Background: an optimization exercise with open tools, aiming at small area. Do not read the settings as production practice. At most, simulation tests tie the RTL to the original design; equivalence was not proved. The series may have gaps, and a smaller design here may also do less where the tests do not look. Function not checked in runs 7 to 10: the RTL went through the layout flow alone. No activity file was given, so power comes from the tool's default toggle rates.

==> flow/config.mk <==
export PLATFORM = sky130hd
export DESIGN_NAME = vlt
export DESIGN_NICKNAME = vlt
export VERILOG_FILES = /design/flow/design.v
export SDC_FILE = /design/flow/constraint.sdc
export NUM_CORES = 4
export LEC_CHECK = 0
export ABC_AREA = 1
export CAP_MARGIN = 20
export CORE_MARGIN = 2
export CORE_UTILIZATION = 40
export PLACE_DENSITY = 0.6
export SLEW_MARGIN = 20
export SYNTH_HIERARCHICAL = 1
export SYNTH_MINIMUM_KEEP_SIZE = 0
==> flow/constraint.sdc <==
create_clock -name core_clock -period 9.0 [get_ports {clock}]
set_input_delay 1.8000 -clock core_clock [delete_from_list [all_inputs] [get_ports {clock}]]
set_output_delay 1.8000 -clock core_clock [all_outputs]
set_load 0.01 [all_outputs]
==> flow/design.v <==
module vlt_tab ( 
    x0, x1, x2, x3, x4, x5, x6, x7, x8, x9,
    f0, f1, f2, f3, f4, f5, f6, f7, f8, f9, f10, f11, f12, f13, f14, f15,
    f16, f17, f18, f19, f20, f21, f22, f23, f24, c_iq0, c_iq1, c_iq2,
    c_iq3, c_rob0, c_rob1, c_rob2, c_lsq0, c_lsq1, c_lsq2, c_instbuff0,
    c_instbuff1, c_instbuff2, c_instbuff3  );
  input  x0, x1, x2, x3, x4, x5, x6, x7, x8, x9;
  output f0, f1, f2, f3, f4, f5, f6, f7, f8, f9, f10, f11, f12, f13, f14, f15,
    f16, f17, f18, f19, f20, f21, f22, f23, f24, c_iq0, c_iq1, c_iq2,
    c_iq3, c_rob0, c_rob1, c_rob2, c_lsq0, c_lsq1, c_lsq2, c_instbuff0,
    c_instbuff1, c_instbuff2, c_instbuff3;
  wire new_n50, new_n51, new_n52, new_n53, new_n54, new_n55, new_n56,
    new_n57, new_n58, new_n59, new_n60, new_n61, new_n62, new_n63, new_n64,
    new_n65, new_n66, new_n67, new_n68, new_n69, new_n70, new_n71, new_n72,
    new_n73, new_n74, new_n75, new_n76, new_n77, new_n78, new_n79, new_n80,
    new_n81, new_n82, new_n83, new_n84, new_n85, new_n87, new_n88, new_n89,
    new_n90, new_n91, new_n92, new_n93, new_n94, new_n95, new_n96, new_n97,
    new_n98, new_n99, new_n100, new_n101, new_n102, new_n103, new_n104,
    new_n105, new_n106, new_n107, new_n108, new_n109, new_n110, new_n111,
    new_n112, new_n113, new_n114, new_n115, new_n116, new_n117, new_n118,
    new_n119, new_n120, new_n121, new_n122, new_n123, new_n124, new_n125,
    new_n126, new_n128, new_n129, new_n130, new_n131, new_n132, new_n133,
    new_n134, new_n135, new_n136, new_n137, new_n138, new_n139, new_n140,
    new_n141, new_n142, new_n143, new_n144, new_n145, new_n146, new_n147,
    new_n148, new_n149, new_n150, new_n151, new_n152, new_n153, new_n154,
    new_n155, new_n156, new_n157, new_n158, new_n159, new_n160, new_n161,
    new_n162, new_n163, new_n164, new_n165, new_n166, new_n167, new_n168,
    new_n169, new_n170, new_n172, new_n173, new_n174, new_n175, new_n176,
    new_n177, new_n178, new_n179, new_n180, new_n181, new_n182, new_n183,
    new_n184, new_n185, new_n186, new_n187, new_n188, new_n190, new_n191,
    new_n192, new_n193, new_n194, new_n195, new_n196, new_n197, new_n198,
    new_n199, new_n200, new_n201, new_n202, new_n203, new_n204, new_n205,
    new_n206, new_n208, new_n209, new_n210, new_n211, new_n212, new_n213,
    new_n214, new_n216, new_n217, new_n218, new_n220, new_n221, new_n222,
    new_n226, new_n227, new_n228, new_n229, new_n230, new_n231, new_n232,
    new_n233, new_n234, new_n235, new_n236, new_n237, new_n238, new_n239,
    new_n240, new_n241, new_n242, new_n243, new_n244, new_n245, new_n246,
    new_n248, new_n249, new_n250, new_n251, new_n252, new_n253, new_n254,
    new_n256, new_n257, new_n258, new_n259, new_n261, new_n263, new_n264,
    new_n265, new_n266, new_n267, new_n270, new_n271, new_n272, new_n273,
    new_n274, new_n275, new_n276, new_n277, new_n278, new_n279, new_n280,
    new_n281, new_n283, new_n284, new_n289, new_n290, new_n292, new_n293,
    new_n296, new_n297, new_n298, new_n299, new_n300, new_n301, new_n302,
    new_n304, new_n305, new_n306, new_n307, new_n308, new_n309, new_n310,
    new_n312, new_n313, new_n314, new_n315, new_n316, new_n317, new_n320,
    new_n321, new_n322, new_n324, new_n325, new_n326, new_n327, new_n329,
    new_n330, new_n331, new_n332, new_n333, new_n334, new_n336, new_n337,
    new_n338, new_n339, new_n340, new_n342, new_n344, new_n345, new_n347,
    new_n348, new_n350, new_n351, new_n354, new_n355, new_n356;
  assign new_n50 = ~x3 & ~x4;
  assign new_n51 = ~x1 & new_n50;
  assign new_n52 = ~x6 & ~x7;
  assign new_n53 = x5 & ~new_n52;
  assign new_n54 = new_n51 & ~new_n53;
  assign new_n55 = x7 & ~x8;
  assign new_n56 = ~x5 & ~new_n55;
  assign new_n57 = new_n54 & ~new_n56;
  assign new_n58 = ~x7 & ~x8;
  assign new_n59 = x9 & new_n58;
  assign new_n60 = x8 & ~new_n53;
  assign new_n61 = ~new_n59 & ~new_n60;
  assign new_n62 = x6 & new_n51;
  assign new_n63 = ~new_n61 & new_n62;
  assign new_n64 = ~new_n57 & ~new_n63;
  assign new_n65 = ~x1 & ~x2;
  assign new_n66 = x3 & x4;
  assign new_n67 = x5 & ~x6;
  assign new_n68 = new_n55 & new_n67;
  assign new_n69 = new_n66 & ~new_n68;
  assign new_n70 = x6 & ~x7;
  assign new_n71 = x8 & ~x9;
  assign new_n72 = new_n70 & new_n71;
  assign new_n73 = ~x7 & x9;
  assign new_n74 = ~x5 & ~x6;
  assign new_n75 = new_n73 & new_n74;
  assign new_n76 = x4 & ~new_n75;
  assign new_n77 = ~new_n72 & new_n76;
  assign new_n78 = x5 & x6;
  assign new_n79 = ~new_n58 & new_n78;
  assign new_n80 = ~x3 & ~new_n79;
  assign new_n81 = ~new_n77 & new_n80;
  assign new_n82 = ~new_n69 & ~new_n81;
  assign new_n83 = new_n65 & ~new_n82;
  assign new_n84 = ~x5 & new_n51;
  assign new_n85 = new_n52 & new_n84;
  assign f8 = new_n83 | new_n85;
  assign new_n87 = new_n64 & ~new_n65;
  assign new_n88 = ~x9 & new_n55;
  assign new_n89 = new_n51 & new_n88;
  assign new_n90 = ~x2 & ~new_n89;
  assign new_n91 = new_n78 & ~new_n90;
  assign new_n92 = x8 & x9;
  assign new_n93 = ~x8 & ~x9;
  assign new_n94 = ~new_n92 & ~new_n93;
  assign new_n95 = x3 & ~x5;
  assign new_n96 = ~x7 & new_n95;
  assign new_n97 = ~new_n94 & new_n96;
  assign new_n98 = ~new_n91 & ~new_n97;
  assign new_n99 = ~new_n87 & ~new_n98;
  assign new_n100 = ~x4 & new_n65;
  assign new_n101 = x3 & x5;
  assign new_n102 = new_n100 & new_n101;
  assign new_n103 = new_n52 & new_n102;
  assign new_n104 = ~new_n59 & ~new_n88;
  assign new_n105 = new_n101 & ~new_n104;
  assign new_n106 = ~new_n50 & ~new_n66;
  assign new_n107 = ~new_n92 & ~new_n106;
  assign new_n108 = ~x6 & x7;
  assign new_n109 = ~new_n70 & ~new_n108;
  assign new_n110 = ~x3 & x9;
  assign new_n111 = ~new_n109 & ~new_n110;
  assign new_n112 = ~new_n107 & new_n111;
  assign new_n113 = ~new_n105 & ~new_n112;
  assign new_n114 = new_n102 & new_n113;
  assign new_n115 = ~new_n103 & ~new_n114;
  assign new_n116 = ~x8 & ~new_n115;
  assign new_n117 = x2 & new_n54;
  assign new_n118 = new_n108 & new_n117;
  assign new_n119 = x3 & new_n65;
  assign new_n120 = x4 & new_n119;
  assign new_n121 = x6 & new_n55;
  assign new_n122 = ~x5 & new_n100;
  assign new_n123 = new_n121 & new_n122;
  assign new_n124 = ~new_n120 & ~new_n123;
  assign new_n125 = new_n82 & ~new_n124;
  assign new_n126 = ~new_n118 & ~new_n125;
  assign c_rob2 = new_n116 | ~new_n126;
  assign new_n128 = new_n65 & new_n82;
  assign new_n129 = ~c_rob2 & new_n128;
  assign new_n130 = x4 & x9;
  assign new_n131 = new_n121 & new_n130;
  assign new_n132 = new_n113 & ~new_n131;
  assign new_n133 = new_n129 & ~new_n132;
  assign new_n134 = new_n52 & new_n120;
  assign new_n135 = new_n58 & new_n74;
  assign new_n136 = new_n132 & ~new_n135;
  assign new_n137 = ~new_n53 & new_n136;
  assign new_n138 = x7 & x8;
  assign new_n139 = ~new_n58 & ~new_n138;
  assign new_n140 = ~x2 & new_n66;
  assign new_n141 = ~new_n71 & new_n140;
  assign new_n142 = ~new_n139 & new_n141;
  assign new_n143 = new_n137 & new_n142;
  assign new_n144 = ~new_n134 & ~new_n143;
  assign new_n145 = ~new_n133 & new_n144;
  assign new_n146 = ~new_n99 & new_n145;
  assign new_n147 = ~f8 & ~new_n146;
  assign new_n148 = new_n55 & new_n102;
  assign new_n149 = ~new_n147 & ~new_n148;
  assign new_n150 = new_n64 & new_n149;
  assign new_n151 = ~x0 & ~new_n150;
  assign new_n152 = new_n52 & ~new_n92;
  assign new_n153 = ~x5 & ~new_n152;
  assign new_n154 = new_n67 & new_n93;
  assign new_n155 = ~new_n153 & ~new_n154;
  assign new_n156 = ~x4 & ~new_n78;
  assign new_n157 = new_n53 & new_n71;
  assign new_n158 = new_n156 & ~new_n157;
  assign new_n159 = new_n65 & ~new_n158;
  assign new_n160 = new_n81 & new_n159;
  assign new_n161 = ~x9 & new_n160;
  assign new_n162 = ~new_n74 & new_n117;
  assign new_n163 = ~new_n161 & ~new_n162;
  assign new_n164 = new_n155 & ~new_n163;
  assign new_n165 = ~new_n103 & ~new_n164;
  assign new_n166 = x0 & ~new_n165;
  assign new_n167 = ~x3 & new_n65;
  assign new_n168 = ~new_n129 & ~new_n167;
  assign new_n169 = ~x0 & ~new_n168;
  assign new_n170 = ~new_n166 & ~new_n169;
  assign f20 = x0 & f8;
  assign new_n172 = ~new_n65 & f20;
  assign new_n173 = ~new_n155 & new_n159;
  assign new_n174 = ~new_n172 & ~new_n173;
  assign new_n175 = ~new_n125 & ~new_n174;
  assign new_n176 = new_n125 & new_n155;
  assign new_n177 = x0 & new_n176;
  assign new_n178 = new_n145 & ~new_n177;
  assign new_n179 = ~new_n175 & new_n178;
  assign new_n180 = new_n170 & new_n179;
  assign new_n181 = ~new_n89 & ~new_n170;
  assign new_n182 = ~new_n55 & ~new_n73;
  assign new_n183 = ~new_n94 & ~new_n182;
  assign new_n184 = x5 & ~new_n183;
  assign new_n185 = new_n156 & new_n167;
  assign new_n186 = ~x9 & new_n109;
  assign new_n187 = new_n182 & ~new_n186;
  assign new_n188 = new_n185 & ~new_n187;
  assign f11 = ~new_n184 & new_n188;
  assign new_n190 = ~new_n181 & ~f11;
  assign new_n191 = new_n119 & new_n138;
  assign new_n192 = new_n78 & new_n191;
  assign new_n193 = ~new_n134 & ~new_n192;
  assign new_n194 = ~new_n99 & new_n193;
  assign new_n195 = ~new_n176 & new_n194;
  assign new_n196 = ~new_n175 & new_n195;
  assign new_n197 = new_n190 & ~new_n196;
  assign new_n198 = new_n149 & ~new_n167;
  assign new_n199 = ~new_n155 & ~new_n198;
  assign new_n200 = ~new_n93 & ~new_n110;
  assign new_n201 = new_n100 & ~new_n200;
  assign new_n202 = ~new_n84 & ~new_n201;
  assign new_n203 = ~x6 & ~new_n202;
  assign new_n204 = ~new_n199 & ~new_n203;
  assign new_n205 = ~x0 & ~new_n204;
  assign new_n206 = new_n149 & new_n196;
  assign f5 = x0 & ~new_n206;
  assign new_n208 = ~x4 & ~new_n137;
  assign new_n209 = x0 & x6;
  assign new_n210 = new_n137 & ~new_n209;
  assign new_n211 = new_n119 & ~new_n210;
  assign new_n212 = ~new_n208 & new_n211;
  assign new_n213 = ~f5 & new_n212;
  assign new_n214 = ~new_n58 & new_n209;
  assign f10 = f11 & new_n214;
  assign new_n216 = ~new_n166 & ~f10;
  assign new_n217 = ~new_n213 & new_n216;
  assign new_n218 = ~new_n129 & ~new_n162;
  assign f7 = new_n147 | ~new_n218;
  assign new_n220 = ~new_n53 & new_n120;
  assign new_n221 = ~new_n136 & new_n220;
  assign new_n222 = ~new_n160 & ~f11;
  assign f9 = new_n221 | ~new_n222;
  assign c_rob0 = f7 | f9;
  assign f15 = new_n167 & ~c_rob0;
  assign new_n226 = ~new_n52 & new_n114;
  assign new_n227 = ~new_n220 & ~new_n226;
  assign new_n228 = x0 & ~new_n227;
  assign new_n229 = ~x0 & ~new_n132;
  assign new_n230 = x0 & new_n67;
  assign new_n231 = ~x7 & new_n94;
  assign new_n232 = new_n230 & new_n231;
  assign new_n233 = ~new_n229 & ~new_n232;
  assign new_n234 = ~new_n228 & new_n233;
  assign new_n235 = new_n52 & new_n95;
  assign new_n236 = x0 & ~new_n235;
  assign new_n237 = new_n83 & new_n236;
  assign new_n238 = new_n65 & ~new_n237;
  assign new_n239 = ~new_n234 & new_n238;
  assign new_n240 = ~new_n155 & new_n182;
  assign new_n241 = new_n51 & new_n240;
  assign new_n242 = ~new_n118 & ~new_n123;
  assign new_n243 = ~new_n241 & new_n242;
  assign new_n244 = ~new_n239 & new_n243;
  assign new_n245 = ~f15 & new_n244;
  assign new_n246 = new_n217 & new_n245;
  assign f3 = new_n205 | ~new_n246;
  assign new_n248 = ~new_n197 & ~f3;
  assign new_n249 = new_n78 & new_n106;
  assign new_n250 = ~new_n78 & ~new_n106;
  assign new_n251 = x0 & ~new_n250;
  assign new_n252 = ~new_n249 & new_n251;
  assign new_n253 = ~new_n248 & new_n252;
  assign new_n254 = new_n180 & ~new_n253;
  assign f0 = new_n151 | ~new_n254;
  assign new_n256 = ~new_n220 & ~new_n254;
  assign new_n257 = x0 & ~new_n101;
  assign new_n258 = ~new_n87 & new_n257;
  assign new_n259 = ~f5 & ~new_n258;
  assign f1 = ~new_n256 & ~new_n259;
  assign new_n261 = ~f5 & ~f3;
  assign f2 = ~new_n87 | ~new_n261;
  assign new_n263 = f20 & new_n256;
  assign new_n264 = ~new_n237 & new_n258;
  assign new_n265 = ~new_n256 & new_n264;
  assign new_n266 = ~new_n263 & ~new_n265;
  assign new_n267 = x4 & new_n230;
  assign c_instbuff3 = new_n191 & new_n267;
  assign f23 = ~new_n266 | c_instbuff3;
  assign new_n270 = new_n237 & ~f23;
  assign new_n271 = ~new_n232 & ~new_n270;
  assign new_n272 = f0 & ~new_n271;
  assign new_n273 = new_n65 & ~f0;
  assign new_n274 = ~x0 & new_n273;
  assign new_n275 = new_n87 & new_n241;
  assign new_n276 = new_n217 & ~new_n275;
  assign new_n277 = ~new_n274 & new_n276;
  assign new_n278 = ~new_n272 & new_n277;
  assign new_n279 = ~new_n85 & ~new_n192;
  assign new_n280 = ~f11 & new_n279;
  assign new_n281 = ~x0 & ~new_n280;
  assign f4 = ~new_n278 | new_n281;
  assign new_n283 = ~x0 & new_n54;
  assign new_n284 = new_n190 & ~new_n283;
  assign f6 = ~new_n261 | ~new_n284;
  assign f13 = ~x8 & new_n118;
  assign f12 = f11 | f13;
  assign f18 = x0 & f15;
  assign new_n289 = ~x6 & ~new_n240;
  assign new_n290 = ~new_n231 & ~new_n289;
  assign f14 = f18 & ~new_n290;
  assign new_n292 = ~new_n71 & ~new_n155;
  assign new_n293 = x0 & ~new_n292;
  assign f16 = f15 & ~new_n293;
  assign f17 = ~x0 & f15;
  assign new_n296 = x0 & ~new_n254;
  assign new_n297 = ~x4 & new_n192;
  assign new_n298 = ~new_n221 & ~new_n297;
  assign new_n299 = ~new_n296 & new_n298;
  assign new_n300 = ~new_n237 & new_n299;
  assign new_n301 = f23 & new_n300;
  assign new_n302 = ~f23 & ~new_n300;
  assign f19 = new_n301 | new_n302;
  assign new_n304 = new_n237 & new_n256;
  assign new_n305 = ~new_n167 & f4;
  assign new_n306 = ~new_n74 & new_n283;
  assign new_n307 = new_n149 & ~new_n306;
  assign new_n308 = new_n180 & new_n307;
  assign new_n309 = ~f15 & ~new_n308;
  assign new_n310 = ~new_n305 & new_n309;
  assign f21 = new_n304 | new_n310;
  assign new_n312 = ~f15 & ~new_n273;
  assign new_n313 = x0 & ~new_n125;
  assign new_n314 = ~new_n312 & ~new_n313;
  assign new_n315 = ~new_n84 & ~new_n310;
  assign new_n316 = ~new_n237 & ~f23;
  assign new_n317 = ~new_n315 & new_n316;
  assign f22 = new_n314 | new_n317;
  assign f24 = f2 & ~new_n270;
  assign new_n320 = x0 & new_n115;
  assign new_n321 = ~new_n248 & ~new_n320;
  assign new_n322 = ~new_n116 & ~new_n321;
  assign c_iq0 = ~new_n278 | ~new_n322;
  assign new_n324 = new_n227 & ~new_n296;
  assign new_n325 = ~new_n228 & ~new_n324;
  assign new_n326 = ~f11 & f6;
  assign new_n327 = c_rob0 & ~new_n326;
  assign c_iq1 = new_n325 | new_n327;
  assign new_n329 = x8 & ~new_n115;
  assign new_n330 = ~x0 & ~new_n329;
  assign new_n331 = ~new_n87 & new_n241;
  assign new_n332 = new_n227 & ~f12;
  assign new_n333 = ~new_n331 & new_n332;
  assign new_n334 = ~new_n330 & ~new_n333;
  assign c_iq3 = f14 | new_n334;
  assign new_n336 = new_n270 & c_iq3;
  assign new_n337 = ~new_n254 & ~c_iq3;
  assign new_n338 = new_n64 & ~new_n337;
  assign new_n339 = ~new_n261 & ~new_n338;
  assign new_n340 = f2 & ~new_n339;
  assign c_iq2 = ~new_n336 & new_n340;
  assign new_n342 = f11 & ~new_n214;
  assign c_lsq0 = f18 | new_n342;
  assign new_n344 = x0 & new_n292;
  assign new_n345 = f15 & ~new_n344;
  assign c_lsq1 = f10 | new_n345;
  assign new_n347 = x0 & new_n185;
  assign new_n348 = new_n290 & new_n347;
  assign c_lsq2 = f13 | new_n348;
  assign new_n350 = ~new_n296 & new_n310;
  assign new_n351 = new_n266 & ~new_n270;
  assign c_instbuff0 = new_n350 | ~new_n351;
  assign c_instbuff1 = new_n270 | ~new_n299;
  assign new_n354 = ~new_n310 & new_n321;
  assign new_n355 = ~f8 & f4;
  assign new_n356 = new_n266 & ~new_n355;
  assign c_instbuff2 = new_n354 | ~new_n356;
  assign c_rob1 = f8;
endmodule
module vlt (
    input clock
  , input reset
  , input important
  , input [8:0] opcode
  , input [9:0] start_ts
  , input [9:0] end_ts
  , input [11:0] prev_vbits
  , output [3:0] iq_shift1
  , output [3:0] iq_shift2
  , output iq_shift1_v
  , output iq_shift2_v
  , output [17:0] iq_vbits
  , output [3:0] rob_shift1
  , output [3:0] rob_shift2
  , output rob_shift1_v
  , output rob_shift2_v
  , output [17:0] rob_vbits
  , output [3:0] lq_shift1
  , output [3:0] lq_shift2
  , output lq_shift1_v
  , output lq_shift2_v
  , output [17:0] lq_vbits
  , output [3:0] sq_shift1
  , output [3:0] sq_shift2
  , output sq_shift1_v
  , output sq_shift2_v
  , output [17:0] sq_vbits
  , output [3:0] instbuff_shift1
  , output [3:0] instbuff_shift2
  , output instbuff_shift1_v
  , output instbuff_shift2_v
  , output [17:0] instbuff_vbits
  , input [11:0] total_qvbits0
  , input [11:0] total_qvbits1
  , input [11:0] total_qvbits2
  , input [11:0] total_qvbits3
  , input [9:0] rf_vbits_adj
  , input rf_vbits_adj_mode
  , input [11:0] total_sq_vbits
  , input [31:0] rf_live_vector
  , input [31:0] rf_kill_vector
  , output [19:0] total_svf
  , output [9:0] counter_iq
  , output [9:0] counter_rob
  , output [9:0] counter_lq
  , output [9:0] counter_sq
  , output [9:0] counter_instbuff
  );
wire [38:0] t;
vlt_tab u_tab (.x0(important), .x1(opcode[8]), .x2(opcode[7]), .x3(opcode[6]), .x4(opcode[5]), .x5(opcode[4]), .x6(opcode[3]), .x7(opcode[2]), .x8(opcode[1]), .x9(opcode[0]), .f0(t[0]), .f1(t[1]), .f2(t[2]), .f3(t[3]), .f4(t[4]), .f5(t[5]), .f6(t[6]), .f7(t[7]), .f8(t[8]), .f9(t[9]), .f10(t[10]), .f11(t[11]), .f12(t[12]), .f13(t[13]), .f14(t[14]), .f15(t[15]), .f16(t[16]), .f17(t[17]), .f18(t[18]), .f19(t[19]), .f20(t[20]), .f21(t[21]), .f22(t[22]), .f23(t[23]), .f24(t[24]), .c_iq0(t[25]), .c_iq1(t[26]), .c_iq2(t[27]), .c_iq3(t[28]), .c_rob0(t[29]), .c_rob1(t[30]), .c_rob2(t[31]), .c_lsq0(t[32]), .c_lsq1(t[33]), .c_lsq2(t[34]), .c_instbuff0(t[35]), .c_instbuff1(t[36]), .c_instbuff2(t[37]), .c_instbuff3(t[38]));
assign iq_shift1 = {1'b0, t[2], t[1], t[0]};
assign iq_shift2 = {1'b0, t[5], t[4], t[3]};
assign iq_shift1_v = t[2];
assign iq_shift2_v = t[6];
assign rob_shift1 = {1'b0, t[2], t[8], t[7]};
assign rob_shift2 = {1'b0, t[8], 1'b0, t[9]};
assign rob_shift1_v = t[2];
assign rob_shift2_v = t[8];
assign lq_shift1 = {1'b0, t[12], t[11], t[10]};
assign lq_shift2 = {1'b0, t[11], t[13], t[11]};
assign lq_shift1_v = t[12];
assign lq_shift2_v = t[12];
assign sq_shift1 = {1'b0, t[15], t[15], t[14]};
assign sq_shift2 = {1'b0, t[18], t[17], t[16]};
assign sq_shift1_v = t[15];
assign sq_shift2_v = t[15];
assign instbuff_shift1 = {1'b0, t[2], t[20], t[19]};
assign instbuff_shift2 = {1'b0, t[23], t[22], t[21]};
assign instbuff_shift1_v = t[2];
assign instbuff_shift2_v = t[24];
wire [3:0] iq_c = t[28:25];
reg [3:0] iq_cr;
wire [2:0] rob_c = t[31:29];
reg [2:0] rob_cr;
wire [2:0] lsq_c = t[34:32];
reg [2:0] lsq_cr;
wire [3:0] instbuff_c = t[38:35];
reg [3:0] instbuff_cr;
reg [9:0] dur_r; reg [11:0] prev_r; reg [9:0] cnt;
wire [9:0] nstart = ~start_ts;
wire dur_n1, dur_n2; vha u_dur_n1 (end_ts[0], nstart[0], dur_n1, dur_n2);
wire dur_n3, dur_n4; vha u_dur_n3 (end_ts[1], nstart[1], dur_n3, dur_n4);
wire dur_n5, dur_n6; vha u_dur_n5 (end_ts[2], nstart[2], dur_n5, dur_n6);
wire dur_n7, dur_n8; vha u_dur_n7 (end_ts[3], nstart[3], dur_n7, dur_n8);
wire dur_n9, dur_n10; vha u_dur_n9 (end_ts[4], nstart[4], dur_n9, dur_n10);
wire dur_n11, dur_n12; vha u_dur_n11 (end_ts[5], nstart[5], dur_n11, dur_n12);
wire dur_n13, dur_n14; vha u_dur_n13 (end_ts[6], nstart[6], dur_n13, dur_n14);
wire dur_n15, dur_n16; vha u_dur_n15 (end_ts[7], nstart[7], dur_n15, dur_n16);
wire dur_n17, dur_n18; vha u_dur_n17 (end_ts[8], nstart[8], dur_n17, dur_n18);
wire dur_n19, dur_n20; vha u_dur_n19 (end_ts[9], nstart[9], dur_n19, dur_n20);
wire [9:0] dur_sum;
wire dur_n21 = ~dur_n1; wire dur_n22 = dur_n1;
assign dur_sum[0] = dur_n21;
wire dur_n23, dur_n24; vfa u_dur_n23 (dur_n2, dur_n3, dur_n22, dur_n23, dur_n24);
assign dur_sum[1] = dur_n23;
wire dur_n25, dur_n26; vfa u_dur_n25 (dur_n4, dur_n5, dur_n24, dur_n25, dur_n26);
assign dur_sum[2] = dur_n25;
wire dur_n27, dur_n28; vfa u_dur_n27 (dur_n6, dur_n7, dur_n26, dur_n27, dur_n28);
assign dur_sum[3] = dur_n27;
wire dur_n29, dur_n30; vfa u_dur_n29 (dur_n8, dur_n9, dur_n28, dur_n29, dur_n30);
assign dur_sum[4] = dur_n29;
wire dur_n31, dur_n32; vfa u_dur_n31 (dur_n10, dur_n11, dur_n30, dur_n31, dur_n32);
assign dur_sum[5] = dur_n31;
wire dur_n33, dur_n34; vfa u_dur_n33 (dur_n12, dur_n13, dur_n32, dur_n33, dur_n34);
assign dur_sum[6] = dur_n33;
wire dur_n35, dur_n36; vfa u_dur_n35 (dur_n14, dur_n15, dur_n34, dur_n35, dur_n36);
assign dur_sum[7] = dur_n35;
wire dur_n37, dur_n38; vfa u_dur_n37 (dur_n16, dur_n17, dur_n36, dur_n37, dur_n38);
assign dur_sum[8] = dur_n37;
wire dur_n39, dur_n40; vfa u_dur_n39 (dur_n18, dur_n19, dur_n38, dur_n39, dur_n40);
assign dur_sum[9] = dur_n39;
wire [9:0] cnt_sum;
wire cnt_n41 = ~cnt[0]; wire cnt_n42 = cnt[0];
assign cnt_sum[0] = cnt_n41;
wire cnt_n43, cnt_n44; vha u_cnt_n43 (cnt[1], cnt_n42, cnt_n43, cnt_n44);
assign cnt_sum[1] = cnt_n43;
wire cnt_n45, cnt_n46; vha u_cnt_n45 (cnt[2], cnt_n44, cnt_n45, cnt_n46);
assign cnt_sum[2] = cnt_n45;
wire cnt_n47, cnt_n48; vha u_cnt_n47 (cnt[3], cnt_n46, cnt_n47, cnt_n48);
assign cnt_sum[3] = cnt_n47;
wire cnt_n49, cnt_n50; vha u_cnt_n49 (cnt[4], cnt_n48, cnt_n49, cnt_n50);
assign cnt_sum[4] = cnt_n49;
wire cnt_n51, cnt_n52; vha u_cnt_n51 (cnt[5], cnt_n50, cnt_n51, cnt_n52);
assign cnt_sum[5] = cnt_n51;
wire cnt_n53, cnt_n54; vha u_cnt_n53 (cnt[6], cnt_n52, cnt_n53, cnt_n54);
assign cnt_sum[6] = cnt_n53;
wire cnt_n55, cnt_n56; vha u_cnt_n55 (cnt[7], cnt_n54, cnt_n55, cnt_n56);
assign cnt_sum[7] = cnt_n55;
wire cnt_n57, cnt_n58; vha u_cnt_n57 (cnt[8], cnt_n56, cnt_n57, cnt_n58);
assign cnt_sum[8] = cnt_n57;
wire cnt_n59, cnt_n60; vha u_cnt_n59 (cnt[9], cnt_n58, cnt_n59, cnt_n60);
assign cnt_sum[9] = cnt_n59;
always @(posedge clock) begin
  if (reset) begin
    prev_r <= 12'd0; cnt <= 10'd0;
    iq_cr <= 4'd0;
    rob_cr <= 3'd0;
    lsq_cr <= 3'd0;
    instbuff_cr <= 4'd0;
  end else begin
    prev_r <= prev_vbits; cnt <= cnt_sum;
    iq_cr <= iq_c;
    rob_cr <= rob_c;
    lsq_cr <= lsq_c;
    instbuff_cr <= instbuff_c;
  end
end
always @(posedge clock) dur_r <= dur_sum;
assign counter_iq = cnt;
assign counter_rob = cnt;
assign counter_lq = cnt;
assign counter_sq = cnt;
assign counter_instbuff = cnt;
wire iq_a1 = (iq_cr == 4'd4) | (iq_cr == 4'd10);
wire iq_a2 = (iq_cr == 4'd1) | (iq_cr == 4'd8);
wire iq_a4 = (iq_cr == 4'd14);
wire iq_a8 = (iq_cr == 4'd3) | (iq_cr == 4'd5) | (iq_cr == 4'd11);
wire iq_a32 = (iq_cr == 4'd2) | (iq_cr == 4'd13);
wire iq_a128 = (iq_cr == 4'd9) | (iq_cr == 4'd12);
wire iq_b16 = (iq_cr == 4'd2) | (iq_cr == 4'd5);
wire iq_b32 = (iq_cr == 4'd1) | (iq_cr == 4'd3) | (iq_cr == 4'd4) | (iq_cr == 4'd7) | (iq_cr == 4'd12) | (iq_cr == 4'd14);
wire iq_b64 = (iq_cr == 4'd6) | (iq_cr == 4'd8) | (iq_cr == 4'd9) | (iq_cr == 4'd10) | (iq_cr == 4'd11) | (iq_cr == 4'd13);
wire [17:0] iq_ta = ({18{iq_a1}} & ({8'd0, dur_r} << 0)) | ({18{iq_a2}} & ({8'd0, dur_r} << 1)) | ({18{iq_a4}} & ({8'd0, dur_r} << 2)) | ({18{iq_a8}} & ({8'd0, dur_r} << 3)) | ({18{iq_a32}} & ({8'd0, dur_r} << 5)) | ({18{iq_a128}} & ({8'd0, dur_r} << 7));
wire [17:0] iq_tb = ({18{iq_b16}} & ({8'd0, dur_r} << 4)) | ({18{iq_b32}} & ({8'd0, dur_r} << 5)) | ({18{iq_b64}} & ({8'd0, dur_r} << 6));
wire iq_n61, iq_n62; vha u_iq_n61 (iq_ta[4], iq_tb[4], iq_n61, iq_n62);
wire iq_n63, iq_n64; vfa u_iq_n63 (iq_ta[5], iq_tb[5], prev_r[5], iq_n63, iq_n64);
wire iq_n65, iq_n66; vfa u_iq_n65 (iq_ta[6], iq_tb[6], prev_r[6], iq_n65, iq_n66);
wire iq_n67, iq_n68; vfa u_iq_n67 (iq_ta[7], iq_tb[7], prev_r[7], iq_n67, iq_n68);
wire iq_n69, iq_n70; vfa u_iq_n69 (iq_ta[8], iq_tb[8], prev_r[8], iq_n69, iq_n70);
wire iq_n71, iq_n72; vfa u_iq_n71 (iq_ta[9], iq_tb[9], prev_r[9], iq_n71, iq_n72);
wire iq_n73, iq_n74; vfa u_iq_n73 (iq_ta[10], iq_tb[10], prev_r[10], iq_n73, iq_n74);
wire iq_n75, iq_n76; vfa u_iq_n75 (iq_ta[11], iq_tb[11], prev_r[11], iq_n75, iq_n76);
wire iq_n77, iq_n78; vha u_iq_n77 (iq_ta[12], iq_tb[12], iq_n77, iq_n78);
wire iq_n79, iq_n80; vha u_iq_n79 (iq_ta[13], iq_tb[13], iq_n79, iq_n80);
wire iq_n81, iq_n82; vha u_iq_n81 (iq_ta[14], iq_tb[14], iq_n81, iq_n82);
wire iq_n83, iq_n84; vha u_iq_n83 (iq_ta[15], iq_tb[15], iq_n83, iq_n84);
wire [17:0] iq_sum;
wire iq_n85, iq_n86; vha u_iq_n85 (iq_ta[0], prev_r[0], iq_n85, iq_n86);
wire iq_n87, iq_n88; vfa u_iq_n87 (iq_ta[1], prev_r[1], iq_n86, iq_n87, iq_n88);
wire iq_n89, iq_n90; vfa u_iq_n89 (iq_ta[2], prev_r[2], iq_n88, iq_n89, iq_n90);
wire iq_n91, iq_n92; vfa u_iq_n91 (iq_ta[3], prev_r[3], iq_n90, iq_n91, iq_n92);
wire iq_n93, iq_n94; vfa u_iq_n93 (prev_r[4], iq_n61, iq_n92, iq_n93, iq_n94);
wire iq_n95, iq_n96; vfa u_iq_n95 (iq_n62, iq_n63, iq_n94, iq_n95, iq_n96);
wire iq_n97, iq_n98; vfa u_iq_n97 (iq_n64, iq_n65, iq_n96, iq_n97, iq_n98);
wire iq_n99, iq_n100; vfa u_iq_n99 (iq_n66, iq_n67, iq_n98, iq_n99, iq_n100);
wire iq_n101, iq_n102; vfa u_iq_n101 (iq_n68, iq_n69, iq_n100, iq_n101, iq_n102);
wire iq_n103, iq_n104; vfa u_iq_n103 (iq_n70, iq_n71, iq_n102, iq_n103, iq_n104);
assign iq_sum[0] = iq_n85;
assign iq_sum[1] = iq_n87;
assign iq_sum[2] = iq_n89;
assign iq_sum[3] = iq_n91;
assign iq_sum[4] = iq_n93;
assign iq_sum[5] = iq_n95;
assign iq_sum[6] = iq_n97;
assign iq_sum[7] = iq_n99;
assign iq_sum[8] = iq_n101;
assign iq_sum[9] = iq_n103;
wire iq_n105, iq_n106; vha u_iq_n105 (iq_n72, iq_n73, iq_n105, iq_n106);
wire iq_n107, iq_n108; vfa u_iq_n107 (iq_n74, iq_n75, iq_n106, iq_n107, iq_n108);
wire iq_n109, iq_n110; vfa u_iq_n109 (iq_n76, iq_n77, iq_n108, iq_n109, iq_n110);
wire iq_n111, iq_n112; vfa u_iq_n111 (iq_n78, iq_n79, iq_n110, iq_n111, iq_n112);
wire iq_n113, iq_n114; vfa u_iq_n113 (iq_n80, iq_n81, iq_n112, iq_n113, iq_n114);
wire iq_n115, iq_n116; vfa u_iq_n115 (iq_n82, iq_n83, iq_n114, iq_n115, iq_n116);
wire iq_n117, iq_n118; vfa u_iq_n117 (iq_ta[16], iq_n84, iq_n116, iq_n117, iq_n118);
assign iq_sum[10] = iq_n105 ^ iq_n104;
wire iq_n119 = iq_n104 & iq_n105;
assign iq_sum[11] = iq_n107 ^ iq_n119;
wire iq_n120 = iq_n119 & iq_n107;
assign iq_sum[12] = iq_n109 ^ iq_n120;
wire iq_n121 = iq_n120 & iq_n109;
assign iq_sum[13] = iq_n111 ^ iq_n121;
wire iq_n122 = iq_n121 & iq_n111;
assign iq_sum[14] = iq_n113 ^ iq_n122;
wire iq_n123 = iq_n122 & iq_n113;
assign iq_sum[15] = iq_n115 ^ iq_n123;
wire iq_n124 = iq_n123 & iq_n115;
assign iq_sum[16] = iq_n117 ^ iq_n124;
wire iq_n125 = iq_n124 & iq_n117;
assign iq_sum[17] = iq_n118 ^ iq_n125;
wire iq_n126 = iq_n125 & iq_n118;
assign iq_vbits = iq_sum;
wire rob_a64 = (rob_cr == 3'd2) | (rob_cr == 3'd3);
wire rob_b16 = (rob_cr == 3'd2) | (rob_cr == 3'd4);
wire rob_b32 = (rob_cr == 3'd1) | (rob_cr == 3'd3);
wire [17:0] rob_ta = ({18{rob_a64}} & ({8'd0, dur_r} << 6));
wire [17:0] rob_tb = ({18{rob_b16}} & ({8'd0, dur_r} << 4)) | ({18{rob_b32}} & ({8'd0, dur_r} << 5));
wire rob_n127, rob_n128; vha u_rob_n127 (rob_ta[6], rob_tb[6], rob_n127, rob_n128);
wire rob_n129, rob_n130; vfa u_rob_n129 (rob_ta[7], rob_tb[7], prev_r[7], rob_n129, rob_n130);
wire rob_n131, rob_n132; vfa u_rob_n131 (rob_ta[8], rob_tb[8], prev_r[8], rob_n131, rob_n132);
wire rob_n133, rob_n134; vfa u_rob_n133 (rob_ta[9], rob_tb[9], prev_r[9], rob_n133, rob_n134);
wire rob_n135, rob_n136; vfa u_rob_n135 (rob_ta[10], rob_tb[10], prev_r[10], rob_n135, rob_n136);
wire rob_n137, rob_n138; vfa u_rob_n137 (rob_ta[11], rob_tb[11], prev_r[11], rob_n137, rob_n138);
wire rob_n139, rob_n140; vha u_rob_n139 (rob_ta[12], rob_tb[12], rob_n139, rob_n140);
wire rob_n141, rob_n142; vha u_rob_n141 (rob_ta[13], rob_tb[13], rob_n141, rob_n142);
wire rob_n143, rob_n144; vha u_rob_n143 (rob_ta[14], rob_tb[14], rob_n143, rob_n144);
wire [17:0] rob_sum;
assign rob_sum[0] = prev_r[0];
assign rob_sum[1] = prev_r[1];
assign rob_sum[2] = prev_r[2];
assign rob_sum[3] = prev_r[3];
wire rob_n145, rob_n146; vha u_rob_n145 (rob_tb[4], prev_r[4], rob_n145, rob_n146);
assign rob_sum[4] = rob_n145;
wire rob_n147, rob_n148; vfa u_rob_n147 (rob_tb[5], prev_r[5], rob_n146, rob_n147, rob_n148);
assign rob_sum[5] = rob_n147;
wire rob_n149, rob_n150; vfa u_rob_n149 (prev_r[6], rob_n127, rob_n148, rob_n149, rob_n150);
assign rob_sum[6] = rob_n149;
wire rob_n151, rob_n152; vfa u_rob_n151 (rob_n128, rob_n129, rob_n150, rob_n151, rob_n152);
assign rob_sum[7] = rob_n151;
wire rob_n153, rob_n154; vfa u_rob_n153 (rob_n130, rob_n131, rob_n152, rob_n153, rob_n154);
assign rob_sum[8] = rob_n153;
wire rob_n155, rob_n156; vfa u_rob_n155 (rob_n132, rob_n133, rob_n154, rob_n155, rob_n156);
assign rob_sum[9] = rob_n155;
wire rob_n157, rob_n158; vfa u_rob_n157 (rob_n134, rob_n135, rob_n156, rob_n157, rob_n158);
assign rob_sum[10] = rob_n157;
wire rob_n159, rob_n160; vfa u_rob_n159 (rob_n136, rob_n137, rob_n158, rob_n159, rob_n160);
assign rob_sum[11] = rob_n159;
wire rob_n161, rob_n162; vfa u_rob_n161 (rob_n138, rob_n139, rob_n160, rob_n161, rob_n162);
assign rob_sum[12] = rob_n161;
wire rob_n163, rob_n164; vfa u_rob_n163 (rob_n140, rob_n141, rob_n162, rob_n163, rob_n164);
assign rob_sum[13] = rob_n163;
wire rob_n165, rob_n166; vfa u_rob_n165 (rob_n142, rob_n143, rob_n164, rob_n165, rob_n166);
assign rob_sum[14] = rob_n165;
wire rob_n167, rob_n168; vfa u_rob_n167 (rob_ta[15], rob_n144, rob_n166, rob_n167, rob_n168);
assign rob_sum[15] = rob_n167;
assign rob_sum[16] = rob_n168;
assign rob_sum[17] = 1'b0;
assign rob_vbits = rob_sum;
wire lsq_a4 = (lsq_cr == 3'd4);
wire lsq_a64 = (lsq_cr == 3'd1) | (lsq_cr == 3'd2) | (lsq_cr == 3'd5) | (lsq_cr == 3'd7);
wire lsq_a128 = (lsq_cr == 3'd3) | (lsq_cr == 3'd6);
wire lsq_b8 = (lsq_cr == 3'd2);
wire lsq_b16 = (lsq_cr == 3'd3) | (lsq_cr == 3'd4) | (lsq_cr == 3'd7);
wire lsq_b32 = (lsq_cr == 3'd1) | (lsq_cr == 3'd5) | (lsq_cr == 3'd6);
wire [17:0] lsq_ta = ({18{lsq_a4}} & ({8'd0, dur_r} << 2)) | ({18{lsq_a64}} & ({8'd0, dur_r} << 6)) | ({18{lsq_a128}} & ({8'd0, dur_r} << 7));
wire [17:0] lsq_tb = ({18{lsq_b8}} & ({8'd0, dur_r} << 3)) | ({18{lsq_b16}} & ({8'd0, dur_r} << 4)) | ({18{lsq_b32}} & ({8'd0, dur_r} << 5));
wire lsq_n169, lsq_n170; vha u_lsq_n169 (lsq_ta[3], lsq_tb[3], lsq_n169, lsq_n170);
wire lsq_n171, lsq_n172; vfa u_lsq_n171 (lsq_ta[4], lsq_tb[4], prev_r[4], lsq_n171, lsq_n172);
wire lsq_n173, lsq_n174; vfa u_lsq_n173 (lsq_ta[5], lsq_tb[5], prev_r[5], lsq_n173, lsq_n174);
wire lsq_n175, lsq_n176; vfa u_lsq_n175 (lsq_ta[6], lsq_tb[6], prev_r[6], lsq_n175, lsq_n176);
wire lsq_n177, lsq_n178; vfa u_lsq_n177 (lsq_ta[7], lsq_tb[7], prev_r[7], lsq_n177, lsq_n178);
wire lsq_n179, lsq_n180; vfa u_lsq_n179 (lsq_ta[8], lsq_tb[8], prev_r[8], lsq_n179, lsq_n180);
wire lsq_n181, lsq_n182; vfa u_lsq_n181 (lsq_ta[9], lsq_tb[9], prev_r[9], lsq_n181, lsq_n182);
wire lsq_n183, lsq_n184; vfa u_lsq_n183 (lsq_ta[10], lsq_tb[10], prev_r[10], lsq_n183, lsq_n184);
wire lsq_n185, lsq_n186; vfa u_lsq_n185 (lsq_ta[11], lsq_tb[11], prev_r[11], lsq_n185, lsq_n186);
wire lsq_n187, lsq_n188; vha u_lsq_n187 (lsq_ta[12], lsq_tb[12], lsq_n187, lsq_n188);
wire lsq_n189, lsq_n190; vha u_lsq_n189 (lsq_ta[13], lsq_tb[13], lsq_n189, lsq_n190);
wire lsq_n191, lsq_n192; vha u_lsq_n191 (lsq_ta[14], lsq_tb[14], lsq_n191, lsq_n192);
wire [17:0] lsq_sum;
assign lsq_sum[0] = prev_r[0];
assign lsq_sum[1] = prev_r[1];
wire lsq_n193, lsq_n194; vha u_lsq_n193 (lsq_ta[2], prev_r[2], lsq_n193, lsq_n194);
assign lsq_sum[2] = lsq_n193;
wire lsq_n195, lsq_n196; vfa u_lsq_n195 (prev_r[3], lsq_n169, lsq_n194, lsq_n195, lsq_n196);
assign lsq_sum[3] = lsq_n195;
wire lsq_n197, lsq_n198; vfa u_lsq_n197 (lsq_n170, lsq_n171, lsq_n196, lsq_n197, lsq_n198);
assign lsq_sum[4] = lsq_n197;
wire lsq_n199, lsq_n200; vfa u_lsq_n199 (lsq_n172, lsq_n173, lsq_n198, lsq_n199, lsq_n200);
assign lsq_sum[5] = lsq_n199;
wire lsq_n201, lsq_n202; vfa u_lsq_n201 (lsq_n174, lsq_n175, lsq_n200, lsq_n201, lsq_n202);
assign lsq_sum[6] = lsq_n201;
wire lsq_n203, lsq_n204; vfa u_lsq_n203 (lsq_n176, lsq_n177, lsq_n202, lsq_n203, lsq_n204);
assign lsq_sum[7] = lsq_n203;
wire lsq_n205, lsq_n206; vfa u_lsq_n205 (lsq_n178, lsq_n179, lsq_n204, lsq_n205, lsq_n206);
assign lsq_sum[8] = lsq_n205;
wire lsq_n207, lsq_n208; vfa u_lsq_n207 (lsq_n180, lsq_n181, lsq_n206, lsq_n207, lsq_n208);
assign lsq_sum[9] = lsq_n207;
wire lsq_n209, lsq_n210; vfa u_lsq_n209 (lsq_n182, lsq_n183, lsq_n208, lsq_n209, lsq_n210);
assign lsq_sum[10] = lsq_n209;
wire lsq_n211, lsq_n212; vfa u_lsq_n211 (lsq_n184, lsq_n185, lsq_n210, lsq_n211, lsq_n212);
assign lsq_sum[11] = lsq_n211;
wire lsq_n213, lsq_n214; vfa u_lsq_n213 (lsq_n186, lsq_n187, lsq_n212, lsq_n213, lsq_n214);
assign lsq_sum[12] = lsq_n213;
wire lsq_n215, lsq_n216; vfa u_lsq_n215 (lsq_n188, lsq_n189, lsq_n214, lsq_n215, lsq_n216);
assign lsq_sum[13] = lsq_n215;
wire lsq_n217, lsq_n218; vfa u_lsq_n217 (lsq_n190, lsq_n191, lsq_n216, lsq_n217, lsq_n218);
assign lsq_sum[14] = lsq_n217;
wire lsq_n219, lsq_n220; vfa u_lsq_n219 (lsq_ta[15], lsq_n192, lsq_n218, lsq_n219, lsq_n220);
assign lsq_sum[15] = lsq_n219;
wire lsq_n221, lsq_n222; vha u_lsq_n221 (lsq_ta[16], lsq_n220, lsq_n221, lsq_n222);
assign lsq_sum[16] = lsq_n221;
assign lsq_sum[17] = lsq_n222;
wire lsq_on0 = (lsq_cr == 3'd1) | (lsq_cr == 3'd4) | (lsq_cr == 3'd6);
wire lsq_on1 = (lsq_cr == 3'd2) | (lsq_cr == 3'd3) | (lsq_cr == 3'd5) | (lsq_cr == 3'd7);
assign lq_vbits = (lsq_on1) ? {6'd0, prev_r} : lsq_sum;
assign sq_vbits = (lsq_on0) ? {6'd0, prev_r} : lsq_sum;
wire instbuff_a1 = (instbuff_cr == 4'd6);
wire instbuff_a4 = (instbuff_cr == 4'd4);
wire instbuff_a8 = (instbuff_cr == 4'd1) | (instbuff_cr == 4'd2);
wire instbuff_a16 = (instbuff_cr == 4'd5) | (instbuff_cr == 4'd8);
wire instbuff_a64 = (instbuff_cr == 4'd3) | (instbuff_cr == 4'd7);
wire instbuff_b16 = (instbuff_cr == 4'd1) | (instbuff_cr == 4'd4);
wire instbuff_b32 = (instbuff_cr == 4'd2) | (instbuff_cr == 4'd5) | (instbuff_cr == 4'd6) | (instbuff_cr == 4'd7);
wire instbuff_b64 = (instbuff_cr == 4'd3) | (instbuff_cr == 4'd8);
wire [17:0] instbuff_ta = ({18{instbuff_a1}} & ({8'd0, dur_r} << 0)) | ({18{instbuff_a4}} & ({8'd0, dur_r} << 2)) | ({18{instbuff_a8}} & ({8'd0, dur_r} << 3)) | ({18{instbuff_a16}} & ({8'd0, dur_r} << 4)) | ({18{instbuff_a64}} & ({8'd0, dur_r} << 6));
wire [17:0] instbuff_tb = ({18{instbuff_b16}} & ({8'd0, dur_r} << 4)) | ({18{instbuff_b32}} & ({8'd0, dur_r} << 5)) | ({18{instbuff_b64}} & ({8'd0, dur_r} << 6));
wire [17:0] instbuff_sum;
assign instbuff_sum[0] = instbuff_ta[0];
assign instbuff_sum[1] = instbuff_ta[1];
assign instbuff_sum[2] = instbuff_ta[2];
assign instbuff_sum[3] = instbuff_ta[3];
wire instbuff_n223, instbuff_n224; vha u_instbuff_n223 (instbuff_ta[4], instbuff_tb[4], instbuff_n223, instbuff_n224);
assign instbuff_sum[4] = instbuff_n223;
wire instbuff_n225, instbuff_n226; vfa u_instbuff_n225 (instbuff_ta[5], instbuff_tb[5], instbuff_n224, instbuff_n225, instbuff_n226);
assign instbuff_sum[5] = instbuff_n225;
wire instbuff_n227, instbuff_n228; vfa u_instbuff_n227 (instbuff_ta[6], instbuff_tb[6], instbuff_n226, instbuff_n227, instbuff_n228);
assign instbuff_sum[6] = instbuff_n227;
wire instbuff_n229, instbuff_n230; vfa u_instbuff_n229 (instbuff_ta[7], instbuff_tb[7], instbuff_n228, instbuff_n229, instbuff_n230);
assign instbuff_sum[7] = instbuff_n229;
wire instbuff_n231, instbuff_n232; vfa u_instbuff_n231 (instbuff_ta[8], instbuff_tb[8], instbuff_n230, instbuff_n231, instbuff_n232);
assign instbuff_sum[8] = instbuff_n231;
wire instbuff_n233, instbuff_n234; vfa u_instbuff_n233 (instbuff_ta[9], instbuff_tb[9], instbuff_n232, instbuff_n233, instbuff_n234);
assign instbuff_sum[9] = instbuff_n233;
wire instbuff_n235, instbuff_n236; vfa u_instbuff_n235 (instbuff_ta[10], instbuff_tb[10], instbuff_n234, instbuff_n235, instbuff_n236);
assign instbuff_sum[10] = instbuff_n235;
wire instbuff_n237, instbuff_n238; vfa u_instbuff_n237 (instbuff_ta[11], instbuff_tb[11], instbuff_n236, instbuff_n237, instbuff_n238);
assign instbuff_sum[11] = instbuff_n237;
wire instbuff_n239, instbuff_n240; vfa u_instbuff_n239 (instbuff_ta[12], instbuff_tb[12], instbuff_n238, instbuff_n239, instbuff_n240);
assign instbuff_sum[12] = instbuff_n239;
wire instbuff_n241, instbuff_n242; vfa u_instbuff_n241 (instbuff_ta[13], instbuff_tb[13], instbuff_n240, instbuff_n241, instbuff_n242);
assign instbuff_sum[13] = instbuff_n241;
wire instbuff_n243, instbuff_n244; vfa u_instbuff_n243 (instbuff_ta[14], instbuff_tb[14], instbuff_n242, instbuff_n243, instbuff_n244);
assign instbuff_sum[14] = instbuff_n243;
wire instbuff_n245, instbuff_n246; vfa u_instbuff_n245 (instbuff_ta[15], instbuff_tb[15], instbuff_n244, instbuff_n245, instbuff_n246);
assign instbuff_sum[15] = instbuff_n245;
assign instbuff_sum[16] = instbuff_n246;
assign instbuff_sum[17] = 1'b0;
assign instbuff_vbits = instbuff_sum;
reg [31:0] live; reg [19:0] svf;
wire nm = ~rf_vbits_adj_mode;
wire [9:0] adjx = rf_vbits_adj ^ {10{nm}};
wire svfa_n247, svfa_n248; vfa u_svfa_n247 (svf[6], total_qvbits0[6], total_qvbits1[6], svfa_n247, svfa_n248);
wire svfa_n249, svfa_n250; vfa u_svfa_n249 (total_qvbits2[6], total_qvbits3[6], total_sq_vbits[6], svfa_n249, svfa_n250);
wire svfa_n251, svfa_n252; vfa u_svfa_n251 (adjx[6], live[0], live[1], svfa_n251, svfa_n252);
wire svfa_n253, svfa_n254; vfa u_svfa_n253 (live[2], live[3], live[4], svfa_n253, svfa_n254);
wire svfa_n255, svfa_n256; vfa u_svfa_n255 (live[5], live[6], live[7], svfa_n255, svfa_n256);
wire svfa_n257, svfa_n258; vha u_svfa_n257 (live[8], live[9], svfa_n257, svfa_n258);
wire svfa_n259, svfa_n260; vfa u_svfa_n259 (live[10], live[11], live[12], svfa_n259, svfa_n260);
wire svfa_n261, svfa_n262; vfa u_svfa_n261 (live[13], live[14], live[15], svfa_n261, svfa_n262);
wire svfa_n263, svfa_n264; vfa u_svfa_n263 (live[16], live[17], live[18], svfa_n263, svfa_n264);
wire svfa_n265, svfa_n266; vfa u_svfa_n265 (live[19], live[20], live[21], svfa_n265, svfa_n266);
wire svfa_n267, svfa_n268; vha u_svfa_n267 (live[22], live[23], svfa_n267, svfa_n268);
wire svfa_n269, svfa_n270; vfa u_svfa_n269 (live[24], live[25], live[26], svfa_n269, svfa_n270);
wire svfa_n271, svfa_n272; vfa u_svfa_n271 (live[27], live[28], live[29], svfa_n271, svfa_n272);
wire svfa_n273, svfa_n274; vfa u_svfa_n273 (live[30], live[31], svfa_n247, svfa_n273, svfa_n274);
wire svfa_n275, svfa_n276; vfa u_svfa_n275 (svf[7], total_qvbits0[7], total_qvbits1[7], svfa_n275, svfa_n276);
wire svfa_n277, svfa_n278; vfa u_svfa_n277 (total_qvbits2[7], total_qvbits3[7], total_sq_vbits[7], svfa_n277, svfa_n278);
wire svfa_n279, svfa_n280; vfa u_svfa_n279 (adjx[7], svfa_n248, svfa_n250, svfa_n279, svfa_n280);
wire svfa_n281, svfa_n282; vfa u_svfa_n281 (svfa_n252, svfa_n254, svfa_n256, svfa_n281, svfa_n282);
wire svfa_n283, svfa_n284; vfa u_svfa_n283 (svfa_n249, svfa_n251, svfa_n253, svfa_n283, svfa_n284);
wire svfa_n285, svfa_n286; vfa u_svfa_n285 (svfa_n255, svfa_n257, svfa_n259, svfa_n285, svfa_n286);
wire svfa_n287, svfa_n288; vfa u_svfa_n287 (svfa_n258, svfa_n260, svfa_n262, svfa_n287, svfa_n288);
wire svfa_n289, svfa_n290; vfa u_svfa_n289 (svfa_n264, svfa_n266, svfa_n268, svfa_n289, svfa_n290);
wire svfa_n291, svfa_n292; vfa u_svfa_n291 (svfa_n270, svfa_n272, svfa_n274, svfa_n291, svfa_n292);
wire svfa_n293, svfa_n294; vfa u_svfa_n293 (svf[8], total_qvbits0[8], total_qvbits1[8], svfa_n293, svfa_n294);
wire svfa_n295, svfa_n296; vfa u_svfa_n295 (total_qvbits2[8], total_qvbits3[8], total_sq_vbits[8], svfa_n295, svfa_n296);
wire svfa_n297, svfa_n298; vha u_svfa_n297 (adjx[8], svfa_n276, svfa_n297, svfa_n298);
wire svfa_n299, svfa_n300; vha u_svfa_n299 (svf[9], total_qvbits0[9], svfa_n299, svfa_n300);
wire svfa_n301, svfa_n302; vfa u_svfa_n301 (svf[0], total_qvbits0[0], total_qvbits1[0], svfa_n301, svfa_n302);
wire svfa_n303, svfa_n304; vfa u_svfa_n303 (svf[1], total_qvbits0[1], total_qvbits1[1], svfa_n303, svfa_n304);
wire svfa_n305, svfa_n306; vfa u_svfa_n305 (svf[2], total_qvbits0[2], total_qvbits1[2], svfa_n305, svfa_n306);
wire svfa_n307, svfa_n308; vfa u_svfa_n307 (svf[3], total_qvbits0[3], total_qvbits1[3], svfa_n307, svfa_n308);
wire svfa_n309, svfa_n310; vfa u_svfa_n309 (svf[4], total_qvbits0[4], total_qvbits1[4], svfa_n309, svfa_n310);
wire svfa_n311, svfa_n312; vfa u_svfa_n311 (svf[5], total_qvbits0[5], total_qvbits1[5], svfa_n311, svfa_n312);
wire svfa_n313, svfa_n314; vfa u_svfa_n313 (svfa_n261, svfa_n263, svfa_n265, svfa_n313, svfa_n314);
wire svfa_n315, svfa_n316; vfa u_svfa_n315 (svfa_n267, svfa_n269, svfa_n271, svfa_n315, svfa_n316);
wire svfa_n317, svfa_n318; vfa u_svfa_n317 (svfa_n275, svfa_n277, svfa_n279, svfa_n317, svfa_n318);
wire svfa_n319, svfa_n320; vfa u_svfa_n319 (svfa_n281, svfa_n284, svfa_n286, svfa_n319, svfa_n320);
wire svfa_n321, svfa_n322; vha u_svfa_n321 (svfa_n287, svfa_n289, svfa_n321, svfa_n322);
wire svfa_n323, svfa_n324; vfa u_svfa_n323 (svfa_n278, svfa_n280, svfa_n282, svfa_n323, svfa_n324);
wire svfa_n325, svfa_n326; vfa u_svfa_n325 (svfa_n288, svfa_n290, svfa_n292, svfa_n325, svfa_n326);
wire svfa_n327, svfa_n328; vfa u_svfa_n327 (svfa_n293, svfa_n295, svfa_n297, svfa_n327, svfa_n328);
wire svfa_n329, svfa_n330; vfa u_svfa_n329 (total_qvbits1[9], total_qvbits2[9], total_qvbits3[9], svfa_n329, svfa_n330);
wire svfa_n331, svfa_n332; vfa u_svfa_n331 (total_sq_vbits[9], adjx[9], svfa_n294, svfa_n331, svfa_n332);
wire svfa_n333, svfa_n334; vfa u_svfa_n333 (svfa_n296, svfa_n298, svfa_n299, svfa_n333, svfa_n334);
wire svfa_n335, svfa_n336; vfa u_svfa_n335 (svf[10], total_qvbits0[10], total_qvbits1[10], svfa_n335, svfa_n336);
wire svfa_n337, svfa_n338; vfa u_svfa_n337 (total_qvbits2[10], total_qvbits3[10], total_sq_vbits[10], svfa_n337, svfa_n338);
wire svfa_n339 = ~(rf_vbits_adj_mode ^ svfa_n300); wire svfa_n340 = rf_vbits_adj_mode | svfa_n300;
wire svfa_n341, svfa_n342; vfa u_svfa_n341 (svf[11], total_qvbits0[11], total_qvbits1[11], svfa_n341, svfa_n342);
wire svfa_n343, svfa_n344; vfa u_svfa_n343 (total_qvbits2[11], total_qvbits3[11], total_sq_vbits[11], svfa_n343, svfa_n344);
wire svfa_n345, svfa_n346; vfa u_svfa_n345 (total_qvbits2[0], total_qvbits3[0], total_sq_vbits[0], svfa_n345, svfa_n346);
wire svfa_n347, svfa_n348; vfa u_svfa_n347 (total_qvbits2[1], total_qvbits3[1], total_sq_vbits[1], svfa_n347, svfa_n348);
wire svfa_n349, svfa_n350; vha u_svfa_n349 (adjx[1], svfa_n302, svfa_n349, svfa_n350);
wire svfa_n351, svfa_n352; vfa u_svfa_n351 (total_qvbits2[2], total_qvbits3[2], total_sq_vbits[2], svfa_n351, svfa_n352);
wire svfa_n353, svfa_n354; vfa u_svfa_n353 (adjx[2], svfa_n304, svfa_n305, svfa_n353, svfa_n354);
wire svfa_n355, svfa_n356; vfa u_svfa_n355 (total_qvbits2[3], total_qvbits3[3], total_sq_vbits[3], svfa_n355, svfa_n356);
wire svfa_n357, svfa_n358; vfa u_svfa_n357 (adjx[3], svfa_n306, svfa_n307, svfa_n357, svfa_n358);
wire svfa_n359, svfa_n360; vfa u_svfa_n359 (total_qvbits2[4], total_qvbits3[4], total_sq_vbits[4], svfa_n359, svfa_n360);
wire svfa_n361, svfa_n362; vfa u_svfa_n361 (adjx[4], svfa_n308, svfa_n309, svfa_n361, svfa_n362);
wire svfa_n363, svfa_n364; vfa u_svfa_n363 (total_qvbits2[5], total_qvbits3[5], total_sq_vbits[5], svfa_n363, svfa_n364);
wire svfa_n365, svfa_n366; vfa u_svfa_n365 (adjx[5], svfa_n310, svfa_n311, svfa_n365, svfa_n366);
wire svfa_n367, svfa_n368; vfa u_svfa_n367 (svfa_n273, svfa_n283, svfa_n285, svfa_n367, svfa_n368);
wire svfa_n369, svfa_n370; vfa u_svfa_n369 (svfa_n312, svfa_n313, svfa_n315, svfa_n369, svfa_n370);
wire svfa_n371, svfa_n372; vfa u_svfa_n371 (svfa_n291, svfa_n314, svfa_n316, svfa_n371, svfa_n372);
wire svfa_n373, svfa_n374; vfa u_svfa_n373 (svfa_n317, svfa_n319, svfa_n321, svfa_n373, svfa_n374);
wire svfa_n375, svfa_n376; vfa u_svfa_n375 (svfa_n318, svfa_n320, svfa_n322, svfa_n375, svfa_n376);
wire svfa_n377, svfa_n378; vfa u_svfa_n377 (svfa_n323, svfa_n325, svfa_n327, svfa_n377, svfa_n378);
wire svfa_n379, svfa_n380; vfa u_svfa_n379 (svfa_n324, svfa_n326, svfa_n328, svfa_n379, svfa_n380);
wire svfa_n381, svfa_n382; vfa u_svfa_n381 (svfa_n329, svfa_n331, svfa_n333, svfa_n381, svfa_n382);
wire svfa_n383, svfa_n384; vfa u_svfa_n383 (svfa_n330, svfa_n332, svfa_n334, svfa_n383, svfa_n384);
wire svfa_n385, svfa_n386; vfa u_svfa_n385 (svfa_n335, svfa_n337, svfa_n339, svfa_n385, svfa_n386);
wire svfa_n387, svfa_n388; vfa u_svfa_n387 (svfa_n336, svfa_n338, svfa_n340, svfa_n387, svfa_n388);
wire svfa_n389 = ~(svfa_n341 ^ svfa_n343); wire svfa_n390 = svfa_n341 | svfa_n343;
wire svfa_n391, svfa_n392; vfa u_svfa_n391 (svf[12], svfa_n342, svfa_n344, svfa_n391, svfa_n392);
wire svfa_n393, svfa_n394; vha u_svfa_n393 (adjx[0], nm, svfa_n393, svfa_n394);
wire svfa_n395, svfa_n396; vfa u_svfa_n395 (svfa_n303, svfa_n346, svfa_n347, svfa_n395, svfa_n396);
wire svfa_n397, svfa_n398; vfa u_svfa_n397 (svfa_n348, svfa_n350, svfa_n351, svfa_n397, svfa_n398);
wire svfa_n399, svfa_n400; vfa u_svfa_n399 (svfa_n352, svfa_n354, svfa_n355, svfa_n399, svfa_n400);
wire svfa_n401, svfa_n402; vfa u_svfa_n401 (svfa_n356, svfa_n358, svfa_n359, svfa_n401, svfa_n402);
wire svfa_n403, svfa_n404; vfa u_svfa_n403 (svfa_n360, svfa_n362, svfa_n363, svfa_n403, svfa_n404);
wire svfa_n405, svfa_n406; vfa u_svfa_n405 (svfa_n364, svfa_n366, svfa_n367, svfa_n405, svfa_n406);
wire svfa_n407, svfa_n408; vfa u_svfa_n407 (svfa_n368, svfa_n370, svfa_n371, svfa_n407, svfa_n408);
wire svfa_n409, svfa_n410; vfa u_svfa_n409 (svfa_n372, svfa_n374, svfa_n375, svfa_n409, svfa_n410);
wire svfa_n411, svfa_n412; vfa u_svfa_n411 (svfa_n376, svfa_n378, svfa_n379, svfa_n411, svfa_n412);
wire svfa_n413, svfa_n414; vfa u_svfa_n413 (svfa_n380, svfa_n382, svfa_n383, svfa_n413, svfa_n414);
wire svfa_n415, svfa_n416; vfa u_svfa_n415 (svfa_n384, svfa_n386, svfa_n387, svfa_n415, svfa_n416);
wire svfa_n417, svfa_n418; vfa u_svfa_n417 (svfa_n388, svfa_n390, svfa_n391, svfa_n417, svfa_n418);
wire svfa_n419, svfa_n420; vha u_svfa_n419 (svf[13], svfa_n392, svfa_n419, svfa_n420);
wire svfa_n421, svfa_n422; vha u_svfa_n421 (svfa_n301, svfa_n345, svfa_n421, svfa_n422);
wire svfa_n423, svfa_n424; vfa u_svfa_n423 (svfa_n349, svfa_n394, svfa_n395, svfa_n423, svfa_n424);
wire svfa_n425, svfa_n426; vfa u_svfa_n425 (svfa_n353, svfa_n396, svfa_n397, svfa_n425, svfa_n426);
wire svfa_n427, svfa_n428; vfa u_svfa_n427 (svfa_n357, svfa_n398, svfa_n399, svfa_n427, svfa_n428);
wire svfa_n429, svfa_n430; vfa u_svfa_n429 (svfa_n361, svfa_n400, svfa_n401, svfa_n429, svfa_n430);
wire svfa_n431, svfa_n432; vfa u_svfa_n431 (svfa_n365, svfa_n402, svfa_n403, svfa_n431, svfa_n432);
wire svfa_n433, svfa_n434; vfa u_svfa_n433 (svfa_n369, svfa_n404, svfa_n405, svfa_n433, svfa_n434);
wire svfa_n435, svfa_n436; vfa u_svfa_n435 (svfa_n373, svfa_n406, svfa_n407, svfa_n435, svfa_n436);
wire svfa_n437, svfa_n438; vfa u_svfa_n437 (svfa_n377, svfa_n408, svfa_n409, svfa_n437, svfa_n438);
wire svfa_n439, svfa_n440; vfa u_svfa_n439 (svfa_n381, svfa_n410, svfa_n411, svfa_n439, svfa_n440);
wire svfa_n441, svfa_n442; vfa u_svfa_n441 (svfa_n385, svfa_n412, svfa_n413, svfa_n441, svfa_n442);
wire svfa_n443, svfa_n444; vfa u_svfa_n443 (svfa_n389, svfa_n414, svfa_n415, svfa_n443, svfa_n444);
wire svfa_n445 = ~(svfa_n416 ^ svfa_n417); wire svfa_n446 = svfa_n416 | svfa_n417;
wire svfa_n447 = ~(svfa_n418 ^ svfa_n419); wire svfa_n448 = svfa_n418 | svfa_n419;
wire svfa_n449 = ~(svf[14] ^ svfa_n420); wire svfa_n450 = svf[14] | svfa_n420;
wire svfa_n451 = ~svf[15]; wire svfa_n452 = svf[15];
wire svfa_n453 = ~svf[16]; wire svfa_n454 = svf[16];
wire svfa_n455 = ~svf[17]; wire svfa_n456 = svf[17];
wire svfa_n457 = ~svf[18]; wire svfa_n458 = svf[18];
wire svfa_n459 = ~svf[19]; wire svfa_n460 = svf[19];
wire [19:0] svfa_sum;
wire svfa_n461, svfa_n462; vha u_svfa_n461 (svfa_n393, svfa_n421, svfa_n461, svfa_n462);
wire svfa_n463, svfa_n464; vfa u_svfa_n463 (svfa_n422, svfa_n423, svfa_n462, svfa_n463, svfa_n464);
wire svfa_n465, svfa_n466; vfa u_svfa_n465 (svfa_n424, svfa_n425, svfa_n464, svfa_n465, svfa_n466);
wire svfa_n467, svfa_n468; vfa u_svfa_n467 (svfa_n426, svfa_n427, svfa_n466, svfa_n467, svfa_n468);
wire svfa_n469, svfa_n470; vfa u_svfa_n469 (svfa_n428, svfa_n429, svfa_n468, svfa_n469, svfa_n470);
wire svfa_n471, svfa_n472; vfa u_svfa_n471 (svfa_n430, svfa_n431, svfa_n470, svfa_n471, svfa_n472);
wire svfa_n473, svfa_n474; vfa u_svfa_n473 (svfa_n432, svfa_n433, svfa_n472, svfa_n473, svfa_n474);
assign svfa_sum[0] = svfa_n461;
assign svfa_sum[1] = svfa_n463;
assign svfa_sum[2] = svfa_n465;
assign svfa_sum[3] = svfa_n467;
assign svfa_sum[4] = svfa_n469;
assign svfa_sum[5] = svfa_n471;
assign svfa_sum[6] = svfa_n473;
wire svfa_n475, svfa_n476; vha u_svfa_n475 (svfa_n434, svfa_n435, svfa_n475, svfa_n476);
wire svfa_n477, svfa_n478; vfa u_svfa_n477 (svfa_n436, svfa_n437, svfa_n476, svfa_n477, svfa_n478);
wire svfa_n479, svfa_n480; vfa u_svfa_n479 (svfa_n438, svfa_n439, svfa_n478, svfa_n479, svfa_n480);
wire svfa_n481, svfa_n482; vfa u_svfa_n481 (svfa_n440, svfa_n441, svfa_n480, svfa_n481, svfa_n482);
wire svfa_n483, svfa_n484; vfa u_svfa_n483 (svfa_n442, svfa_n443, svfa_n482, svfa_n483, svfa_n484);
wire svfa_n485, svfa_n486; vfa u_svfa_n485 (svfa_n444, svfa_n445, svfa_n484, svfa_n485, svfa_n486);
wire svfa_n487, svfa_n488; vfa u_svfa_n487 (svfa_n446, svfa_n447, svfa_n486, svfa_n487, svfa_n488);
assign svfa_sum[7] = svfa_n475 ^ svfa_n474;
wire svfa_n489 = svfa_n474 & svfa_n475;
assign svfa_sum[8] = svfa_n477 ^ svfa_n489;
wire svfa_n490 = svfa_n489 & svfa_n477;
assign svfa_sum[9] = svfa_n479 ^ svfa_n490;
wire svfa_n491 = svfa_n490 & svfa_n479;
assign svfa_sum[10] = svfa_n481 ^ svfa_n491;
wire svfa_n492 = svfa_n491 & svfa_n481;
assign svfa_sum[11] = svfa_n483 ^ svfa_n492;
wire svfa_n493 = svfa_n492 & svfa_n483;
assign svfa_sum[12] = svfa_n485 ^ svfa_n493;
wire svfa_n494 = svfa_n493 & svfa_n485;
assign svfa_sum[13] = svfa_n487 ^ svfa_n494;
wire svfa_n495 = svfa_n494 & svfa_n487;
wire svfa_n496 = svfa_n488 | svfa_n495;
wire svfa_n497, svfa_n498; vha u_svfa_n497 (svfa_n448, svfa_n449, svfa_n497, svfa_n498);
wire svfa_n499, svfa_n500; vfa u_svfa_n499 (svfa_n450, svfa_n451, svfa_n498, svfa_n499, svfa_n500);
wire svfa_n501, svfa_n502; vfa u_svfa_n501 (svfa_n452, svfa_n453, svfa_n500, svfa_n501, svfa_n502);
wire svfa_n503, svfa_n504; vfa u_svfa_n503 (svfa_n454, svfa_n455, svfa_n502, svfa_n503, svfa_n504);
wire svfa_n505, svfa_n506; vfa u_svfa_n505 (svfa_n456, svfa_n457, svfa_n504, svfa_n505, svfa_n506);
wire svfa_n507, svfa_n508; vfa u_svfa_n507 (svfa_n458, svfa_n459, svfa_n506, svfa_n507, svfa_n508);
assign svfa_sum[14] = svfa_n497 ^ svfa_n496;
wire svfa_n509 = svfa_n496 & svfa_n497;
assign svfa_sum[15] = svfa_n499 ^ svfa_n509;
wire svfa_n510 = svfa_n509 & svfa_n499;
assign svfa_sum[16] = svfa_n501 ^ svfa_n510;
wire svfa_n511 = svfa_n510 & svfa_n501;
assign svfa_sum[17] = svfa_n503 ^ svfa_n511;
wire svfa_n512 = svfa_n511 & svfa_n503;
assign svfa_sum[18] = svfa_n505 ^ svfa_n512;
wire svfa_n513 = svfa_n512 & svfa_n505;
assign svfa_sum[19] = svfa_n507 ^ svfa_n513;
wire svfa_n514 = svfa_n513 & svfa_n507;
always @(posedge clock) begin
  if (reset) begin live <= 32'd0; svf <= 20'd0; end
  else begin
    live <= (live & ~rf_kill_vector) | rf_live_vector;
    svf <= svfa_sum;
  end
end
assign total_svf = svf;
endmodule
module vfa(input a, input b, input c, output s, output co); assign {co, s} = a + b + c; endmodule
module vha(input a, input b, output s, output co); assign {co, s} = a + b; endmodule
==> flow/flow/run.sh <==
#!/bin/bash
# Own layout flow: the standard synthesis (standard.sh, unchanged), then the
# combinational cells between the standard synthesis's registers and adder cells are
# re-mapped by ABC for area (remap.tcl), then the standard layout steps.
# Port buffers use sky130_fd_sc_hd__buf_1.
# Logs: synth.log (standard synthesis), remap.log (yosys/ABC re-map), standard.log (the
# layout steps); each ORFS step also keeps its own log under orfs/logs/.
set -euo pipefail
HERE=$(pwd)
R=$HERE/orfs/results/sky130hd/vlt/base
export BUFFER_PORTS_ARGS="-buffer_cell sky130_fd_sc_hd__buf_1"
export GPL_KEEP_OVERFLOW=0
bash standard.sh $R/1_2_yosys.v > synth.log 2>&1
cp $R/1_2_yosys.v std_1_2_yosys.v
YOSYS=$FLOW_HOME/../tools/install/yosys/bin/yosys
[ -x "$YOSYS" ] || YOSYS=yosys
LIB=$FLOW_HOME/platforms/sky130hd/lib/sky130_fd_sc_hd__tt_025C_1v80.lib
DU=$(grep -o -- "-dont_use [^ ]*" $HERE/orfs/logs/sky130hd/vlt/base/1_2_yosys.log | sort -u | tr '\n' ' ')
printf 'strash\ndch -f\nmap -a\namap\ntopo\nbuffer -c\nupsize -c\ndnsize -c\n' > area.abc
cat > remap.ys <<Y
read_liberty -ignore_miss_func $LIB
read_verilog std_1_2_yosys.v
hierarchy -top $FLOW_TOP
select -module $FLOW_TOP -list
Y
KEEP=$(grep -o "sky130_fd_sc_hd__[a-z0-9_]*" std_1_2_yosys.v | sort -u | grep -E "__(fa|ha|df|sdf|edf|dl|conb)" | tr '\n' ' ')
cat > remap.ys <<Y
read_liberty -ignore_miss_func $LIB
read_verilog std_1_2_yosys.v
hierarchy -top $FLOW_TOP
setattr -mod -set keep_hierarchy 1 $KEEP
flatten
blackbox $KEEP
delete t:\$scopeinfo
opt_clean -purge
tee -o remap_before.txt stat -liberty $LIB
abc -script area.abc -liberty $LIB $DU -constr $HERE/orfs/objects/sky130hd/vlt/base/abc.constr -D 9000
opt_clean -purge
splitnets
opt_clean -purge
hilomap -singleton -hicell sky130_fd_sc_hd__conb_1 HI -locell sky130_fd_sc_hd__conb_1 LO
insbuf -buf sky130_fd_sc_hd__buf_4 A X
opt_clean -purge
tee -o remap_after.txt stat -liberty $LIB
write_verilog -noattr -nohex -nodec -noexpr remap_1_2_yosys.v
Y
$YOSYS -l remap.log -q remap.ys > /dev/null 2>&1
grep -q "^module $FLOW_TOP" remap_1_2_yosys.v
cp remap_1_2_yosys.v $R/1_2_yosys.v
touch $R/1_2_yosys.v
bash standard.sh > standard.log 2>&1
==> flow/standard.sh <==
#!/bin/bash
# synth_recipe.tcl (not shown) runs the flow's synth.tcl, then flattens the netlist and writes it again
# the make line also repeats each setting of config.mk as NAME=value (left out here)
make -C /OpenROAD-flow-scripts/flow DESIGN_CONFIG=/design/flow/config.mk WORK_HOME=/design/flow/orfs CLKGATE_MAP_FILE= SYNTH_SCRIPT=/design/flow/synth_recipe.tcl "${@:-finish}"
==> run_1/io_placement.png <==
Pins as bars across the die edge, other pins in gray.
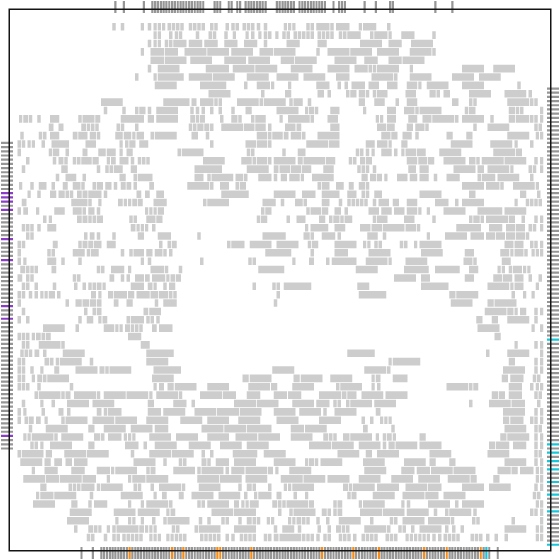
| port | color | pins | direction | edge |
|---|---|---|---|---|
| `opcode` | purple | 9 | input | west |
| `total_qvbits3` | orange | 12 | input | south |
| `counter_instbuff` | cyan | 10 | output | 9 east, 1 south |
all pins by edge: 141 south, 110 east, 74 west, 64 north
port buffer count: 375
Die Ht: 175 um
width of the chip: 175 um

==> run_1/logic_types.png <==
Scale bar: 50 um.
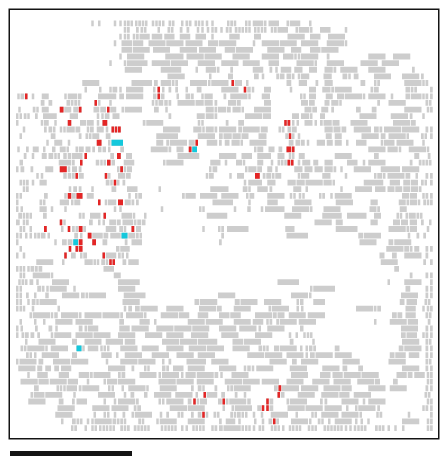
| family | color | cells |
|---|---|---|
| NAND gates | red | 64 |
| AND and OR gates | cyan | 5 |
multi-input gate share of total cell area: 61.4%
Layout Cells excl Fill: 1890
commonest non-fill, non-tap cell in the layout: buf_1

==> out/results.ini, run 1 <==
[power]
internal_power_mw = 2.00
irDropWorstVdd_uv = 272
p_switching_mw = 1.69
p_seq_share_pct = 18.2
power.leakage_nw = 5.90
pwr-share-clk_pct = 10.8
switching_share_pct = 45.8
p_comb_share_pct = 71.0
p_per_area_nw_per_um2 = 283

[placed_design]
dpl.hpwl_um = 28700
gp_congestion = 0.964
preCtsSetupSlack_ns = -0.816
dp.cells = 1869

[global_route]
grt_pass1_wl_um = 54800
grt_overflow = 0
grt_max_degree = 36
antenna_found_initial = 0
grt_pass1_vias = 10100
grt_usage_pct = 22.9

[critical_path]
reg2reg_depth = 21
crit_fanout = 15
worst-r2r-setup-slack_ns = 1.47
crit_type = reg -> out
crit_top_cell = fa_1
crit_buf_inv = 3
worst-endpoint-required_ns = 7.20
crit_path_start = dur_r[1]
crit_cells = 20
path_cells = clkinvlp_4 -> nor2_2 -> ha_1 -> fa_1 -> fa_2 -> fa_2 -> fa_1 -> fa_2 -> fa_1 -> fa_2 -> fa_1 -> fa_1 -> fa_1 -> fa_2 -> fa_1 -> fa_1 -> ha_1 -> inv_2 -> nor2_1 -> buf_2
reg2reg_to = svf[19]
cp-end-kind = output pin
startpoint_type = flop
crit_arrival_ns = 6.95
crit_slowest_cell = dfxtp_4
rr_startpoint = svf[6]
critPathTopFamily = adder cells
critical_path.endpoint = lq_vbits[16]
cpPeakStageDelay_ns = 0.49

[final_layout]
inverters = 197
finalNetCount = 1949
multi_input_area_sq_um = 7990
fillers = 2869
drive_gt1_share_pct = 6.91
n_all_buffers = 382
post-route-util_pct = 45.0
nonClkBufAreaFrac_pct = 11.6
final_cell_mix = 367 x buf_1, 177 x fa_1, 176 x inv_1
nFlopsAndLatches = 98
syn_to_final_growth_pct = 10.5
num_antenna_cells = 0
largestClassByArea = multi-input combinational cells
nMultiInputCombCells = 813
n_clock_buffer = 10
final_area_sq_um = 13000

[route]
post_drt_via_cell_ratio = 5.29
vias = 10000
drtIter0Drc = 916
drc_errors = 0
drtPass1Iterations = 9
postRouteAntennaNets = 0

[hold_path]
min_path_type = reg -> reg
hold_path_startpoint = cnt[0]
hold_end = cnt[0]
min_path_cells = 1

[synth]
synthCells = 1278
syn-cell-area_sq_um = 11800
synth.avg_cell_area_sq_um = 9.20
yosys_warnings = 7

[clocking]
cts_sinks = 98
cts_buffer_depth = 2
cts-root-buf = clkbuf_16
cts_resized = 27
cts_setup_buffers = 5
h-tree-depth = 3
cts_tree = yes

[sta]
relSlewSlack_pct = 28.4
tns_ns = 0
post-route-min-period_ns = 8.75
period_share_pct = 97.2
setup_ws_ns = 0.249
tightest_slew_ns = 1.07
hold_viol = 0
skew_ns = 0.0154

[floorplanning]
ios = 389
start_util_pct = 40.7
design.die.area_sq_um = 30800
row_count = 62
taps = 384

[job]
drv_cap = 0

[status]
outcome = finished clean

==> run_1/clocks.png <==
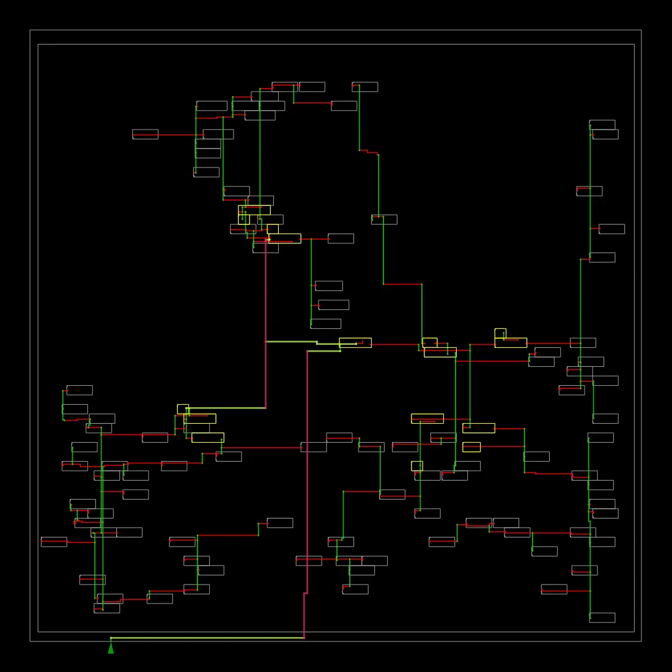
Worst-Skew Late Latency: 0.36 ns
Num CTS Buffers: 9

==> run 1: layer usage <==
metal,routed length (um),track usage (%),share of wire (%)
met5,0,0,0
met4,1180,8.13,3.4
met3,2850,3.40,8.2
met2,16300,37.3,47
met1,14600,31.0,42
==> run 1: stage by stage <==
stage	power, mW	hold WS [ns]
6_report	3.68	0.518
5_1_grt	4.24	0.555
4_1_cts	3.77	0.519
3_5_place_dp	3.34	0.501
3_3_place_gp	3.26	0.492
2_1_floorplan	2.75	0.450
==> run 1: sequential cells by signal, summed over array words and instances (netlist names) <==
| name | cells |
|---|---|
| live | 32 |
| svf | 20 |
| prev_r | 12 |
| cnt | 10 |
| dur_r | 10 |
| instbuff_cr | 4 |
| iq_cr | 4 |
| lsq_cr | 3 |
| rob_cr | 3 |
==> run 1: power groups by stage <==
stage / Combinational (mW) / Clock, mW / Sequential (mW)
final: 2.62 / 0.399 / 0.669
after global placement: 2.59 / 0 / 0.674
after global routing: 3.13 / 0.432 / 0.678
after CTS: 2.69 / 0.416 / 0.665
after detailed placement: 2.67 / 0 / 0.672
after floorplan: 2.17 / 0 / 0.586
==> run 1 -> run 2 <==
--- a/flow/flow/run.sh
+++ b/flow/flow/run.sh
@@ -9,7 +9,6 @@
 HERE=$(pwd)
 R=$HERE/orfs/results/sky130hd/vlt/base
 export BUFFER_PORTS_ARGS="-buffer_cell sky130_fd_sc_hd__buf_1"
-export GPL_KEEP_OVERFLOW=0
 bash standard.sh $R/1_2_yosys.v > synth.log 2>&1
 cp $R/1_2_yosys.v std_1_2_yosys.v
 YOSYS=$FLOW_HOME/../tools/install/yosys/bin/yosys
--- a/flow/config.mk
+++ b/flow/config.mk
@@ -6,10 +6,10 @@
 export NUM_CORES = 4
 export LEC_CHECK = 0
 export ABC_AREA = 1
-export CAP_MARGIN = 20
+export CAP_MARGIN = 5
 export CORE_MARGIN = 2
 export CORE_UTILIZATION = 40
 export PLACE_DENSITY = 0.6
-export SLEW_MARGIN = 20
+export SLEW_MARGIN = 5
 export SYNTH_HIERARCHICAL = 1
 export SYNTH_MINIMUM_KEEP_SIZE = 0
==> run_2/layer_met3.png <==
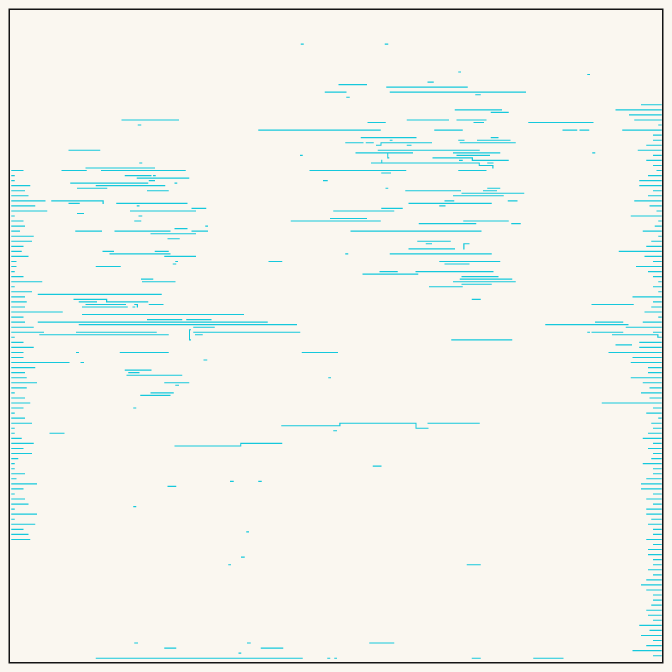
wire length on this layer: 2500 um
longest straight run: 61.6 um
main direction: horizontal
nets with wire on the layer: 315
share of all routed wire: 7.0%
total number of vias: 10100
grt met3 use: 3.05%
final WL: 35700 um

==> run_2/wires.png <==
Two of the layers only.
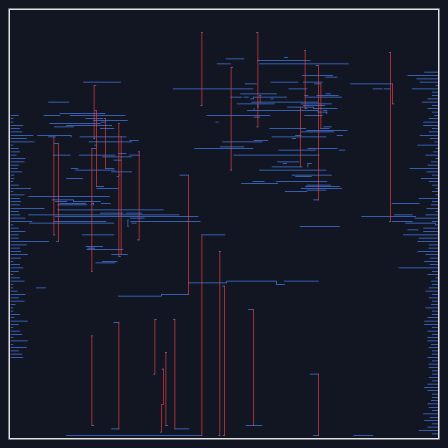
| layer | color | wire length |
|---|---|---|
| metal 4 | red | 1200 um |
| metal 3 | blue | 2500 um |
wire per inst: 18.5 um
Total GRT Usage: 23.6%

==> out/results.ini, run 2 <==
[floorplanning]
dieWidth_um = 175  ; unchanged
row_count = 62  ; unchanged
die_y_um = 175  ; unchanged
start_util_pct = 40.7  ; unchanged
core_sq_um = 28900  ; unchanged
ios = 389  ; unchanged
design.die.area_sq_um = 30800  ; unchanged

[power]
internal_power_mw = 2.01  ; was 2.00 mW
pwr-share-clk_pct = 10.5  ; was 10.8%
switching_share_pct = 45.7  ; was 45.8%
top_power_group = combinational cells  ; unchanged
p_comb_share_pct = 72.3  ; was 71.0%
pg_comb_mw = 2.68  ; was 2.62 mW
p_seq_share_pct = 17.2  ; was 18.2%
power.leakage_nw = 6.07  ; was 5.90 nW
p_per_area_nw_per_um2 = 281  ; was 283 nW/um^2
p_clk_uw = 387  ; was 399 uW
p_switching_mw = 1.69  ; about the same
irDropWorstVdd_uv = 251  ; was 272 uV
total_power_mw = 3.71  ; was 3.68 mW
seq_power_uw = 638  ; was 669 uW

[route]
wl_met2_um = 16800  ; was 16300 um
post_drt_via_cell_ratio = 5.25  ; was 5.29
wl_met3_um = 2500  ; was 2850 um
postRouteAntennaNets = 0  ; unchanged
top_layer = met4  ; unchanged
drtPass1Iterations = 10  ; was 9
drc_errors = 0  ; unchanged
drtIter0Drc = 955  ; was 916
wl_met1_um = 15200  ; was 14600 um

[critical_path]
worst-r2r-setup-slack_ns = 1.37  ; was 1.47 ns
rr_startpoint = svf[6]  ; unchanged
crit_fanout = 1  ; was 15
crit_path_start = total_qvbits0[6]  ; was dur_r[1]
cp-end-kind = flop  ; was output pin
crit_type = in -> reg  ; was reg -> out
critical_path.endpoint = svf[18]  ; was lq_vbits[16]
worst-endpoint-required_ns = 9.23  ; was 7.20 ns
reg2reg_to = svf[18]  ; was svf[19]
reg2reg_depth = 21  ; unchanged
crit_arrival_ns = 8.99  ; was 6.95 ns
startpoint_type = input port  ; was flop

[sta]
setup_violations = 0  ; unchanged
tightest_slew_ns = 1.00  ; was 1.07 ns
rsz0062_at_grt = false
relSlewSlack_pct = 33.1  ; was 28.4%
setup_ws_ns = 0.242  ; was 0.249 ns
fmax_mhz = 114  ; about the same
post-route-min-period_ns = 8.76  ; was 8.75 ns
fin_hold_ws_ns = 0.510  ; was 0.518 ns
skew_ns = 0.0107  ; was 0.0154 ns
period_share_pct = 97.3  ; was 97.2%
tns_ns = 0  ; unchanged
slew_viol_final = 0  ; unchanged
hold_viol = 0  ; unchanged

[global_route]
grt_max_degree = 62  ; was 36
top_usage_layer = met2  ; unchanged
grt_pass1_vias = 10300  ; was 10100
grt_util_met1_pct = 31.7  ; was 31.0%
groute.layer.met2.usage_pct = 38.9  ; was 37.3%
grt_pass1_wl_um = 56600  ; was 54800 um
grt_overflow = 0  ; unchanged
antenna_found_initial = 0  ; unchanged

[clocking]
h-tree-depth = 3  ; unchanged
path_clk_slew_ns = 0.08  ; about the same
cts_tree = yes  ; unchanged
cts_buffer_depth = 2  ; unchanged
cts-root-buf = clkbuf_16  ; unchanged
cts_buffers = 9  ; unchanged
cts_sinks = 98  ; unchanged
postCtsHoldBufs = 0  ; unchanged
clk_latency_ns = 0.36  ; about the same
cts_setup_buffers = 2  ; was 5
cts_resized = 12  ; was 27

[final_layout]
num_antenna_cells = 0  ; unchanged
final_cells = 1932  ; was 1890
fillers = 2942  ; was 2869
final_area_sq_um = 13200  ; was 13000 sq um
drive_gt1_share_pct = 7.95  ; was 6.91%
post-route-util_pct = 45.8  ; was 45.0%
syn_to_final_growth_pct = 12.3  ; was 10.5%
largest_reg_flops = 32  ; unchanged
largest-register = live  ; unchanged
final_cell_mix = 371 x buf_1, 180 x inv_1, 176 x fa_1  ; was 367 x buf_1, 177 x fa_1, 176 x inv_1
layout_commonest_cell = buf_1  ; unchanged
largestRegisters = live x32, svf x20, prev_r x12  ; unchanged
finalNetCount = 1991  ; was 1949

[status]
outcome = finished clean  ; unchanged

[placed_design]
dp.cells = 1914  ; was 1869
gp_congestion = 1.01  ; was 0.964
dpl.hpwl_um = 29800  ; was 28700 um
post_dp_cell_area_sq_um = 12800  ; was 12500 sq um
io_buffers = 375  ; unchanged
preCtsSetupSlack_ns = -0.271  ; was -0.816 ns

[synth]
syn-cell-area_sq_um = 11800  ; unchanged
synth.avg_cell_area_sq_um = 9.20  ; unchanged
yosys_warnings = 7  ; unchanged
synthCells = 1278  ; unchanged

[hold_path]
min_path_type = reg -> reg  ; unchanged

[job]
drv_cap = 0  ; unchanged

[run 2: layout make-up]
class / instances / area [sq um] / share of cell area, %
Clock buffer: 9 / 225 / 1.71
Clock inverter: 7 / 61.3 / 0.464
Inverter: 197 / 742 / 5.62
Multi-Input combinational cell: 813 / 7950 / 60.2
Sequential cell: 98 / 1970 / 14.9
Timing Repair Buffer: 424 / 1780 / 13.5
Tap cell: 384 / 480 / 3.64
[run 2: worst min-delay path by stage]
stage | startpoint | to | slack (ns) | cells past startpoint
detailed placement | live[26] | live[26] | 0.50 | 2
CTS | live[26] | live[26] | 0.52 | 2
floorplan | cnt[0] | cnt[0] | 0.45 | 1
global route | live[9] | live[9] | 0.54 | 2
global placement | live[26] | live[26] | 0.49 | 2
finish | live[26] | live[26] | 0.51 | 2
[run 2: worst max-delay path, stage by stage]
cell,delay (ns)
buf_1,0.09
fa_1,0.49
fa_1,0.42
fa_1,0.48
fa_1,0.58
fa_1,0.43
fa_1,0.44
ha_1,0.22
fa_1,0.40
fa_1,0.40
fa_1,0.39
fa_1,0.40
fa_1,0.39
fa_1,0.44
ha_1,0.21
or2_2,0.28
ha_1,0.19
ha_1,0.18
ha_1,0.18
ha_1,0.18
ha_1,0.26
nor2b_1,0.12
==> run 2 -> run 3 <==
--- a/flow/flow/run.sh
+++ b/flow/flow/run.sh
@@ -15,7 +15,7 @@
 [ -x "$YOSYS" ] || YOSYS=yosys
 LIB=$FLOW_HOME/platforms/sky130hd/lib/sky130_fd_sc_hd__tt_025C_1v80.lib
 DU=$(grep -o -- "-dont_use [^ ]*" $HERE/orfs/logs/sky130hd/vlt/base/1_2_yosys.log | sort -u | tr '\n' ' ')
-printf 'strash\ndch -f\nmap -a\namap\ntopo\nbuffer -c\nupsize -c\ndnsize -c\n' > area.abc
+printf 'strash\ndch -f\nmap -a\namap\ntopo\nupsize -c\ndnsize -c\n' > area.abc
 cat > remap.ys <<Y
 read_liberty -ignore_miss_func $LIB
 read_verilog std_1_2_yosys.v
--- a/flow/config.mk
+++ b/flow/config.mk
@@ -6,10 +6,10 @@
 export NUM_CORES = 4
 export LEC_CHECK = 0
 export ABC_AREA = 1
-export CAP_MARGIN = 5
+export CAP_MARGIN = 20
 export CORE_MARGIN = 2
 export CORE_UTILIZATION = 40
 export PLACE_DENSITY = 0.6
-export SLEW_MARGIN = 5
+export SLEW_MARGIN = 20
 export SYNTH_HIERARCHICAL = 1
 export SYNTH_MINIMUM_KEEP_SIZE = 0
==> out/results.ini, run 3 <==
[status]
outcome = finished clean  ; unchanged

[power]
pg_comb_mw = 2.68  ; about the same
seq_power_uw = 621  ; was 638 uW
internal_power_mw = 2.04  ; was 2.01 mW
p_seq_share_pct = 16.7  ; was 17.2%
irDropWorstVdd_uv = 311  ; was 251 uV
p_clk_uw = 422  ; was 387 uW
pwr-share-clk_pct = 11.3  ; was 10.5%
p_per_area_nw_per_um2 = 280  ; was 281 nW/um^2
p_comb_share_pct = 72.0  ; was 72.3%

[placed_design]
post_dp_cell_area_sq_um = 12900  ; was 12800 sq um
preCtsSetupSlack_ns = -0.179  ; was -0.271 ns
io_buffers = 375  ; unchanged

[global_route]
antenna_found_initial = 0  ; unchanged
grt_max_degree = 61  ; was 62
grt_usage_pct = 22.9  ; was 23.6%
grt_overflow = 0  ; unchanged

[final_layout]
drive_gt1_share_pct = 8.42  ; was 7.95%
largestRegisters = live x32, svf x20, prev_r x12  ; unchanged
finalNetCount = 1999  ; was 1991
largest_reg_flops = 32  ; unchanged
final_area_sq_um = 13300  ; was 13200 sq um

[sta]
rsz0062_at_grt = false  ; unchanged
tns_ns = 0  ; unchanged
relSlewSlack_pct = 32.2  ; was 33.1%
post-route-min-period_ns = 8.68  ; was 8.76 ns
fin_hold_ws_ns = 0.507  ; was 0.510 ns
setup_violations = 0  ; unchanged
hold_viol = 0  ; unchanged
slew_viol_final = 0  ; unchanged

[critical_path]
cp-end-kind = output pin  ; was flop
reg2reg_depth = 21  ; unchanged
critPathTopFamily = adder cells  ; unchanged
worst-r2r-setup-slack_ns = 1.58  ; was 1.37 ns
crit_cells = 23  ; was 22
crit_top_cell = fa_2  ; was fa_1

[floorplanning]
design.die.area_sq_um = 30500  ; was 30800 sq um
row_count = 62  ; unchanged
start_util_pct = 40.5  ; was 40.7%
core_sq_um = 28700  ; was 28900 sq um

[clocking]
path_clk_slew_ns = 0.07  ; was 0.08 ns
cts_buffer_depth = 2  ; unchanged
cts_buffers = 9  ; unchanged
cts_sinks = 98  ; unchanged
cts_tree = yes  ; unchanged
h-tree-depth = 3  ; unchanged
clk_latency_ns = 0.36  ; about the same

[hold_path]
hold_path_startpoint = live[9]  ; was live[26]
hold_end = live[9]  ; was live[26]
min_path_cells = 2  ; unchanged

[synth]
yosys_warnings = 7  ; unchanged

[route]
drtPass1Iterations = 9  ; was 10
drc_errors = 0  ; unchanged
drtIter0Drc = 842  ; was 955

[job]
drv_cap = 0  ; unchanged

## run 3: cell types whose count changed in the layout (fill, tap and decap cells not counted), sizes merged
cell	change
clkinv	+176
inv	-178
clkbuf	+1
bufinv	+1
buf	+8
## run 3: timing repair
item	4_1_cts	5_1_grt
cloned	0	0
pin swaps	2	3
setup endpoints to repair	5	9
hold buffers	0	0
gates resized for setup	13	12
## run 3: routing by layer
layer / up-vias / share of wire, % / track usage (%)
met5: - / 0 / 0
met4: 0 / 2.2 / 6.67
met3: 60 / 7.1 / 3.83
met2: 494 / 48 / 38.0
met1: 4781 / 43 / 31.0
li1: 4656 / - / -
## run 3: layout make-up
type,instances,area [sq um]
clock buffer,10,239
tap,384,480
inverter,197,743
timing repair buffer,432,1850
multi-input combinational,813,7960
fill,2857,15400
sequential,98,1960
clock inverter,6,73.8
## run 3: per-stage QoR
stage	util (%)	total power [mW]	std cells
finish	46.4	3.72	1940
global route	46.4	4.28	1940
CTS	46.3	3.80	1940
detailed placement	45.1	3.34	1924
global placement	45.1	3.28	1924
floorplan	-	2.75	1249
## run 3: tightest hold or removal path, stage by stage (launching register included)
cell and delay (ns):
dfxtp_1 0.34, a21oi_1 0.06, nor2_1 0.07
==> run_3/io_placement.png <==
Pins as bars across the die edge, other pins in gray.
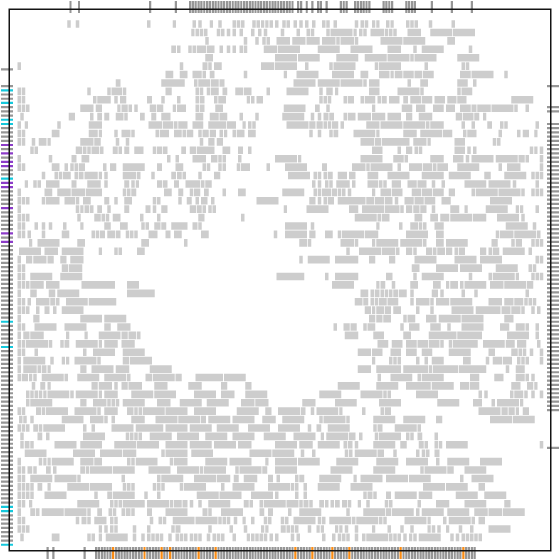
| port | color | pins | direction | edge |
|---|---|---|---|---|
| `counter_instbuff` | cyan | 10 | output | west |
| `total_qvbits3` | orange | 12 | input | south |
| `opcode` | purple | 9 | input | west |
all pins by edge: 137 south, 111 west, 73 east, 68 north
Die Ht: 175 um
width of the chip: 175 um

==> run_3/layer_met3.png <==
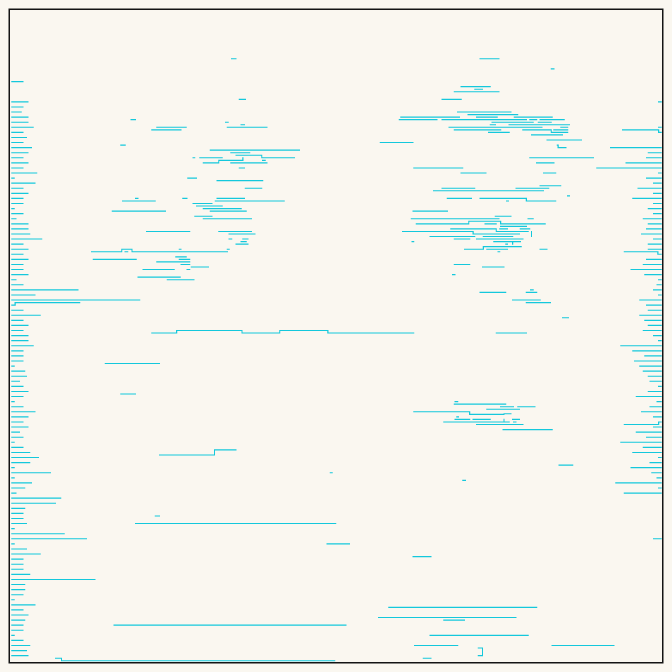
total number of vias: 9991
final WL: 34400 um
grt met3 use: 3.83%

==> run_3/clock_tree.png <==
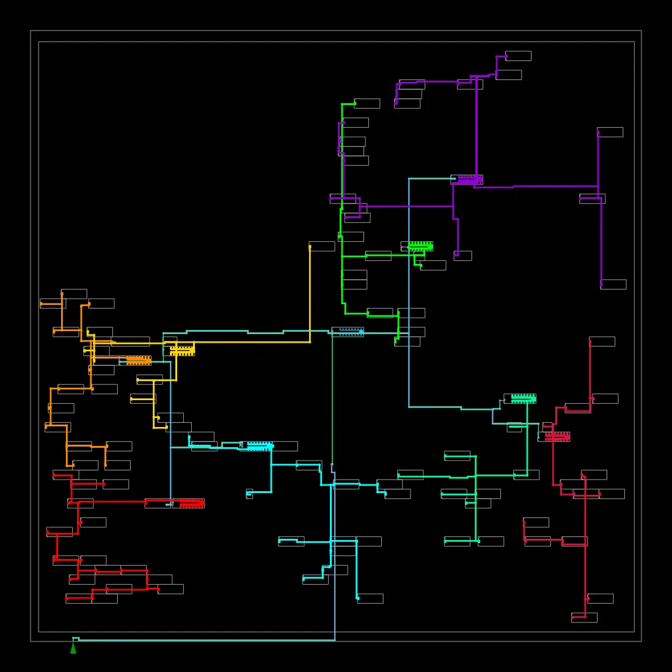

==> run 3 -> run 4 <==
--- a/flow/flow/run.sh
+++ b/flow/flow/run.sh
@@ -2,20 +2,23 @@
 # Own layout flow: the standard synthesis (standard.sh, unchanged), then the
 # combinational cells between the standard synthesis's registers and adder cells are
 # re-mapped by ABC for area (remap.tcl), then the standard layout steps.
-# Port buffers use sky130_fd_sc_hd__buf_1.
+# Port buffers use sky130_fd_sc_hd__buf_1. Timing-driven global placement only uses the
+# resizer virtually (GPL_KEEP_OVERFLOW=0): its buffers and resizes are not kept; the later
+# standard repair steps fix timing.
 # Logs: synth.log (standard synthesis), remap.log (yosys/ABC re-map), standard.log (the
 # layout steps); each ORFS step also keeps its own log under orfs/logs/.
 set -euo pipefail
 HERE=$(pwd)
 R=$HERE/orfs/results/sky130hd/vlt/base
 export BUFFER_PORTS_ARGS="-buffer_cell sky130_fd_sc_hd__buf_1"
+export GPL_KEEP_OVERFLOW=0
 bash standard.sh $R/1_2_yosys.v > synth.log 2>&1
 cp $R/1_2_yosys.v std_1_2_yosys.v
 YOSYS=$FLOW_HOME/../tools/install/yosys/bin/yosys
 [ -x "$YOSYS" ] || YOSYS=yosys
 LIB=$FLOW_HOME/platforms/sky130hd/lib/sky130_fd_sc_hd__tt_025C_1v80.lib
 DU=$(grep -o -- "-dont_use [^ ]*" $HERE/orfs/logs/sky130hd/vlt/base/1_2_yosys.log | sort -u | tr '\n' ' ')
-printf 'strash\ndch -f\nmap -a\namap\ntopo\nupsize -c\ndnsize -c\n' > area.abc
+printf 'strash\ndch -f\nmap -a\namap\ntopo\nbuffer -c\nupsize -c\ndnsize -c\n' > area.abc
 cat > remap.ys <<Y
 read_liberty -ignore_miss_func $LIB
 read_verilog std_1_2_yosys.v
==> run_4/clock_tree.png <==
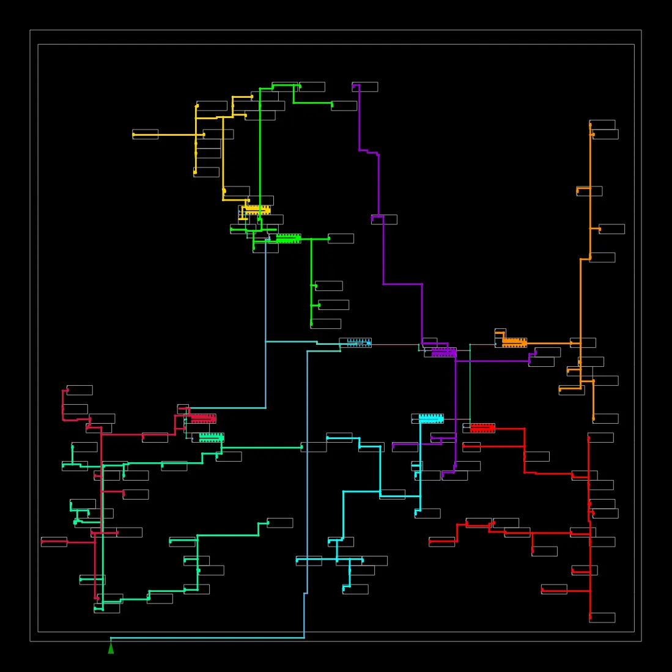
clk root buf: clkbuf_16
H-tree depth: 3
# clock sinks: 98
Seq Cell Count: 98

==> out/results.ini, run 4 <==
[global_route]
grt_pass1_wl_um = 54800  ; was 54500 um
grt_max_degree = 36  ; was 61

[power]
power.leakage_nw = 5.90  ; was 5.48 nW
pwr-share-clk_pct = 10.8  ; was 11.3%
p_comb_share_pct = 71.0  ; was 72.0%

[critical_path]
worst-r2r-setup-slack_ns = 1.47  ; was 1.58 ns
cp-end-kind = output pin  ; unchanged
startpoint_type = flop  ; unchanged
critical_path.endpoint = lq_vbits[16]  ; unchanged
worst-endpoint-required_ns = 7.20  ; about the same
reg2reg_depth = 21  ; unchanged
crit_path_start = dur_r[1]  ; was lsq_cr[2]
rr_startpoint = svf[6]  ; unchanged
crit_fanout = 15  ; was 6
crit_slowest_cell = dfxtp_4  ; was fa_1
cpPeakStageDelay_ns = 0.49  ; was 0.39 ns
crit_type = reg -> out  ; unchanged

[final_layout]
final_cell_mix = 367 x buf_1, 177 x fa_1, 176 x inv_1  ; was 372 x buf_1, 183 x clkinv_1, 177 x fa_1
n_clock_buffer = 10  ; unchanged
multi_input_area_share_pct = 61.4  ; was 59.8%
finalNetCount = 1949  ; was 1999
largest-register = live  ; unchanged
seq_area_sq_um = 1980  ; was 1960 sq um
sh_seq_area_pct = 15.3  ; was 14.8%
final_cells = 1890  ; was 1940
syn_to_final_growth_pct = 10.5  ; was 14.4%
fillers = 2869  ; was 2857
nMultiInputCombCells = 813  ; unchanged
clk_share_pct = 2.26  ; was 2.35%
largestRegisters = live x32, svf x20, prev_r x12  ; unchanged
final_area_sq_um = 13000  ; was 13300 sq um
largest_reg_flops = 32  ; unchanged
largestClassByArea = multi-input combinational cells  ; unchanged

[clocking]
cts_tree = yes  ; unchanged
cts_buffer_depth = 2  ; unchanged
postCtsHoldBufs = 0  ; unchanged
path_clk_slew_ns = 0.08  ; was 0.07 ns

[placed_design]
io_buffers = 375  ; unchanged
post_dp_cell_area_sq_um = 12500  ; was 12900 sq um
preCtsSetupSlack_ns = -0.816  ; was -0.179 ns
gp_congestion = 0.964  ; was 0.934
dp.cells = 1869  ; was 1924

[sta]
relSlewSlack_pct = 28.4  ; was 32.2%
skew_ns = 0.0154  ; was 0.00735 ns
setup_ws_ns = 0.249  ; was 0.325 ns
tns_ns = 0  ; unchanged
slew_viol_final = 0  ; unchanged
fmax_mhz = 114  ; was 115 MHz

[job]
drv_cap = 0  ; unchanged

[floorplanning]
start_util_pct = 40.7  ; was 40.5%
ios = 389  ; unchanged
design.die.area_sq_um = 30800  ; was 30500 sq um
dieWidth_um = 175  ; about the same

[status]
outcome = finished clean  ; unchanged

[synth]
synthCells = 1278  ; was 1237
yosys_warnings = 7  ; unchanged
synth.avg_cell_area_sq_um = 9.20  ; was 9.40 sq um

[route]
postRouteAntennaNets = 0  ; unchanged
drtIter0Drc = 916  ; was 842
drc_errors = 0  ; unchanged
drtPass1Iterations = 9  ; unchanged

[hold_path]
min_path_cells = 1  ; was 2
hold_path_startpoint = cnt[0]  ; was live[9]

==> run_4/wires.png <==
Two of the layers only.
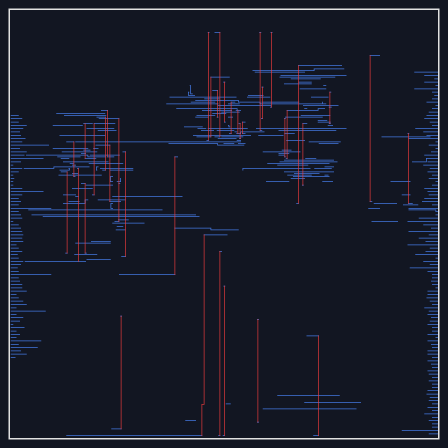
Total GRT Usage: 22.9%
wire per inst: 18.4 um
total number of vias: 10000
final WL: 34900 um

## run 4: changes by cell type in the layout (fill, tap and decap cells not counted), sizes merged
cell / delta
clkinv: -178
clkbuf: +3
bufinv: -1
clkinvlp: +1
buf: -53
inv: +178
## run 4: power by group through the flow
stage                     registers (mW)  clock network (mW)  logic, mW
after CTS                          0.665               0.416       2.69
after floorplan                    0.586                   0       2.17
after global routing               0.678               0.432       3.13
final                              0.669               0.399       2.62
after detailed placement           0.672                   0       2.67
after global placement             0.674                   0       2.59
## run 4: per-layer routing
| layer | GRT usage [%] | vias up | part of all wire, % |
|---|---|---|---|
| li1 | - | 4546 | - |
| met1 | 31.0 | 4811 | 42 |
| met2 | 37.3 | 566 | 47 |
| met3 | 3.40 | 79 | 8.2 |
| met4 | 8.13 | 0 | 3.4 |
| met5 | 0 | - | 0 |
## run 4: what timing repair did
item | CTS | global route
setup buffers | 5 | 0
resized for setup | 27 | 32
endpoints found under the setup margin | 12 | 14
pin swaps | 1 | 3
==> run 4 -> run 5 <==
--- a/flow/flow/run.sh
+++ b/flow/flow/run.sh
@@ -1,7 +1,7 @@
 #!/bin/bash
 # Own layout flow: the standard synthesis (standard.sh, unchanged), then the
 # combinational cells between the standard synthesis's registers and adder cells are
-# re-mapped by ABC for area (remap.tcl), then the standard layout steps.
+# re-mapped by ABC for area (remap.ys), then the standard layout steps.
 # Port buffers use sky130_fd_sc_hd__buf_1. Timing-driven global placement only uses the
 # resizer virtually (GPL_KEEP_OVERFLOW=0): its buffers and resizes are not kept; the later
 # standard repair steps fix timing.
--- a/flow/config.mk
+++ b/flow/config.mk
@@ -9,6 +9,7 @@
 export CAP_MARGIN = 20
 export CORE_MARGIN = 2
 export CORE_UTILIZATION = 40
+export GPL_TIMING_DRIVEN = 0
 export PLACE_DENSITY = 0.6
 export SLEW_MARGIN = 20
 export SYNTH_HIERARCHICAL = 1
==> run_5/layer_met3.png <==
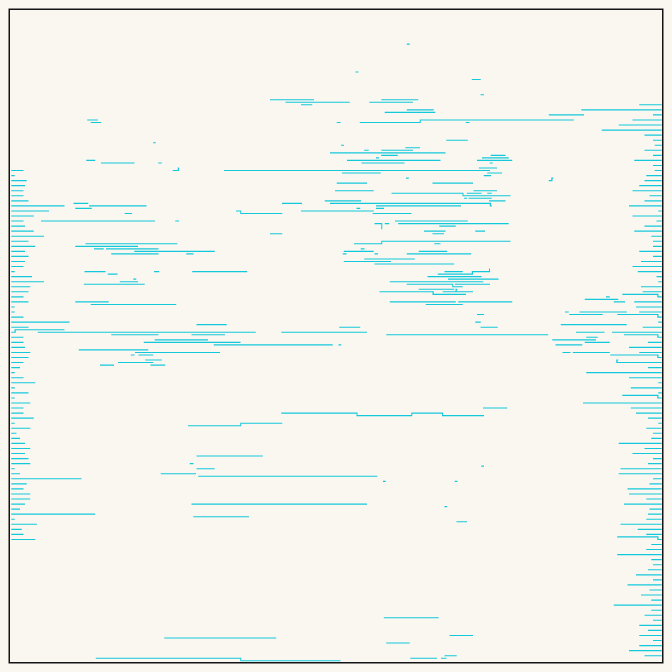
share of all routed wire: 7.7%
wire length on this layer: 2930 um
longest straight run: 71.3 um
final WL: 38200 um
grt met3 use: 4.18%
total number of vias: 10500

==> out/results.ini, run 5 <==
[critical_path]
crit_slowest_cell = fa_1  ; was dfxtp_4
rr_startpoint = svf[6]  ; unchanged
critical_path.endpoint = svf[19]  ; was lq_vbits[16]
reg2reg_depth = 22  ; was 21
crit_fanout = 10  ; was 15
cp-end-kind = flop  ; was output pin
startpoint_type = input port  ; was flop
worst-endpoint-required_ns = 9.21  ; was 7.20 ns
crit_arrival_ns = 8.98  ; was 6.95 ns
cpPeakStageDelay_ns = 0.57  ; was 0.49 ns
reg2reg_to = svf[19]  ; unchanged
crit_top_cell = fa_1  ; unchanged
crit_type = in -> reg  ; was reg -> out
worst-r2r-setup-slack_ns = 1.49  ; was 1.47 ns
crit_path_start = rf_vbits_adj_mode  ; was dur_r[1]

[sta]
relSlewSlack_pct = 37.7  ; was 28.4%
fin_hold_ws_ns = 0.512  ; was 0.518 ns
fmax_mhz = 114  ; about the same
period_share_pct = 97.4  ; was 97.2%
slew_viol_final = 0  ; unchanged
tightest_slew_ns = 0.928  ; was 1.07 ns
tns_ns = 0  ; unchanged
post-route-min-period_ns = 8.77  ; was 8.75 ns
setup_ws_ns = 0.231  ; was 0.249 ns
hold_viol = 0  ; unchanged
rsz0062_at_grt = false
skew_ns = 0.0173  ; was 0.0154 ns
setup_violations = 0  ; unchanged

[final_layout]
fillers = 2851  ; was 2869
final_cell_mix = 369 x buf_1, 174 x fa_1, 173 x inv_1  ; was 367 x buf_1, 177 x fa_1, 176 x inv_1
largest-register = live  ; unchanged
largestRegisters = live x32, svf x20, prev_r x12  ; unchanged
finalNetCount = 2126  ; was 1949
syn_to_final_growth_pct = 20.9  ; was 10.5%
largest_reg_flops = 32  ; unchanged
layout_commonest_cell = buf_1  ; unchanged
post-route-util_pct = 49.3  ; was 45.0%
drive_gt1_share_pct = 15.0  ; was 6.91%
final_area_sq_um = 14200  ; was 13000 sq um

[hold_path]
min_path_type = reg -> reg  ; unchanged
hold_end = live[21]  ; was cnt[0]
hold_path_startpoint = live[21]  ; was cnt[0]
min_path_cells = 2  ; was 1

[floorplanning]
row_count = 62  ; unchanged
core_sq_um = 28900  ; unchanged
ios = 389  ; unchanged
die_y_um = 175  ; unchanged
start_util_pct = 40.7  ; unchanged
design.die.area_sq_um = 30800  ; unchanged
dieWidth_um = 175  ; unchanged

[global_route]
grt_pass1_vias = 10700  ; was 10100
grt_pass1_wl_um = 58800  ; was 54800 um
grt_overflow = 0  ; unchanged
grt_usage_pct = 24.8  ; was 22.9%
grt_max_degree = 19  ; was 36
antenna_found_initial = 0  ; unchanged

[power]
p_per_area_nw_per_um2 = 277  ; was 283 nW/um^2
pwr-share-clk_pct = 10.1  ; was 10.8%
top_power_group = combinational cells  ; unchanged
total_power_mw = 3.94  ; was 3.68 mW
internal_power_mw = 2.18  ; was 2.00 mW
p_comb_share_pct = 74.4  ; was 71.0%
irDropWorstVdd_uv = 335  ; was 272 uV
seq_power_uw = 611  ; was 669 uW
switching_share_pct = 44.6  ; was 45.8%
p_switching_mw = 1.75  ; was 1.69 mW
power.leakage_nw = 6.69  ; was 5.90 nW
p_clk_uw = 396  ; was 399 uW
p_seq_share_pct = 15.5  ; was 18.2%
pg_comb_mw = 2.93  ; was 2.62 mW

[status]
outcome = finished clean  ; unchanged

[clocking]
cts_sinks = 98  ; unchanged
cts_tree = yes  ; unchanged
clk_latency_ns = 0.36  ; about the same
cts-root-buf = clkbuf_16  ; unchanged
path_clk_slew_ns = 0.09  ; was 0.08 ns
h-tree-depth = 3  ; unchanged
cts_buffers = 9  ; unchanged
cts_buffer_depth = 2  ; unchanged

[synth]
synth.avg_cell_area_sq_um = 9.20  ; unchanged
syn-cell-area_sq_um = 11800  ; unchanged
synthCells = 1278  ; unchanged
yosys_warnings = 7  ; unchanged

[route]
post_drt_wl_per_cell_um = 18.5  ; was 18.4 um
postRouteAntennaNets = 0  ; unchanged
post_drt_via_cell_ratio = 5.08  ; was 5.29
drtIter0Drc = 858  ; was 916
drtPass1Iterations = 9  ; unchanged
drc_errors = 0  ; unchanged

[placed_design]
gp_congestion = 0.971  ; was 0.964
post_dp_cell_area_sq_um = 13700  ; was 12500 sq um
dp.cells = 2047  ; was 1869
dpl.hpwl_um = 32100  ; was 28700 um
io_buffers = 373  ; was 375
preCtsSetupSlack_ns = -0.668  ; was -0.816 ns

[job]
drv_cap = 0  ; unchanged

==> run_5/logic_types.png <==
Scale bar: 50 um.
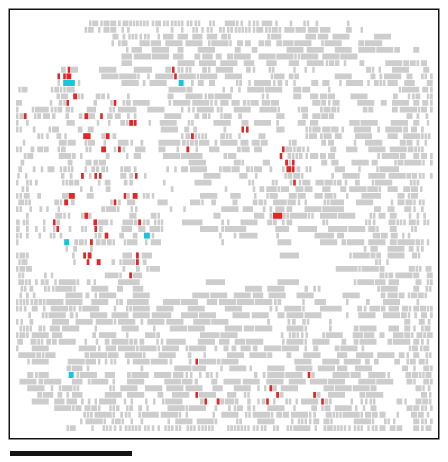
| family | color | cells |
|---|---|---|
| AND and OR gates | cyan | 5 |
| NAND gates | red | 64 |
Layout Cells excl Fill: 2068
multi-input gate share of total cell area: 56.5%

run 5: worst max-delay path, delay by kind of cell:
| kind | cells | cell delay [ns] |
|---|---|---|
| AO/OA/AOI/OAI | 2 | 0.12 |
| adder cells (fa/ha/maj) | 18 | 6.29 |
| AND/OR/NAND/NOR | 3 | 0.51 |
| buffers and inverters | 2 | 0.27 |
run 5: timing repair:
action,CTS,global route
gates resized for setup,31,41
buffers inserted,5,1
hold buffers,0,0
endpoints found under the setup margin,12,14
pin swaps,3,4
run 5: area by class of cell:
class | count | area (sq um) | share of cell area, %
tap | 384 | 480 | 3.38
multi-input combinational | 813 | 8030 | 56.5
buffer | 180 | 1230 | 8.69
antenna | 1 | 2.50 | 0.0176
inverter | 197 | 748 | 5.26
timing repair buffer | 379 | 1450 | 10.2
sequential | 98 | 1970 | 13.9
clock inverter | 6 | 58.8 | 0.414
clock buffer | 10 | 239 | 1.68
run 5: metal layers:
metal | vias to the layer above | share of wire, % | global-route usage (%)
met4 | 0 | 2.9 | 8.51
li1 | 4900 | - | -
met5 | - | 0 | 0
met2 | 505 | 48 | 41.7
met3 | 65 | 7.7 | 4.18
met1 | 5027 | 42 | 32.4
==> run 5 -> run 6 <==
==> flow/run.sh (new file) <==
#!/bin/bash
# synth_recipe.tcl (not shown) runs the flow's synth.tcl, then flattens the netlist and writes it again
# the make line also repeats each setting of config.mk as NAME=value (left out here)
make -C /OpenROAD-flow-scripts/flow DESIGN_CONFIG=/design/flow/config.mk WORK_HOME=/design/flow/orfs CLKGATE_MAP_FILE= SYNTH_SCRIPT=/design/flow/synth_recipe.tcl finish
--- a/flow/config.mk
+++ b/flow/config.mk
@@ -9,7 +9,6 @@
 export CAP_MARGIN = 20
 export CORE_MARGIN = 2
 export CORE_UTILIZATION = 40
-export GPL_TIMING_DRIVEN = 0
 export PLACE_DENSITY = 0.6
 export SLEW_MARGIN = 20
 export SYNTH_HIERARCHICAL = 1
removed: flow/flow/run.sh
removed: flow/standard.sh
==> out/results.ini, run 6 <==
[status]
outcome = finished clean  ; unchanged

[clocking]
clk_latency_ns = 0.37  ; was 0.36 ns
cts_buffers = 9  ; unchanged
cts-root-buf = clkbuf_16  ; unchanged
cts_resized = 20  ; was 31
h-tree-depth = 3  ; unchanged
postCtsHoldBufs = 0  ; unchanged
cts_tree = yes  ; unchanged

[global_route]
antenna_found_initial = 1  ; was 0
grt_usage_pct = 24.4  ; was 24.8%
grt_pass1_vias = 11000  ; was 10700
grt_pass1_wl_um = 61600  ; was 58800 um

[power]
irDropWorstVdd_uv = 437  ; was 335 uV
p_clk_uw = 412  ; was 396 uW
power.leakage_nw = 7.71  ; was 6.69 nW
p_per_area_nw_per_um2 = 265  ; was 277 nW/um^2
p_comb_share_pct = 75.8  ; was 74.4%
pg_comb_mw = 3.24  ; was 2.93 mW
pwr-share-clk_pct = 9.7  ; was 10.1%
total_power_mw = 4.27  ; was 3.94 mW
switching_share_pct = 46.6  ; was 44.6%
p_switching_mw = 1.99  ; was 1.75 mW
internal_power_mw = 2.28  ; was 2.18 mW

[critical_path]
critPathTopFamily = adder cells  ; unchanged
crit_buf_inv = 3  ; was 2
crit_top_cell = fa_1  ; unchanged
reg2reg_to = svf[19]  ; unchanged
crit_cells = 21  ; was 25
crit_path_start = lsq_cr[1]  ; was rf_vbits_adj_mode
crit_fanout = 3  ; was 10
rr_startpoint = svf[6]  ; unchanged
startpoint_type = flop  ; was input port
crit_type = reg -> out  ; was in -> reg
worst-r2r-setup-slack_ns = 1.76  ; was 1.49 ns

[sta]
tns_ns = 0  ; unchanged
rsz0062_at_grt = true  ; was false

[route]
post_drt_via_cell_ratio = 4.87  ; was 5.08
post_drt_wl_per_cell_um = 17.7  ; was 18.5 um
postRouteAntennaNets = 0  ; unchanged
drc_errors = 0  ; unchanged

[placed_design]
io_buffers = 375  ; was 373
dp.cells = 2194  ; was 2047
gp_congestion = 0.914  ; was 0.971
preCtsSetupSlack_ns = -0.519  ; was -0.668 ns
post_dp_cell_area_sq_um = 15700  ; was 13700 sq um

[final_layout]
drive_gt1_share_pct = 7.82  ; was 15.0%
fillers = 2936  ; was 2851
largest_reg_flops = 32  ; unchanged
final_area_sq_um = 16100  ; was 14200 sq um
largest-register = live  ; unchanged
final_cell_mix = 364 x clkdlybuf4s50_1, 301 x nand2_1, 225 x inv_1  ; was 369 x buf_1, 174 x fa_1, 173 x inv_1
syn_to_final_growth_pct = 30.4  ; was 20.9%
post-route-util_pct = 52.9  ; was 49.3%

[floorplanning]
ios = 389  ; unchanged
core_sq_um = 30500  ; was 28900 sq um
die_y_um = 180  ; was 175 um
design.die.area_sq_um = 32300  ; was 30800 sq um
row_count = 64  ; was 62

[synth]
synthCells = 1551  ; was 1278
synth.avg_cell_area_sq_um = 7.97  ; was 9.20 sq um
syn-cell-area_sq_um = 12400  ; was 11800 sq um

[job]
drv_cap = 0  ; unchanged

run 6: per-layer routing:
metal	GRT usage [%]	part of all wire [%]
met5	0	0
met4	7.32	2.8
met3	4.44	6.6
met2	41.7	49
met1	31.5	42
run 6: layout make-up:
| type | instances | area (sq um) | area share [%] |
|---|---|---|---|
| multi-input combinational | 1064 | 8520 | 52.8 |
| timing repair buffer | 400 | 3940 | 24.4 |
| sequential | 98 | 1960 | 12.2 |
| inverter | 238 | 893 | 5.54 |
| tap | 396 | 495 | 3.07 |
| clock buffer | 10 | 239 | 1.48 |
| clock inverter | 6 | 70.1 | 0.435 |
| antenna | 1 | 2.50 | 0.0155 |
run 6: how the worst min path moves through the flow:
stage | slack (ns) | start | cells after the start | to
after global placement | 0.48 | live[23] | 2 | live[23]
final | 0.50 | live[8] | 2 | live[8]
after CTS | 0.52 | live[8] | 2 | live[8]
after global routing | 0.54 | live[29] | 2 | live[29]
after floorplan | 0.46 | live[23] | 2 | live[23]
after detailed placement | 0.50 | live[8] | 2 | live[8]
run 6: Yosys stat by module (local to each module, per instance):
module	flip-flops and latches	cells inside	area [sq um]
vlt_tab	0	291	1540
vlt	98	1026	6510
vfa	0	1	20.0
vha	0	1	12.5
==> run_6/layer_met3.png <==
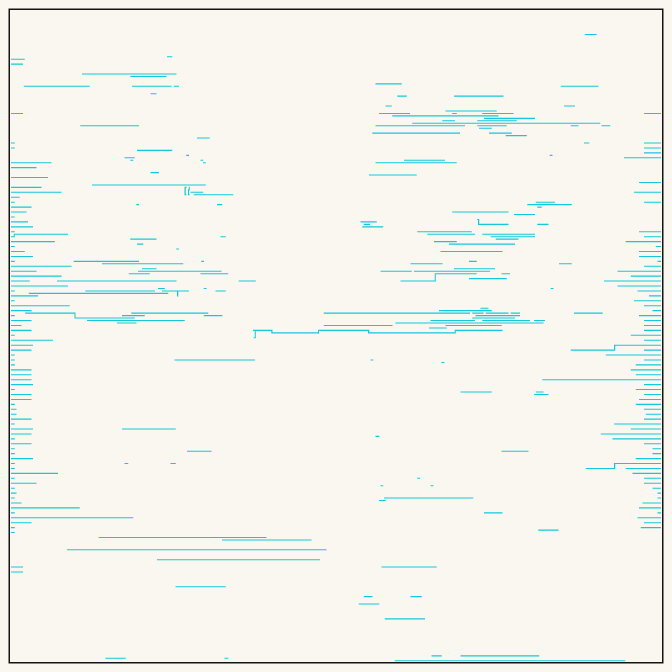
wire length on this layer: 2580 um
longest straight run: 71.3 um
nets with wire on the layer: 253
grt met3 use: 4.44%
total number of vias: 10800
final WL: 39100 um

==> run_6/logic_types.png <==
Scale bar: 50 um.
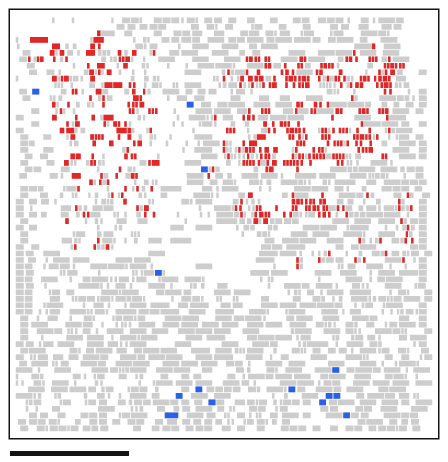
| family | color | cells |
|---|---|---|
| XOR/XNOR gates | blue | 14 |
| NAND gates | red | 407 |
Layout Cells excl Fill: 2213
multi-input gate share of total cell area: 52.8%
commonest non-fill, non-tap cell in the layout: clkdlybuf4s50_1

==> run 6 -> run 7 <==
--- a/flow/design.v
+++ b/flow/design.v
@@ -13,348 +13,332 @@
     new_n57, new_n58, new_n59, new_n60, new_n61, new_n62, new_n63, new_n64,
     new_n65, new_n66, new_n67, new_n68, new_n69, new_n70, new_n71, new_n72,
     new_n73, new_n74, new_n75, new_n76, new_n77, new_n78, new_n79, new_n80,
-    new_n81, new_n82, new_n83, new_n84, new_n85, new_n87, new_n88, new_n89,
-    new_n90, new_n91, new_n92, new_n93, new_n94, new_n95, new_n96, new_n97,
-    new_n98, new_n99, new_n100, new_n101, new_n102, new_n103, new_n104,
-    new_n105, new_n106, new_n107, new_n108, new_n109, new_n110, new_n111,
-    new_n112, new_n113, new_n114, new_n115, new_n116, new_n117, new_n118,
-    new_n119, new_n120, new_n121, new_n122, new_n123, new_n124, new_n125,
-    new_n126, new_n128, new_n129, new_n130, new_n131, new_n132, new_n133,
-    new_n134, new_n135, new_n136, new_n137, new_n138, new_n139, new_n140,
-    new_n141, new_n142, new_n143, new_n144, new_n145, new_n146, new_n147,
-    new_n148, new_n149, new_n150, new_n151, new_n152, new_n153, new_n154,
-    new_n155, new_n156, new_n157, new_n158, new_n159, new_n160, new_n161,
-    new_n162, new_n163, new_n164, new_n165, new_n166, new_n167, new_n168,
-    new_n169, new_n170, new_n172, new_n173, new_n174, new_n175, new_n176,
-    new_n177, new_n178, new_n179, new_n180, new_n181, new_n182, new_n183,
-    new_n184, new_n185, new_n186, new_n187, new_n188, new_n190, new_n191,
-    new_n192, new_n193, new_n194, new_n195, new_n196, new_n197, new_n198,
-    new_n199, new_n200, new_n201, new_n202, new_n203, new_n204, new_n205,
-    new_n206, new_n208, new_n209, new_n210, new_n211, new_n212, new_n213,
-    new_n214, new_n216, new_n217, new_n218, new_n220, new_n221, new_n222,
-    new_n226, new_n227, new_n228, new_n229, new_n230, new_n231, new_n232,
-    new_n233, new_n234, new_n235, new_n236, new_n237, new_n238, new_n239,
-    new_n240, new_n241, new_n242, new_n243, new_n244, new_n245, new_n246,
-    new_n248, new_n249, new_n250, new_n251, new_n252, new_n253, new_n254,
-    new_n256, new_n257, new_n258, new_n259, new_n261, new_n263, new_n264,
-    new_n265, new_n266, new_n267, new_n270, new_n271, new_n272, new_n273,
-    new_n274, new_n275, new_n276, new_n277, new_n278, new_n279, new_n280,
-    new_n281, new_n283, new_n284, new_n289, new_n290, new_n292, new_n293,
-    new_n296, new_n297, new_n298, new_n299, new_n300, new_n301, new_n302,
-    new_n304, new_n305, new_n306, new_n307, new_n308, new_n309, new_n310,
-    new_n312, new_n313, new_n314, new_n315, new_n316, new_n317, new_n320,
-    new_n321, new_n322, new_n324, new_n325, new_n326, new_n327, new_n329,
-    new_n330, new_n331, new_n332, new_n333, new_n334, new_n336, new_n337,
-    new_n338, new_n339, new_n340, new_n342, new_n344, new_n345, new_n347,
-    new_n348, new_n350, new_n351, new_n354, new_n355, new_n356;
-  assign new_n50 = ~x3 & ~x4;
-  assign new_n51 = ~x1 & new_n50;
-  assign new_n52 = ~x6 & ~x7;
-  assign new_n53 = x5 & ~new_n52;
-  assign new_n54 = new_n51 & ~new_n53;
-  assign new_n55 = x7 & ~x8;
-  assign new_n56 = ~x5 & ~new_n55;
-  assign new_n57 = new_n54 & ~new_n56;
-  assign new_n58 = ~x7 & ~x8;
-  assign new_n59 = x9 & new_n58;
-  assign new_n60 = x8 & ~new_n53;
+    new_n81, new_n82, new_n83, new_n84, new_n85, new_n86, new_n87, new_n88,
+    new_n89, new_n90, new_n91, new_n92, new_n93, new_n94, new_n95, new_n96,
+    new_n97, new_n98, new_n99, new_n100, new_n101, new_n102, new_n103,
+    new_n104, new_n105, new_n106, new_n107, new_n108, new_n109, new_n110,
+    new_n111, new_n112, new_n113, new_n114, new_n115, new_n116, new_n117,
+    new_n118, new_n119, new_n120, new_n121, new_n122, new_n123, new_n124,
+    new_n125, new_n126, new_n127, new_n128, new_n129, new_n130, new_n131,
+    new_n132, new_n133, new_n134, new_n135, new_n136, new_n138, new_n139,
+    new_n140, new_n141, new_n142, new_n143, new_n144, new_n145, new_n146,
+    new_n147, new_n148, new_n149, new_n151, new_n152, new_n154, new_n155,
+    new_n156, new_n157, new_n158, new_n159, new_n160, new_n161, new_n162,
+    new_n163, new_n164, new_n165, new_n166, new_n169, new_n170, new_n171,
+    new_n172, new_n173, new_n174, new_n175, new_n176, new_n177, new_n178,
+    new_n179, new_n180, new_n181, new_n182, new_n183, new_n184, new_n185,
+    new_n187, new_n188, new_n189, new_n190, new_n192, new_n193, new_n194,
+    new_n195, new_n196, new_n197, new_n198, new_n199, new_n200, new_n201,
+    new_n202, new_n203, new_n204, new_n206, new_n207, new_n208, new_n209,
+    new_n212, new_n213, new_n214, new_n215, new_n216, new_n217, new_n218,
+    new_n220, new_n221, new_n222, new_n223, new_n224, new_n225, new_n226,
+    new_n227, new_n228, new_n229, new_n230, new_n231, new_n232, new_n233,
+    new_n234, new_n235, new_n236, new_n237, new_n238, new_n239, new_n240,
+    new_n241, new_n242, new_n244, new_n245, new_n246, new_n247, new_n248,
+    new_n250, new_n251, new_n252, new_n255, new_n256, new_n257, new_n258,
+    new_n259, new_n260, new_n261, new_n262, new_n263, new_n264, new_n265,
+    new_n267, new_n268, new_n269, new_n270, new_n271, new_n272, new_n273,
+    new_n274, new_n276, new_n277, new_n278, new_n279, new_n280, new_n281,
+    new_n282, new_n283, new_n284, new_n285, new_n286, new_n288, new_n290,
+    new_n291, new_n292, new_n293, new_n294, new_n299, new_n300, new_n301,
+    new_n302, new_n303, new_n306, new_n307, new_n311, new_n312, new_n313,
+    new_n314, new_n315, new_n317, new_n318, new_n320, new_n321, new_n322,
+    new_n323, new_n325, new_n326, new_n327, new_n328, new_n329, new_n330,
+    new_n331, new_n332, new_n333, new_n335, new_n338, new_n341;
+  assign new_n50 = x5 & x6;
+  assign new_n51 = ~x1 & ~x2;
+  assign new_n52 = x7 & ~x8;
+  assign new_n53 = x8 & x9;
+  assign new_n54 = x5 & ~new_n53;
+  assign new_n55 = x6 & x7;
+  assign new_n56 = ~x6 & ~x7;
+  assign new_n57 = ~new_n55 & ~new_n56;
+  assign new_n58 = ~new_n54 & ~new_n57;
+  assign new_n59 = ~new_n52 & ~new_n58;
+  assign new_n60 = x7 & x9;
   assign new_n61 = ~new_n59 & ~new_n60;
-  assign new_n62 = x6 & new_n51;
-  assign new_n63 = ~new_n61 & new_n62;
-  assign new_n64 = ~new_n57 & ~new_n63;
-  assign new_n65 = ~x1 & ~x2;
-  assign new_n66 = x3 & x4;
-  assign new_n67 = x5 & ~x6;
-  assign new_n68 = new_n55 & new_n67;
-  assign new_n69 = new_n66 & ~new_n68;
-  assign new_n70 = x6 & ~x7;
-  assign new_n71 = x8 & ~x9;
-  assign new_n72 = new_n70 & new_n71;
-  assign new_n73 = ~x7 & x9;
-  assign new_n74 = ~x5 & ~x6;
-  assign new_n75 = new_n73 & new_n74;
-  assign new_n76 = x4 & ~new_n75;
-  assign new_n77 = ~new_n72 & new_n76;
-  assign new_n78 = x5 & x6;
-  assign new_n79 = ~new_n58 & new_n78;
-  assign new_n80 = ~x3 & ~new_n79;
-  assign new_n81 = ~new_n77 & new_n80;
-  assign new_n82 = ~new_n69 & ~new_n81;
-  assign new_n83 = new_n65 & ~new_n82;
-  assign new_n84 = ~x5 & new_n51;
-  assign new_n85 = new_n52 & new_n84;
-  assign f8 = new_n83 | new_n85;
-  assign new_n87 = new_n64 & ~new_n65;
-  assign new_n88 = ~x9 & new_n55;
-  assign new_n89 = new_n51 & new_n88;
-  assign new_n90 = ~x2 & ~new_n89;
-  assign new_n91 = new_n78 & ~new_n90;
-  assign new_n92 = x8 & x9;
-  assign new_n93 = ~x8 & ~x9;
-  assign new_n94 = ~new_n92 & ~new_n93;
-  assign new_n95 = x3 & ~x5;
-  assign new_n96 = ~x7 & new_n95;
-  assign new_n97 = ~new_n94 & new_n96;
-  assign new_n98 = ~new_n91 & ~new_n97;
-  assign new_n99 = ~new_n87 & ~new_n98;
-  assign new_n100 = ~x4 & new_n65;
-  assign new_n101 = x3 & x5;
-  assign new_n102 = new_n100 & new_n101;
-  assign new_n103 = new_n52 & new_n102;
-  assign new_n104 = ~new_n59 & ~new_n88;
-  assign new_n105 = new_n101 & ~new_n104;
-  assign new_n106 = ~new_n50 & ~new_n66;
-  assign new_n107 = ~new_n92 & ~new_n106;
-  assign new_n108 = ~x6 & x7;
-  assign new_n109 = ~new_n70 & ~new_n108;
-  assign new_n110 = ~x3 & x9;
-  assign new_n111 = ~new_n109 & ~new_n110;
-  assign new_n112 = ~new_n107 & new_n111;
-  assign new_n113 = ~new_n105 & ~new_n112;
-  assign new_n114 = new_n102 & new_n113;
-  assign new_n115 = ~new_n103 & ~new_n114;
-  assign new_n116 = ~x8 & ~new_n115;
-  assign new_n117 = x2 & new_n54;
-  assign new_n118 = new_n108 & new_n117;
-  assign new_n119 = x3 & new_n65;
-  assign new_n120 = x4 & new_n119;
-  assign new_n121 = x6 & new_n55;
-  assign new_n122 = ~x5 & new_n100;
-  assign new_n123 = new_n121 & new_n122;
-  assign new_n124 = ~new_n120 & ~new_n123;
-  assign new_n125 = new_n82 & ~new_n124;
-  assign new_n126 = ~new_n118 & ~new_n125;
-  assign c_rob2 = new_n116 | ~new_n126;
-  assign new_n128 = new_n65 & new_n82;
-  assign new_n129 = ~c_rob2 & new_n128;
-  assign new_n130 = x4 & x9;
-  assign new_n131 = new_n121 & new_n130;
-  assign new_n132 = new_n113 & ~new_n131;
-  assign new_n133 = new_n129 & ~new_n132;
-  assign new_n134 = new_n52 & new_n120;
-  assign new_n135 = new_n58 & new_n74;
-  assign new_n136 = new_n132 & ~new_n135;
-  assign new_n137 = ~new_n53 & new_n136;
-  assign new_n138 = x7 & x8;
-  assign new_n139 = ~new_n58 & ~new_n138;
-  assign new_n140 = ~x2 & new_n66;
-  assign new_n141 = ~new_n71 & new_n140;
-  assign new_n142 = ~new_n139 & new_n141;
-  assign new_n143 = new_n137 & new_n142;
-  assign new_n144 = ~new_n134 & ~new_n143;
-  assign new_n145 = ~new_n133 & new_n144;
-  assign new_n146 = ~new_n99 & new_n145;
-  assign new_n147 = ~f8 & ~new_n146;
-  assign new_n148 = new_n55 & new_n102;
-  assign new_n149 = ~new_n147 & ~new_n148;
-  assign new_n150 = new_n64 & new_n149;
-  assign new_n151 = ~x0 & ~new_n150;
-  assign new_n152 = new_n52 & ~new_n92;
-  assign new_n153 = ~x5 & ~new_n152;
-  assign new_n154 = new_n67 & new_n93;
-  assign new_n155 = ~new_n153 & ~new_n154;
-  assign new_n156 = ~x4 & ~new_n78;
-  assign new_n157 = new_n53 & new_n71;
-  assign new_n158 = new_n156 & ~new_n157;
-  assign new_n159 = new_n65 & ~new_n158;
-  assign new_n160 = new_n81 & new_n159;
-  assign new_n161 = ~x9 & new_n160;
-  assign new_n162 = ~new_n74 & new_n117;
+  assign new_n62 = x7 & x8;
+  assign new_n63 = ~x5 & x9;
+  assign new_n64 = ~new_n62 & new_n63;
+  assign new_n65 = ~new_n61 & ~new_n64;
+  assign new_n66 = ~x4 & ~new_n65;
+  assign new_n67 = ~x6 & ~new_n53;
+  assign new_n68 = x5 & ~new_n67;
+  assign new_n69 = x5 & ~x9;
+  assign new_n70 = x7 & ~new_n69;
+  assign new_n71 = ~new_n68 & new_n70;
+  assign new_n72 = x5 & ~x6;
+  assign new_n73 = x8 & ~new_n72;
+  assign new_n74 = ~x3 & ~new_n54;
+  assign new_n75 = ~new_n73 & new_n74;
+  assign new_n76 = ~new_n71 & ~new_n75;
+  assign new_n77 = ~new_n66 & new_n76;
+  assign new_n78 = new_n51 & ~new_n77;
+  assign new_n79 = x6 & x8;
+  assign new_n80 = ~new_n55 & ~new_n79;
+  assign new_n81 = ~x5 & ~new_n79;
+  assign new_n82 = ~new_n64 & ~new_n81;
+  assign new_n83 = ~new_n80 & new_n82;
+  assign new_n84 = ~x3 & ~x4;
+  assign new_n85 = ~x1 & new_n84;
+  assign new_n86 = x2 & new_n85;
+  assign new_n87 = ~x8 & ~x9;
+  assign new_n88 = ~x7 & ~new_n87;
+  assign new_n89 = ~new_n55 & ~new_n88;
+  assign new_n90 = new_n86 & ~new_n89;
+  assign new_n91 = ~new_n83 & new_n90;
+  assign new_n92 = ~new_n78 & ~new_n91;
+  assign new_n93 = new_n50 & ~new_n92;
+  assign new_n94 = ~x4 & ~x9;
+  assign new_n95 = ~x3 & ~new_n94;
+  assign new_n96 = ~x4 & ~new_n52;
+  assign new_n97 = ~x2 & ~new_n96;
+  assign new_n98 = ~new_n95 & new_n97;
+  assign new_n99 = x8 & ~new_n60;
+  assign new_n100 = ~new_n52 & ~new_n99;
+  assign new_n101 = new_n72 & new_n87;
+  assign new_n102 = ~x5 & x6;
+  assign new_n103 = ~new_n101 & ~new_n102;
+  assign new_n104 = new_n100 & ~new_n103;
+  assign new_n105 = new_n98 & new_n104;
+  assign new_n106 = x1 & new_n105;
+  assign new_n107 = new_n67 & new_n88;
+  assign new_n108 = ~new_n55 & ~new_n107;
+  assign new_n109 = x4 & x9;
+  assign new_n110 = new_n52 & new_n109;
+  assign new_n111 = ~new_n108 & ~new_n110;
+  assign new_n112 = x7 & ~new_n72;
+  assign new_n113 = x4 & ~new_n69;
+  assign new_n114 = ~new_n112 & new_n113;
+  assign new_n115 = x5 & new_n56;
+  assign new_n116 = x3 & x4;
+  assign new_n117 = new_n51 & ~new_n84;
+  assign new_n118 = ~new_n116 & new_n117;
+  assign new_n119 = ~new_n115 & new_n118;
+  assign new_n120 = ~new_n114 & new_n119;
+  assign new_n121 = ~new_n111 & new_n120;
+  assign new_n122 = ~new_n106 & ~new_n121;
+  assign new_n123 = ~new_n93 & new_n122;
+  assign new_n124 = new_n52 & new_n72;
+  assign new_n125 = new_n116 & ~new_n124;
+  assign new_n126 = x5 & ~new_n80;
+  assign new_n127 = new_n84 & ~new_n126;
+  assign new_n128 = ~new_n125 & ~new_n127;
+  assign new_n129 = ~x5 & new_n56;
+  assign new_n130 = new_n109 & new_n129;
+  assign new_n131 = ~x9 & new_n79;
+  assign new_n132 = new_n114 & new_n131;
+  assign new_n133 = ~new_n130 & ~new_n132;
+  assign new_n134 = new_n128 & new_n133;
+  assign new_n135 = new_n51 & ~new_n134;
+  assign new_n136 = new_n85 & new_n129;
+  assign f8 = new_n135 | new_n136;
+  assign new_n138 = x3 & new_n51;
+  assign new_n139 = ~x8 & new_n138;
+  assign new_n140 = new_n128 & new_n139;
+  assign new_n141 = ~x5 & ~x6;
+  assign new_n142 = new_n86 & new_n141;
+  assign new_n143 = ~new_n140 & ~new_n142;
+  assign new_n144 = ~new_n129 & ~new_n143;
+  assign new_n145 = x5 & ~new_n56;
+  assign new_n146 = new_n85 & ~new_n145;
+  assign new_n147 = ~new_n51 & ~new_n146;
+  assign new_n148 = ~new_n144 & ~new_n147;
+  assign new_n149 = ~f8 & new_n148;
+  assign f7 = ~new_n123 | new_n149;
+  assign new_n151 = ~x3 & new_n51;
+  assign new_n152 = new_n66 & new_n151;
+  assign f11 = ~new_n50 & new_n152;
+  assign new_n154 = x4 & new_n129;
+  assign new_n155 = ~x5 & ~new_n55;
+  assign new_n156 = ~new_n145 & ~new_n155;
+  assign new_n157 = new_n109 & new_n156;
+  assign new_n158 = ~new_n154 & ~new_n157;
+  assign new_n159 = new_n139 & ~new_n158;
+  assign new_n160 = x8 & new_n63;
+  assign new_n161 = new_n57 & new_n160;
+  assign new_n162 = ~x3 & ~new_n60;
   assign new_n163 = ~new_n161 & ~new_n162;
-  assign new_n164 = new_n155 & ~new_n163;
-  assign new_n165 = ~new_n103 & ~new_n164;
-  assign new_n166 = x0 & ~new_n165;
-  assign new_n167 = ~x3 & new_n65;
-  assign new_n168 = ~new_n129 & ~new_n167;
-  assign new_n169 = ~x0 & ~new_n168;
-  assign new_n170 = ~new_n166 & ~new_n169;
-  assign f20 = x0 & f8;
-  assign new_n172 = ~new_n65 & f20;
-  assign new_n173 = ~new_n155 & new_n159;
-  assign new_n174 = ~new_n172 & ~new_n173;
-  assign new_n175 = ~new_n125 & ~new_n174;
-  assign new_n176 = new_n125 & new_n155;
-  assign new_n177 = x0 & new_n176;
-  assign new_n178 = new_n145 & ~new_n177;
-  assign new_n179 = ~new_n175 & new_n178;
-  assign new_n180 = new_n170 & new_n179;
-  assign new_n181 = ~new_n89 & ~new_n170;
-  assign new_n182 = ~new_n55 & ~new_n73;
-  assign new_n183 = ~new_n94 & ~new_n182;
-  assign new_n184 = x5 & ~new_n183;
-  assign new_n185 = new_n156 & new_n167;
-  assign new_n186 = ~x9 & new_n109;
-  assign new_n187 = new_n182 & ~new_n186;
-  assign new_n188 = new_n185 & ~new_n187;
-  assign f11 = ~new_n184 & new_n188;
-  assign new_n190 = ~new_n181 & ~f11;
-  assign new_n191 = new_n119 & new_n138;
-  assign new_n192 = new_n78 & new_n191;
-  assign new_n193 = ~new_n134 & ~new_n192;
-  assign new_n194 = ~new_n99 & new_n193;
-  assign new_n195 = ~new_n176 & new_n194;
-  assign new_n196 = ~new_n175 & new_n195;
-  assign new_n197 = new_n190 & ~new_n196;
-  assign new_n198 = new_n149 & ~new_n167;
-  assign new_n199 = ~new_n155 & ~new_n198;
-  assign new_n200 = ~new_n93 & ~new_n110;
-  assign new_n201 = new_n100 & ~new_n200;
-  assign new_n202 = ~new_n84 & ~new_n201;
-  assign new_n203 = ~x6 & ~new_n202;
-  assign new_n204 = ~new_n199 & ~new_n203;
-  assign new_n205 = ~x0 & ~new_n204;
-  assign new_n206 = new_n149 & new_n196;
-  assign f5 = x0 & ~new_n206;
-  assign new_n208 = ~x4 & ~new_n137;
-  assign new_n209 = x0 & x6;
-  assign new_n210 = new_n137 & ~new_n209;
-  assign new_n211 = new_n119 & ~new_n210;
-  assign new_n212 = ~new_n208 & new_n211;
-  assign new_n213 = ~f5 & new_n212;
-  assign new_n214 = ~new_n58 & new_n209;
-  assign f10 = f11 & new_n214;
-  assign new_n216 = ~new_n166 & ~f10;
-  assign new_n217 = ~new_n213 & new_n216;
-  assign new_n218 = ~new_n129 & ~new_n162;
-  assign f7 = new_n147 | ~new_n218;
-  assign new_n220 = ~new_n53 & new_n120;
-  assign new_n221 = ~new_n136 & new_n220;
-  assign new_n222 = ~new_n160 & ~f11;
-  assign f9 = new_n221 | ~new_n222;
+  assign new_n164 = ~new_n146 & ~new_n163;
+  assign new_n165 = new_n135 & new_n164;
+  assign new_n166 = ~new_n159 & ~new_n165;
+  assign f9 = f11 | ~new_n166;
   assign c_rob0 = f7 | f9;
-  assign f15 = new_n167 & ~c_rob0;
-  assign new_n226 = ~new_n52 & new_n114;
-  assign new_n227 = ~new_n220 & ~new_n226;
-  assign new_n228 = x0 & ~new_n227;
-  assign new_n229 = ~x0 & ~new_n132;
-  assign new_n230 = x0 & new_n67;
-  assign new_n231 = ~x7 & new_n94;
-  assign new_n232 = new_n230 & new_n231;
-  assign new_n233 = ~new_n229 & ~new_n232;
-  assign new_n234 = ~new_n228 & new_n233;
-  assign new_n235 = new_n52 & new_n95;
-  assign new_n236 = x0 & ~new_n235;
-  assign new_n237 = new_n83 & new_n236;
-  assign new_n238 = new_n65 & ~new_n237;
-  assign new_n239 = ~new_n234 & new_n238;
-  assign new_n240 = ~new_n155 & new_n182;
-  assign new_n241 = new_n51 & new_n240;
-  assign new_n242 = ~new_n118 & ~new_n123;
-  assign new_n243 = ~new_n241 & new_n242;
-  assign new_n244 = ~new_n239 & new_n243;
-  assign new_n245 = ~f15 & new_n244;
-  assign new_n246 = new_n217 & new_n245;
-  assign f3 = new_n205 | ~new_n246;
-  assign new_n248 = ~new_n197 & ~f3;
-  assign new_n249 = new_n78 & new_n106;
-  assign new_n250 = ~new_n78 & ~new_n106;
-  assign new_n251 = x0 & ~new_n250;
-  assign new_n252 = ~new_n249 & new_n251;
-  assign new_n253 = ~new_n248 & new_n252;
-  assign new_n254 = new_n180 & ~new_n253;
-  assign f0 = new_n151 | ~new_n254;
-  assign new_n256 = ~new_n220 & ~new_n254;
-  assign new_n257 = x0 & ~new_n101;
-  assign new_n258 = ~new_n87 & new_n257;
-  assign new_n259 = ~f5 & ~new_n258;
-  assign f1 = ~new_n256 & ~new_n259;
-  assign new_n261 = ~f5 & ~f3;
-  assign f2 = ~new_n87 | ~new_n261;
-  assign new_n263 = f20 & new_n256;
-  assign new_n264 = ~new_n237 & new_n258;
-  assign new_n265 = ~new_n256 & new_n264;
-  assign new_n266 = ~new_n263 & ~new_n265;
-  assign new_n267 = x4 & new_n230;
-  assign c_instbuff3 = new_n191 & new_n267;
-  assign f23 = ~new_n266 | c_instbuff3;
-  assign new_n270 = new_n237 & ~f23;
-  assign new_n271 = ~new_n232 & ~new_n270;
-  assign new_n272 = f0 & ~new_n271;
-  assign new_n273 = new_n65 & ~f0;
-  assign new_n274 = ~x0 & new_n273;
-  assign new_n275 = new_n87 & new_n241;
-  assign new_n276 = new_n217 & ~new_n275;
-  assign new_n277 = ~new_n274 & new_n276;
-  assign new_n278 = ~new_n272 & new_n277;
-  assign new_n279 = ~new_n85 & ~new_n192;
-  assign new_n280 = ~f11 & new_n279;
-  assign new_n281 = ~x0 & ~new_n280;
-  assign f4 = ~new_n278 | new_n281;
-  assign new_n283 = ~x0 & new_n54;
-  assign new_n284 = new_n190 & ~new_n283;
-  assign f6 = ~new_n261 | ~new_n284;
-  assign f13 = ~x8 & new_n118;
+  assign new_n169 = x6 & x9;
+  assign new_n170 = c_rob0 & new_n169;
+  assign new_n171 = ~new_n105 & ~new_n170;
+  assign new_n172 = new_n51 & new_n134;
+  assign new_n173 = ~new_n98 & new_n172;
+  assign new_n174 = ~new_n52 & new_n81;
+  assign new_n175 = new_n138 & ~new_n145;
+  assign new_n176 = ~new_n146 & ~new_n175;
+  assign new_n177 = ~new_n174 & ~new_n176;
+  assign new_n178 = ~new_n173 & ~new_n177;
+  assign new_n179 = ~new_n78 & new_n178;
+  assign new_n180 = new_n171 & new_n179;
+  assign new_n181 = x0 & ~new_n180;
+  assign new_n182 = ~x3 & new_n103;
+  assign new_n183 = x4 & ~new_n182;
+  assign new_n184 = new_n181 & new_n183;
+  assign new_n185 = new_n123 & ~new_n184;
+  assign f20 = x0 & f8;
+  assign new_n187 = new_n138 & new_n145;
+  assign new_n188 = x4 & new_n187;
+  assign new_n189 = x0 & ~x6;
+  assign new_n190 = x8 & new_n189;
+  assign c_instbuff3 = new_n188 & new_n190;
+  assign new_n192 = f20 & ~c_instbuff3;
+  assign new_n193 = new_n180 & new_n192;
+  assign new_n194 = new_n185 & ~new_n193;
+  assign new_n195 = x5 & new_n91;
+  assign new_n196 = new_n194 & ~new_n195;
+  assign new_n197 = ~x5 & new_n193;
+  assign new_n198 = x5 & x7;
+  assign new_n199 = new_n79 & new_n198;
+  assign new_n200 = new_n138 & new_n199;
+  assign new_n201 = ~x4 & new_n187;
+  assign new_n202 = ~new_n200 & ~new_n201;
+  assign new_n203 = ~new_n197 & new_n202;
+  assign new_n204 = new_n185 & new_n203;
+  assign f5 = x0 & ~new_n204;
+  assign new_n206 = ~new_n181 & ~f5;
+  assign new_n207 = ~x3 & ~new_n107;
+  assign new_n208 = ~new_n206 & ~new_n207;
+  assign new_n209 = new_n135 & new_n181;
+  assign f2 = ~new_n147 | ~new_n171;
+  assign f24 = ~new_n209 & f2;
+  assign new_n212 = x3 & ~f24;
+  assign new_n213 = new_n156 & new_n172;
+  assign new_n214 = ~new_n212 & ~new_n213;
+  assign new_n215 = new_n208 & ~new_n214;
+  assign new_n216 = new_n196 & ~new_n215;
+  assign new_n217 = ~x0 & ~new_n147;
+  assign new_n218 = ~new_n80 & new_n152;
+  assign f10 = f20 & new_n218;
+  assign new_n220 = x0 & ~new_n196;
+  assign new_n221 = ~new_n188 & ~new_n220;
+  assign new_n222 = ~f5 & ~new_n221;
+  assign new_n223 = ~f10 & ~new_n222;
+  assign new_n224 = new_n146 & new_n180;
+  assign new_n225 = ~new_n159 & ~new_n224;
+  assign new_n226 = ~f20 & ~new_n225;
+  assign new_n227 = new_n140 & new_n156;
+  assign new_n228 = ~new_n226 & ~new_n227;
+  assign new_n229 = ~new_n215 & new_n228;
+  assign new_n230 = new_n223 & new_n229;
+  assign new_n231 = x3 & ~new_n145;
+  assign new_n232 = ~new_n182 & ~new_n231;
+  assign new_n233 = new_n172 & new_n232;
+  assign new_n234 = ~new_n217 & ~new_n233;
+  assign new_n235 = new_n123 & new_n234;
+  assign new_n236 = ~new_n226 & new_n235;
+  assign new_n237 = ~x4 & new_n200;
+  assign new_n238 = ~f11 & ~new_n200;
+  assign new_n239 = ~x0 & ~new_n238;
+  assign new_n240 = ~x1 & new_n98;
+  assign new_n241 = new_n161 & new_n240;
+  assign new_n242 = ~new_n239 & ~new_n241;
+  assign f4 = ~new_n230 | ~new_n242;
+  assign new_n244 = ~x0 & new_n231;
+  assign new_n245 = ~x2 & ~new_n244;
+  assign new_n246 = f4 & ~new_n245;
+  assign new_n247 = x4 & new_n246;
+  assign new_n248 = ~new_n237 & ~new_n247;
+  assign f22 = ~new_n236 & new_n248;
+  assign new_n250 = ~new_n172 & ~f22;
+  assign new_n251 = ~new_n230 & ~new_n250;
+  assign new_n252 = new_n217 & ~new_n251;
+  assign f0 = ~new_n216 | new_n252;
+  assign f15 = new_n151 & ~c_rob0;
+  assign new_n255 = ~new_n215 & ~new_n220;
+  assign new_n256 = new_n248 & new_n255;
+  assign new_n257 = ~new_n91 & ~new_n251;
+  assign new_n258 = new_n256 & ~new_n257;
+  assign new_n259 = new_n146 & ~new_n258;
+  assign new_n260 = x3 & new_n93;
+  assign new_n261 = new_n103 & ~new_n160;
+  assign new_n262 = new_n151 & ~new_n261;
+  assign new_n263 = new_n122 & ~new_n262;
+  assign new_n264 = ~new_n260 & new_n263;
+  assign new_n265 = ~new_n259 & new_n264;
+  assign c_instbuff1 = new_n209 | ~new_n256;
+  assign new_n267 = ~new_n265 & ~c_instbuff1;
+  assign new_n268 = ~f15 & ~new_n267;
+  assign new_n269 = new_n223 & ~new_n246;
+  assign new_n270 = new_n268 & new_n269;
+  assign new_n271 = new_n154 & ~new_n194;
+  assign new_n272 = ~new_n129 & new_n194;
+  assign new_n273 = ~new_n271 & ~new_n272;
+  assign new_n274 = new_n208 & ~new_n273;
+  assign f3 = ~new_n270 | new_n274;
+  assign new_n276 = new_n187 & ~f3;
+  assign new_n277 = ~x3 & ~new_n206;
+  assign new_n278 = ~new_n194 & new_n206;
+  assign new_n279 = ~new_n277 & ~new_n278;
+  assign new_n280 = new_n268 & ~new_n279;
+  assign new_n281 = ~new_n135 & new_n206;
+  assign new_n282 = new_n135 & ~new_n206;
+  assign new_n283 = new_n231 & ~new_n282;
+  assign new_n284 = ~new_n281 & new_n283;
+  assign new_n285 = ~new_n152 & ~new_n284;
+  assign new_n286 = ~new_n280 & new_n285;
+  assign c_iq1 = new_n276 | ~new_n286;
+  assign new_n288 = ~new_n216 & c_iq1;
+  assign f1 = ~new_n206 & ~new_n288;
+  assign new_n290 = ~new_n152 & ~new_n217;
+  assign new_n291 = ~f5 & new_n290;
+  assign new_n292 = new_n123 & ~new_n240;
+  assign new_n293 = ~x0 & ~new_n292;
+  assign new_n294 = ~new_n291 & ~new_n293;
+  assign f6 = f3 | new_n294;
+  assign f13 = new_n52 & new_n142;
   assign f12 = f11 | f13;
   assign f18 = x0 & f15;
-  assign new_n289 = ~x6 & ~new_n240;
-  assign new_n290 = ~new_n231 & ~new_n289;
-  assign f14 = f18 & ~new_n290;
-  assign new_n292 = ~new_n71 & ~new_n155;
-  assign new_n293 = x0 & ~new_n292;
-  assign f16 = f15 & ~new_n293;
+  assign new_n299 = new_n87 & f18;
+  assign new_n300 = new_n62 & new_n146;
+  assign new_n301 = ~new_n218 & ~new_n300;
+  assign new_n302 = f20 & ~new_n301;
+  assign new_n303 = ~f13 & ~new_n302;
+  assign c_lsq2 = new_n299 | ~new_n303;
+  assign f14 = f18 & ~c_lsq2;
+  assign new_n306 = ~new_n100 & new_n302;
+  assign new_n307 = ~f14 & ~new_n306;
+  assign f16 = f15 & new_n307;
   assign f17 = ~x0 & f15;
-  assign new_n296 = x0 & ~new_n254;
-  assign new_n297 = ~x4 & new_n192;
-  assign new_n298 = ~new_n221 & ~new_n297;
-  assign new_n299 = ~new_n296 & new_n298;
-  assign new_n300 = ~new_n237 & new_n299;
-  assign new_n301 = f23 & new_n300;
-  assign new_n302 = ~f23 & ~new_n300;
-  assign f19 = new_n301 | new_n302;
-  assign new_n304 = new_n237 & new_n256;
-  assign new_n305 = ~new_n167 & f4;
-  assign new_n306 = ~new_n74 & new_n283;
-  assign new_n307 = new_n149 & ~new_n306;
-  assign new_n308 = new_n180 & new_n307;
-  assign new_n309 = ~f15 & ~new_n308;
-  assign new_n310 = ~new_n305 & new_n309;
-  assign f21 = new_n304 | new_n310;
-  assign new_n312 = ~f15 & ~new_n273;
-  assign new_n313 = x0 & ~new_n125;
-  assign new_n314 = ~new_n312 & ~new_n313;
-  assign new_n315 = ~new_n84 & ~new_n310;
-  assign new_n316 = ~new_n237 & ~f23;
-  assign new_n317 = ~new_n315 & new_n316;
-  assign f22 = new_n314 | new_n317;
-  assign f24 = f2 & ~new_n270;
-  assign new_n320 = x0 & new_n115;
-  assign new_n321 = ~new_n248 & ~new_n320;
-  assign new_n322 = ~new_n116 & ~new_n321;
-  assign c_iq0 = ~new_n278 | ~new_n322;
-  assign new_n324 = new_n227 & ~new_n296;
-  assign new_n325 = ~new_n228 & ~new_n324;
-  assign new_n326 = ~f11 & f6;
-  assign new_n327 = c_rob0 & ~new_n326;
-  assign c_iq1 = new_n325 | new_n327;
-  assign new_n329 = x8 & ~new_n115;
-  assign new_n330 = ~x0 & ~new_n329;
-  assign new_n331 = ~new_n87 & new_n241;
-  assign new_n332 = new_n227 & ~f12;
-  assign new_n333 = ~new_n331 & new_n332;
-  assign new_n334 = ~new_n330 & ~new_n333;
-  assign c_iq3 = f14 | new_n334;
-  assign new_n336 = new_n270 & c_iq3;
-  assign new_n337 = ~new_n254 & ~c_iq3;
-  assign new_n338 = new_n64 & ~new_n337;
-  assign new_n339 = ~new_n261 & ~new_n338;
-  assign new_n340 = f2 & ~new_n339;
-  assign c_iq2 = ~new_n336 & new_n340;
-  assign new_n342 = f11 & ~new_n214;
-  assign c_lsq0 = f18 | new_n342;
-  assign new_n344 = x0 & new_n292;
-  assign new_n345 = f15 & ~new_n344;
-  assign c_lsq1 = f10 | new_n345;
-  assign new_n347 = x0 & new_n185;
-  assign new_n348 = new_n290 & new_n347;
-  assign c_lsq2 = f13 | new_n348;
-  assign new_n350 = ~new_n296 & new_n310;
-  assign new_n351 = new_n266 & ~new_n270;
-  assign c_instbuff0 = new_n350 | ~new_n351;
-  assign c_instbuff1 = new_n270 | ~new_n299;
-  assign new_n354 = ~new_n310 & new_n321;
-  assign new_n355 = ~f8 & f4;
-  assign new_n356 = new_n266 & ~new_n355;
-  assign c_instbuff2 = new_n354 | ~new_n356;
+  assign f19 = new_n181 | ~new_n248;
+  assign new_n311 = ~new_n142 & ~new_n200;
+  assign new_n312 = ~f17 & new_n311;
+  assign new_n313 = ~new_n246 & new_n312;
+  assign new_n314 = ~new_n251 & new_n313;
+  assign new_n315 = ~new_n236 & new_n314;
+  assign f21 = new_n193 | new_n315;
+  assign new_n317 = new_n181 & ~c_instbuff1;
+  assign new_n318 = ~new_n193 & ~new_n317;
+  assign f23 = c_instbuff3 | ~new_n318;
+  assign new_n320 = new_n134 & ~f23;
+  assign new_n321 = f1 & ~new_n320;
+  assign new_n322 = ~f3 & ~new_n293;
+  assign new_n323 = ~new_n321 & ~new_n322;
+  assign c_iq0 = ~new_n230 | new_n323;
+  assign new_n325 = ~new_n84 & ~new_n212;
+  assign new_n326 = f1 & new_n325;
+  assign new_n327 = ~x0 & new_n51;
+  assign new_n328 = new_n270 & new_n327;
+  assign new_n329 = new_n50 & new_n51;
+  assign new_n330 = ~new_n187 & ~new_n329;
+  assign new_n331 = new_n196 & ~new_n330;
+  assign new_n332 = ~new_n258 & ~new_n331;
+  assign new_n333 = ~new_n328 & new_n332;
+  assign c_iq2 = new_n326 | ~new_n333;
+  assign new_n335 = ~new_n237 & ~f1;
+  assign c_iq3 = f6 & ~new_n335;
+  assign c_rob2 = new_n123 & new_n144;
+  assign new_n338 = ~f11 & ~f18;
+  assign c_lsq0 = ~f10 & ~new_n338;
+  assign c_lsq1 = ~new_n307 | f17;
+  assign new_n341 = ~f19 & f21;
+  assign c_instbuff0 = new_n321 | new_n341;
+  assign c_instbuff2 = ~new_n314 | ~new_n318;
   assign c_rob1 = f8;
 endmodule
 module vlt (
@@ -492,20 +476,19 @@
 assign cnt_sum[9] = cnt_n59;
 always @(posedge clock) begin
   if (reset) begin
-    prev_r <= 12'd0; cnt <= 10'd0;
+    prev_r <= 12'd0; cnt <= 10'd0; dur_r <= 10'd0;
     iq_cr <= 4'd0;
     rob_cr <= 3'd0;
     lsq_cr <= 3'd0;
     instbuff_cr <= 4'd0;
   end else begin
-    prev_r <= prev_vbits; cnt <= cnt_sum;
+    prev_r <= prev_vbits; cnt <= cnt_sum; dur_r <= dur_sum;
     iq_cr <= iq_c;
     rob_cr <= rob_c;
     lsq_cr <= lsq_c;
     instbuff_cr <= instbuff_c;
   end
 end
-always @(posedge clock) dur_r <= dur_sum;
 assign counter_iq = cnt;
 assign counter_rob = cnt;
 assign counter_lq = cnt;
==> flow/flow/run.sh (new file) <==
#!/bin/bash
# Own layout flow: the standard synthesis (standard.sh, unchanged), then the
# combinational cells between the standard synthesis's registers and adder cells are
# re-mapped by ABC for area (remap.tcl), then the standard layout steps.
# Port buffers use sky130_fd_sc_hd__buf_1.
# Logs: synth.log (standard synthesis), remap.log (yosys/ABC re-map), standard.log (the
# layout steps); each ORFS step also keeps its own log under orfs/logs/.
set -euo pipefail
HERE=$(pwd)
R=$HERE/orfs/results/sky130hd/vlt/base
export BUFFER_PORTS_ARGS="-buffer_cell sky130_fd_sc_hd__buf_1"
bash standard.sh $R/1_2_yosys.v > synth.log 2>&1
cp $R/1_2_yosys.v std_1_2_yosys.v
YOSYS=$FLOW_HOME/../tools/install/yosys/bin/yosys
[ -x "$YOSYS" ] || YOSYS=yosys
LIB=$FLOW_HOME/platforms/sky130hd/lib/sky130_fd_sc_hd__tt_025C_1v80.lib
DU=$(grep -o -- "-dont_use [^ ]*" $HERE/orfs/logs/sky130hd/vlt/base/1_2_yosys.log | sort -u | tr '\n' ' ')
printf 'strash\ndch -f\nmap -a\namap\ntopo\nbuffer -c\nupsize -c\ndnsize -c\n' > area.abc
cat > remap.ys <<Y
read_liberty -ignore_miss_func $LIB
read_verilog std_1_2_yosys.v
hierarchy -top $FLOW_TOP
select -module $FLOW_TOP -list
Y
KEEP=$(grep -o "sky130_fd_sc_hd__[a-z0-9_]*" std_1_2_yosys.v | sort -u | grep -E "__(fa|ha|df|sdf|edf|dl|conb)" | tr '\n' ' ')
cat > remap.ys <<Y
read_liberty -ignore_miss_func $LIB
read_verilog std_1_2_yosys.v
hierarchy -top $FLOW_TOP
setattr -mod -set keep_hierarchy 1 $KEEP
flatten
blackbox $KEEP
delete t:\$scopeinfo
opt_clean -purge
tee -o remap_before.txt stat -liberty $LIB
abc -script area.abc -liberty $LIB $DU -constr $HERE/orfs/objects/sky130hd/vlt/base/abc.constr -D 9000
opt_clean -purge
splitnets
opt_clean -purge
hilomap -singleton -hicell sky130_fd_sc_hd__conb_1 HI -locell sky130_fd_sc_hd__conb_1 LO
insbuf -buf sky130_fd_sc_hd__buf_4 A X
opt_clean -purge
tee -o remap_after.txt stat -liberty $LIB
write_verilog -noattr -nohex -nodec -noexpr remap_1_2_yosys.v
Y
$YOSYS -l remap.log -q remap.ys > /dev/null 2>&1
grep -q "^module $FLOW_TOP" remap_1_2_yosys.v
cp remap_1_2_yosys.v $R/1_2_yosys.v
touch $R/1_2_yosys.v
bash standard.sh > standard.log 2>&1
==> flow/standard.sh (new file) <==
#!/bin/bash
# synth_recipe.tcl (not shown) runs the flow's synth.tcl, then flattens the netlist and writes it again
# the make line also repeats each setting of config.mk as NAME=value (left out here)
make -C /OpenROAD-flow-scripts/flow DESIGN_CONFIG=/design/flow/config.mk WORK_HOME=/design/flow/orfs CLKGATE_MAP_FILE= SYNTH_SCRIPT=/design/flow/synth_recipe.tcl "${@:-finish}"
removed: flow/run.sh
==> run_7/wires.png <==
Two of the layers only.
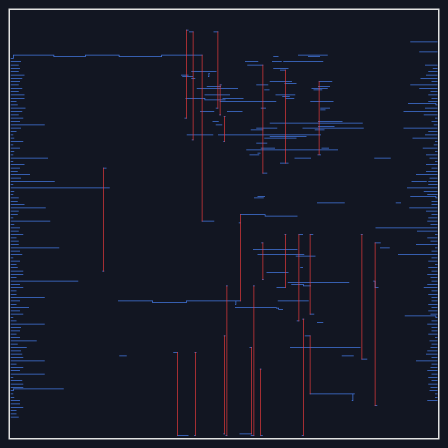
Total GRT Usage: 23.3%
total number of vias: 10300

==> run_7/clock_tree.png <==
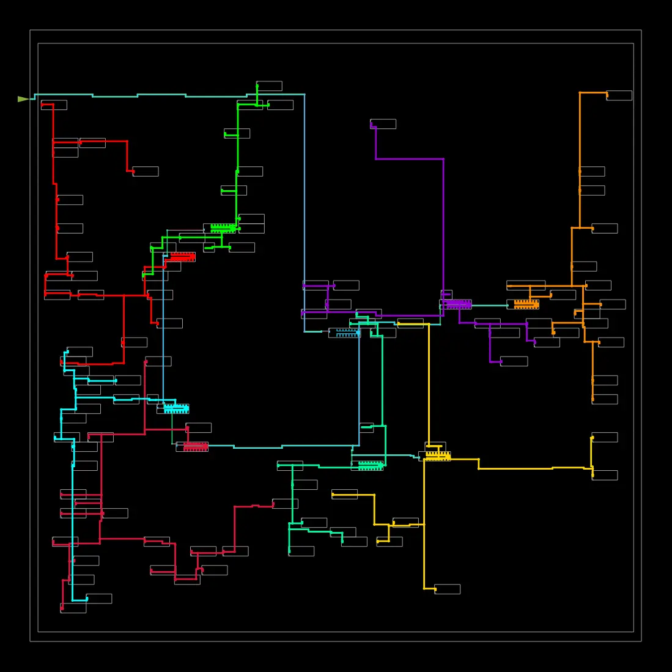

==> out/results.ini, run 7 <==
[status]
outcome = finished with violations  ; was finished clean
violatedChecks = setup timing

[clocking]
cts_tree = yes  ; unchanged
cts_buffer_depth = 2  ; unchanged
h-tree-depth = 3  ; unchanged
clk_latency_ns = 0.37  ; about the same
path_clk_slew_ns = 0.07  ; was 0.08 ns
cts_sinks = 98  ; unchanged
cts-root-buf = clkbuf_16  ; unchanged
cts_buffers = 9  ; unchanged

[critical_path]
worst-endpoint-required_ns = 7.20  ; about the same
crit_slowest_cell = a2111oi_4  ; was fa_2
crit_fanout = 3  ; unchanged
startpoint_type = input port  ; was flop
crit_top_cell = nor2_2  ; was fa_1
cp-end-kind = output pin  ; unchanged
crit_arrival_ns = 7.25  ; was 6.94 ns

[route]
wl_met2_um = 17700  ; was 19000 um
wl_met3_um = 1910  ; was 2580 um
wl_met1_um = 14700  ; was 16400 um
top_layer = met4  ; unchanged
drc_errors = 0  ; unchanged
postRouteAntennaNets = 0  ; unchanged
routed_wl_um = 35200  ; was 39100 um

[placed_design]
post_dp_cell_area_sq_um = 13400  ; was 15700 sq um
gp_congestion = 0.888  ; was 0.914
io_buffers = 375  ; unchanged

[power]
p_per_area_nw_per_um2 = 260  ; was 265 nW/um^2
power.leakage_nw = 6.61  ; was 7.71 nW
pwr-share-clk_pct = 11.7  ; was 9.7%
switching_share_pct = 44.3  ; was 46.6%
p_clk_uw = 433  ; was 412 uW
internal_power_mw = 2.06  ; was 2.28 mW
irDropWorstVdd_uv = 448  ; was 437 uV
pg_comb_mw = 2.66  ; was 3.24 mW
top_power_group = combinational cells  ; unchanged
seq_power_uw = 608  ; was 619 uW

[sta]
tightest_slew_ns = 0.856  ; was 1.04 ns
relSlewSlack_pct = 43.0  ; was 31.0%
tns_ns = -0.0510  ; was 0 ns
setup_violations = 1  ; was 0
post-route-min-period_ns = 9.05  ; was 8.74 ns
setup_ws_ns = -0.0510  ; was 0.263 ns
fmax_mhz = 110  ; was 114 MHz

[floorplanning]
ios = 389  ; unchanged
design.die.area_sq_um = 30700  ; was 32300 sq um
row_count = 62  ; was 64
core_sq_um = 28800  ; was 30500 sq um

[synth]
synth.avg_cell_area_sq_um = 9.24  ; was 7.97 sq um
yosys_warnings = 7  ; unchanged
syn-cell-area_sq_um = 11700  ; was 12400 sq um
synthCells = 1268  ; was 1551

[job]
drv_cap = 0  ; unchanged

[final_layout]
syn_to_final_growth_pct = 21.6  ; was 30.4%
largest-register = live  ; unchanged
drive_gt1_share_pct = 17.1  ; was 7.82%
final_cell_mix = 363 x buf_1, 178 x fa_1, 166 x inv_1  ; was 364 x clkdlybuf4s50_1, 301 x nand2_1, 225 x inv_1
final_area_sq_um = 14300  ; was 16100 sq um
num_antenna_cells = 0  ; was 1
post-route-util_pct = 49.5  ; was 52.9%

[global_route]
antenna_found_initial = 0  ; was 1
grt_max_degree = 99  ; was 89
grt_pass1_wl_um = 56000  ; was 61600 um

[hold_path]
min_path_type = reg -> reg  ; unchanged

run 7: worst max-delay path, delay by kind of cell:
kind | cells | cell delay (ns)
AOI/OAI and AO/OA | 17 | 2.86
adders and majority gates | 1 | 0.16
buffers and inverters | 10 | 0.85
and+or+nand+nor | 14 | 1.55
run 7: path summary, 6_finish.rpt:
check | slack, ns | start | to | cells past startpoint
worst max-delay path | -0.05 | opcode[2] | iq_shift1[1] | 42
worst min-delay path | 0.51 | live[22] | live[22] | 2
worst max register to register | 1.42 | svf[6] | svf[18] | 21
worst min register to register | 0.51 | live[22] | live[22] | 2
run 7: layout make-up:
cell class | instances | area (sq um)
Tap cell | 384 | 480
Clock inverter | 6 | 83.8
Clock buffer | 10 | 239
Multi-Input combinational cell | 806 | 8060
Timing Repair Buffer | 534 | 2690
Fill cell | 2804 | 14500
Sequential cell | 98 | 1970
Inverter | 194 | 742
run 7: layer usage:
layer	track usage, %	vias to the layer above
met5	0	-
met2	40.9	431
met3	3.29	55
met1	29.6	4982
li1	-	4816
met4	7.22	0
run 7: what timing repair did:
action                                  CTS  global route
hold endpoints to repair                  0             0
resized for setup                         9            75
buffers inserted                          0            28
hold buffers                              0             0
endpoints found under the setup margin    4            12
pin swaps                                 0            36
==> run_7/clocks.png <==
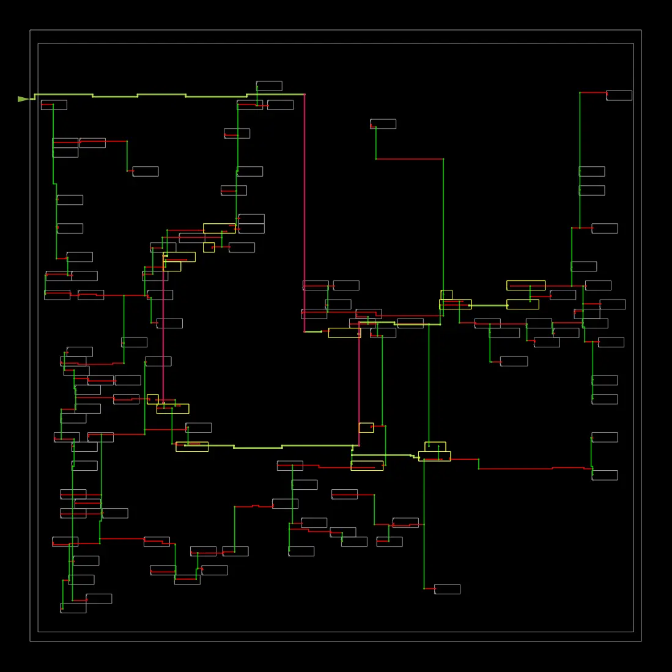

--- run 8: outline of the changes from run 7 ---
flow/design.v: 886 -> 889 lines; modules unchanged: 3
  vlt_tab: edited, 343 -> 346 lines
==> module vlt_tab as of run 8 <==
module vlt_tab ( 
    x0, x1, x2, x3, x4, x5, x6, x7, x8, x9,
    f0, f1, f2, f3, f4, f5, f6, f7, f8, f9, f10, f11, f12, f13, f14, f15,
    f16, f17, f18, f19, f20, f21, f22, f23, f24, c_iq0, c_iq1, c_iq2,
    c_iq3, c_rob0, c_rob1, c_rob2, c_lsq0, c_lsq1, c_lsq2, c_instbuff0,
    c_instbuff1, c_instbuff2, c_instbuff3  );
  input  x0, x1, x2, x3, x4, x5, x6, x7, x8, x9;
  output f0, f1, f2, f3, f4, f5, f6, f7, f8, f9, f10, f11, f12, f13, f14, f15,
    f16, f17, f18, f19, f20, f21, f22, f23, f24, c_iq0, c_iq1, c_iq2,
    c_iq3, c_rob0, c_rob1, c_rob2, c_lsq0, c_lsq1, c_lsq2, c_instbuff0,
    c_instbuff1, c_instbuff2, c_instbuff3;
  wire new_n50, new_n51, new_n52, new_n53, new_n54, new_n55, new_n56,
    new_n57, new_n58, new_n59, new_n60, new_n61, new_n62, new_n63, new_n64,
    new_n65, new_n66, new_n67, new_n68, new_n69, new_n70, new_n71, new_n72,
    new_n73, new_n74, new_n75, new_n76, new_n77, new_n78, new_n79, new_n80,
    new_n81, new_n82, new_n83, new_n84, new_n85, new_n86, new_n87, new_n89,
    new_n90, new_n91, new_n92, new_n93, new_n94, new_n95, new_n96, new_n97,
    new_n98, new_n99, new_n100, new_n101, new_n102, new_n103, new_n104,
    new_n105, new_n106, new_n107, new_n108, new_n109, new_n110, new_n111,
    new_n112, new_n113, new_n114, new_n115, new_n116, new_n117, new_n118,
    new_n119, new_n120, new_n121, new_n122, new_n123, new_n124, new_n126,
    new_n127, new_n128, new_n129, new_n130, new_n131, new_n132, new_n133,
    new_n134, new_n135, new_n136, new_n137, new_n138, new_n139, new_n140,
    new_n141, new_n142, new_n143, new_n144, new_n145, new_n146, new_n147,
    new_n148, new_n149, new_n150, new_n151, new_n152, new_n153, new_n154,
    new_n155, new_n156, new_n157, new_n158, new_n159, new_n160, new_n161,
    new_n162, new_n163, new_n164, new_n165, new_n166, new_n167, new_n168,
    new_n169, new_n170, new_n171, new_n172, new_n174, new_n175, new_n176,
    new_n177, new_n178, new_n179, new_n180, new_n181, new_n182, new_n183,
    new_n184, new_n185, new_n186, new_n187, new_n188, new_n189, new_n190,
    new_n191, new_n195, new_n196, new_n197, new_n198, new_n199, new_n200,
    new_n201, new_n202, new_n203, new_n204, new_n205, new_n206, new_n207,
    new_n208, new_n209, new_n210, new_n211, new_n212, new_n213, new_n214,
    new_n215, new_n216, new_n217, new_n219, new_n220, new_n221, new_n222,
    new_n223, new_n224, new_n225, new_n226, new_n227, new_n228, new_n229,
    new_n230, new_n231, new_n232, new_n233, new_n234, new_n235, new_n236,
    new_n237, new_n239, new_n240, new_n241, new_n242, new_n243, new_n244,
    new_n245, new_n246, new_n247, new_n249, new_n250, new_n251, new_n252,
    new_n253, new_n254, new_n255, new_n256, new_n257, new_n258, new_n259,
    new_n260, new_n261, new_n262, new_n263, new_n264, new_n265, new_n266,
    new_n267, new_n268, new_n269, new_n270, new_n273, new_n274, new_n275,
    new_n278, new_n279, new_n280, new_n282, new_n284, new_n285, new_n286,
    new_n290, new_n294, new_n295, new_n296, new_n297, new_n298, new_n299,
    new_n301, new_n302, new_n303, new_n304, new_n306, new_n307, new_n308,
    new_n309, new_n310, new_n311, new_n313, new_n314, new_n316, new_n317,
    new_n318, new_n323, new_n324, new_n326, new_n327, new_n328, new_n330,
    new_n331, new_n332, new_n333, new_n335, new_n338, new_n340, new_n341,
    new_n344;
  assign new_n50 = ~x1 & ~x3;
  assign new_n51 = ~x4 & new_n50;
  assign new_n52 = ~x6 & ~x7;
  assign new_n53 = ~x5 & new_n52;
  assign new_n54 = x5 & ~new_n52;
  assign new_n55 = ~new_n53 & ~new_n54;
  assign new_n56 = new_n51 & new_n55;
  assign new_n57 = x7 & x8;
  assign new_n58 = x9 & new_n57;
  assign new_n59 = x7 & ~x8;
  assign new_n60 = ~x8 & x9;
  assign new_n61 = ~new_n59 & ~new_n60;
  assign new_n62 = ~new_n58 & new_n61;
  assign new_n63 = x6 & new_n62;
  assign new_n64 = ~new_n57 & ~new_n63;
  assign new_n65 = new_n56 & new_n64;
  assign new_n66 = ~x0 & new_n65;
  assign new_n67 = ~x1 & ~x2;
  assign new_n68 = ~x3 & new_n67;
  assign new_n69 = ~x7 & ~x8;
  assign new_n70 = x6 & ~new_n69;
  assign new_n71 = new_n51 & ~new_n70;
  assign new_n72 = x5 & ~new_n71;
  assign new_n73 = new_n68 & ~new_n72;
  assign new_n74 = ~x6 & x9;
  assign new_n75 = x6 & x8;
  assign new_n76 = ~x9 & new_n75;
  assign new_n77 = ~new_n74 & ~new_n76;
  assign new_n78 = ~x7 & ~new_n77;
  assign new_n79 = x4 & ~new_n78;
  assign new_n80 = new_n73 & ~new_n79;
  assign new_n81 = x5 & ~x6;
  assign new_n82 = new_n59 & new_n81;
  assign new_n83 = x3 & new_n67;
  assign new_n84 = x4 & new_n83;
  assign new_n85 = ~new_n82 & new_n84;
  assign new_n86 = ~new_n80 & ~new_n85;
  assign new_n87 = new_n51 & new_n53;
  assign f8 = ~new_n86 | new_n87;
  assign new_n89 = x3 & ~x8;
  assign new_n90 = new_n67 & ~new_n89;
  assign new_n91 = ~f8 & new_n90;
  assign new_n92 = ~x5 & new_n51;
  assign new_n93 = x2 & new_n92;
  assign new_n94 = x6 & new_n93;
  assign new_n95 = x6 & x7;
  assign new_n96 = ~x4 & new_n67;
  assign new_n97 = ~x9 & new_n96;
  assign new_n98 = x5 & new_n97;
  assign new_n99 = new_n95 & new_n98;
  assign new_n100 = ~new_n52 & ~new_n95;
  assign new_n101 = ~new_n53 & ~new_n100;
  assign new_n102 = ~x4 & new_n83;
  assign new_n103 = ~new_n101 & new_n102;
  assign new_n104 = ~new_n99 & ~new_n103;
  assign new_n105 = ~new_n94 & new_n104;
  assign new_n106 = ~new_n91 & new_n105;
  assign new_n107 = ~f8 & new_n106;
  assign new_n108 = ~x7 & new_n51;
  assign new_n109 = ~new_n63 & new_n108;
  assign new_n110 = new_n107 & new_n109;
  assign new_n111 = x6 & new_n110;
  assign new_n112 = ~new_n62 & new_n68;
  assign new_n113 = new_n97 & new_n112;
  assign new_n114 = ~new_n111 & ~new_n113;
  assign new_n115 = ~x9 & new_n100;
  assign new_n116 = ~new_n59 & new_n115;
  assign new_n117 = x8 & x9;
  assign new_n118 = x5 & ~new_n117;
  assign new_n119 = ~new_n58 & ~new_n118;
  assign new_n120 = ~x4 & new_n119;
  assign new_n121 = ~new_n116 & new_n120;
  assign new_n122 = new_n73 & new_n121;
  assign new_n123 = new_n114 & ~new_n122;
  assign new_n124 = x5 & x6;
  assign f11 = ~new_n123 & ~new_n124;
  assign new_n126 = x5 & x7;
  assign new_n127 = new_n75 & new_n126;
  assign new_n128 = new_n83 & new_n127;
  assign new_n129 = ~new_n87 & ~new_n128;
  assign new_n130 = ~new_n58 & ~new_n69;
  assign new_n131 = ~new_n74 & ~new_n130;
  assign new_n132 = new_n53 & ~new_n117;
  assign new_n133 = ~x8 & ~x9;
  assign new_n134 = new_n52 & new_n133;
  assign new_n135 = x5 & ~new_n134;
  assign new_n136 = ~new_n132 & ~new_n135;
  assign new_n137 = ~x2 & x3;
  assign new_n138 = x4 & new_n137;
  assign new_n139 = new_n136 & new_n138;
  assign new_n140 = new_n131 & new_n139;
  assign new_n141 = new_n129 & ~new_n140;
  assign new_n142 = ~new_n67 & ~new_n141;
  assign new_n143 = ~new_n117 & ~new_n133;
  assign new_n144 = ~new_n104 & ~new_n143;
  assign new_n145 = ~new_n100 & ~new_n144;
  assign new_n146 = x3 & ~new_n145;
  assign new_n147 = new_n60 & new_n95;
  assign new_n148 = ~new_n115 & ~new_n147;
  assign new_n149 = x4 & ~new_n148;
  assign new_n150 = x9 & new_n81;
  assign new_n151 = new_n89 & new_n150;
  assign new_n152 = ~new_n136 & ~new_n151;
  assign new_n153 = x4 & ~new_n152;
  assign new_n154 = new_n60 & new_n153;
  assign new_n155 = ~new_n149 & ~new_n154;
  assign new_n156 = new_n146 & ~new_n155;
  assign new_n157 = ~new_n146 & new_n155;
  assign new_n158 = ~new_n156 & ~new_n157;
  assign new_n159 = x3 & ~new_n107;
  assign new_n160 = ~new_n152 & ~new_n159;
  assign new_n161 = ~new_n158 & ~new_n160;
  assign new_n162 = new_n67 & ~new_n161;
  assign new_n163 = ~new_n142 & ~new_n162;
  assign new_n164 = ~f11 & new_n163;
  assign new_n165 = ~x5 & new_n69;
  assign new_n166 = new_n84 & new_n165;
  assign new_n167 = ~new_n93 & ~new_n166;
  assign new_n168 = ~x6 & ~new_n167;
  assign new_n169 = new_n164 & new_n168;
  assign new_n170 = ~x0 & ~new_n164;
  assign new_n171 = x1 & new_n140;
  assign new_n172 = new_n106 & ~new_n171;
  assign f7 = new_n110 | ~new_n172;
  assign new_n174 = ~new_n158 & ~new_n168;
  assign new_n175 = ~new_n54 & new_n84;
  assign new_n176 = new_n96 & new_n100;
  assign new_n177 = ~new_n68 & ~new_n176;
  assign new_n178 = ~x3 & ~new_n149;
  assign new_n179 = ~new_n177 & ~new_n178;
  assign new_n180 = ~x6 & new_n57;
  assign new_n181 = x6 & ~new_n143;
  assign new_n182 = ~new_n180 & ~new_n181;
  assign new_n183 = new_n98 & ~new_n182;
  assign new_n184 = ~new_n179 & ~new_n183;
  assign new_n185 = new_n54 & new_n102;
  assign new_n186 = new_n184 & new_n185;
  assign new_n187 = ~new_n175 & ~new_n186;
  assign new_n188 = ~new_n174 & ~new_n187;
  assign new_n189 = ~new_n56 & ~new_n150;
  assign new_n190 = new_n80 & new_n189;
  assign new_n191 = ~new_n122 & ~new_n190;
  assign f9 = new_n188 | ~new_n191;
  assign c_rob0 = f7 | f9;
  assign f15 = new_n68 & ~c_rob0;
  assign new_n195 = new_n131 & ~new_n143;
  assign new_n196 = ~new_n76 & ~new_n195;
  assign new_n197 = new_n56 & ~new_n196;
  assign new_n198 = ~f15 & ~new_n197;
  assign new_n199 = ~new_n170 & new_n198;
  assign new_n200 = ~new_n169 & new_n199;
  assign new_n201 = ~x0 & ~new_n200;
  assign new_n202 = new_n67 & new_n153;
  assign new_n203 = new_n55 & new_n83;
  assign new_n204 = ~new_n202 & ~new_n203;
  assign new_n205 = ~new_n201 & ~new_n204;
  assign new_n206 = new_n89 & new_n126;
  assign new_n207 = x0 & ~new_n206;
  assign new_n208 = new_n67 & ~new_n207;
  assign new_n209 = ~x5 & ~x7;
  assign new_n210 = x3 & ~new_n209;
  assign new_n211 = new_n208 & ~new_n210;
  assign new_n212 = ~new_n96 & ~new_n141;
  assign new_n213 = ~new_n144 & ~new_n179;
  assign new_n214 = ~new_n202 & new_n213;
  assign new_n215 = ~new_n212 & new_n214;
  assign new_n216 = new_n187 & new_n215;
  assign new_n217 = ~new_n111 & new_n216;
  assign f5 = x0 & ~new_n217;
  assign new_n219 = new_n53 & f5;
  assign new_n220 = x0 & x5;
  assign new_n221 = new_n84 & new_n220;
  assign new_n222 = ~x0 & x8;
  assign new_n223 = new_n93 & new_n222;
  assign new_n224 = ~new_n221 & ~new_n223;
  assign new_n225 = x6 & ~new_n224;
  assign new_n226 = ~new_n219 & ~new_n225;
  assign new_n227 = ~new_n211 & new_n226;
  assign new_n228 = ~new_n205 & new_n227;
  assign new_n229 = new_n110 & new_n152;
  assign new_n230 = ~x0 & ~new_n187;
  assign new_n231 = new_n52 & ~new_n119;
  assign new_n232 = new_n91 & new_n231;
  assign new_n233 = ~new_n140 & new_n184;
  assign new_n234 = ~new_n232 & new_n233;
  assign new_n235 = ~new_n230 & new_n234;
  assign new_n236 = ~new_n229 & new_n235;
  assign new_n237 = new_n228 & new_n236;
  assign f0 = new_n66 | ~new_n237;
  assign new_n239 = new_n106 & ~new_n187;
  assign new_n240 = new_n114 & ~new_n239;
  assign new_n241 = ~x0 & ~new_n240;
  assign new_n242 = x0 & ~new_n237;
  assign new_n243 = new_n217 & new_n242;
  assign new_n244 = ~new_n101 & new_n182;
  assign new_n245 = new_n136 & ~new_n244;
  assign new_n246 = ~new_n86 & new_n245;
  assign new_n247 = new_n237 & new_n246;
  assign f10 = ~f15 & new_n247;
  assign new_n249 = new_n84 & new_n228;
  assign new_n250 = ~f10 & ~new_n249;
  assign new_n251 = ~new_n243 & new_n250;
  assign new_n252 = ~x0 & x4;
  assign new_n253 = new_n203 & ~new_n252;
  assign new_n254 = new_n106 & new_n253;
  assign new_n255 = new_n56 & new_n75;
  assign new_n256 = ~x5 & new_n96;
  assign new_n257 = ~new_n112 & ~new_n256;
  assign new_n258 = ~new_n203 & new_n257;
  assign new_n259 = ~new_n65 & new_n258;
  assign new_n260 = ~new_n255 & new_n259;
  assign new_n261 = new_n56 & new_n260;
  assign new_n262 = ~new_n254 & ~new_n261;
  assign new_n263 = new_n251 & new_n262;
  assign new_n264 = ~new_n241 & new_n263;
  assign new_n265 = ~x0 & ~new_n264;
  assign new_n266 = f0 & ~new_n265;
  assign new_n267 = ~f11 & ~new_n266;
  assign new_n268 = new_n200 & new_n251;
  assign new_n269 = x0 & ~new_n187;
  assign new_n270 = ~new_n55 & new_n269;
  assign f3 = ~new_n268 | new_n270;
  assign f6 = ~new_n267 | f3;
  assign new_n273 = ~new_n67 & ~new_n92;
  assign new_n274 = ~f6 & ~new_n273;
  assign new_n275 = ~new_n198 & ~new_n260;
  assign f13 = new_n59 & new_n168;
  assign f12 = f11 | f13;
  assign new_n278 = new_n187 & ~f12;
  assign new_n279 = ~new_n275 & new_n278;
  assign new_n280 = ~new_n274 & new_n279;
  assign f1 = x0 & ~new_n280;
  assign new_n282 = ~f0 & ~f1;
  assign f2 = ~new_n268 | ~new_n282;
  assign new_n284 = new_n129 & ~new_n188;
  assign new_n285 = ~f11 & new_n284;
  assign new_n286 = ~x0 & ~new_n285;
  assign f4 = ~new_n263 | new_n286;
  assign f18 = x0 & f15;
  assign f14 = ~new_n247 & f18;
  assign new_n290 = ~new_n130 & new_n247;
  assign f17 = ~x0 & f15;
  assign f16 = new_n290 | f17;
  assign f20 = x0 & f8;
  assign new_n294 = ~x4 & new_n128;
  assign new_n295 = ~new_n188 & ~new_n294;
  assign new_n296 = ~new_n242 & new_n295;
  assign new_n297 = ~f20 & ~new_n296;
  assign new_n298 = ~new_n91 & new_n260;
  assign new_n299 = x0 & ~new_n298;
  assign f19 = new_n297 | new_n299;
  assign new_n301 = ~f7 & ~new_n208;
  assign new_n302 = ~new_n188 & new_n263;
  assign new_n303 = ~f20 & ~new_n302;
  assign new_n304 = ~new_n259 & f20;
  assign c_instbuff1 = ~new_n296 | new_n304;
  assign new_n306 = ~f19 & c_instbuff1;
  assign new_n307 = new_n299 & ~c_instbuff1;
  assign new_n308 = ~new_n306 & ~new_n307;
  assign new_n309 = ~new_n128 & ~new_n168;
  assign new_n310 = ~f17 & new_n309;
  assign new_n311 = new_n308 & new_n310;
  assign c_instbuff2 = new_n303 | ~new_n311;
  assign new_n313 = ~new_n301 & ~c_instbuff2;
  assign new_n314 = new_n184 & new_n226;
  assign f21 = new_n313 | ~new_n314;
  assign new_n316 = ~new_n201 & ~new_n208;
  assign new_n317 = ~c_instbuff1 & ~new_n316;
  assign new_n318 = ~new_n261 & ~new_n317;
  assign f22 = new_n313 | ~new_n318;
  assign c_instbuff3 = new_n180 & new_n221;
  assign f23 = ~new_n308 | c_instbuff3;
  assign f24 = f2 & ~new_n304;
  assign new_n323 = x5 & new_n269;
  assign new_n324 = ~new_n201 & ~new_n323;
  assign c_iq0 = ~new_n264 | ~new_n324;
  assign new_n326 = new_n187 & new_n242;
  assign new_n327 = new_n123 & ~new_n230;
  assign new_n328 = ~new_n326 & new_n327;
  assign c_iq1 = new_n274 | ~new_n328;
  assign new_n330 = ~new_n268 & ~new_n282;
  assign new_n331 = x0 & ~new_n267;
  assign new_n332 = f2 & ~new_n331;
  assign new_n333 = ~new_n330 & new_n332;
  assign c_iq2 = new_n270 | new_n333;
  assign new_n335 = ~x0 & ~new_n91;
  assign c_iq3 = ~new_n279 & ~new_n335;
  assign c_rob2 = new_n107 & ~new_n273;
  assign new_n338 = f11 & ~f10;
  assign c_lsq0 = f18 | new_n338;
  assign new_n340 = ~new_n143 & new_n247;
  assign new_n341 = f15 & ~new_n340;
  assign c_lsq1 = f10 | new_n341;
  assign c_lsq2 = new_n247 | f13;
  assign new_n344 = ~new_n299 & ~f21;
  assign c_instbuff0 = ~new_n297 & ~new_n344;
  assign c_rob1 = f8;
endmodule
==> run_8/clocks.png <==
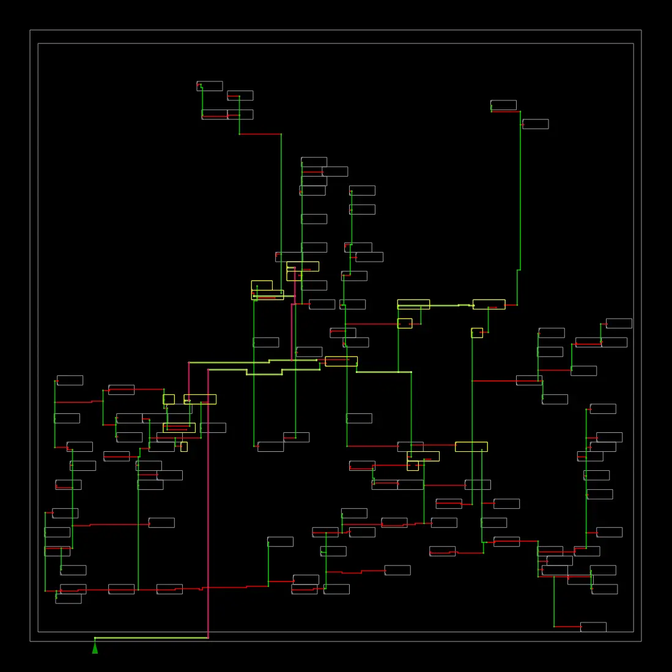
clk_skew: 0.0154 ns
Worst-Skew Late Latency: 0.35 ns
Clk. pwr: 397 uW
clock buffers: 9

==> run_8/io_placement.png <==
Pins as bars across the die edge, other pins in gray.
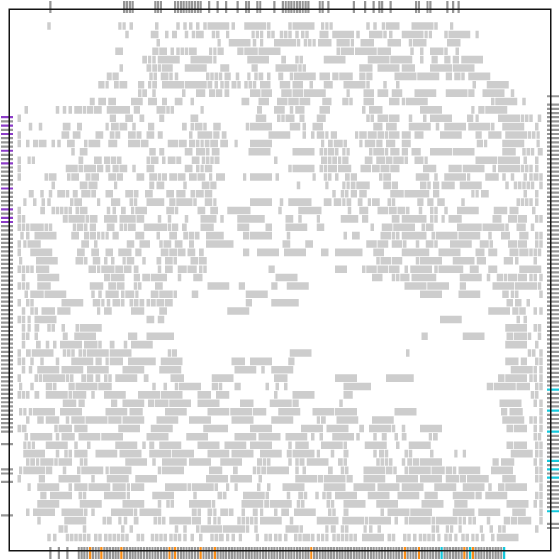
width of the chip: 175 um
Die Ht: 175 um

==> out/results.ini, run 8 <==
[status]
outcome = finished clean  ; was finished with violations

[final_layout]
n_all_buffers = 492  ; was 534
clk_share_pct = 2.14  ; was 2.26%
drive_gt1_share_pct = 13.5  ; was 17.1%
final_cell_mix = 367 x buf_1, 176 x fa_1, 167 x inv_1  ; was 363 x buf_1, 178 x fa_1, 166 x inv_1
nFlopsAndLatches = 98  ; unchanged
final_area_sq_um = 13800  ; was 14300 sq um
layout_commonest_cell = buf_1  ; unchanged
fillers = 2894  ; was 2804
multi_input_area_sq_um = 8040  ; was 8060 sq um
syn_to_final_growth_pct = 17.7  ; was 21.6%
seq_area_sq_um = 1970  ; about the same
multi_input_area_share_pct = 58.3  ; was 56.5%
largest-register = live  ; unchanged
num_antenna_cells = 0  ; unchanged
largest_reg_flops = 32  ; unchanged
largestClassByArea = multi-input combinational cells  ; unchanged
final_cells = 1994  ; was 2032
nonClkBufAreaFrac_pct = 16.7  ; was 18.8%
largestRegisters = live x32, svf x20, prev_r x12  ; unchanged

[global_route]
grt_max_degree = 97  ; was 99
grt_pass1_wl_um = 57100  ; was 56000 um
grt_usage_pct = 24.0  ; was 23.3%
antenna_found_initial = 0  ; unchanged
grt_overflow = 0  ; unchanged
grt_pass1_vias = 10400  ; was 10500

[hold_path]
hold_end = live[23]  ; was live[22]
min_path_cells = 2  ; unchanged
hold_path_startpoint = live[23]  ; was live[22]

[clocking]
path_clk_slew_ns = 0.08  ; was 0.07 ns
cts-root-buf = clkbuf_16  ; unchanged
cts_buffer_depth = 2  ; unchanged
cts_buffers = 9  ; unchanged
cts_tree = yes  ; unchanged
h-tree-depth = 3  ; unchanged

[sta]
tightest_slew_ns = 1.07  ; was 0.856 ns
tns_ns = 0  ; was -0.0510 ns
post-route-min-period_ns = 8.76  ; was 9.05 ns
relSlewSlack_pct = 28.4  ; was 43.0%
setup_violations = 0  ; was 1
period_share_pct = 97.3  ; was 101%
fin_hold_ws_ns = 0.499  ; was 0.508 ns
hold_viol = 0  ; unchanged

[critical_path]
startpoint_type = flop  ; was input port
worst-r2r-setup-slack_ns = 1.39  ; was 1.42 ns
path_cells = inv_1 -> nor2_2 -> nand2_2 -> o21ai_2 -> inv_1 -> o22ai_2 -> fa_1 -> fa_2 -> fa_1 -> fa_1 -> fa_1 -> fa_2 -> fa_1 -> fa_2 -> fa_2 -> fa_2 -> fa_2 -> fa_1 -> fa_1 -> ha_1 -> inv_1 -> nor2_1 -> buf_2
crit_top_cell = fa_1  ; was nor2_2
critical_path.endpoint = lq_vbits[16]  ; was iq_shift1[1]
cpPeakStageDelay_ns = 0.45  ; was 0.36 ns
crit_fanout = 5  ; was 3
crit_slowest_cell = fa_1  ; was a2111oi_4
reg2reg_to = svf[18]  ; unchanged
cp-end-kind = output pin  ; unchanged
crit_type = reg -> out  ; was in -> out
worst-endpoint-required_ns = 7.20  ; about the same
crit_arrival_ns = 6.96  ; was 7.25 ns
crit_path_start = lsq_cr[2]  ; was opcode[2]

[floorplanning]
taps = 384  ; unchanged
row_count = 62  ; unchanged
design.die.area_sq_um = 30700  ; about the same
ios = 389  ; unchanged
core_sq_um = 28800  ; unchanged

[placed_design]
gp_congestion = 0.978  ; was 0.888
post_dp_cell_area_sq_um = 13300  ; was 13400 sq um
dp.cells = 1973  ; was 1989
io_buffers = 375  ; unchanged
preCtsSetupSlack_ns = -0.366  ; was -0.455 ns

[synth]
yosys_warnings = 7  ; unchanged
synth.avg_cell_area_sq_um = 9.20  ; was 9.24 sq um
syn-cell-area_sq_um = 11700  ; about the same
synthCells = 1274  ; was 1268

[route]
postRouteAntennaNets = 0  ; unchanged
post_drt_via_cell_ratio = 5.17  ; was 5.06
drtPass1Iterations = 13  ; was 11

[power]
internal_power_mw = 1.95  ; was 2.06 mW
p_per_area_nw_per_um2 = 253  ; was 260 nW/um^2
p_comb_share_pct = 71.2  ; was 71.9%
p_switching_mw = 1.55  ; was 1.64 mW
switching_share_pct = 44.3  ; about the same

[job]
drv_cap = 0  ; unchanged

## run 8: worst max-delay path: cells and delay by family, from the launching register on
family,cells,cell delay [ns]
simple gates,3,0.37
flops,1,0.37
fa+ha+maj,14,5.22
buf+inv,4,0.38
compound gates,2,0.27
## run 8: power groups by stage
| stage | sequential, mW | combinational, mW | clock [mW] |
|---|---|---|---|
| floorplan | 0.580 | 1.92 | 0 |
| global placement | 0.620 | 2.48 | 0 |
| detailed placement | 0.619 | 2.51 | 0 |
| CTS | 0.610 | 2.55 | 0.420 |
| global route | 0.620 | 2.92 | 0.433 |
| finish | 0.610 | 2.49 | 0.397 |
## run 8: repair_timing
| item | 4_1_cts | 5_1_grt |
|---|---|---|
| setup endpoints to repair | 5 | 20 |
| resized for setup | 11 | 46 |
| pin swaps | 1 | 11 |
| buffers inserted | 0 | 5 |
## run 8: per-layer routing
layer | share of wire, % | GRT usage (%)
met4 | 2.3 | 6.63
met2 | 47 | 39.8
met1 | 43 | 32.5
met5 | 0 | 0
met3 | 7.7 | 3.72
==> run 9: too many edits to list; what changed since run 8 <==
flow/design.v: 889 -> 914 lines; modules unchanged: 2
  vlt_tab: edited, 346 -> 359 lines
  vlt: edited, 541 -> 553 lines
==> module vlt_tab as of run 9 <==
module vlt_tab ( 
    x0, x1, x2, x3, x4, x5, x6, x7, x8, x9,
    f0, f1, f2, f3, f4, f5, f6, f7, f8, f9, f10, f11, f12, f13, f14, f15,
    f16, f17, f18, f19, f20, f21, f22, f23, f24, c_iq0, c_iq1, c_iq2,
    c_iq3, c_rob0, c_rob1, c_rob2, c_lsq0, c_lsq1, c_lsq2, c_instbuff0,
    c_instbuff1, c_instbuff2, c_instbuff3  );
  input  x0, x1, x2, x3, x4, x5, x6, x7, x8, x9;
  output f0, f1, f2, f3, f4, f5, f6, f7, f8, f9, f10, f11, f12, f13, f14, f15,
    f16, f17, f18, f19, f20, f21, f22, f23, f24, c_iq0, c_iq1, c_iq2,
    c_iq3, c_rob0, c_rob1, c_rob2, c_lsq0, c_lsq1, c_lsq2, c_instbuff0,
    c_instbuff1, c_instbuff2, c_instbuff3;
  wire new_n50, new_n51, new_n52, new_n53, new_n54, new_n55, new_n56,
    new_n57, new_n58, new_n59, new_n60, new_n61, new_n62, new_n63, new_n64,
    new_n65, new_n66, new_n67, new_n68, new_n69, new_n70, new_n71, new_n72,
    new_n73, new_n74, new_n75, new_n76, new_n77, new_n78, new_n79, new_n80,
    new_n81, new_n82, new_n83, new_n84, new_n85, new_n87, new_n88, new_n89,
    new_n90, new_n91, new_n92, new_n93, new_n94, new_n95, new_n96, new_n97,
    new_n98, new_n99, new_n100, new_n101, new_n102, new_n103, new_n104,
    new_n105, new_n106, new_n107, new_n108, new_n109, new_n110, new_n111,
    new_n112, new_n113, new_n114, new_n115, new_n116, new_n117, new_n118,
    new_n119, new_n120, new_n121, new_n122, new_n123, new_n124, new_n125,
    new_n126, new_n128, new_n129, new_n130, new_n131, new_n132, new_n133,
    new_n134, new_n135, new_n136, new_n137, new_n138, new_n139, new_n140,
    new_n141, new_n142, new_n143, new_n144, new_n145, new_n146, new_n147,
    new_n148, new_n149, new_n150, new_n151, new_n152, new_n153, new_n154,
    new_n155, new_n156, new_n157, new_n158, new_n159, new_n160, new_n161,
    new_n162, new_n163, new_n164, new_n165, new_n166, new_n167, new_n168,
    new_n169, new_n170, new_n172, new_n173, new_n174, new_n175, new_n176,
    new_n177, new_n178, new_n179, new_n180, new_n181, new_n182, new_n183,
    new_n184, new_n185, new_n186, new_n187, new_n188, new_n190, new_n191,
    new_n192, new_n193, new_n194, new_n195, new_n196, new_n197, new_n198,
    new_n199, new_n200, new_n201, new_n202, new_n203, new_n204, new_n205,
    new_n206, new_n208, new_n209, new_n210, new_n211, new_n212, new_n213,
    new_n214, new_n216, new_n217, new_n218, new_n220, new_n221, new_n222,
    new_n226, new_n227, new_n228, new_n229, new_n230, new_n231, new_n232,
    new_n233, new_n234, new_n235, new_n236, new_n237, new_n238, new_n239,
    new_n240, new_n241, new_n242, new_n243, new_n244, new_n245, new_n246,
    new_n248, new_n249, new_n250, new_n251, new_n252, new_n253, new_n254,
    new_n256, new_n257, new_n258, new_n259, new_n261, new_n263, new_n264,
    new_n265, new_n266, new_n267, new_n270, new_n271, new_n272, new_n273,
    new_n274, new_n275, new_n276, new_n277, new_n278, new_n279, new_n280,
    new_n281, new_n283, new_n284, new_n289, new_n290, new_n292, new_n293,
    new_n296, new_n297, new_n298, new_n299, new_n300, new_n301, new_n302,
    new_n304, new_n305, new_n306, new_n307, new_n308, new_n309, new_n310,
    new_n312, new_n313, new_n314, new_n315, new_n316, new_n317, new_n320,
    new_n321, new_n322, new_n324, new_n325, new_n326, new_n327, new_n329,
    new_n330, new_n331, new_n332, new_n333, new_n334, new_n336, new_n337,
    new_n338, new_n339, new_n340, new_n342, new_n344, new_n345, new_n347,
    new_n348, new_n350, new_n351, new_n354, new_n355, new_n356;
  assign new_n50 = ~x3 & ~x4;
  assign new_n51 = ~x1 & new_n50;
  assign new_n52 = ~x6 & ~x7;
  assign new_n53 = x5 & ~new_n52;
  assign new_n54 = new_n51 & ~new_n53;
  assign new_n55 = x7 & ~x8;
  assign new_n56 = ~x5 & ~new_n55;
  assign new_n57 = new_n54 & ~new_n56;
  assign new_n58 = ~x7 & ~x8;
  assign new_n59 = x9 & new_n58;
  assign new_n60 = x8 & ~new_n53;
  assign new_n61 = ~new_n59 & ~new_n60;
  assign new_n62 = x6 & new_n51;
  assign new_n63 = ~new_n61 & new_n62;
  assign new_n64 = ~new_n57 & ~new_n63;
  assign new_n65 = ~x1 & ~x2;
  assign new_n66 = x3 & x4;
  assign new_n67 = x5 & ~x6;
  assign new_n68 = new_n55 & new_n67;
  assign new_n69 = new_n66 & ~new_n68;
  assign new_n70 = x6 & ~x7;
  assign new_n71 = x8 & ~x9;
  assign new_n72 = new_n70 & new_n71;
  assign new_n73 = ~x7 & x9;
  assign new_n74 = ~x5 & ~x6;
  assign new_n75 = new_n73 & new_n74;
  assign new_n76 = x4 & ~new_n75;
  assign new_n77 = ~new_n72 & new_n76;
  assign new_n78 = x5 & x6;
  assign new_n79 = ~new_n58 & new_n78;
  assign new_n80 = ~x3 & ~new_n79;
  assign new_n81 = ~new_n77 & new_n80;
  assign new_n82 = ~new_n69 & ~new_n81;
  assign new_n83 = new_n65 & ~new_n82;
  assign new_n84 = ~x5 & new_n51;
  assign new_n85 = new_n52 & new_n84;
  assign f8 = new_n83 | new_n85;
  assign new_n87 = new_n64 & ~new_n65;
  assign new_n88 = ~x9 & new_n55;
  assign new_n89 = new_n51 & new_n88;
  assign new_n90 = ~x2 & ~new_n89;
  assign new_n91 = new_n78 & ~new_n90;
  assign new_n92 = x8 & x9;
  assign new_n93 = ~x8 & ~x9;
  assign new_n94 = ~new_n92 & ~new_n93;
  assign new_n95 = x3 & ~x5;
  assign new_n96 = ~x7 & new_n95;
  assign new_n97 = ~new_n94 & new_n96;
  assign new_n98 = ~new_n91 & ~new_n97;
  assign new_n99 = ~new_n87 & ~new_n98;
  assign new_n100 = ~x4 & new_n65;
  assign new_n101 = x3 & x5;
  assign new_n102 = new_n100 & new_n101;
  assign new_n103 = new_n52 & new_n102;
  assign new_n104 = ~new_n59 & ~new_n88;
  assign new_n105 = new_n101 & ~new_n104;
  assign new_n106 = ~new_n50 & ~new_n66;
  assign new_n107 = ~new_n92 & ~new_n106;
  assign new_n108 = ~x6 & x7;
  assign new_n109 = ~new_n70 & ~new_n108;
  assign new_n110 = ~x3 & x9;
  assign new_n111 = ~new_n109 & ~new_n110;
  assign new_n112 = ~new_n107 & new_n111;
  assign new_n113 = ~new_n105 & ~new_n112;
  assign new_n114 = new_n102 & new_n113;
  assign new_n115 = ~new_n103 & ~new_n114;
  assign new_n116 = ~x8 & ~new_n115;
  assign new_n117 = x2 & new_n54;
  assign new_n118 = new_n108 & new_n117;
  assign new_n119 = x3 & new_n65;
  assign new_n120 = x4 & new_n119;
  assign new_n121 = x6 & new_n55;
  assign new_n122 = ~x5 & new_n100;
  assign new_n123 = new_n121 & new_n122;
  assign new_n124 = ~new_n120 & ~new_n123;
  assign new_n125 = new_n82 & ~new_n124;
  assign new_n126 = ~new_n118 & ~new_n125;
  assign c_rob2 = new_n116 | ~new_n126;
  assign new_n128 = new_n65 & new_n82;
  assign new_n129 = ~c_rob2 & new_n128;
  assign new_n130 = x4 & x9;
  assign new_n131 = new_n121 & new_n130;
  assign new_n132 = new_n113 & ~new_n131;
  assign new_n133 = new_n129 & ~new_n132;
  assign new_n134 = new_n52 & new_n120;
  assign new_n135 = new_n58 & new_n74;
  assign new_n136 = new_n132 & ~new_n135;
  assign new_n137 = ~new_n53 & new_n136;
  assign new_n138 = x7 & x8;
  assign new_n139 = ~new_n58 & ~new_n138;
  assign new_n140 = ~x2 & new_n66;
  assign new_n141 = ~new_n71 & new_n140;
  assign new_n142 = ~new_n139 & new_n141;
  assign new_n143 = new_n137 & new_n142;
  assign new_n144 = ~new_n134 & ~new_n143;
  assign new_n145 = ~new_n133 & new_n144;
  assign new_n146 = ~new_n99 & new_n145;
  assign new_n147 = ~f8 & ~new_n146;
  assign new_n148 = new_n55 & new_n102;
  assign new_n149 = ~new_n147 & ~new_n148;
  assign new_n150 = new_n64 & new_n149;
  assign new_n151 = ~x0 & ~new_n150;
  assign new_n152 = new_n52 & ~new_n92;
  assign new_n153 = ~x5 & ~new_n152;
  assign new_n154 = new_n67 & new_n93;
  assign new_n155 = ~new_n153 & ~new_n154;
  assign new_n156 = ~x4 & ~new_n78;
  assign new_n157 = new_n53 & new_n71;
  assign new_n158 = new_n156 & ~new_n157;
  assign new_n159 = new_n65 & ~new_n158;
  assign new_n160 = new_n81 & new_n159;
  assign new_n161 = ~x9 & new_n160;
  assign new_n162 = ~new_n74 & new_n117;
  assign new_n163 = ~new_n161 & ~new_n162;
  assign new_n164 = new_n155 & ~new_n163;
  assign new_n165 = ~new_n103 & ~new_n164;
  assign new_n166 = x0 & ~new_n165;
  assign new_n167 = ~x3 & new_n65;
  assign new_n168 = ~new_n129 & ~new_n167;
  assign new_n169 = ~x0 & ~new_n168;
  assign new_n170 = ~new_n166 & ~new_n169;
  assign f20 = x0 & f8;
  assign new_n172 = ~new_n65 & f20;
  assign new_n173 = ~new_n155 & new_n159;
  assign new_n174 = ~new_n172 & ~new_n173;
  assign new_n175 = ~new_n125 & ~new_n174;
  assign new_n176 = new_n125 & new_n155;
  assign new_n177 = x0 & new_n176;
  assign new_n178 = new_n145 & ~new_n177;
  assign new_n179 = ~new_n175 & new_n178;
  assign new_n180 = new_n170 & new_n179;
  assign new_n181 = ~new_n89 & ~new_n170;
  assign new_n182 = ~new_n55 & ~new_n73;
  assign new_n183 = ~new_n94 & ~new_n182;
  assign new_n184 = x5 & ~new_n183;
  assign new_n185 = new_n156 & new_n167;
  assign new_n186 = ~x9 & new_n109;
  assign new_n187 = new_n182 & ~new_n186;
  assign new_n188 = new_n185 & ~new_n187;
  assign f11 = ~new_n184 & new_n188;
  assign new_n190 = ~new_n181 & ~f11;
  assign new_n191 = new_n119 & new_n138;
  assign new_n192 = new_n78 & new_n191;
  assign new_n193 = ~new_n134 & ~new_n192;
  assign new_n194 = ~new_n99 & new_n193;
  assign new_n195 = ~new_n176 & new_n194;
  assign new_n196 = ~new_n175 & new_n195;
  assign new_n197 = new_n190 & ~new_n196;
  assign new_n198 = new_n149 & ~new_n167;
  assign new_n199 = ~new_n155 & ~new_n198;
  assign new_n200 = ~new_n93 & ~new_n110;
  assign new_n201 = new_n100 & ~new_n200;
  assign new_n202 = ~new_n84 & ~new_n201;
  assign new_n203 = ~x6 & ~new_n202;
  assign new_n204 = ~new_n199 & ~new_n203;
  assign new_n205 = ~x0 & ~new_n204;
  assign new_n206 = new_n149 & new_n196;
  assign f5 = x0 & ~new_n206;
  assign new_n208 = ~x4 & ~new_n137;
  assign new_n209 = x0 & x6;
  assign new_n210 = new_n137 & ~new_n209;
  assign new_n211 = new_n119 & ~new_n210;
  assign new_n212 = ~new_n208 & new_n211;
  assign new_n213 = ~f5 & new_n212;
  assign new_n214 = ~new_n58 & new_n209;
  assign f10 = f11 & new_n214;
  assign new_n216 = ~new_n166 & ~f10;
  assign new_n217 = ~new_n213 & new_n216;
  assign new_n218 = ~new_n129 & ~new_n162;
  assign f7 = new_n147 | ~new_n218;
  assign new_n220 = ~new_n53 & new_n120;
  assign new_n221 = ~new_n136 & new_n220;
  assign new_n222 = ~new_n160 & ~f11;
  assign f9 = new_n221 | ~new_n222;
  assign c_rob0 = f7 | f9;
  assign f15 = new_n167 & ~c_rob0;
  assign new_n226 = ~new_n52 & new_n114;
  assign new_n227 = ~new_n220 & ~new_n226;
  assign new_n228 = x0 & ~new_n227;
  assign new_n229 = ~x0 & ~new_n132;
  assign new_n230 = x0 & new_n67;
  assign new_n231 = ~x7 & new_n94;
  assign new_n232 = new_n230 & new_n231;
  assign new_n233 = ~new_n229 & ~new_n232;
  assign new_n234 = ~new_n228 & new_n233;
  assign new_n235 = new_n52 & new_n95;
  assign new_n236 = x0 & ~new_n235;
  assign new_n237 = new_n83 & new_n236;
  assign new_n238 = new_n65 & ~new_n237;
  assign new_n239 = ~new_n234 & new_n238;
  assign new_n240 = ~new_n155 & new_n182;
  assign new_n241 = new_n51 & new_n240;
  assign new_n242 = ~new_n118 & ~new_n123;
  assign new_n243 = ~new_n241 & new_n242;
  assign new_n244 = ~new_n239 & new_n243;
  assign new_n245 = ~f15 & new_n244;
  assign new_n246 = new_n217 & new_n245;
  assign f3 = new_n205 | ~new_n246;
  assign new_n248 = ~new_n197 & ~f3;
  assign new_n249 = new_n78 & new_n106;
  assign new_n250 = ~new_n78 & ~new_n106;
  assign new_n251 = x0 & ~new_n250;
  assign new_n252 = ~new_n249 & new_n251;
  assign new_n253 = ~new_n248 & new_n252;
  assign new_n254 = new_n180 & ~new_n253;
  assign f0 = new_n151 | ~new_n254;
  assign new_n256 = ~new_n220 & ~new_n254;
  assign new_n257 = x0 & ~new_n101;
  assign new_n258 = ~new_n87 & new_n257;
  assign new_n259 = ~f5 & ~new_n258;
  assign f1 = ~new_n256 & ~new_n259;
  assign new_n261 = ~f5 & ~f3;
  assign f2 = ~new_n87 | ~new_n261;
  assign new_n263 = f20 & new_n256;
  assign new_n264 = ~new_n237 & new_n258;
  assign new_n265 = ~new_n256 & new_n264;
  assign new_n266 = ~new_n263 & ~new_n265;
  assign new_n267 = x4 & new_n230;
  assign c_instbuff3 = new_n191 & new_n267;
  assign f23 = ~new_n266 | c_instbuff3;
  assign new_n270 = new_n237 & ~f23;
  assign new_n271 = ~new_n232 & ~new_n270;
  assign new_n272 = f0 & ~new_n271;
  assign new_n273 = new_n65 & ~f0;
  assign new_n274 = ~x0 & new_n273;
  assign new_n275 = new_n87 & new_n241;
  assign new_n276 = new_n217 & ~new_n275;
  assign new_n277 = ~new_n274 & new_n276;
  assign new_n278 = ~new_n272 & new_n277;
  assign new_n279 = ~new_n85 & ~new_n192;
  assign new_n280 = ~f11 & new_n279;
  assign new_n281 = ~x0 & ~new_n280;
  assign f4 = ~new_n278 | new_n281;
  assign new_n283 = ~x0 & new_n54;
  assign new_n284 = new_n190 & ~new_n283;
  assign f6 = ~new_n261 | ~new_n284;
  assign f13 = ~x8 & new_n118;
  assign f12 = f11 | f13;
  assign f18 = x0 & f15;
  assign new_n289 = ~x6 & ~new_n240;
  assign new_n290 = ~new_n231 & ~new_n289;
  assign f14 = f18 & ~new_n290;
  assign new_n292 = ~new_n71 & ~new_n155;
  assign new_n293 = x0 & ~new_n292;
  assign f16 = f15 & ~new_n293;
  assign f17 = ~x0 & f15;
  assign new_n296 = x0 & ~new_n254;
  assign new_n297 = ~x4 & new_n192;
  assign new_n298 = ~new_n221 & ~new_n297;
  assign new_n299 = ~new_n296 & new_n298;
  assign new_n300 = ~new_n237 & new_n299;
  assign new_n301 = f23 & new_n300;
  assign new_n302 = ~f23 & ~new_n300;
  assign f19 = new_n301 | new_n302;
  assign new_n304 = new_n237 & new_n256;
  assign new_n305 = ~new_n167 & f4;
  assign new_n306 = ~new_n74 & new_n283;
  assign new_n307 = new_n149 & ~new_n306;
  assign new_n308 = new_n180 & new_n307;
  assign new_n309 = ~f15 & ~new_n308;
  assign new_n310 = ~new_n305 & new_n309;
  assign f21 = new_n304 | new_n310;
  assign new_n312 = ~f15 & ~new_n273;
  assign new_n313 = x0 & ~new_n125;
  assign new_n314 = ~new_n312 & ~new_n313;
  assign new_n315 = ~new_n84 & ~new_n310;
  assign new_n316 = ~new_n237 & ~f23;
  assign new_n317 = ~new_n315 & new_n316;
  assign f22 = new_n314 | new_n317;
  assign f24 = f2 & ~new_n270;
  assign new_n320 = x0 & new_n115;
  assign new_n321 = ~new_n248 & ~new_n320;
  assign new_n322 = ~new_n116 & ~new_n321;
  assign c_iq0 = ~new_n278 | ~new_n322;
  assign new_n324 = new_n227 & ~new_n296;
  assign new_n325 = ~new_n228 & ~new_n324;
  assign new_n326 = ~f11 & f6;
  assign new_n327 = c_rob0 & ~new_n326;
  assign c_iq1 = new_n325 | new_n327;
  assign new_n329 = x8 & ~new_n115;
  assign new_n330 = ~x0 & ~new_n329;
  assign new_n331 = ~new_n87 & new_n241;
  assign new_n332 = new_n227 & ~f12;
  assign new_n333 = ~new_n331 & new_n332;
  assign new_n334 = ~new_n330 & ~new_n333;
  assign c_iq3 = f14 | new_n334;
  assign new_n336 = new_n270 & c_iq3;
  assign new_n337 = ~new_n254 & ~c_iq3;
  assign new_n338 = new_n64 & ~new_n337;
  assign new_n339 = ~new_n261 & ~new_n338;
  assign new_n340 = f2 & ~new_n339;
  assign c_iq2 = ~new_n336 & new_n340;
  assign new_n342 = f11 & ~new_n214;
  assign c_lsq0 = f18 | new_n342;
  assign new_n344 = x0 & new_n292;
  assign new_n345 = f15 & ~new_n344;
  assign c_lsq1 = f10 | new_n345;
  assign new_n347 = x0 & new_n185;
  assign new_n348 = new_n290 & new_n347;
  assign c_lsq2 = f13 | new_n348;
  assign new_n350 = ~new_n296 & new_n310;
  assign new_n351 = new_n266 & ~new_n270;
  assign c_instbuff0 = new_n350 | ~new_n351;
  assign c_instbuff1 = new_n270 | ~new_n299;
  assign new_n354 = ~new_n310 & new_n321;
  assign new_n355 = ~f8 & f4;
  assign new_n356 = new_n266 & ~new_n355;
  assign c_instbuff2 = new_n354 | ~new_n356;
  assign c_rob1 = f8;
endmodule
==> out/results.ini, run 9 <==
[status]
outcome = finished clean  ; unchanged

[placed_design]
gp_congestion = 0.966  ; was 0.978
post_dp_cell_area_sq_um = 12900  ; was 13300 sq um
preCtsSetupSlack_ns = -0.108  ; was -0.366 ns

[sta]
setup_violations = 0  ; unchanged
period_share_pct = 96.8  ; was 97.3%
fmax_mhz = 115  ; was 114 MHz
rsz0062_at_grt = false
fin_hold_ws_ns = 0.500  ; was 0.499 ns
relSlewSlack_pct = 38.9  ; was 28.4%
slew_viol_final = 0  ; unchanged
setup_ws_ns = 0.284  ; was 0.239 ns
tns_ns = 0  ; unchanged

[critical_path]
crit_arrival_ns = 8.93  ; was 6.96 ns
crit_path_start = rf_vbits_adj[6]  ; was lsq_cr[2]
critical_path.endpoint = svf[18]  ; was lq_vbits[16]
cpPeakStageDelay_ns = 0.55  ; was 0.45 ns
crit_buf_inv = 2  ; was 4
crit_cells = 26  ; was 23
startpoint_type = input port  ; was flop
rr_startpoint = svf[6]  ; unchanged
crit_fanout = 2  ; was 5
crit_slowest_cell = fa_1  ; unchanged

[synth]
synth.avg_cell_area_sq_um = 9.19  ; was 9.20 sq um
yosys_warnings = 7  ; unchanged
synthCells = 1290  ; was 1274

[clocking]
cts_buffer_depth = 2  ; unchanged
h-tree-depth = 3  ; unchanged
cts_resized = 0  ; was 11
postCtsHoldBufs = 0  ; unchanged
cts_tree = yes  ; unchanged
cts_buffers = 9  ; unchanged
cts_sinks = 98  ; unchanged

[route]
drc_errors = 0  ; unchanged
wl_met3_um = 2780  ; was 2830 um
drtPass1Iterations = 9  ; was 13
top_layer = met4  ; unchanged

[final_layout]
finalNetCount = 2011  ; was 2049
largest_reg_flops = 32  ; unchanged
final_cells = 1950  ; was 1994
layout_commonest_cell = buf_1  ; unchanged
post-route-util_pct = 45.1  ; was 47.9%
final_area_sq_um = 13300  ; was 13800 sq um
syn_to_final_growth_pct = 11.9  ; was 17.7%

[global_route]
grt_max_degree = 73  ; was 97
grt_overflow = 0  ; unchanged
antenna_found_initial = 1  ; was 0
grt_pass1_vias = 10100  ; was 10400

[floorplanning]
row_count = 63  ; was 62
dieWidth_um = 176  ; was 175 um

[power]
p_per_area_nw_per_um2 = 288  ; was 253 nW/um^2
irDropWorstVdd_uv = 325  ; was 416 uV

[hold_path]
min_path_type = reg -> reg  ; unchanged

## run 9: layout make-up
| cell class | count | area (sq um) |
|---|---|---|
| sequential | 98 | 1960 |
| fill | 2929 | 16100 |
| timing repair buffer | 423 | 1770 |
| inverter | 193 | 727 |
| clock buffer | 10 | 229 |
| clock inverter | 6 | 88.8 |
| tap | 390 | 488 |
| antenna | 1 | 2.50 |
| multi-input combinational | 829 | 8000 |
## run 9: report_power, final
group / switching [mW] / leakage, nW / internal (mW)
Sequential: 0.0993 / 0.814 / 0.532
Clock: 0.180 / 0.149 / 0.245
Combinational: 1.45 / 5.24 / 1.31
Total: 1.73 / 6.21 / 2.09
## run 9: worst min path at each step
stage | start | to | slack [ns] | cells after the start
floorplan | cnt[0] | cnt[0] | 0.45 | 1
global placement | live[22] | live[22] | 0.48 | 2
detailed placement | live[8] | live[8] | 0.48 | 2
CTS | live[8] | live[8] | 0.50 | 2
global route | live[9] | live[9] | 0.54 | 2
finish | live[8] | live[8] | 0.50 | 2
## run 9: layer usage
metal,vias up,GRT usage [%]
li1,4671,-
met1,4940,32.1
met2,558,37.8
met3,62,3.66
met4,0,6.58
met5,-,0
==> run_9/layer_met3.png <==
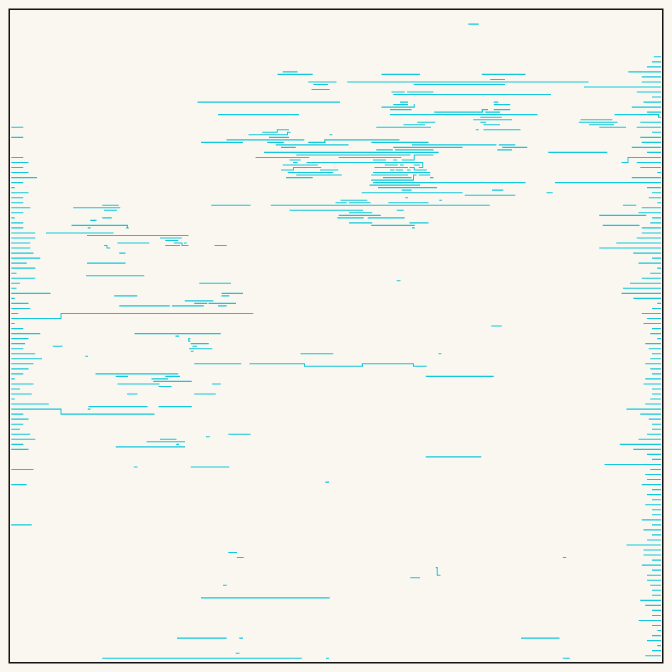
total number of vias: 10200
final WL: 35900 um
grt met3 use: 3.66%

==> run_9/wires.png <==
Two of the layers only.
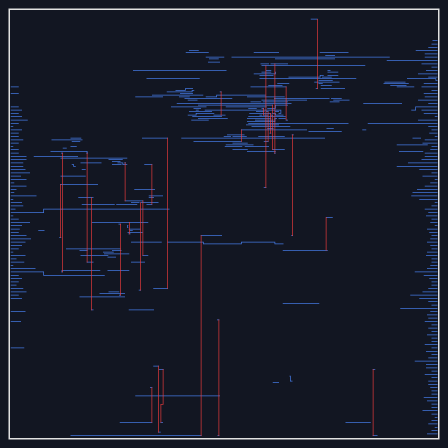
| layer | color | wire length |
|---|---|---|
| metal 4 | red | 809 um |
| metal 3 | blue | 2780 um |
wire per inst: 18.4 um
Total GRT Usage: 23.2%

==> run_9/io_placement.png <==
Pins as bars across the die edge, other pins in gray.
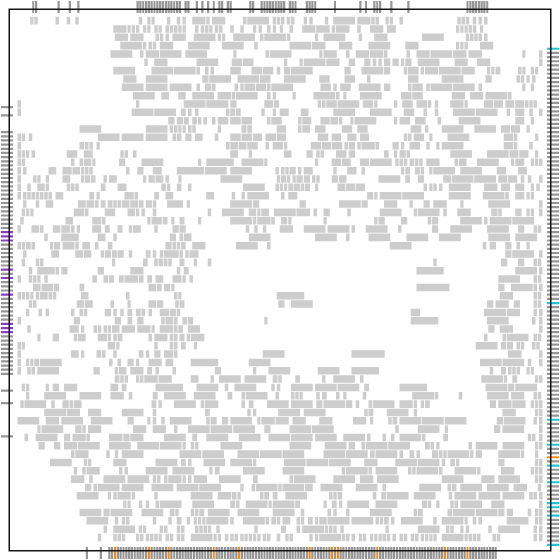

## Run 10: large edit since run 9, in outline
flow/design.v: 914 -> 895 lines; modules unchanged: 3
  vlt: edited, 553 -> 534 lines
--- a/flow/flow/run.sh
+++ b/flow/flow/run.sh
@@ -2,6 +2,8 @@
 # Own layout flow: the standard synthesis (standard.sh, unchanged), then the
 # combinational cells between the standard synthesis's registers and adder cells are
-# re-mapped by ABC for area (remap.tcl), then the standard layout steps.
-# Port buffers use sky130_fd_sc_hd__buf_1.
+# re-mapped by ABC for area (remap.ys), then the standard layout steps.
+# Port buffers use sky130_fd_sc_hd__buf_1. Timing-driven global placement only uses the
+# resizer virtually (GPL_KEEP_OVERFLOW=0): its buffers and resizes are not kept; the later
+# standard repair steps fix timing.
 # Logs: synth.log (standard synthesis), remap.log (yosys/ABC re-map), standard.log (the
 # layout steps); each ORFS step also keeps its own log under orfs/logs/.
@@ -10,4 +12,5 @@
 R=$HERE/orfs/results/sky130hd/vlt/base
 export BUFFER_PORTS_ARGS="-buffer_cell sky130_fd_sc_hd__buf_1"
+export GPL_KEEP_OVERFLOW=0
 bash standard.sh $R/1_2_yosys.v > synth.log 2>&1
 cp $R/1_2_yosys.v std_1_2_yosys.v
==> run_10/io_placement.png <==
Pins as bars across the die edge, other pins in gray.
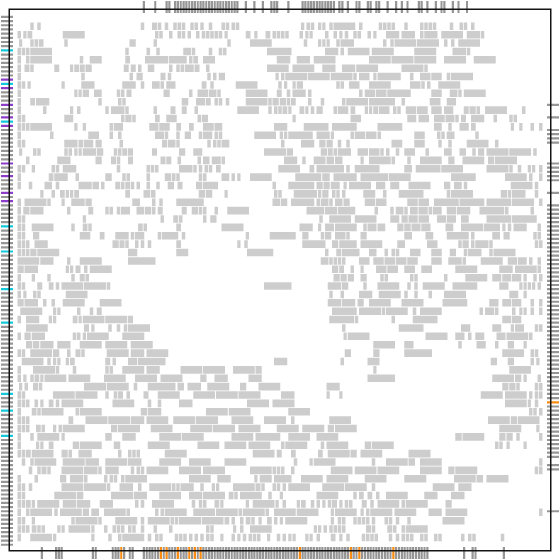
| port | color | pins | direction | edge |
|---|---|---|---|---|
| `opcode` | purple | 9 | input | west |
| `counter_instbuff` | cyan | 10 | output | west |
| `total_qvbits3` | orange | 12 | input | 11 south, 1 east |
all pins by edge: 127 west, 118 south, 76 east, 68 north
Die Ht: 175 um
width of the chip: 175 um

==> out/results.ini, run 10 <==
[status]
outcome = finished with violations  ; was finished clean
violatedChecks = setup timing

[sta]
setup_ws_ns = -0.0798  ; was 0.284 ns
hold_viol = 0  ; unchanged
setup_violations = 1  ; was 0
tightest_slew_ns = 1.05  ; was 0.909 ns
relSlewSlack_pct = 29.8  ; was 38.9%
fmax_mhz = 110  ; was 115 MHz
slew_viol_final = 0  ; unchanged
tns_ns = -0.0798  ; was 0 ns

[placed_design]
preCtsSetupSlack_ns = -0.732  ; was -0.108 ns
io_buffers = 375  ; unchanged
dp.cells = 1861  ; was 1933
post_dp_cell_area_sq_um = 12500  ; was 12900 sq um

[clocking]
clk_latency_ns = 0.37  ; was 0.35 ns
cts_sinks = 98  ; unchanged
cts_buffer_depth = 2  ; unchanged
cts_tree = yes  ; unchanged

[route]
post_drt_via_cell_ratio = 5.22  ; was 5.25
post_drt_wl_per_cell_um = 18.7  ; was 18.4 um
top_layer = met4  ; unchanged
drtPass1Iterations = 15  ; was 9
drtIter0Drc = 780  ; was 940
wl_met2_um = 17900  ; was 16800 um

[hold_path]
hold_end = cnt[0]  ; was live[8]
min_path_type = reg -> reg  ; unchanged
min_path_cells = 1  ; was 2

[final_layout]
final_cell_mix = 366 x buf_1, 171 x inv_1, 163 x fa_1  ; was 373 x buf_1, 182 x fa_1, 177 x inv_1
drive_gt1_share_pct = 9.66  ; was 6.74%
finalNetCount = 1947  ; was 2011
seq_area_sq_um = 1990  ; was 1960 sq um
layout_commonest_cell = buf_1  ; unchanged
largest_reg_flops = 32  ; unchanged
final_cells = 1896  ; was 1950
post-route-util_pct = 45.6  ; was 45.1%
largest-register = live  ; unchanged
final_area_sq_um = 13100  ; was 13300 sq um
largestRegisters = live x32, svf x20, prev_r x12  ; unchanged

[global_route]
grt_util_met1_pct = 29.1  ; was 32.1%
grt_pass1_wl_um = 54700  ; was 55600 um
grt_pass1_vias = 10000  ; was 10100
antenna_found_initial = 1  ; unchanged

[synth]
syn-cell-area_sq_um = 11700  ; was 11900 sq um
synthCells = 1278  ; was 1290
yosys_warnings = 7  ; unchanged
synth.avg_cell_area_sq_um = 9.18  ; was 9.19 sq um

[power]
irDropWorstVdd_uv = 280  ; was 325 uV
p_per_area_nw_per_um2 = 285  ; was 288 nW/um^2
power.leakage_nw = 5.88  ; was 6.21 nW

[critical_path]
critical_path.endpoint = iq_vbits[16]  ; was svf[18]
rr_startpoint = svf[6]  ; unchanged
reg2reg_to = svf[18]  ; unchanged
worst-endpoint-required_ns = 7.20  ; was 9.21 ns
crit_fanout = 8  ; was 2

[floorplanning]
core_sq_um = 28800  ; was 29400 sq um
row_count = 62  ; was 63

[job]
drv_cap = 0  ; unchanged

==> run_10/layer_met3.png <==
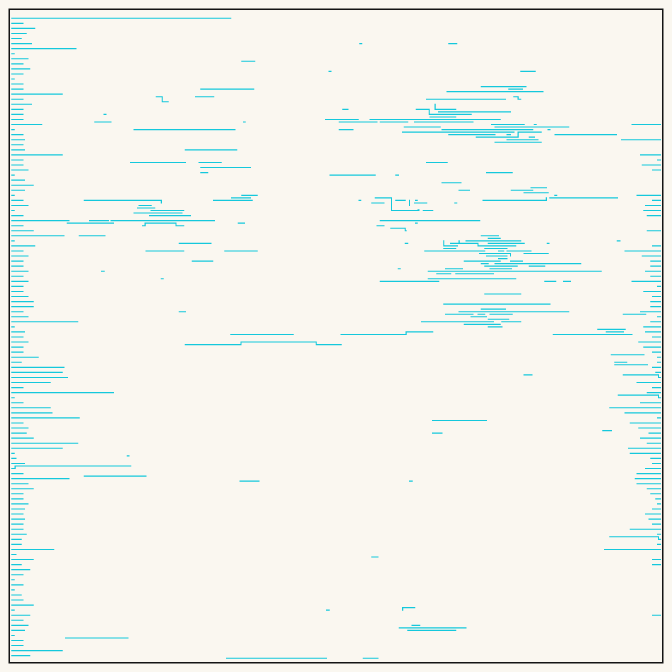
grt met3 use: 4.11%
total number of vias: 9906

run 10: critical path, cell delays in order, from the launching register on:
cell      delay (ns)
dfxtp_2         0.34
buf_4           0.14
nand4_1         0.16
o21ai_0         0.17
a311oi_1        0.68
inv_1           0.32
a222oi_1        0.37
inv_1           0.11
fa_1            0.49
fa_2            0.38
fa_2            0.35
fa_2            0.35
fa_2            0.36
fa_2            0.36
fa_2            0.36
fa_2            0.35
fa_2            0.34
fa_2            0.36
fa_2            0.35
fa_1            0.48
buf_2           0.12
run 10: cell type report:
| type | instances | share of cell area, % |
|---|---|---|
| timing repair buffer | 395 | 12.3 |
| sequential | 98 | 15.1 |
| multi-input combinational | 805 | 60.9 |
| tap | 384 | 3.66 |
| antenna | 1 | 0.0191 |
| inverter | 197 | 5.74 |
| clock inverter | 7 | 0.581 |
| clock buffer | 9 | 1.71 |
run 10: what timing repair did:
item,CTS,global route
pin swaps,7,6
buffers inserted,14,4
setup endpoints to repair,15,15
hold buffers,0,0
resized for setup,47,35
run 10: power by group:
part	internal (mW)	switching, mW
sequential	0.533	0.127
combinational	1.29	1.39
clock	0.198	0.206
==> run 11: too many edits to list; what changed since run 10 <==
flow/design.v: 895 -> 1301 lines; modules unchanged: 0
  vlt: edited, 534 -> 1301 lines
  removed: vlt_tab, vfa, vha
==> flow/run.sh (new file) <==
#!/bin/bash
# synth_recipe.tcl (not shown) runs the flow's synth.tcl, then flattens the netlist and writes it again
# the make line also repeats each setting of config.mk as NAME=value (left out here)
make -C /OpenROAD-flow-scripts/flow DESIGN_CONFIG=/design/flow/config.mk WORK_HOME=/design/flow/orfs CLKGATE_MAP_FILE= SYNTH_SCRIPT=/design/flow/synth_recipe.tcl finish
--- a/flow/config.mk
+++ b/flow/config.mk
@@ -6,5 +6,4 @@
 export NUM_CORES = 4
 export LEC_CHECK = 0
-export ABC_AREA = 1
 export CAP_MARGIN = 20
 export CORE_MARGIN = 2
@@ -12,4 +11,2 @@
 export PLACE_DENSITY = 0.6
 export SLEW_MARGIN = 20
-export SYNTH_HIERARCHICAL = 1
-export SYNTH_MINIMUM_KEEP_SIZE = 0
removed: flow/flow/run.sh
removed: flow/standard.sh
==> run_11/clocks.png <==
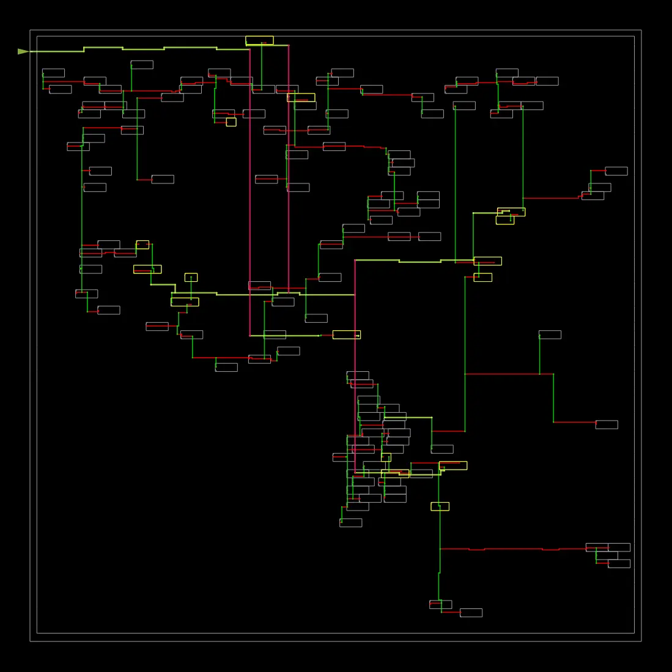
# clock sinks: 112
Clk. pwr: 447 uW
clk_skew: 0.0115 ns

==> run_11/layer_met3.png <==
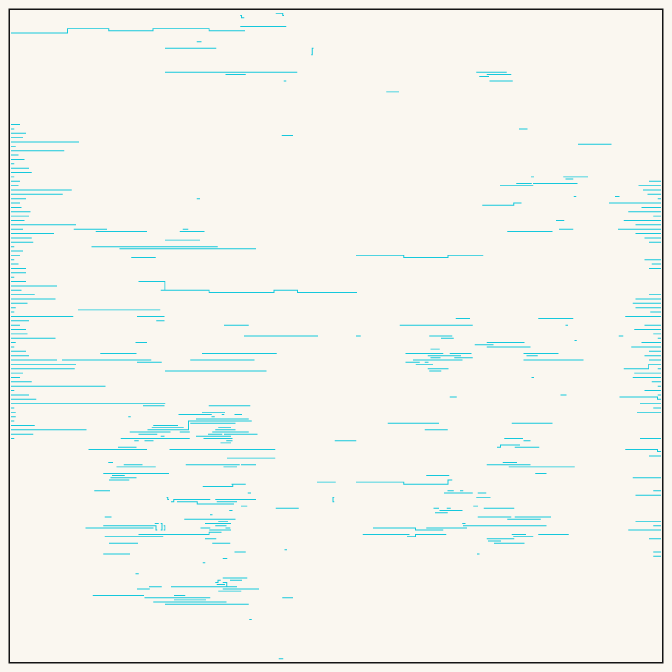
wire length on this layer: 2880 um
nets with wire on the layer: 268
total number of vias: 14900
final WL: 51100 um
grt met3 use: 3.24%

==> out/results.ini, run 11 <==
[critical_path]
worst-endpoint-required_ns = 9.27  ; was 7.20 ns
crit_fanout = 7  ; was 8
crit_arrival_ns = 8.29  ; was 7.28 ns
crit_buf_inv = 3  ; was 4
cp-end-kind = flop  ; was output pin
path_cells = inv_1 -> fa_1 -> fa_1 -> fa_1 -> fa_1 -> fa_1 -> fa_1 -> inv_1 -> ha_1 -> fa_1 -> a21o_1 -> a21oi_1 -> xor2_1 -> fa_1 -> fa_1 -> fa_1 -> inv_1 -> ha_1 -> nand3_1 -> a211oi_1 -> nor3_1 -> o31ai_1 -> a21oi_1 -> o311ai_0  ; was buf_4 -> nand4_1 -> o21ai_0 -> a311oi_1 -> inv_1 -> a222oi_1 -> inv_1 -> fa_1 -> fa_2 -> fa_2 -> fa_2 -> fa_2 -> fa_2 -> fa_2 -> fa_2 -> fa_2 -> fa_2 -> fa_2 -> fa_1 -> buf_2
critPathTopFamily = adder cells  ; unchanged
crit_type = reg -> reg  ; was reg -> out
crit_top_cell = fa_1  ; was fa_2

[job]
drv_cap = 0  ; unchanged

[clocking]
cts-root-buf = clkbuf_16  ; unchanged
clk_latency_ns = 0.39  ; was 0.37 ns
path_clk_slew_ns = 0.10  ; was 0.08 ns
cts_tree = yes  ; unchanged
cts_setup_buffers = 0  ; was 14
h-tree-depth = 3  ; unchanged

[final_layout]
final_cells = 2735  ; was 1896
largestRegisters = live x32, svf x20, prev_r x12  ; unchanged
syn_to_final_growth_pct = 24.7  ; was 11.9%
final_cell_mix = 374 x clkdlybuf4s50_1, 250 x inv_1, 171 x ha_1  ; was 366 x buf_1, 171 x inv_1, 163 x fa_1
final_area_sq_um = 19800  ; was 13100 sq um
largest-register = live  ; unchanged
finalNetCount = 2680  ; was 1947
layout_commonest_cell = clkdlybuf4s50_1  ; was buf_1

[global_route]
groute.layer.met2.usage_pct = 39.1  ; was 40.2%
grt_overflow = 0  ; unchanged
grt_pass1_wl_um = 79500  ; was 54700 um
grt_max_degree = 78  ; was 40
grt_usage_pct = 24.2  ; was 23.1%

[power]
power.leakage_nw = 9.12  ; was 5.88 nW
irDropWorstVdd_uv = 892  ; was 280 uV
switching_share_pct = 53.0  ; was 46.1%
pwr-share-clk_pct = 6.4  ; was 10.8%
total_power_mw = 7.01  ; was 3.75 mW
seq_power_uw = 682  ; was 659 uW
p_comb_share_pct = 83.9  ; was 71.6%
p_seq_share_pct = 9.7  ; was 17.6%
internal_power_mw = 3.30  ; was 2.02 mW
pg_comb_mw = 5.89  ; was 2.68 mW

[placed_design]
dpl.hpwl_um = 41000  ; was 29300 um
post_dp_cell_area_sq_um = 19500  ; was 12500 sq um
preCtsSetupSlack_ns = 1.08  ; was -0.732 ns
dp.cells = 2719  ; was 1861
io_buffers = 375  ; unchanged

[floorplanning]
ios = 389  ; unchanged
start_util_pct = 40.3  ; was 40.8%
core_sq_um = 39500  ; was 28800 sq um
dieWidth_um = 203  ; was 175 um
row_count = 73  ; was 62

[sta]
hold_viol = 0  ; unchanged
slew_viol_final = 0  ; unchanged
tightest_slew_ns = 0.874  ; was 1.05 ns
setup_ws_ns = 0.980  ; was -0.0798 ns
post-route-min-period_ns = 8.02  ; was 9.08 ns
setup_violations = 0  ; was 1
fin_hold_ws_ns = 0.493  ; was 0.509 ns

[synth]
yosys_warnings = 1  ; was 7
synth.avg_cell_area_sq_um = 8.06  ; was 9.18 sq um
syn-cell-area_sq_um = 15900  ; was 11700 sq um

[route]
top_layer = met5  ; was met4
wl_met1_um = 23500  ; was 14200 um
wl_met3_um = 2880  ; was 2570 um
post_drt_wl_per_cell_um = 18.7  ; about the same

[hold_path]
min_path_type = reg -> reg  ; unchanged

[status]
outcome = finished clean  ; was finished with violations

[run 11: worst paths after layout]
check	from	slack, ns	to	cells past startpoint
worst min register to register	live[16]	0.49	live[16]	2
worst max register to register	live[0]	0.98	svf[19]	24
worst max-delay path	live[0]	0.98	svf[19]	24
worst min-delay path	live[16]	0.49	live[16]	2
[run 11: cell families (layout without fill, tap and decap cells)]
kind of cell | Yosys count | count (layout) | synth area share [%]
xor gates and xnor gates | 100 | 100 | 5.56
muxes | 28 | 28 | 1.87
buffers and inverters | 447 | 672 | 12.6
and+or+nand+nor | 499 | 499 | 15.6
other | 1 | 13 | 0.0236
DFF | 112 | 112 | 14.1
adders and majority gates | 296 | 296 | 29.2
AOI/OAI and AO/OA | 490 | 490 | 21.0
[run 11: area by class of cell]
cell class / count / area [sq um]
clock buffers: 9 / 225
clock inverters: 7 / 88.8
fillers: 3862 / 19600
inverters: 251 / 942
multi-input cells: 1426 / 11700
flip-flops and latches: 112 / 2240
well taps: 525 / 657
repair buffers: 405 / 3980
[run 11: worst min-delay path, delay by kind of cell (launching register included)]
kind            cells  cell delay, ns
flops               1            0.33
simple gates        1            0.07
compound gates      1            0.06

==> afterwards: timing with drivers on the ports <==
The flow's constraints put no driver on any port. The routed layouts listed below were extracted and timed again, unchanged, in two steps.
Step 1 assumes that a clkbuf_16 drives the clock port and a buf_2 every other input.
Step 2, shift: input delay + t, output delay - t, t = (earliest + latest rising clock arrival at the registers) / 2. This alone moves slack from input paths to output paths.
Slacks: ideal ports / drivers / drivers and shift; pairs: ideal ports / drivers.
run	t (ns)	setup slack, ns	hold WS [ns]	clock arrival spread, ns	worst data-port slew with drivers (ns)
run 1	0.393	0.249 / 0.202 / -0.085	0.518 / 0.518 / 0.518	0.021 / 0.021	0.07
run 2	0.399	0.242 / 0.269 / -0.130	0.510 / 0.510 / 0.510	0.012 / 0.013	0.07
run 3	0.408	0.325 / 0.278 / -0.015	0.507 / 0.507 / 0.507	0.021 / 0.021	0.06
run 4	0.393	0.249 / 0.202 / -0.085	0.518 / 0.518 / 0.518	0.021 / 0.021	0.07
run 5	0.398	0.231 / 0.224 / -0.139	0.512 / 0.512 / 0.512	0.018 / 0.017	0.07
run 6	0.412	0.263 / 0.213 / -0.120	0.505 / 0.505 / 0.505	0.014 / 0.014	0.08
run 7	0.401	-0.051 / -0.095 / -0.108	0.508 / 0.508 / 0.508	0.021 / 0.021	0.06
run 8	0.394	0.239 / 0.190 / -0.111	0.499 / 0.499 / 0.499	0.016 / 0.016	0.08
run 9	0.390	0.284 / 0.270 / -0.099	0.500 / 0.500 / 0.500	0.016 / 0.017	0.07
run 10	0.409	-0.080 / -0.129 / -0.094	0.509 / 0.509 / 0.509	0.026 / 0.026	0.07
run 11	0.442	0.980 / 0.980 / 0.980	0.493 / 0.493 / 0.493	0.017 / 0.017	0.11
With both steps, setup timing fails in 8 of these runs, where it was met with ideal ports.
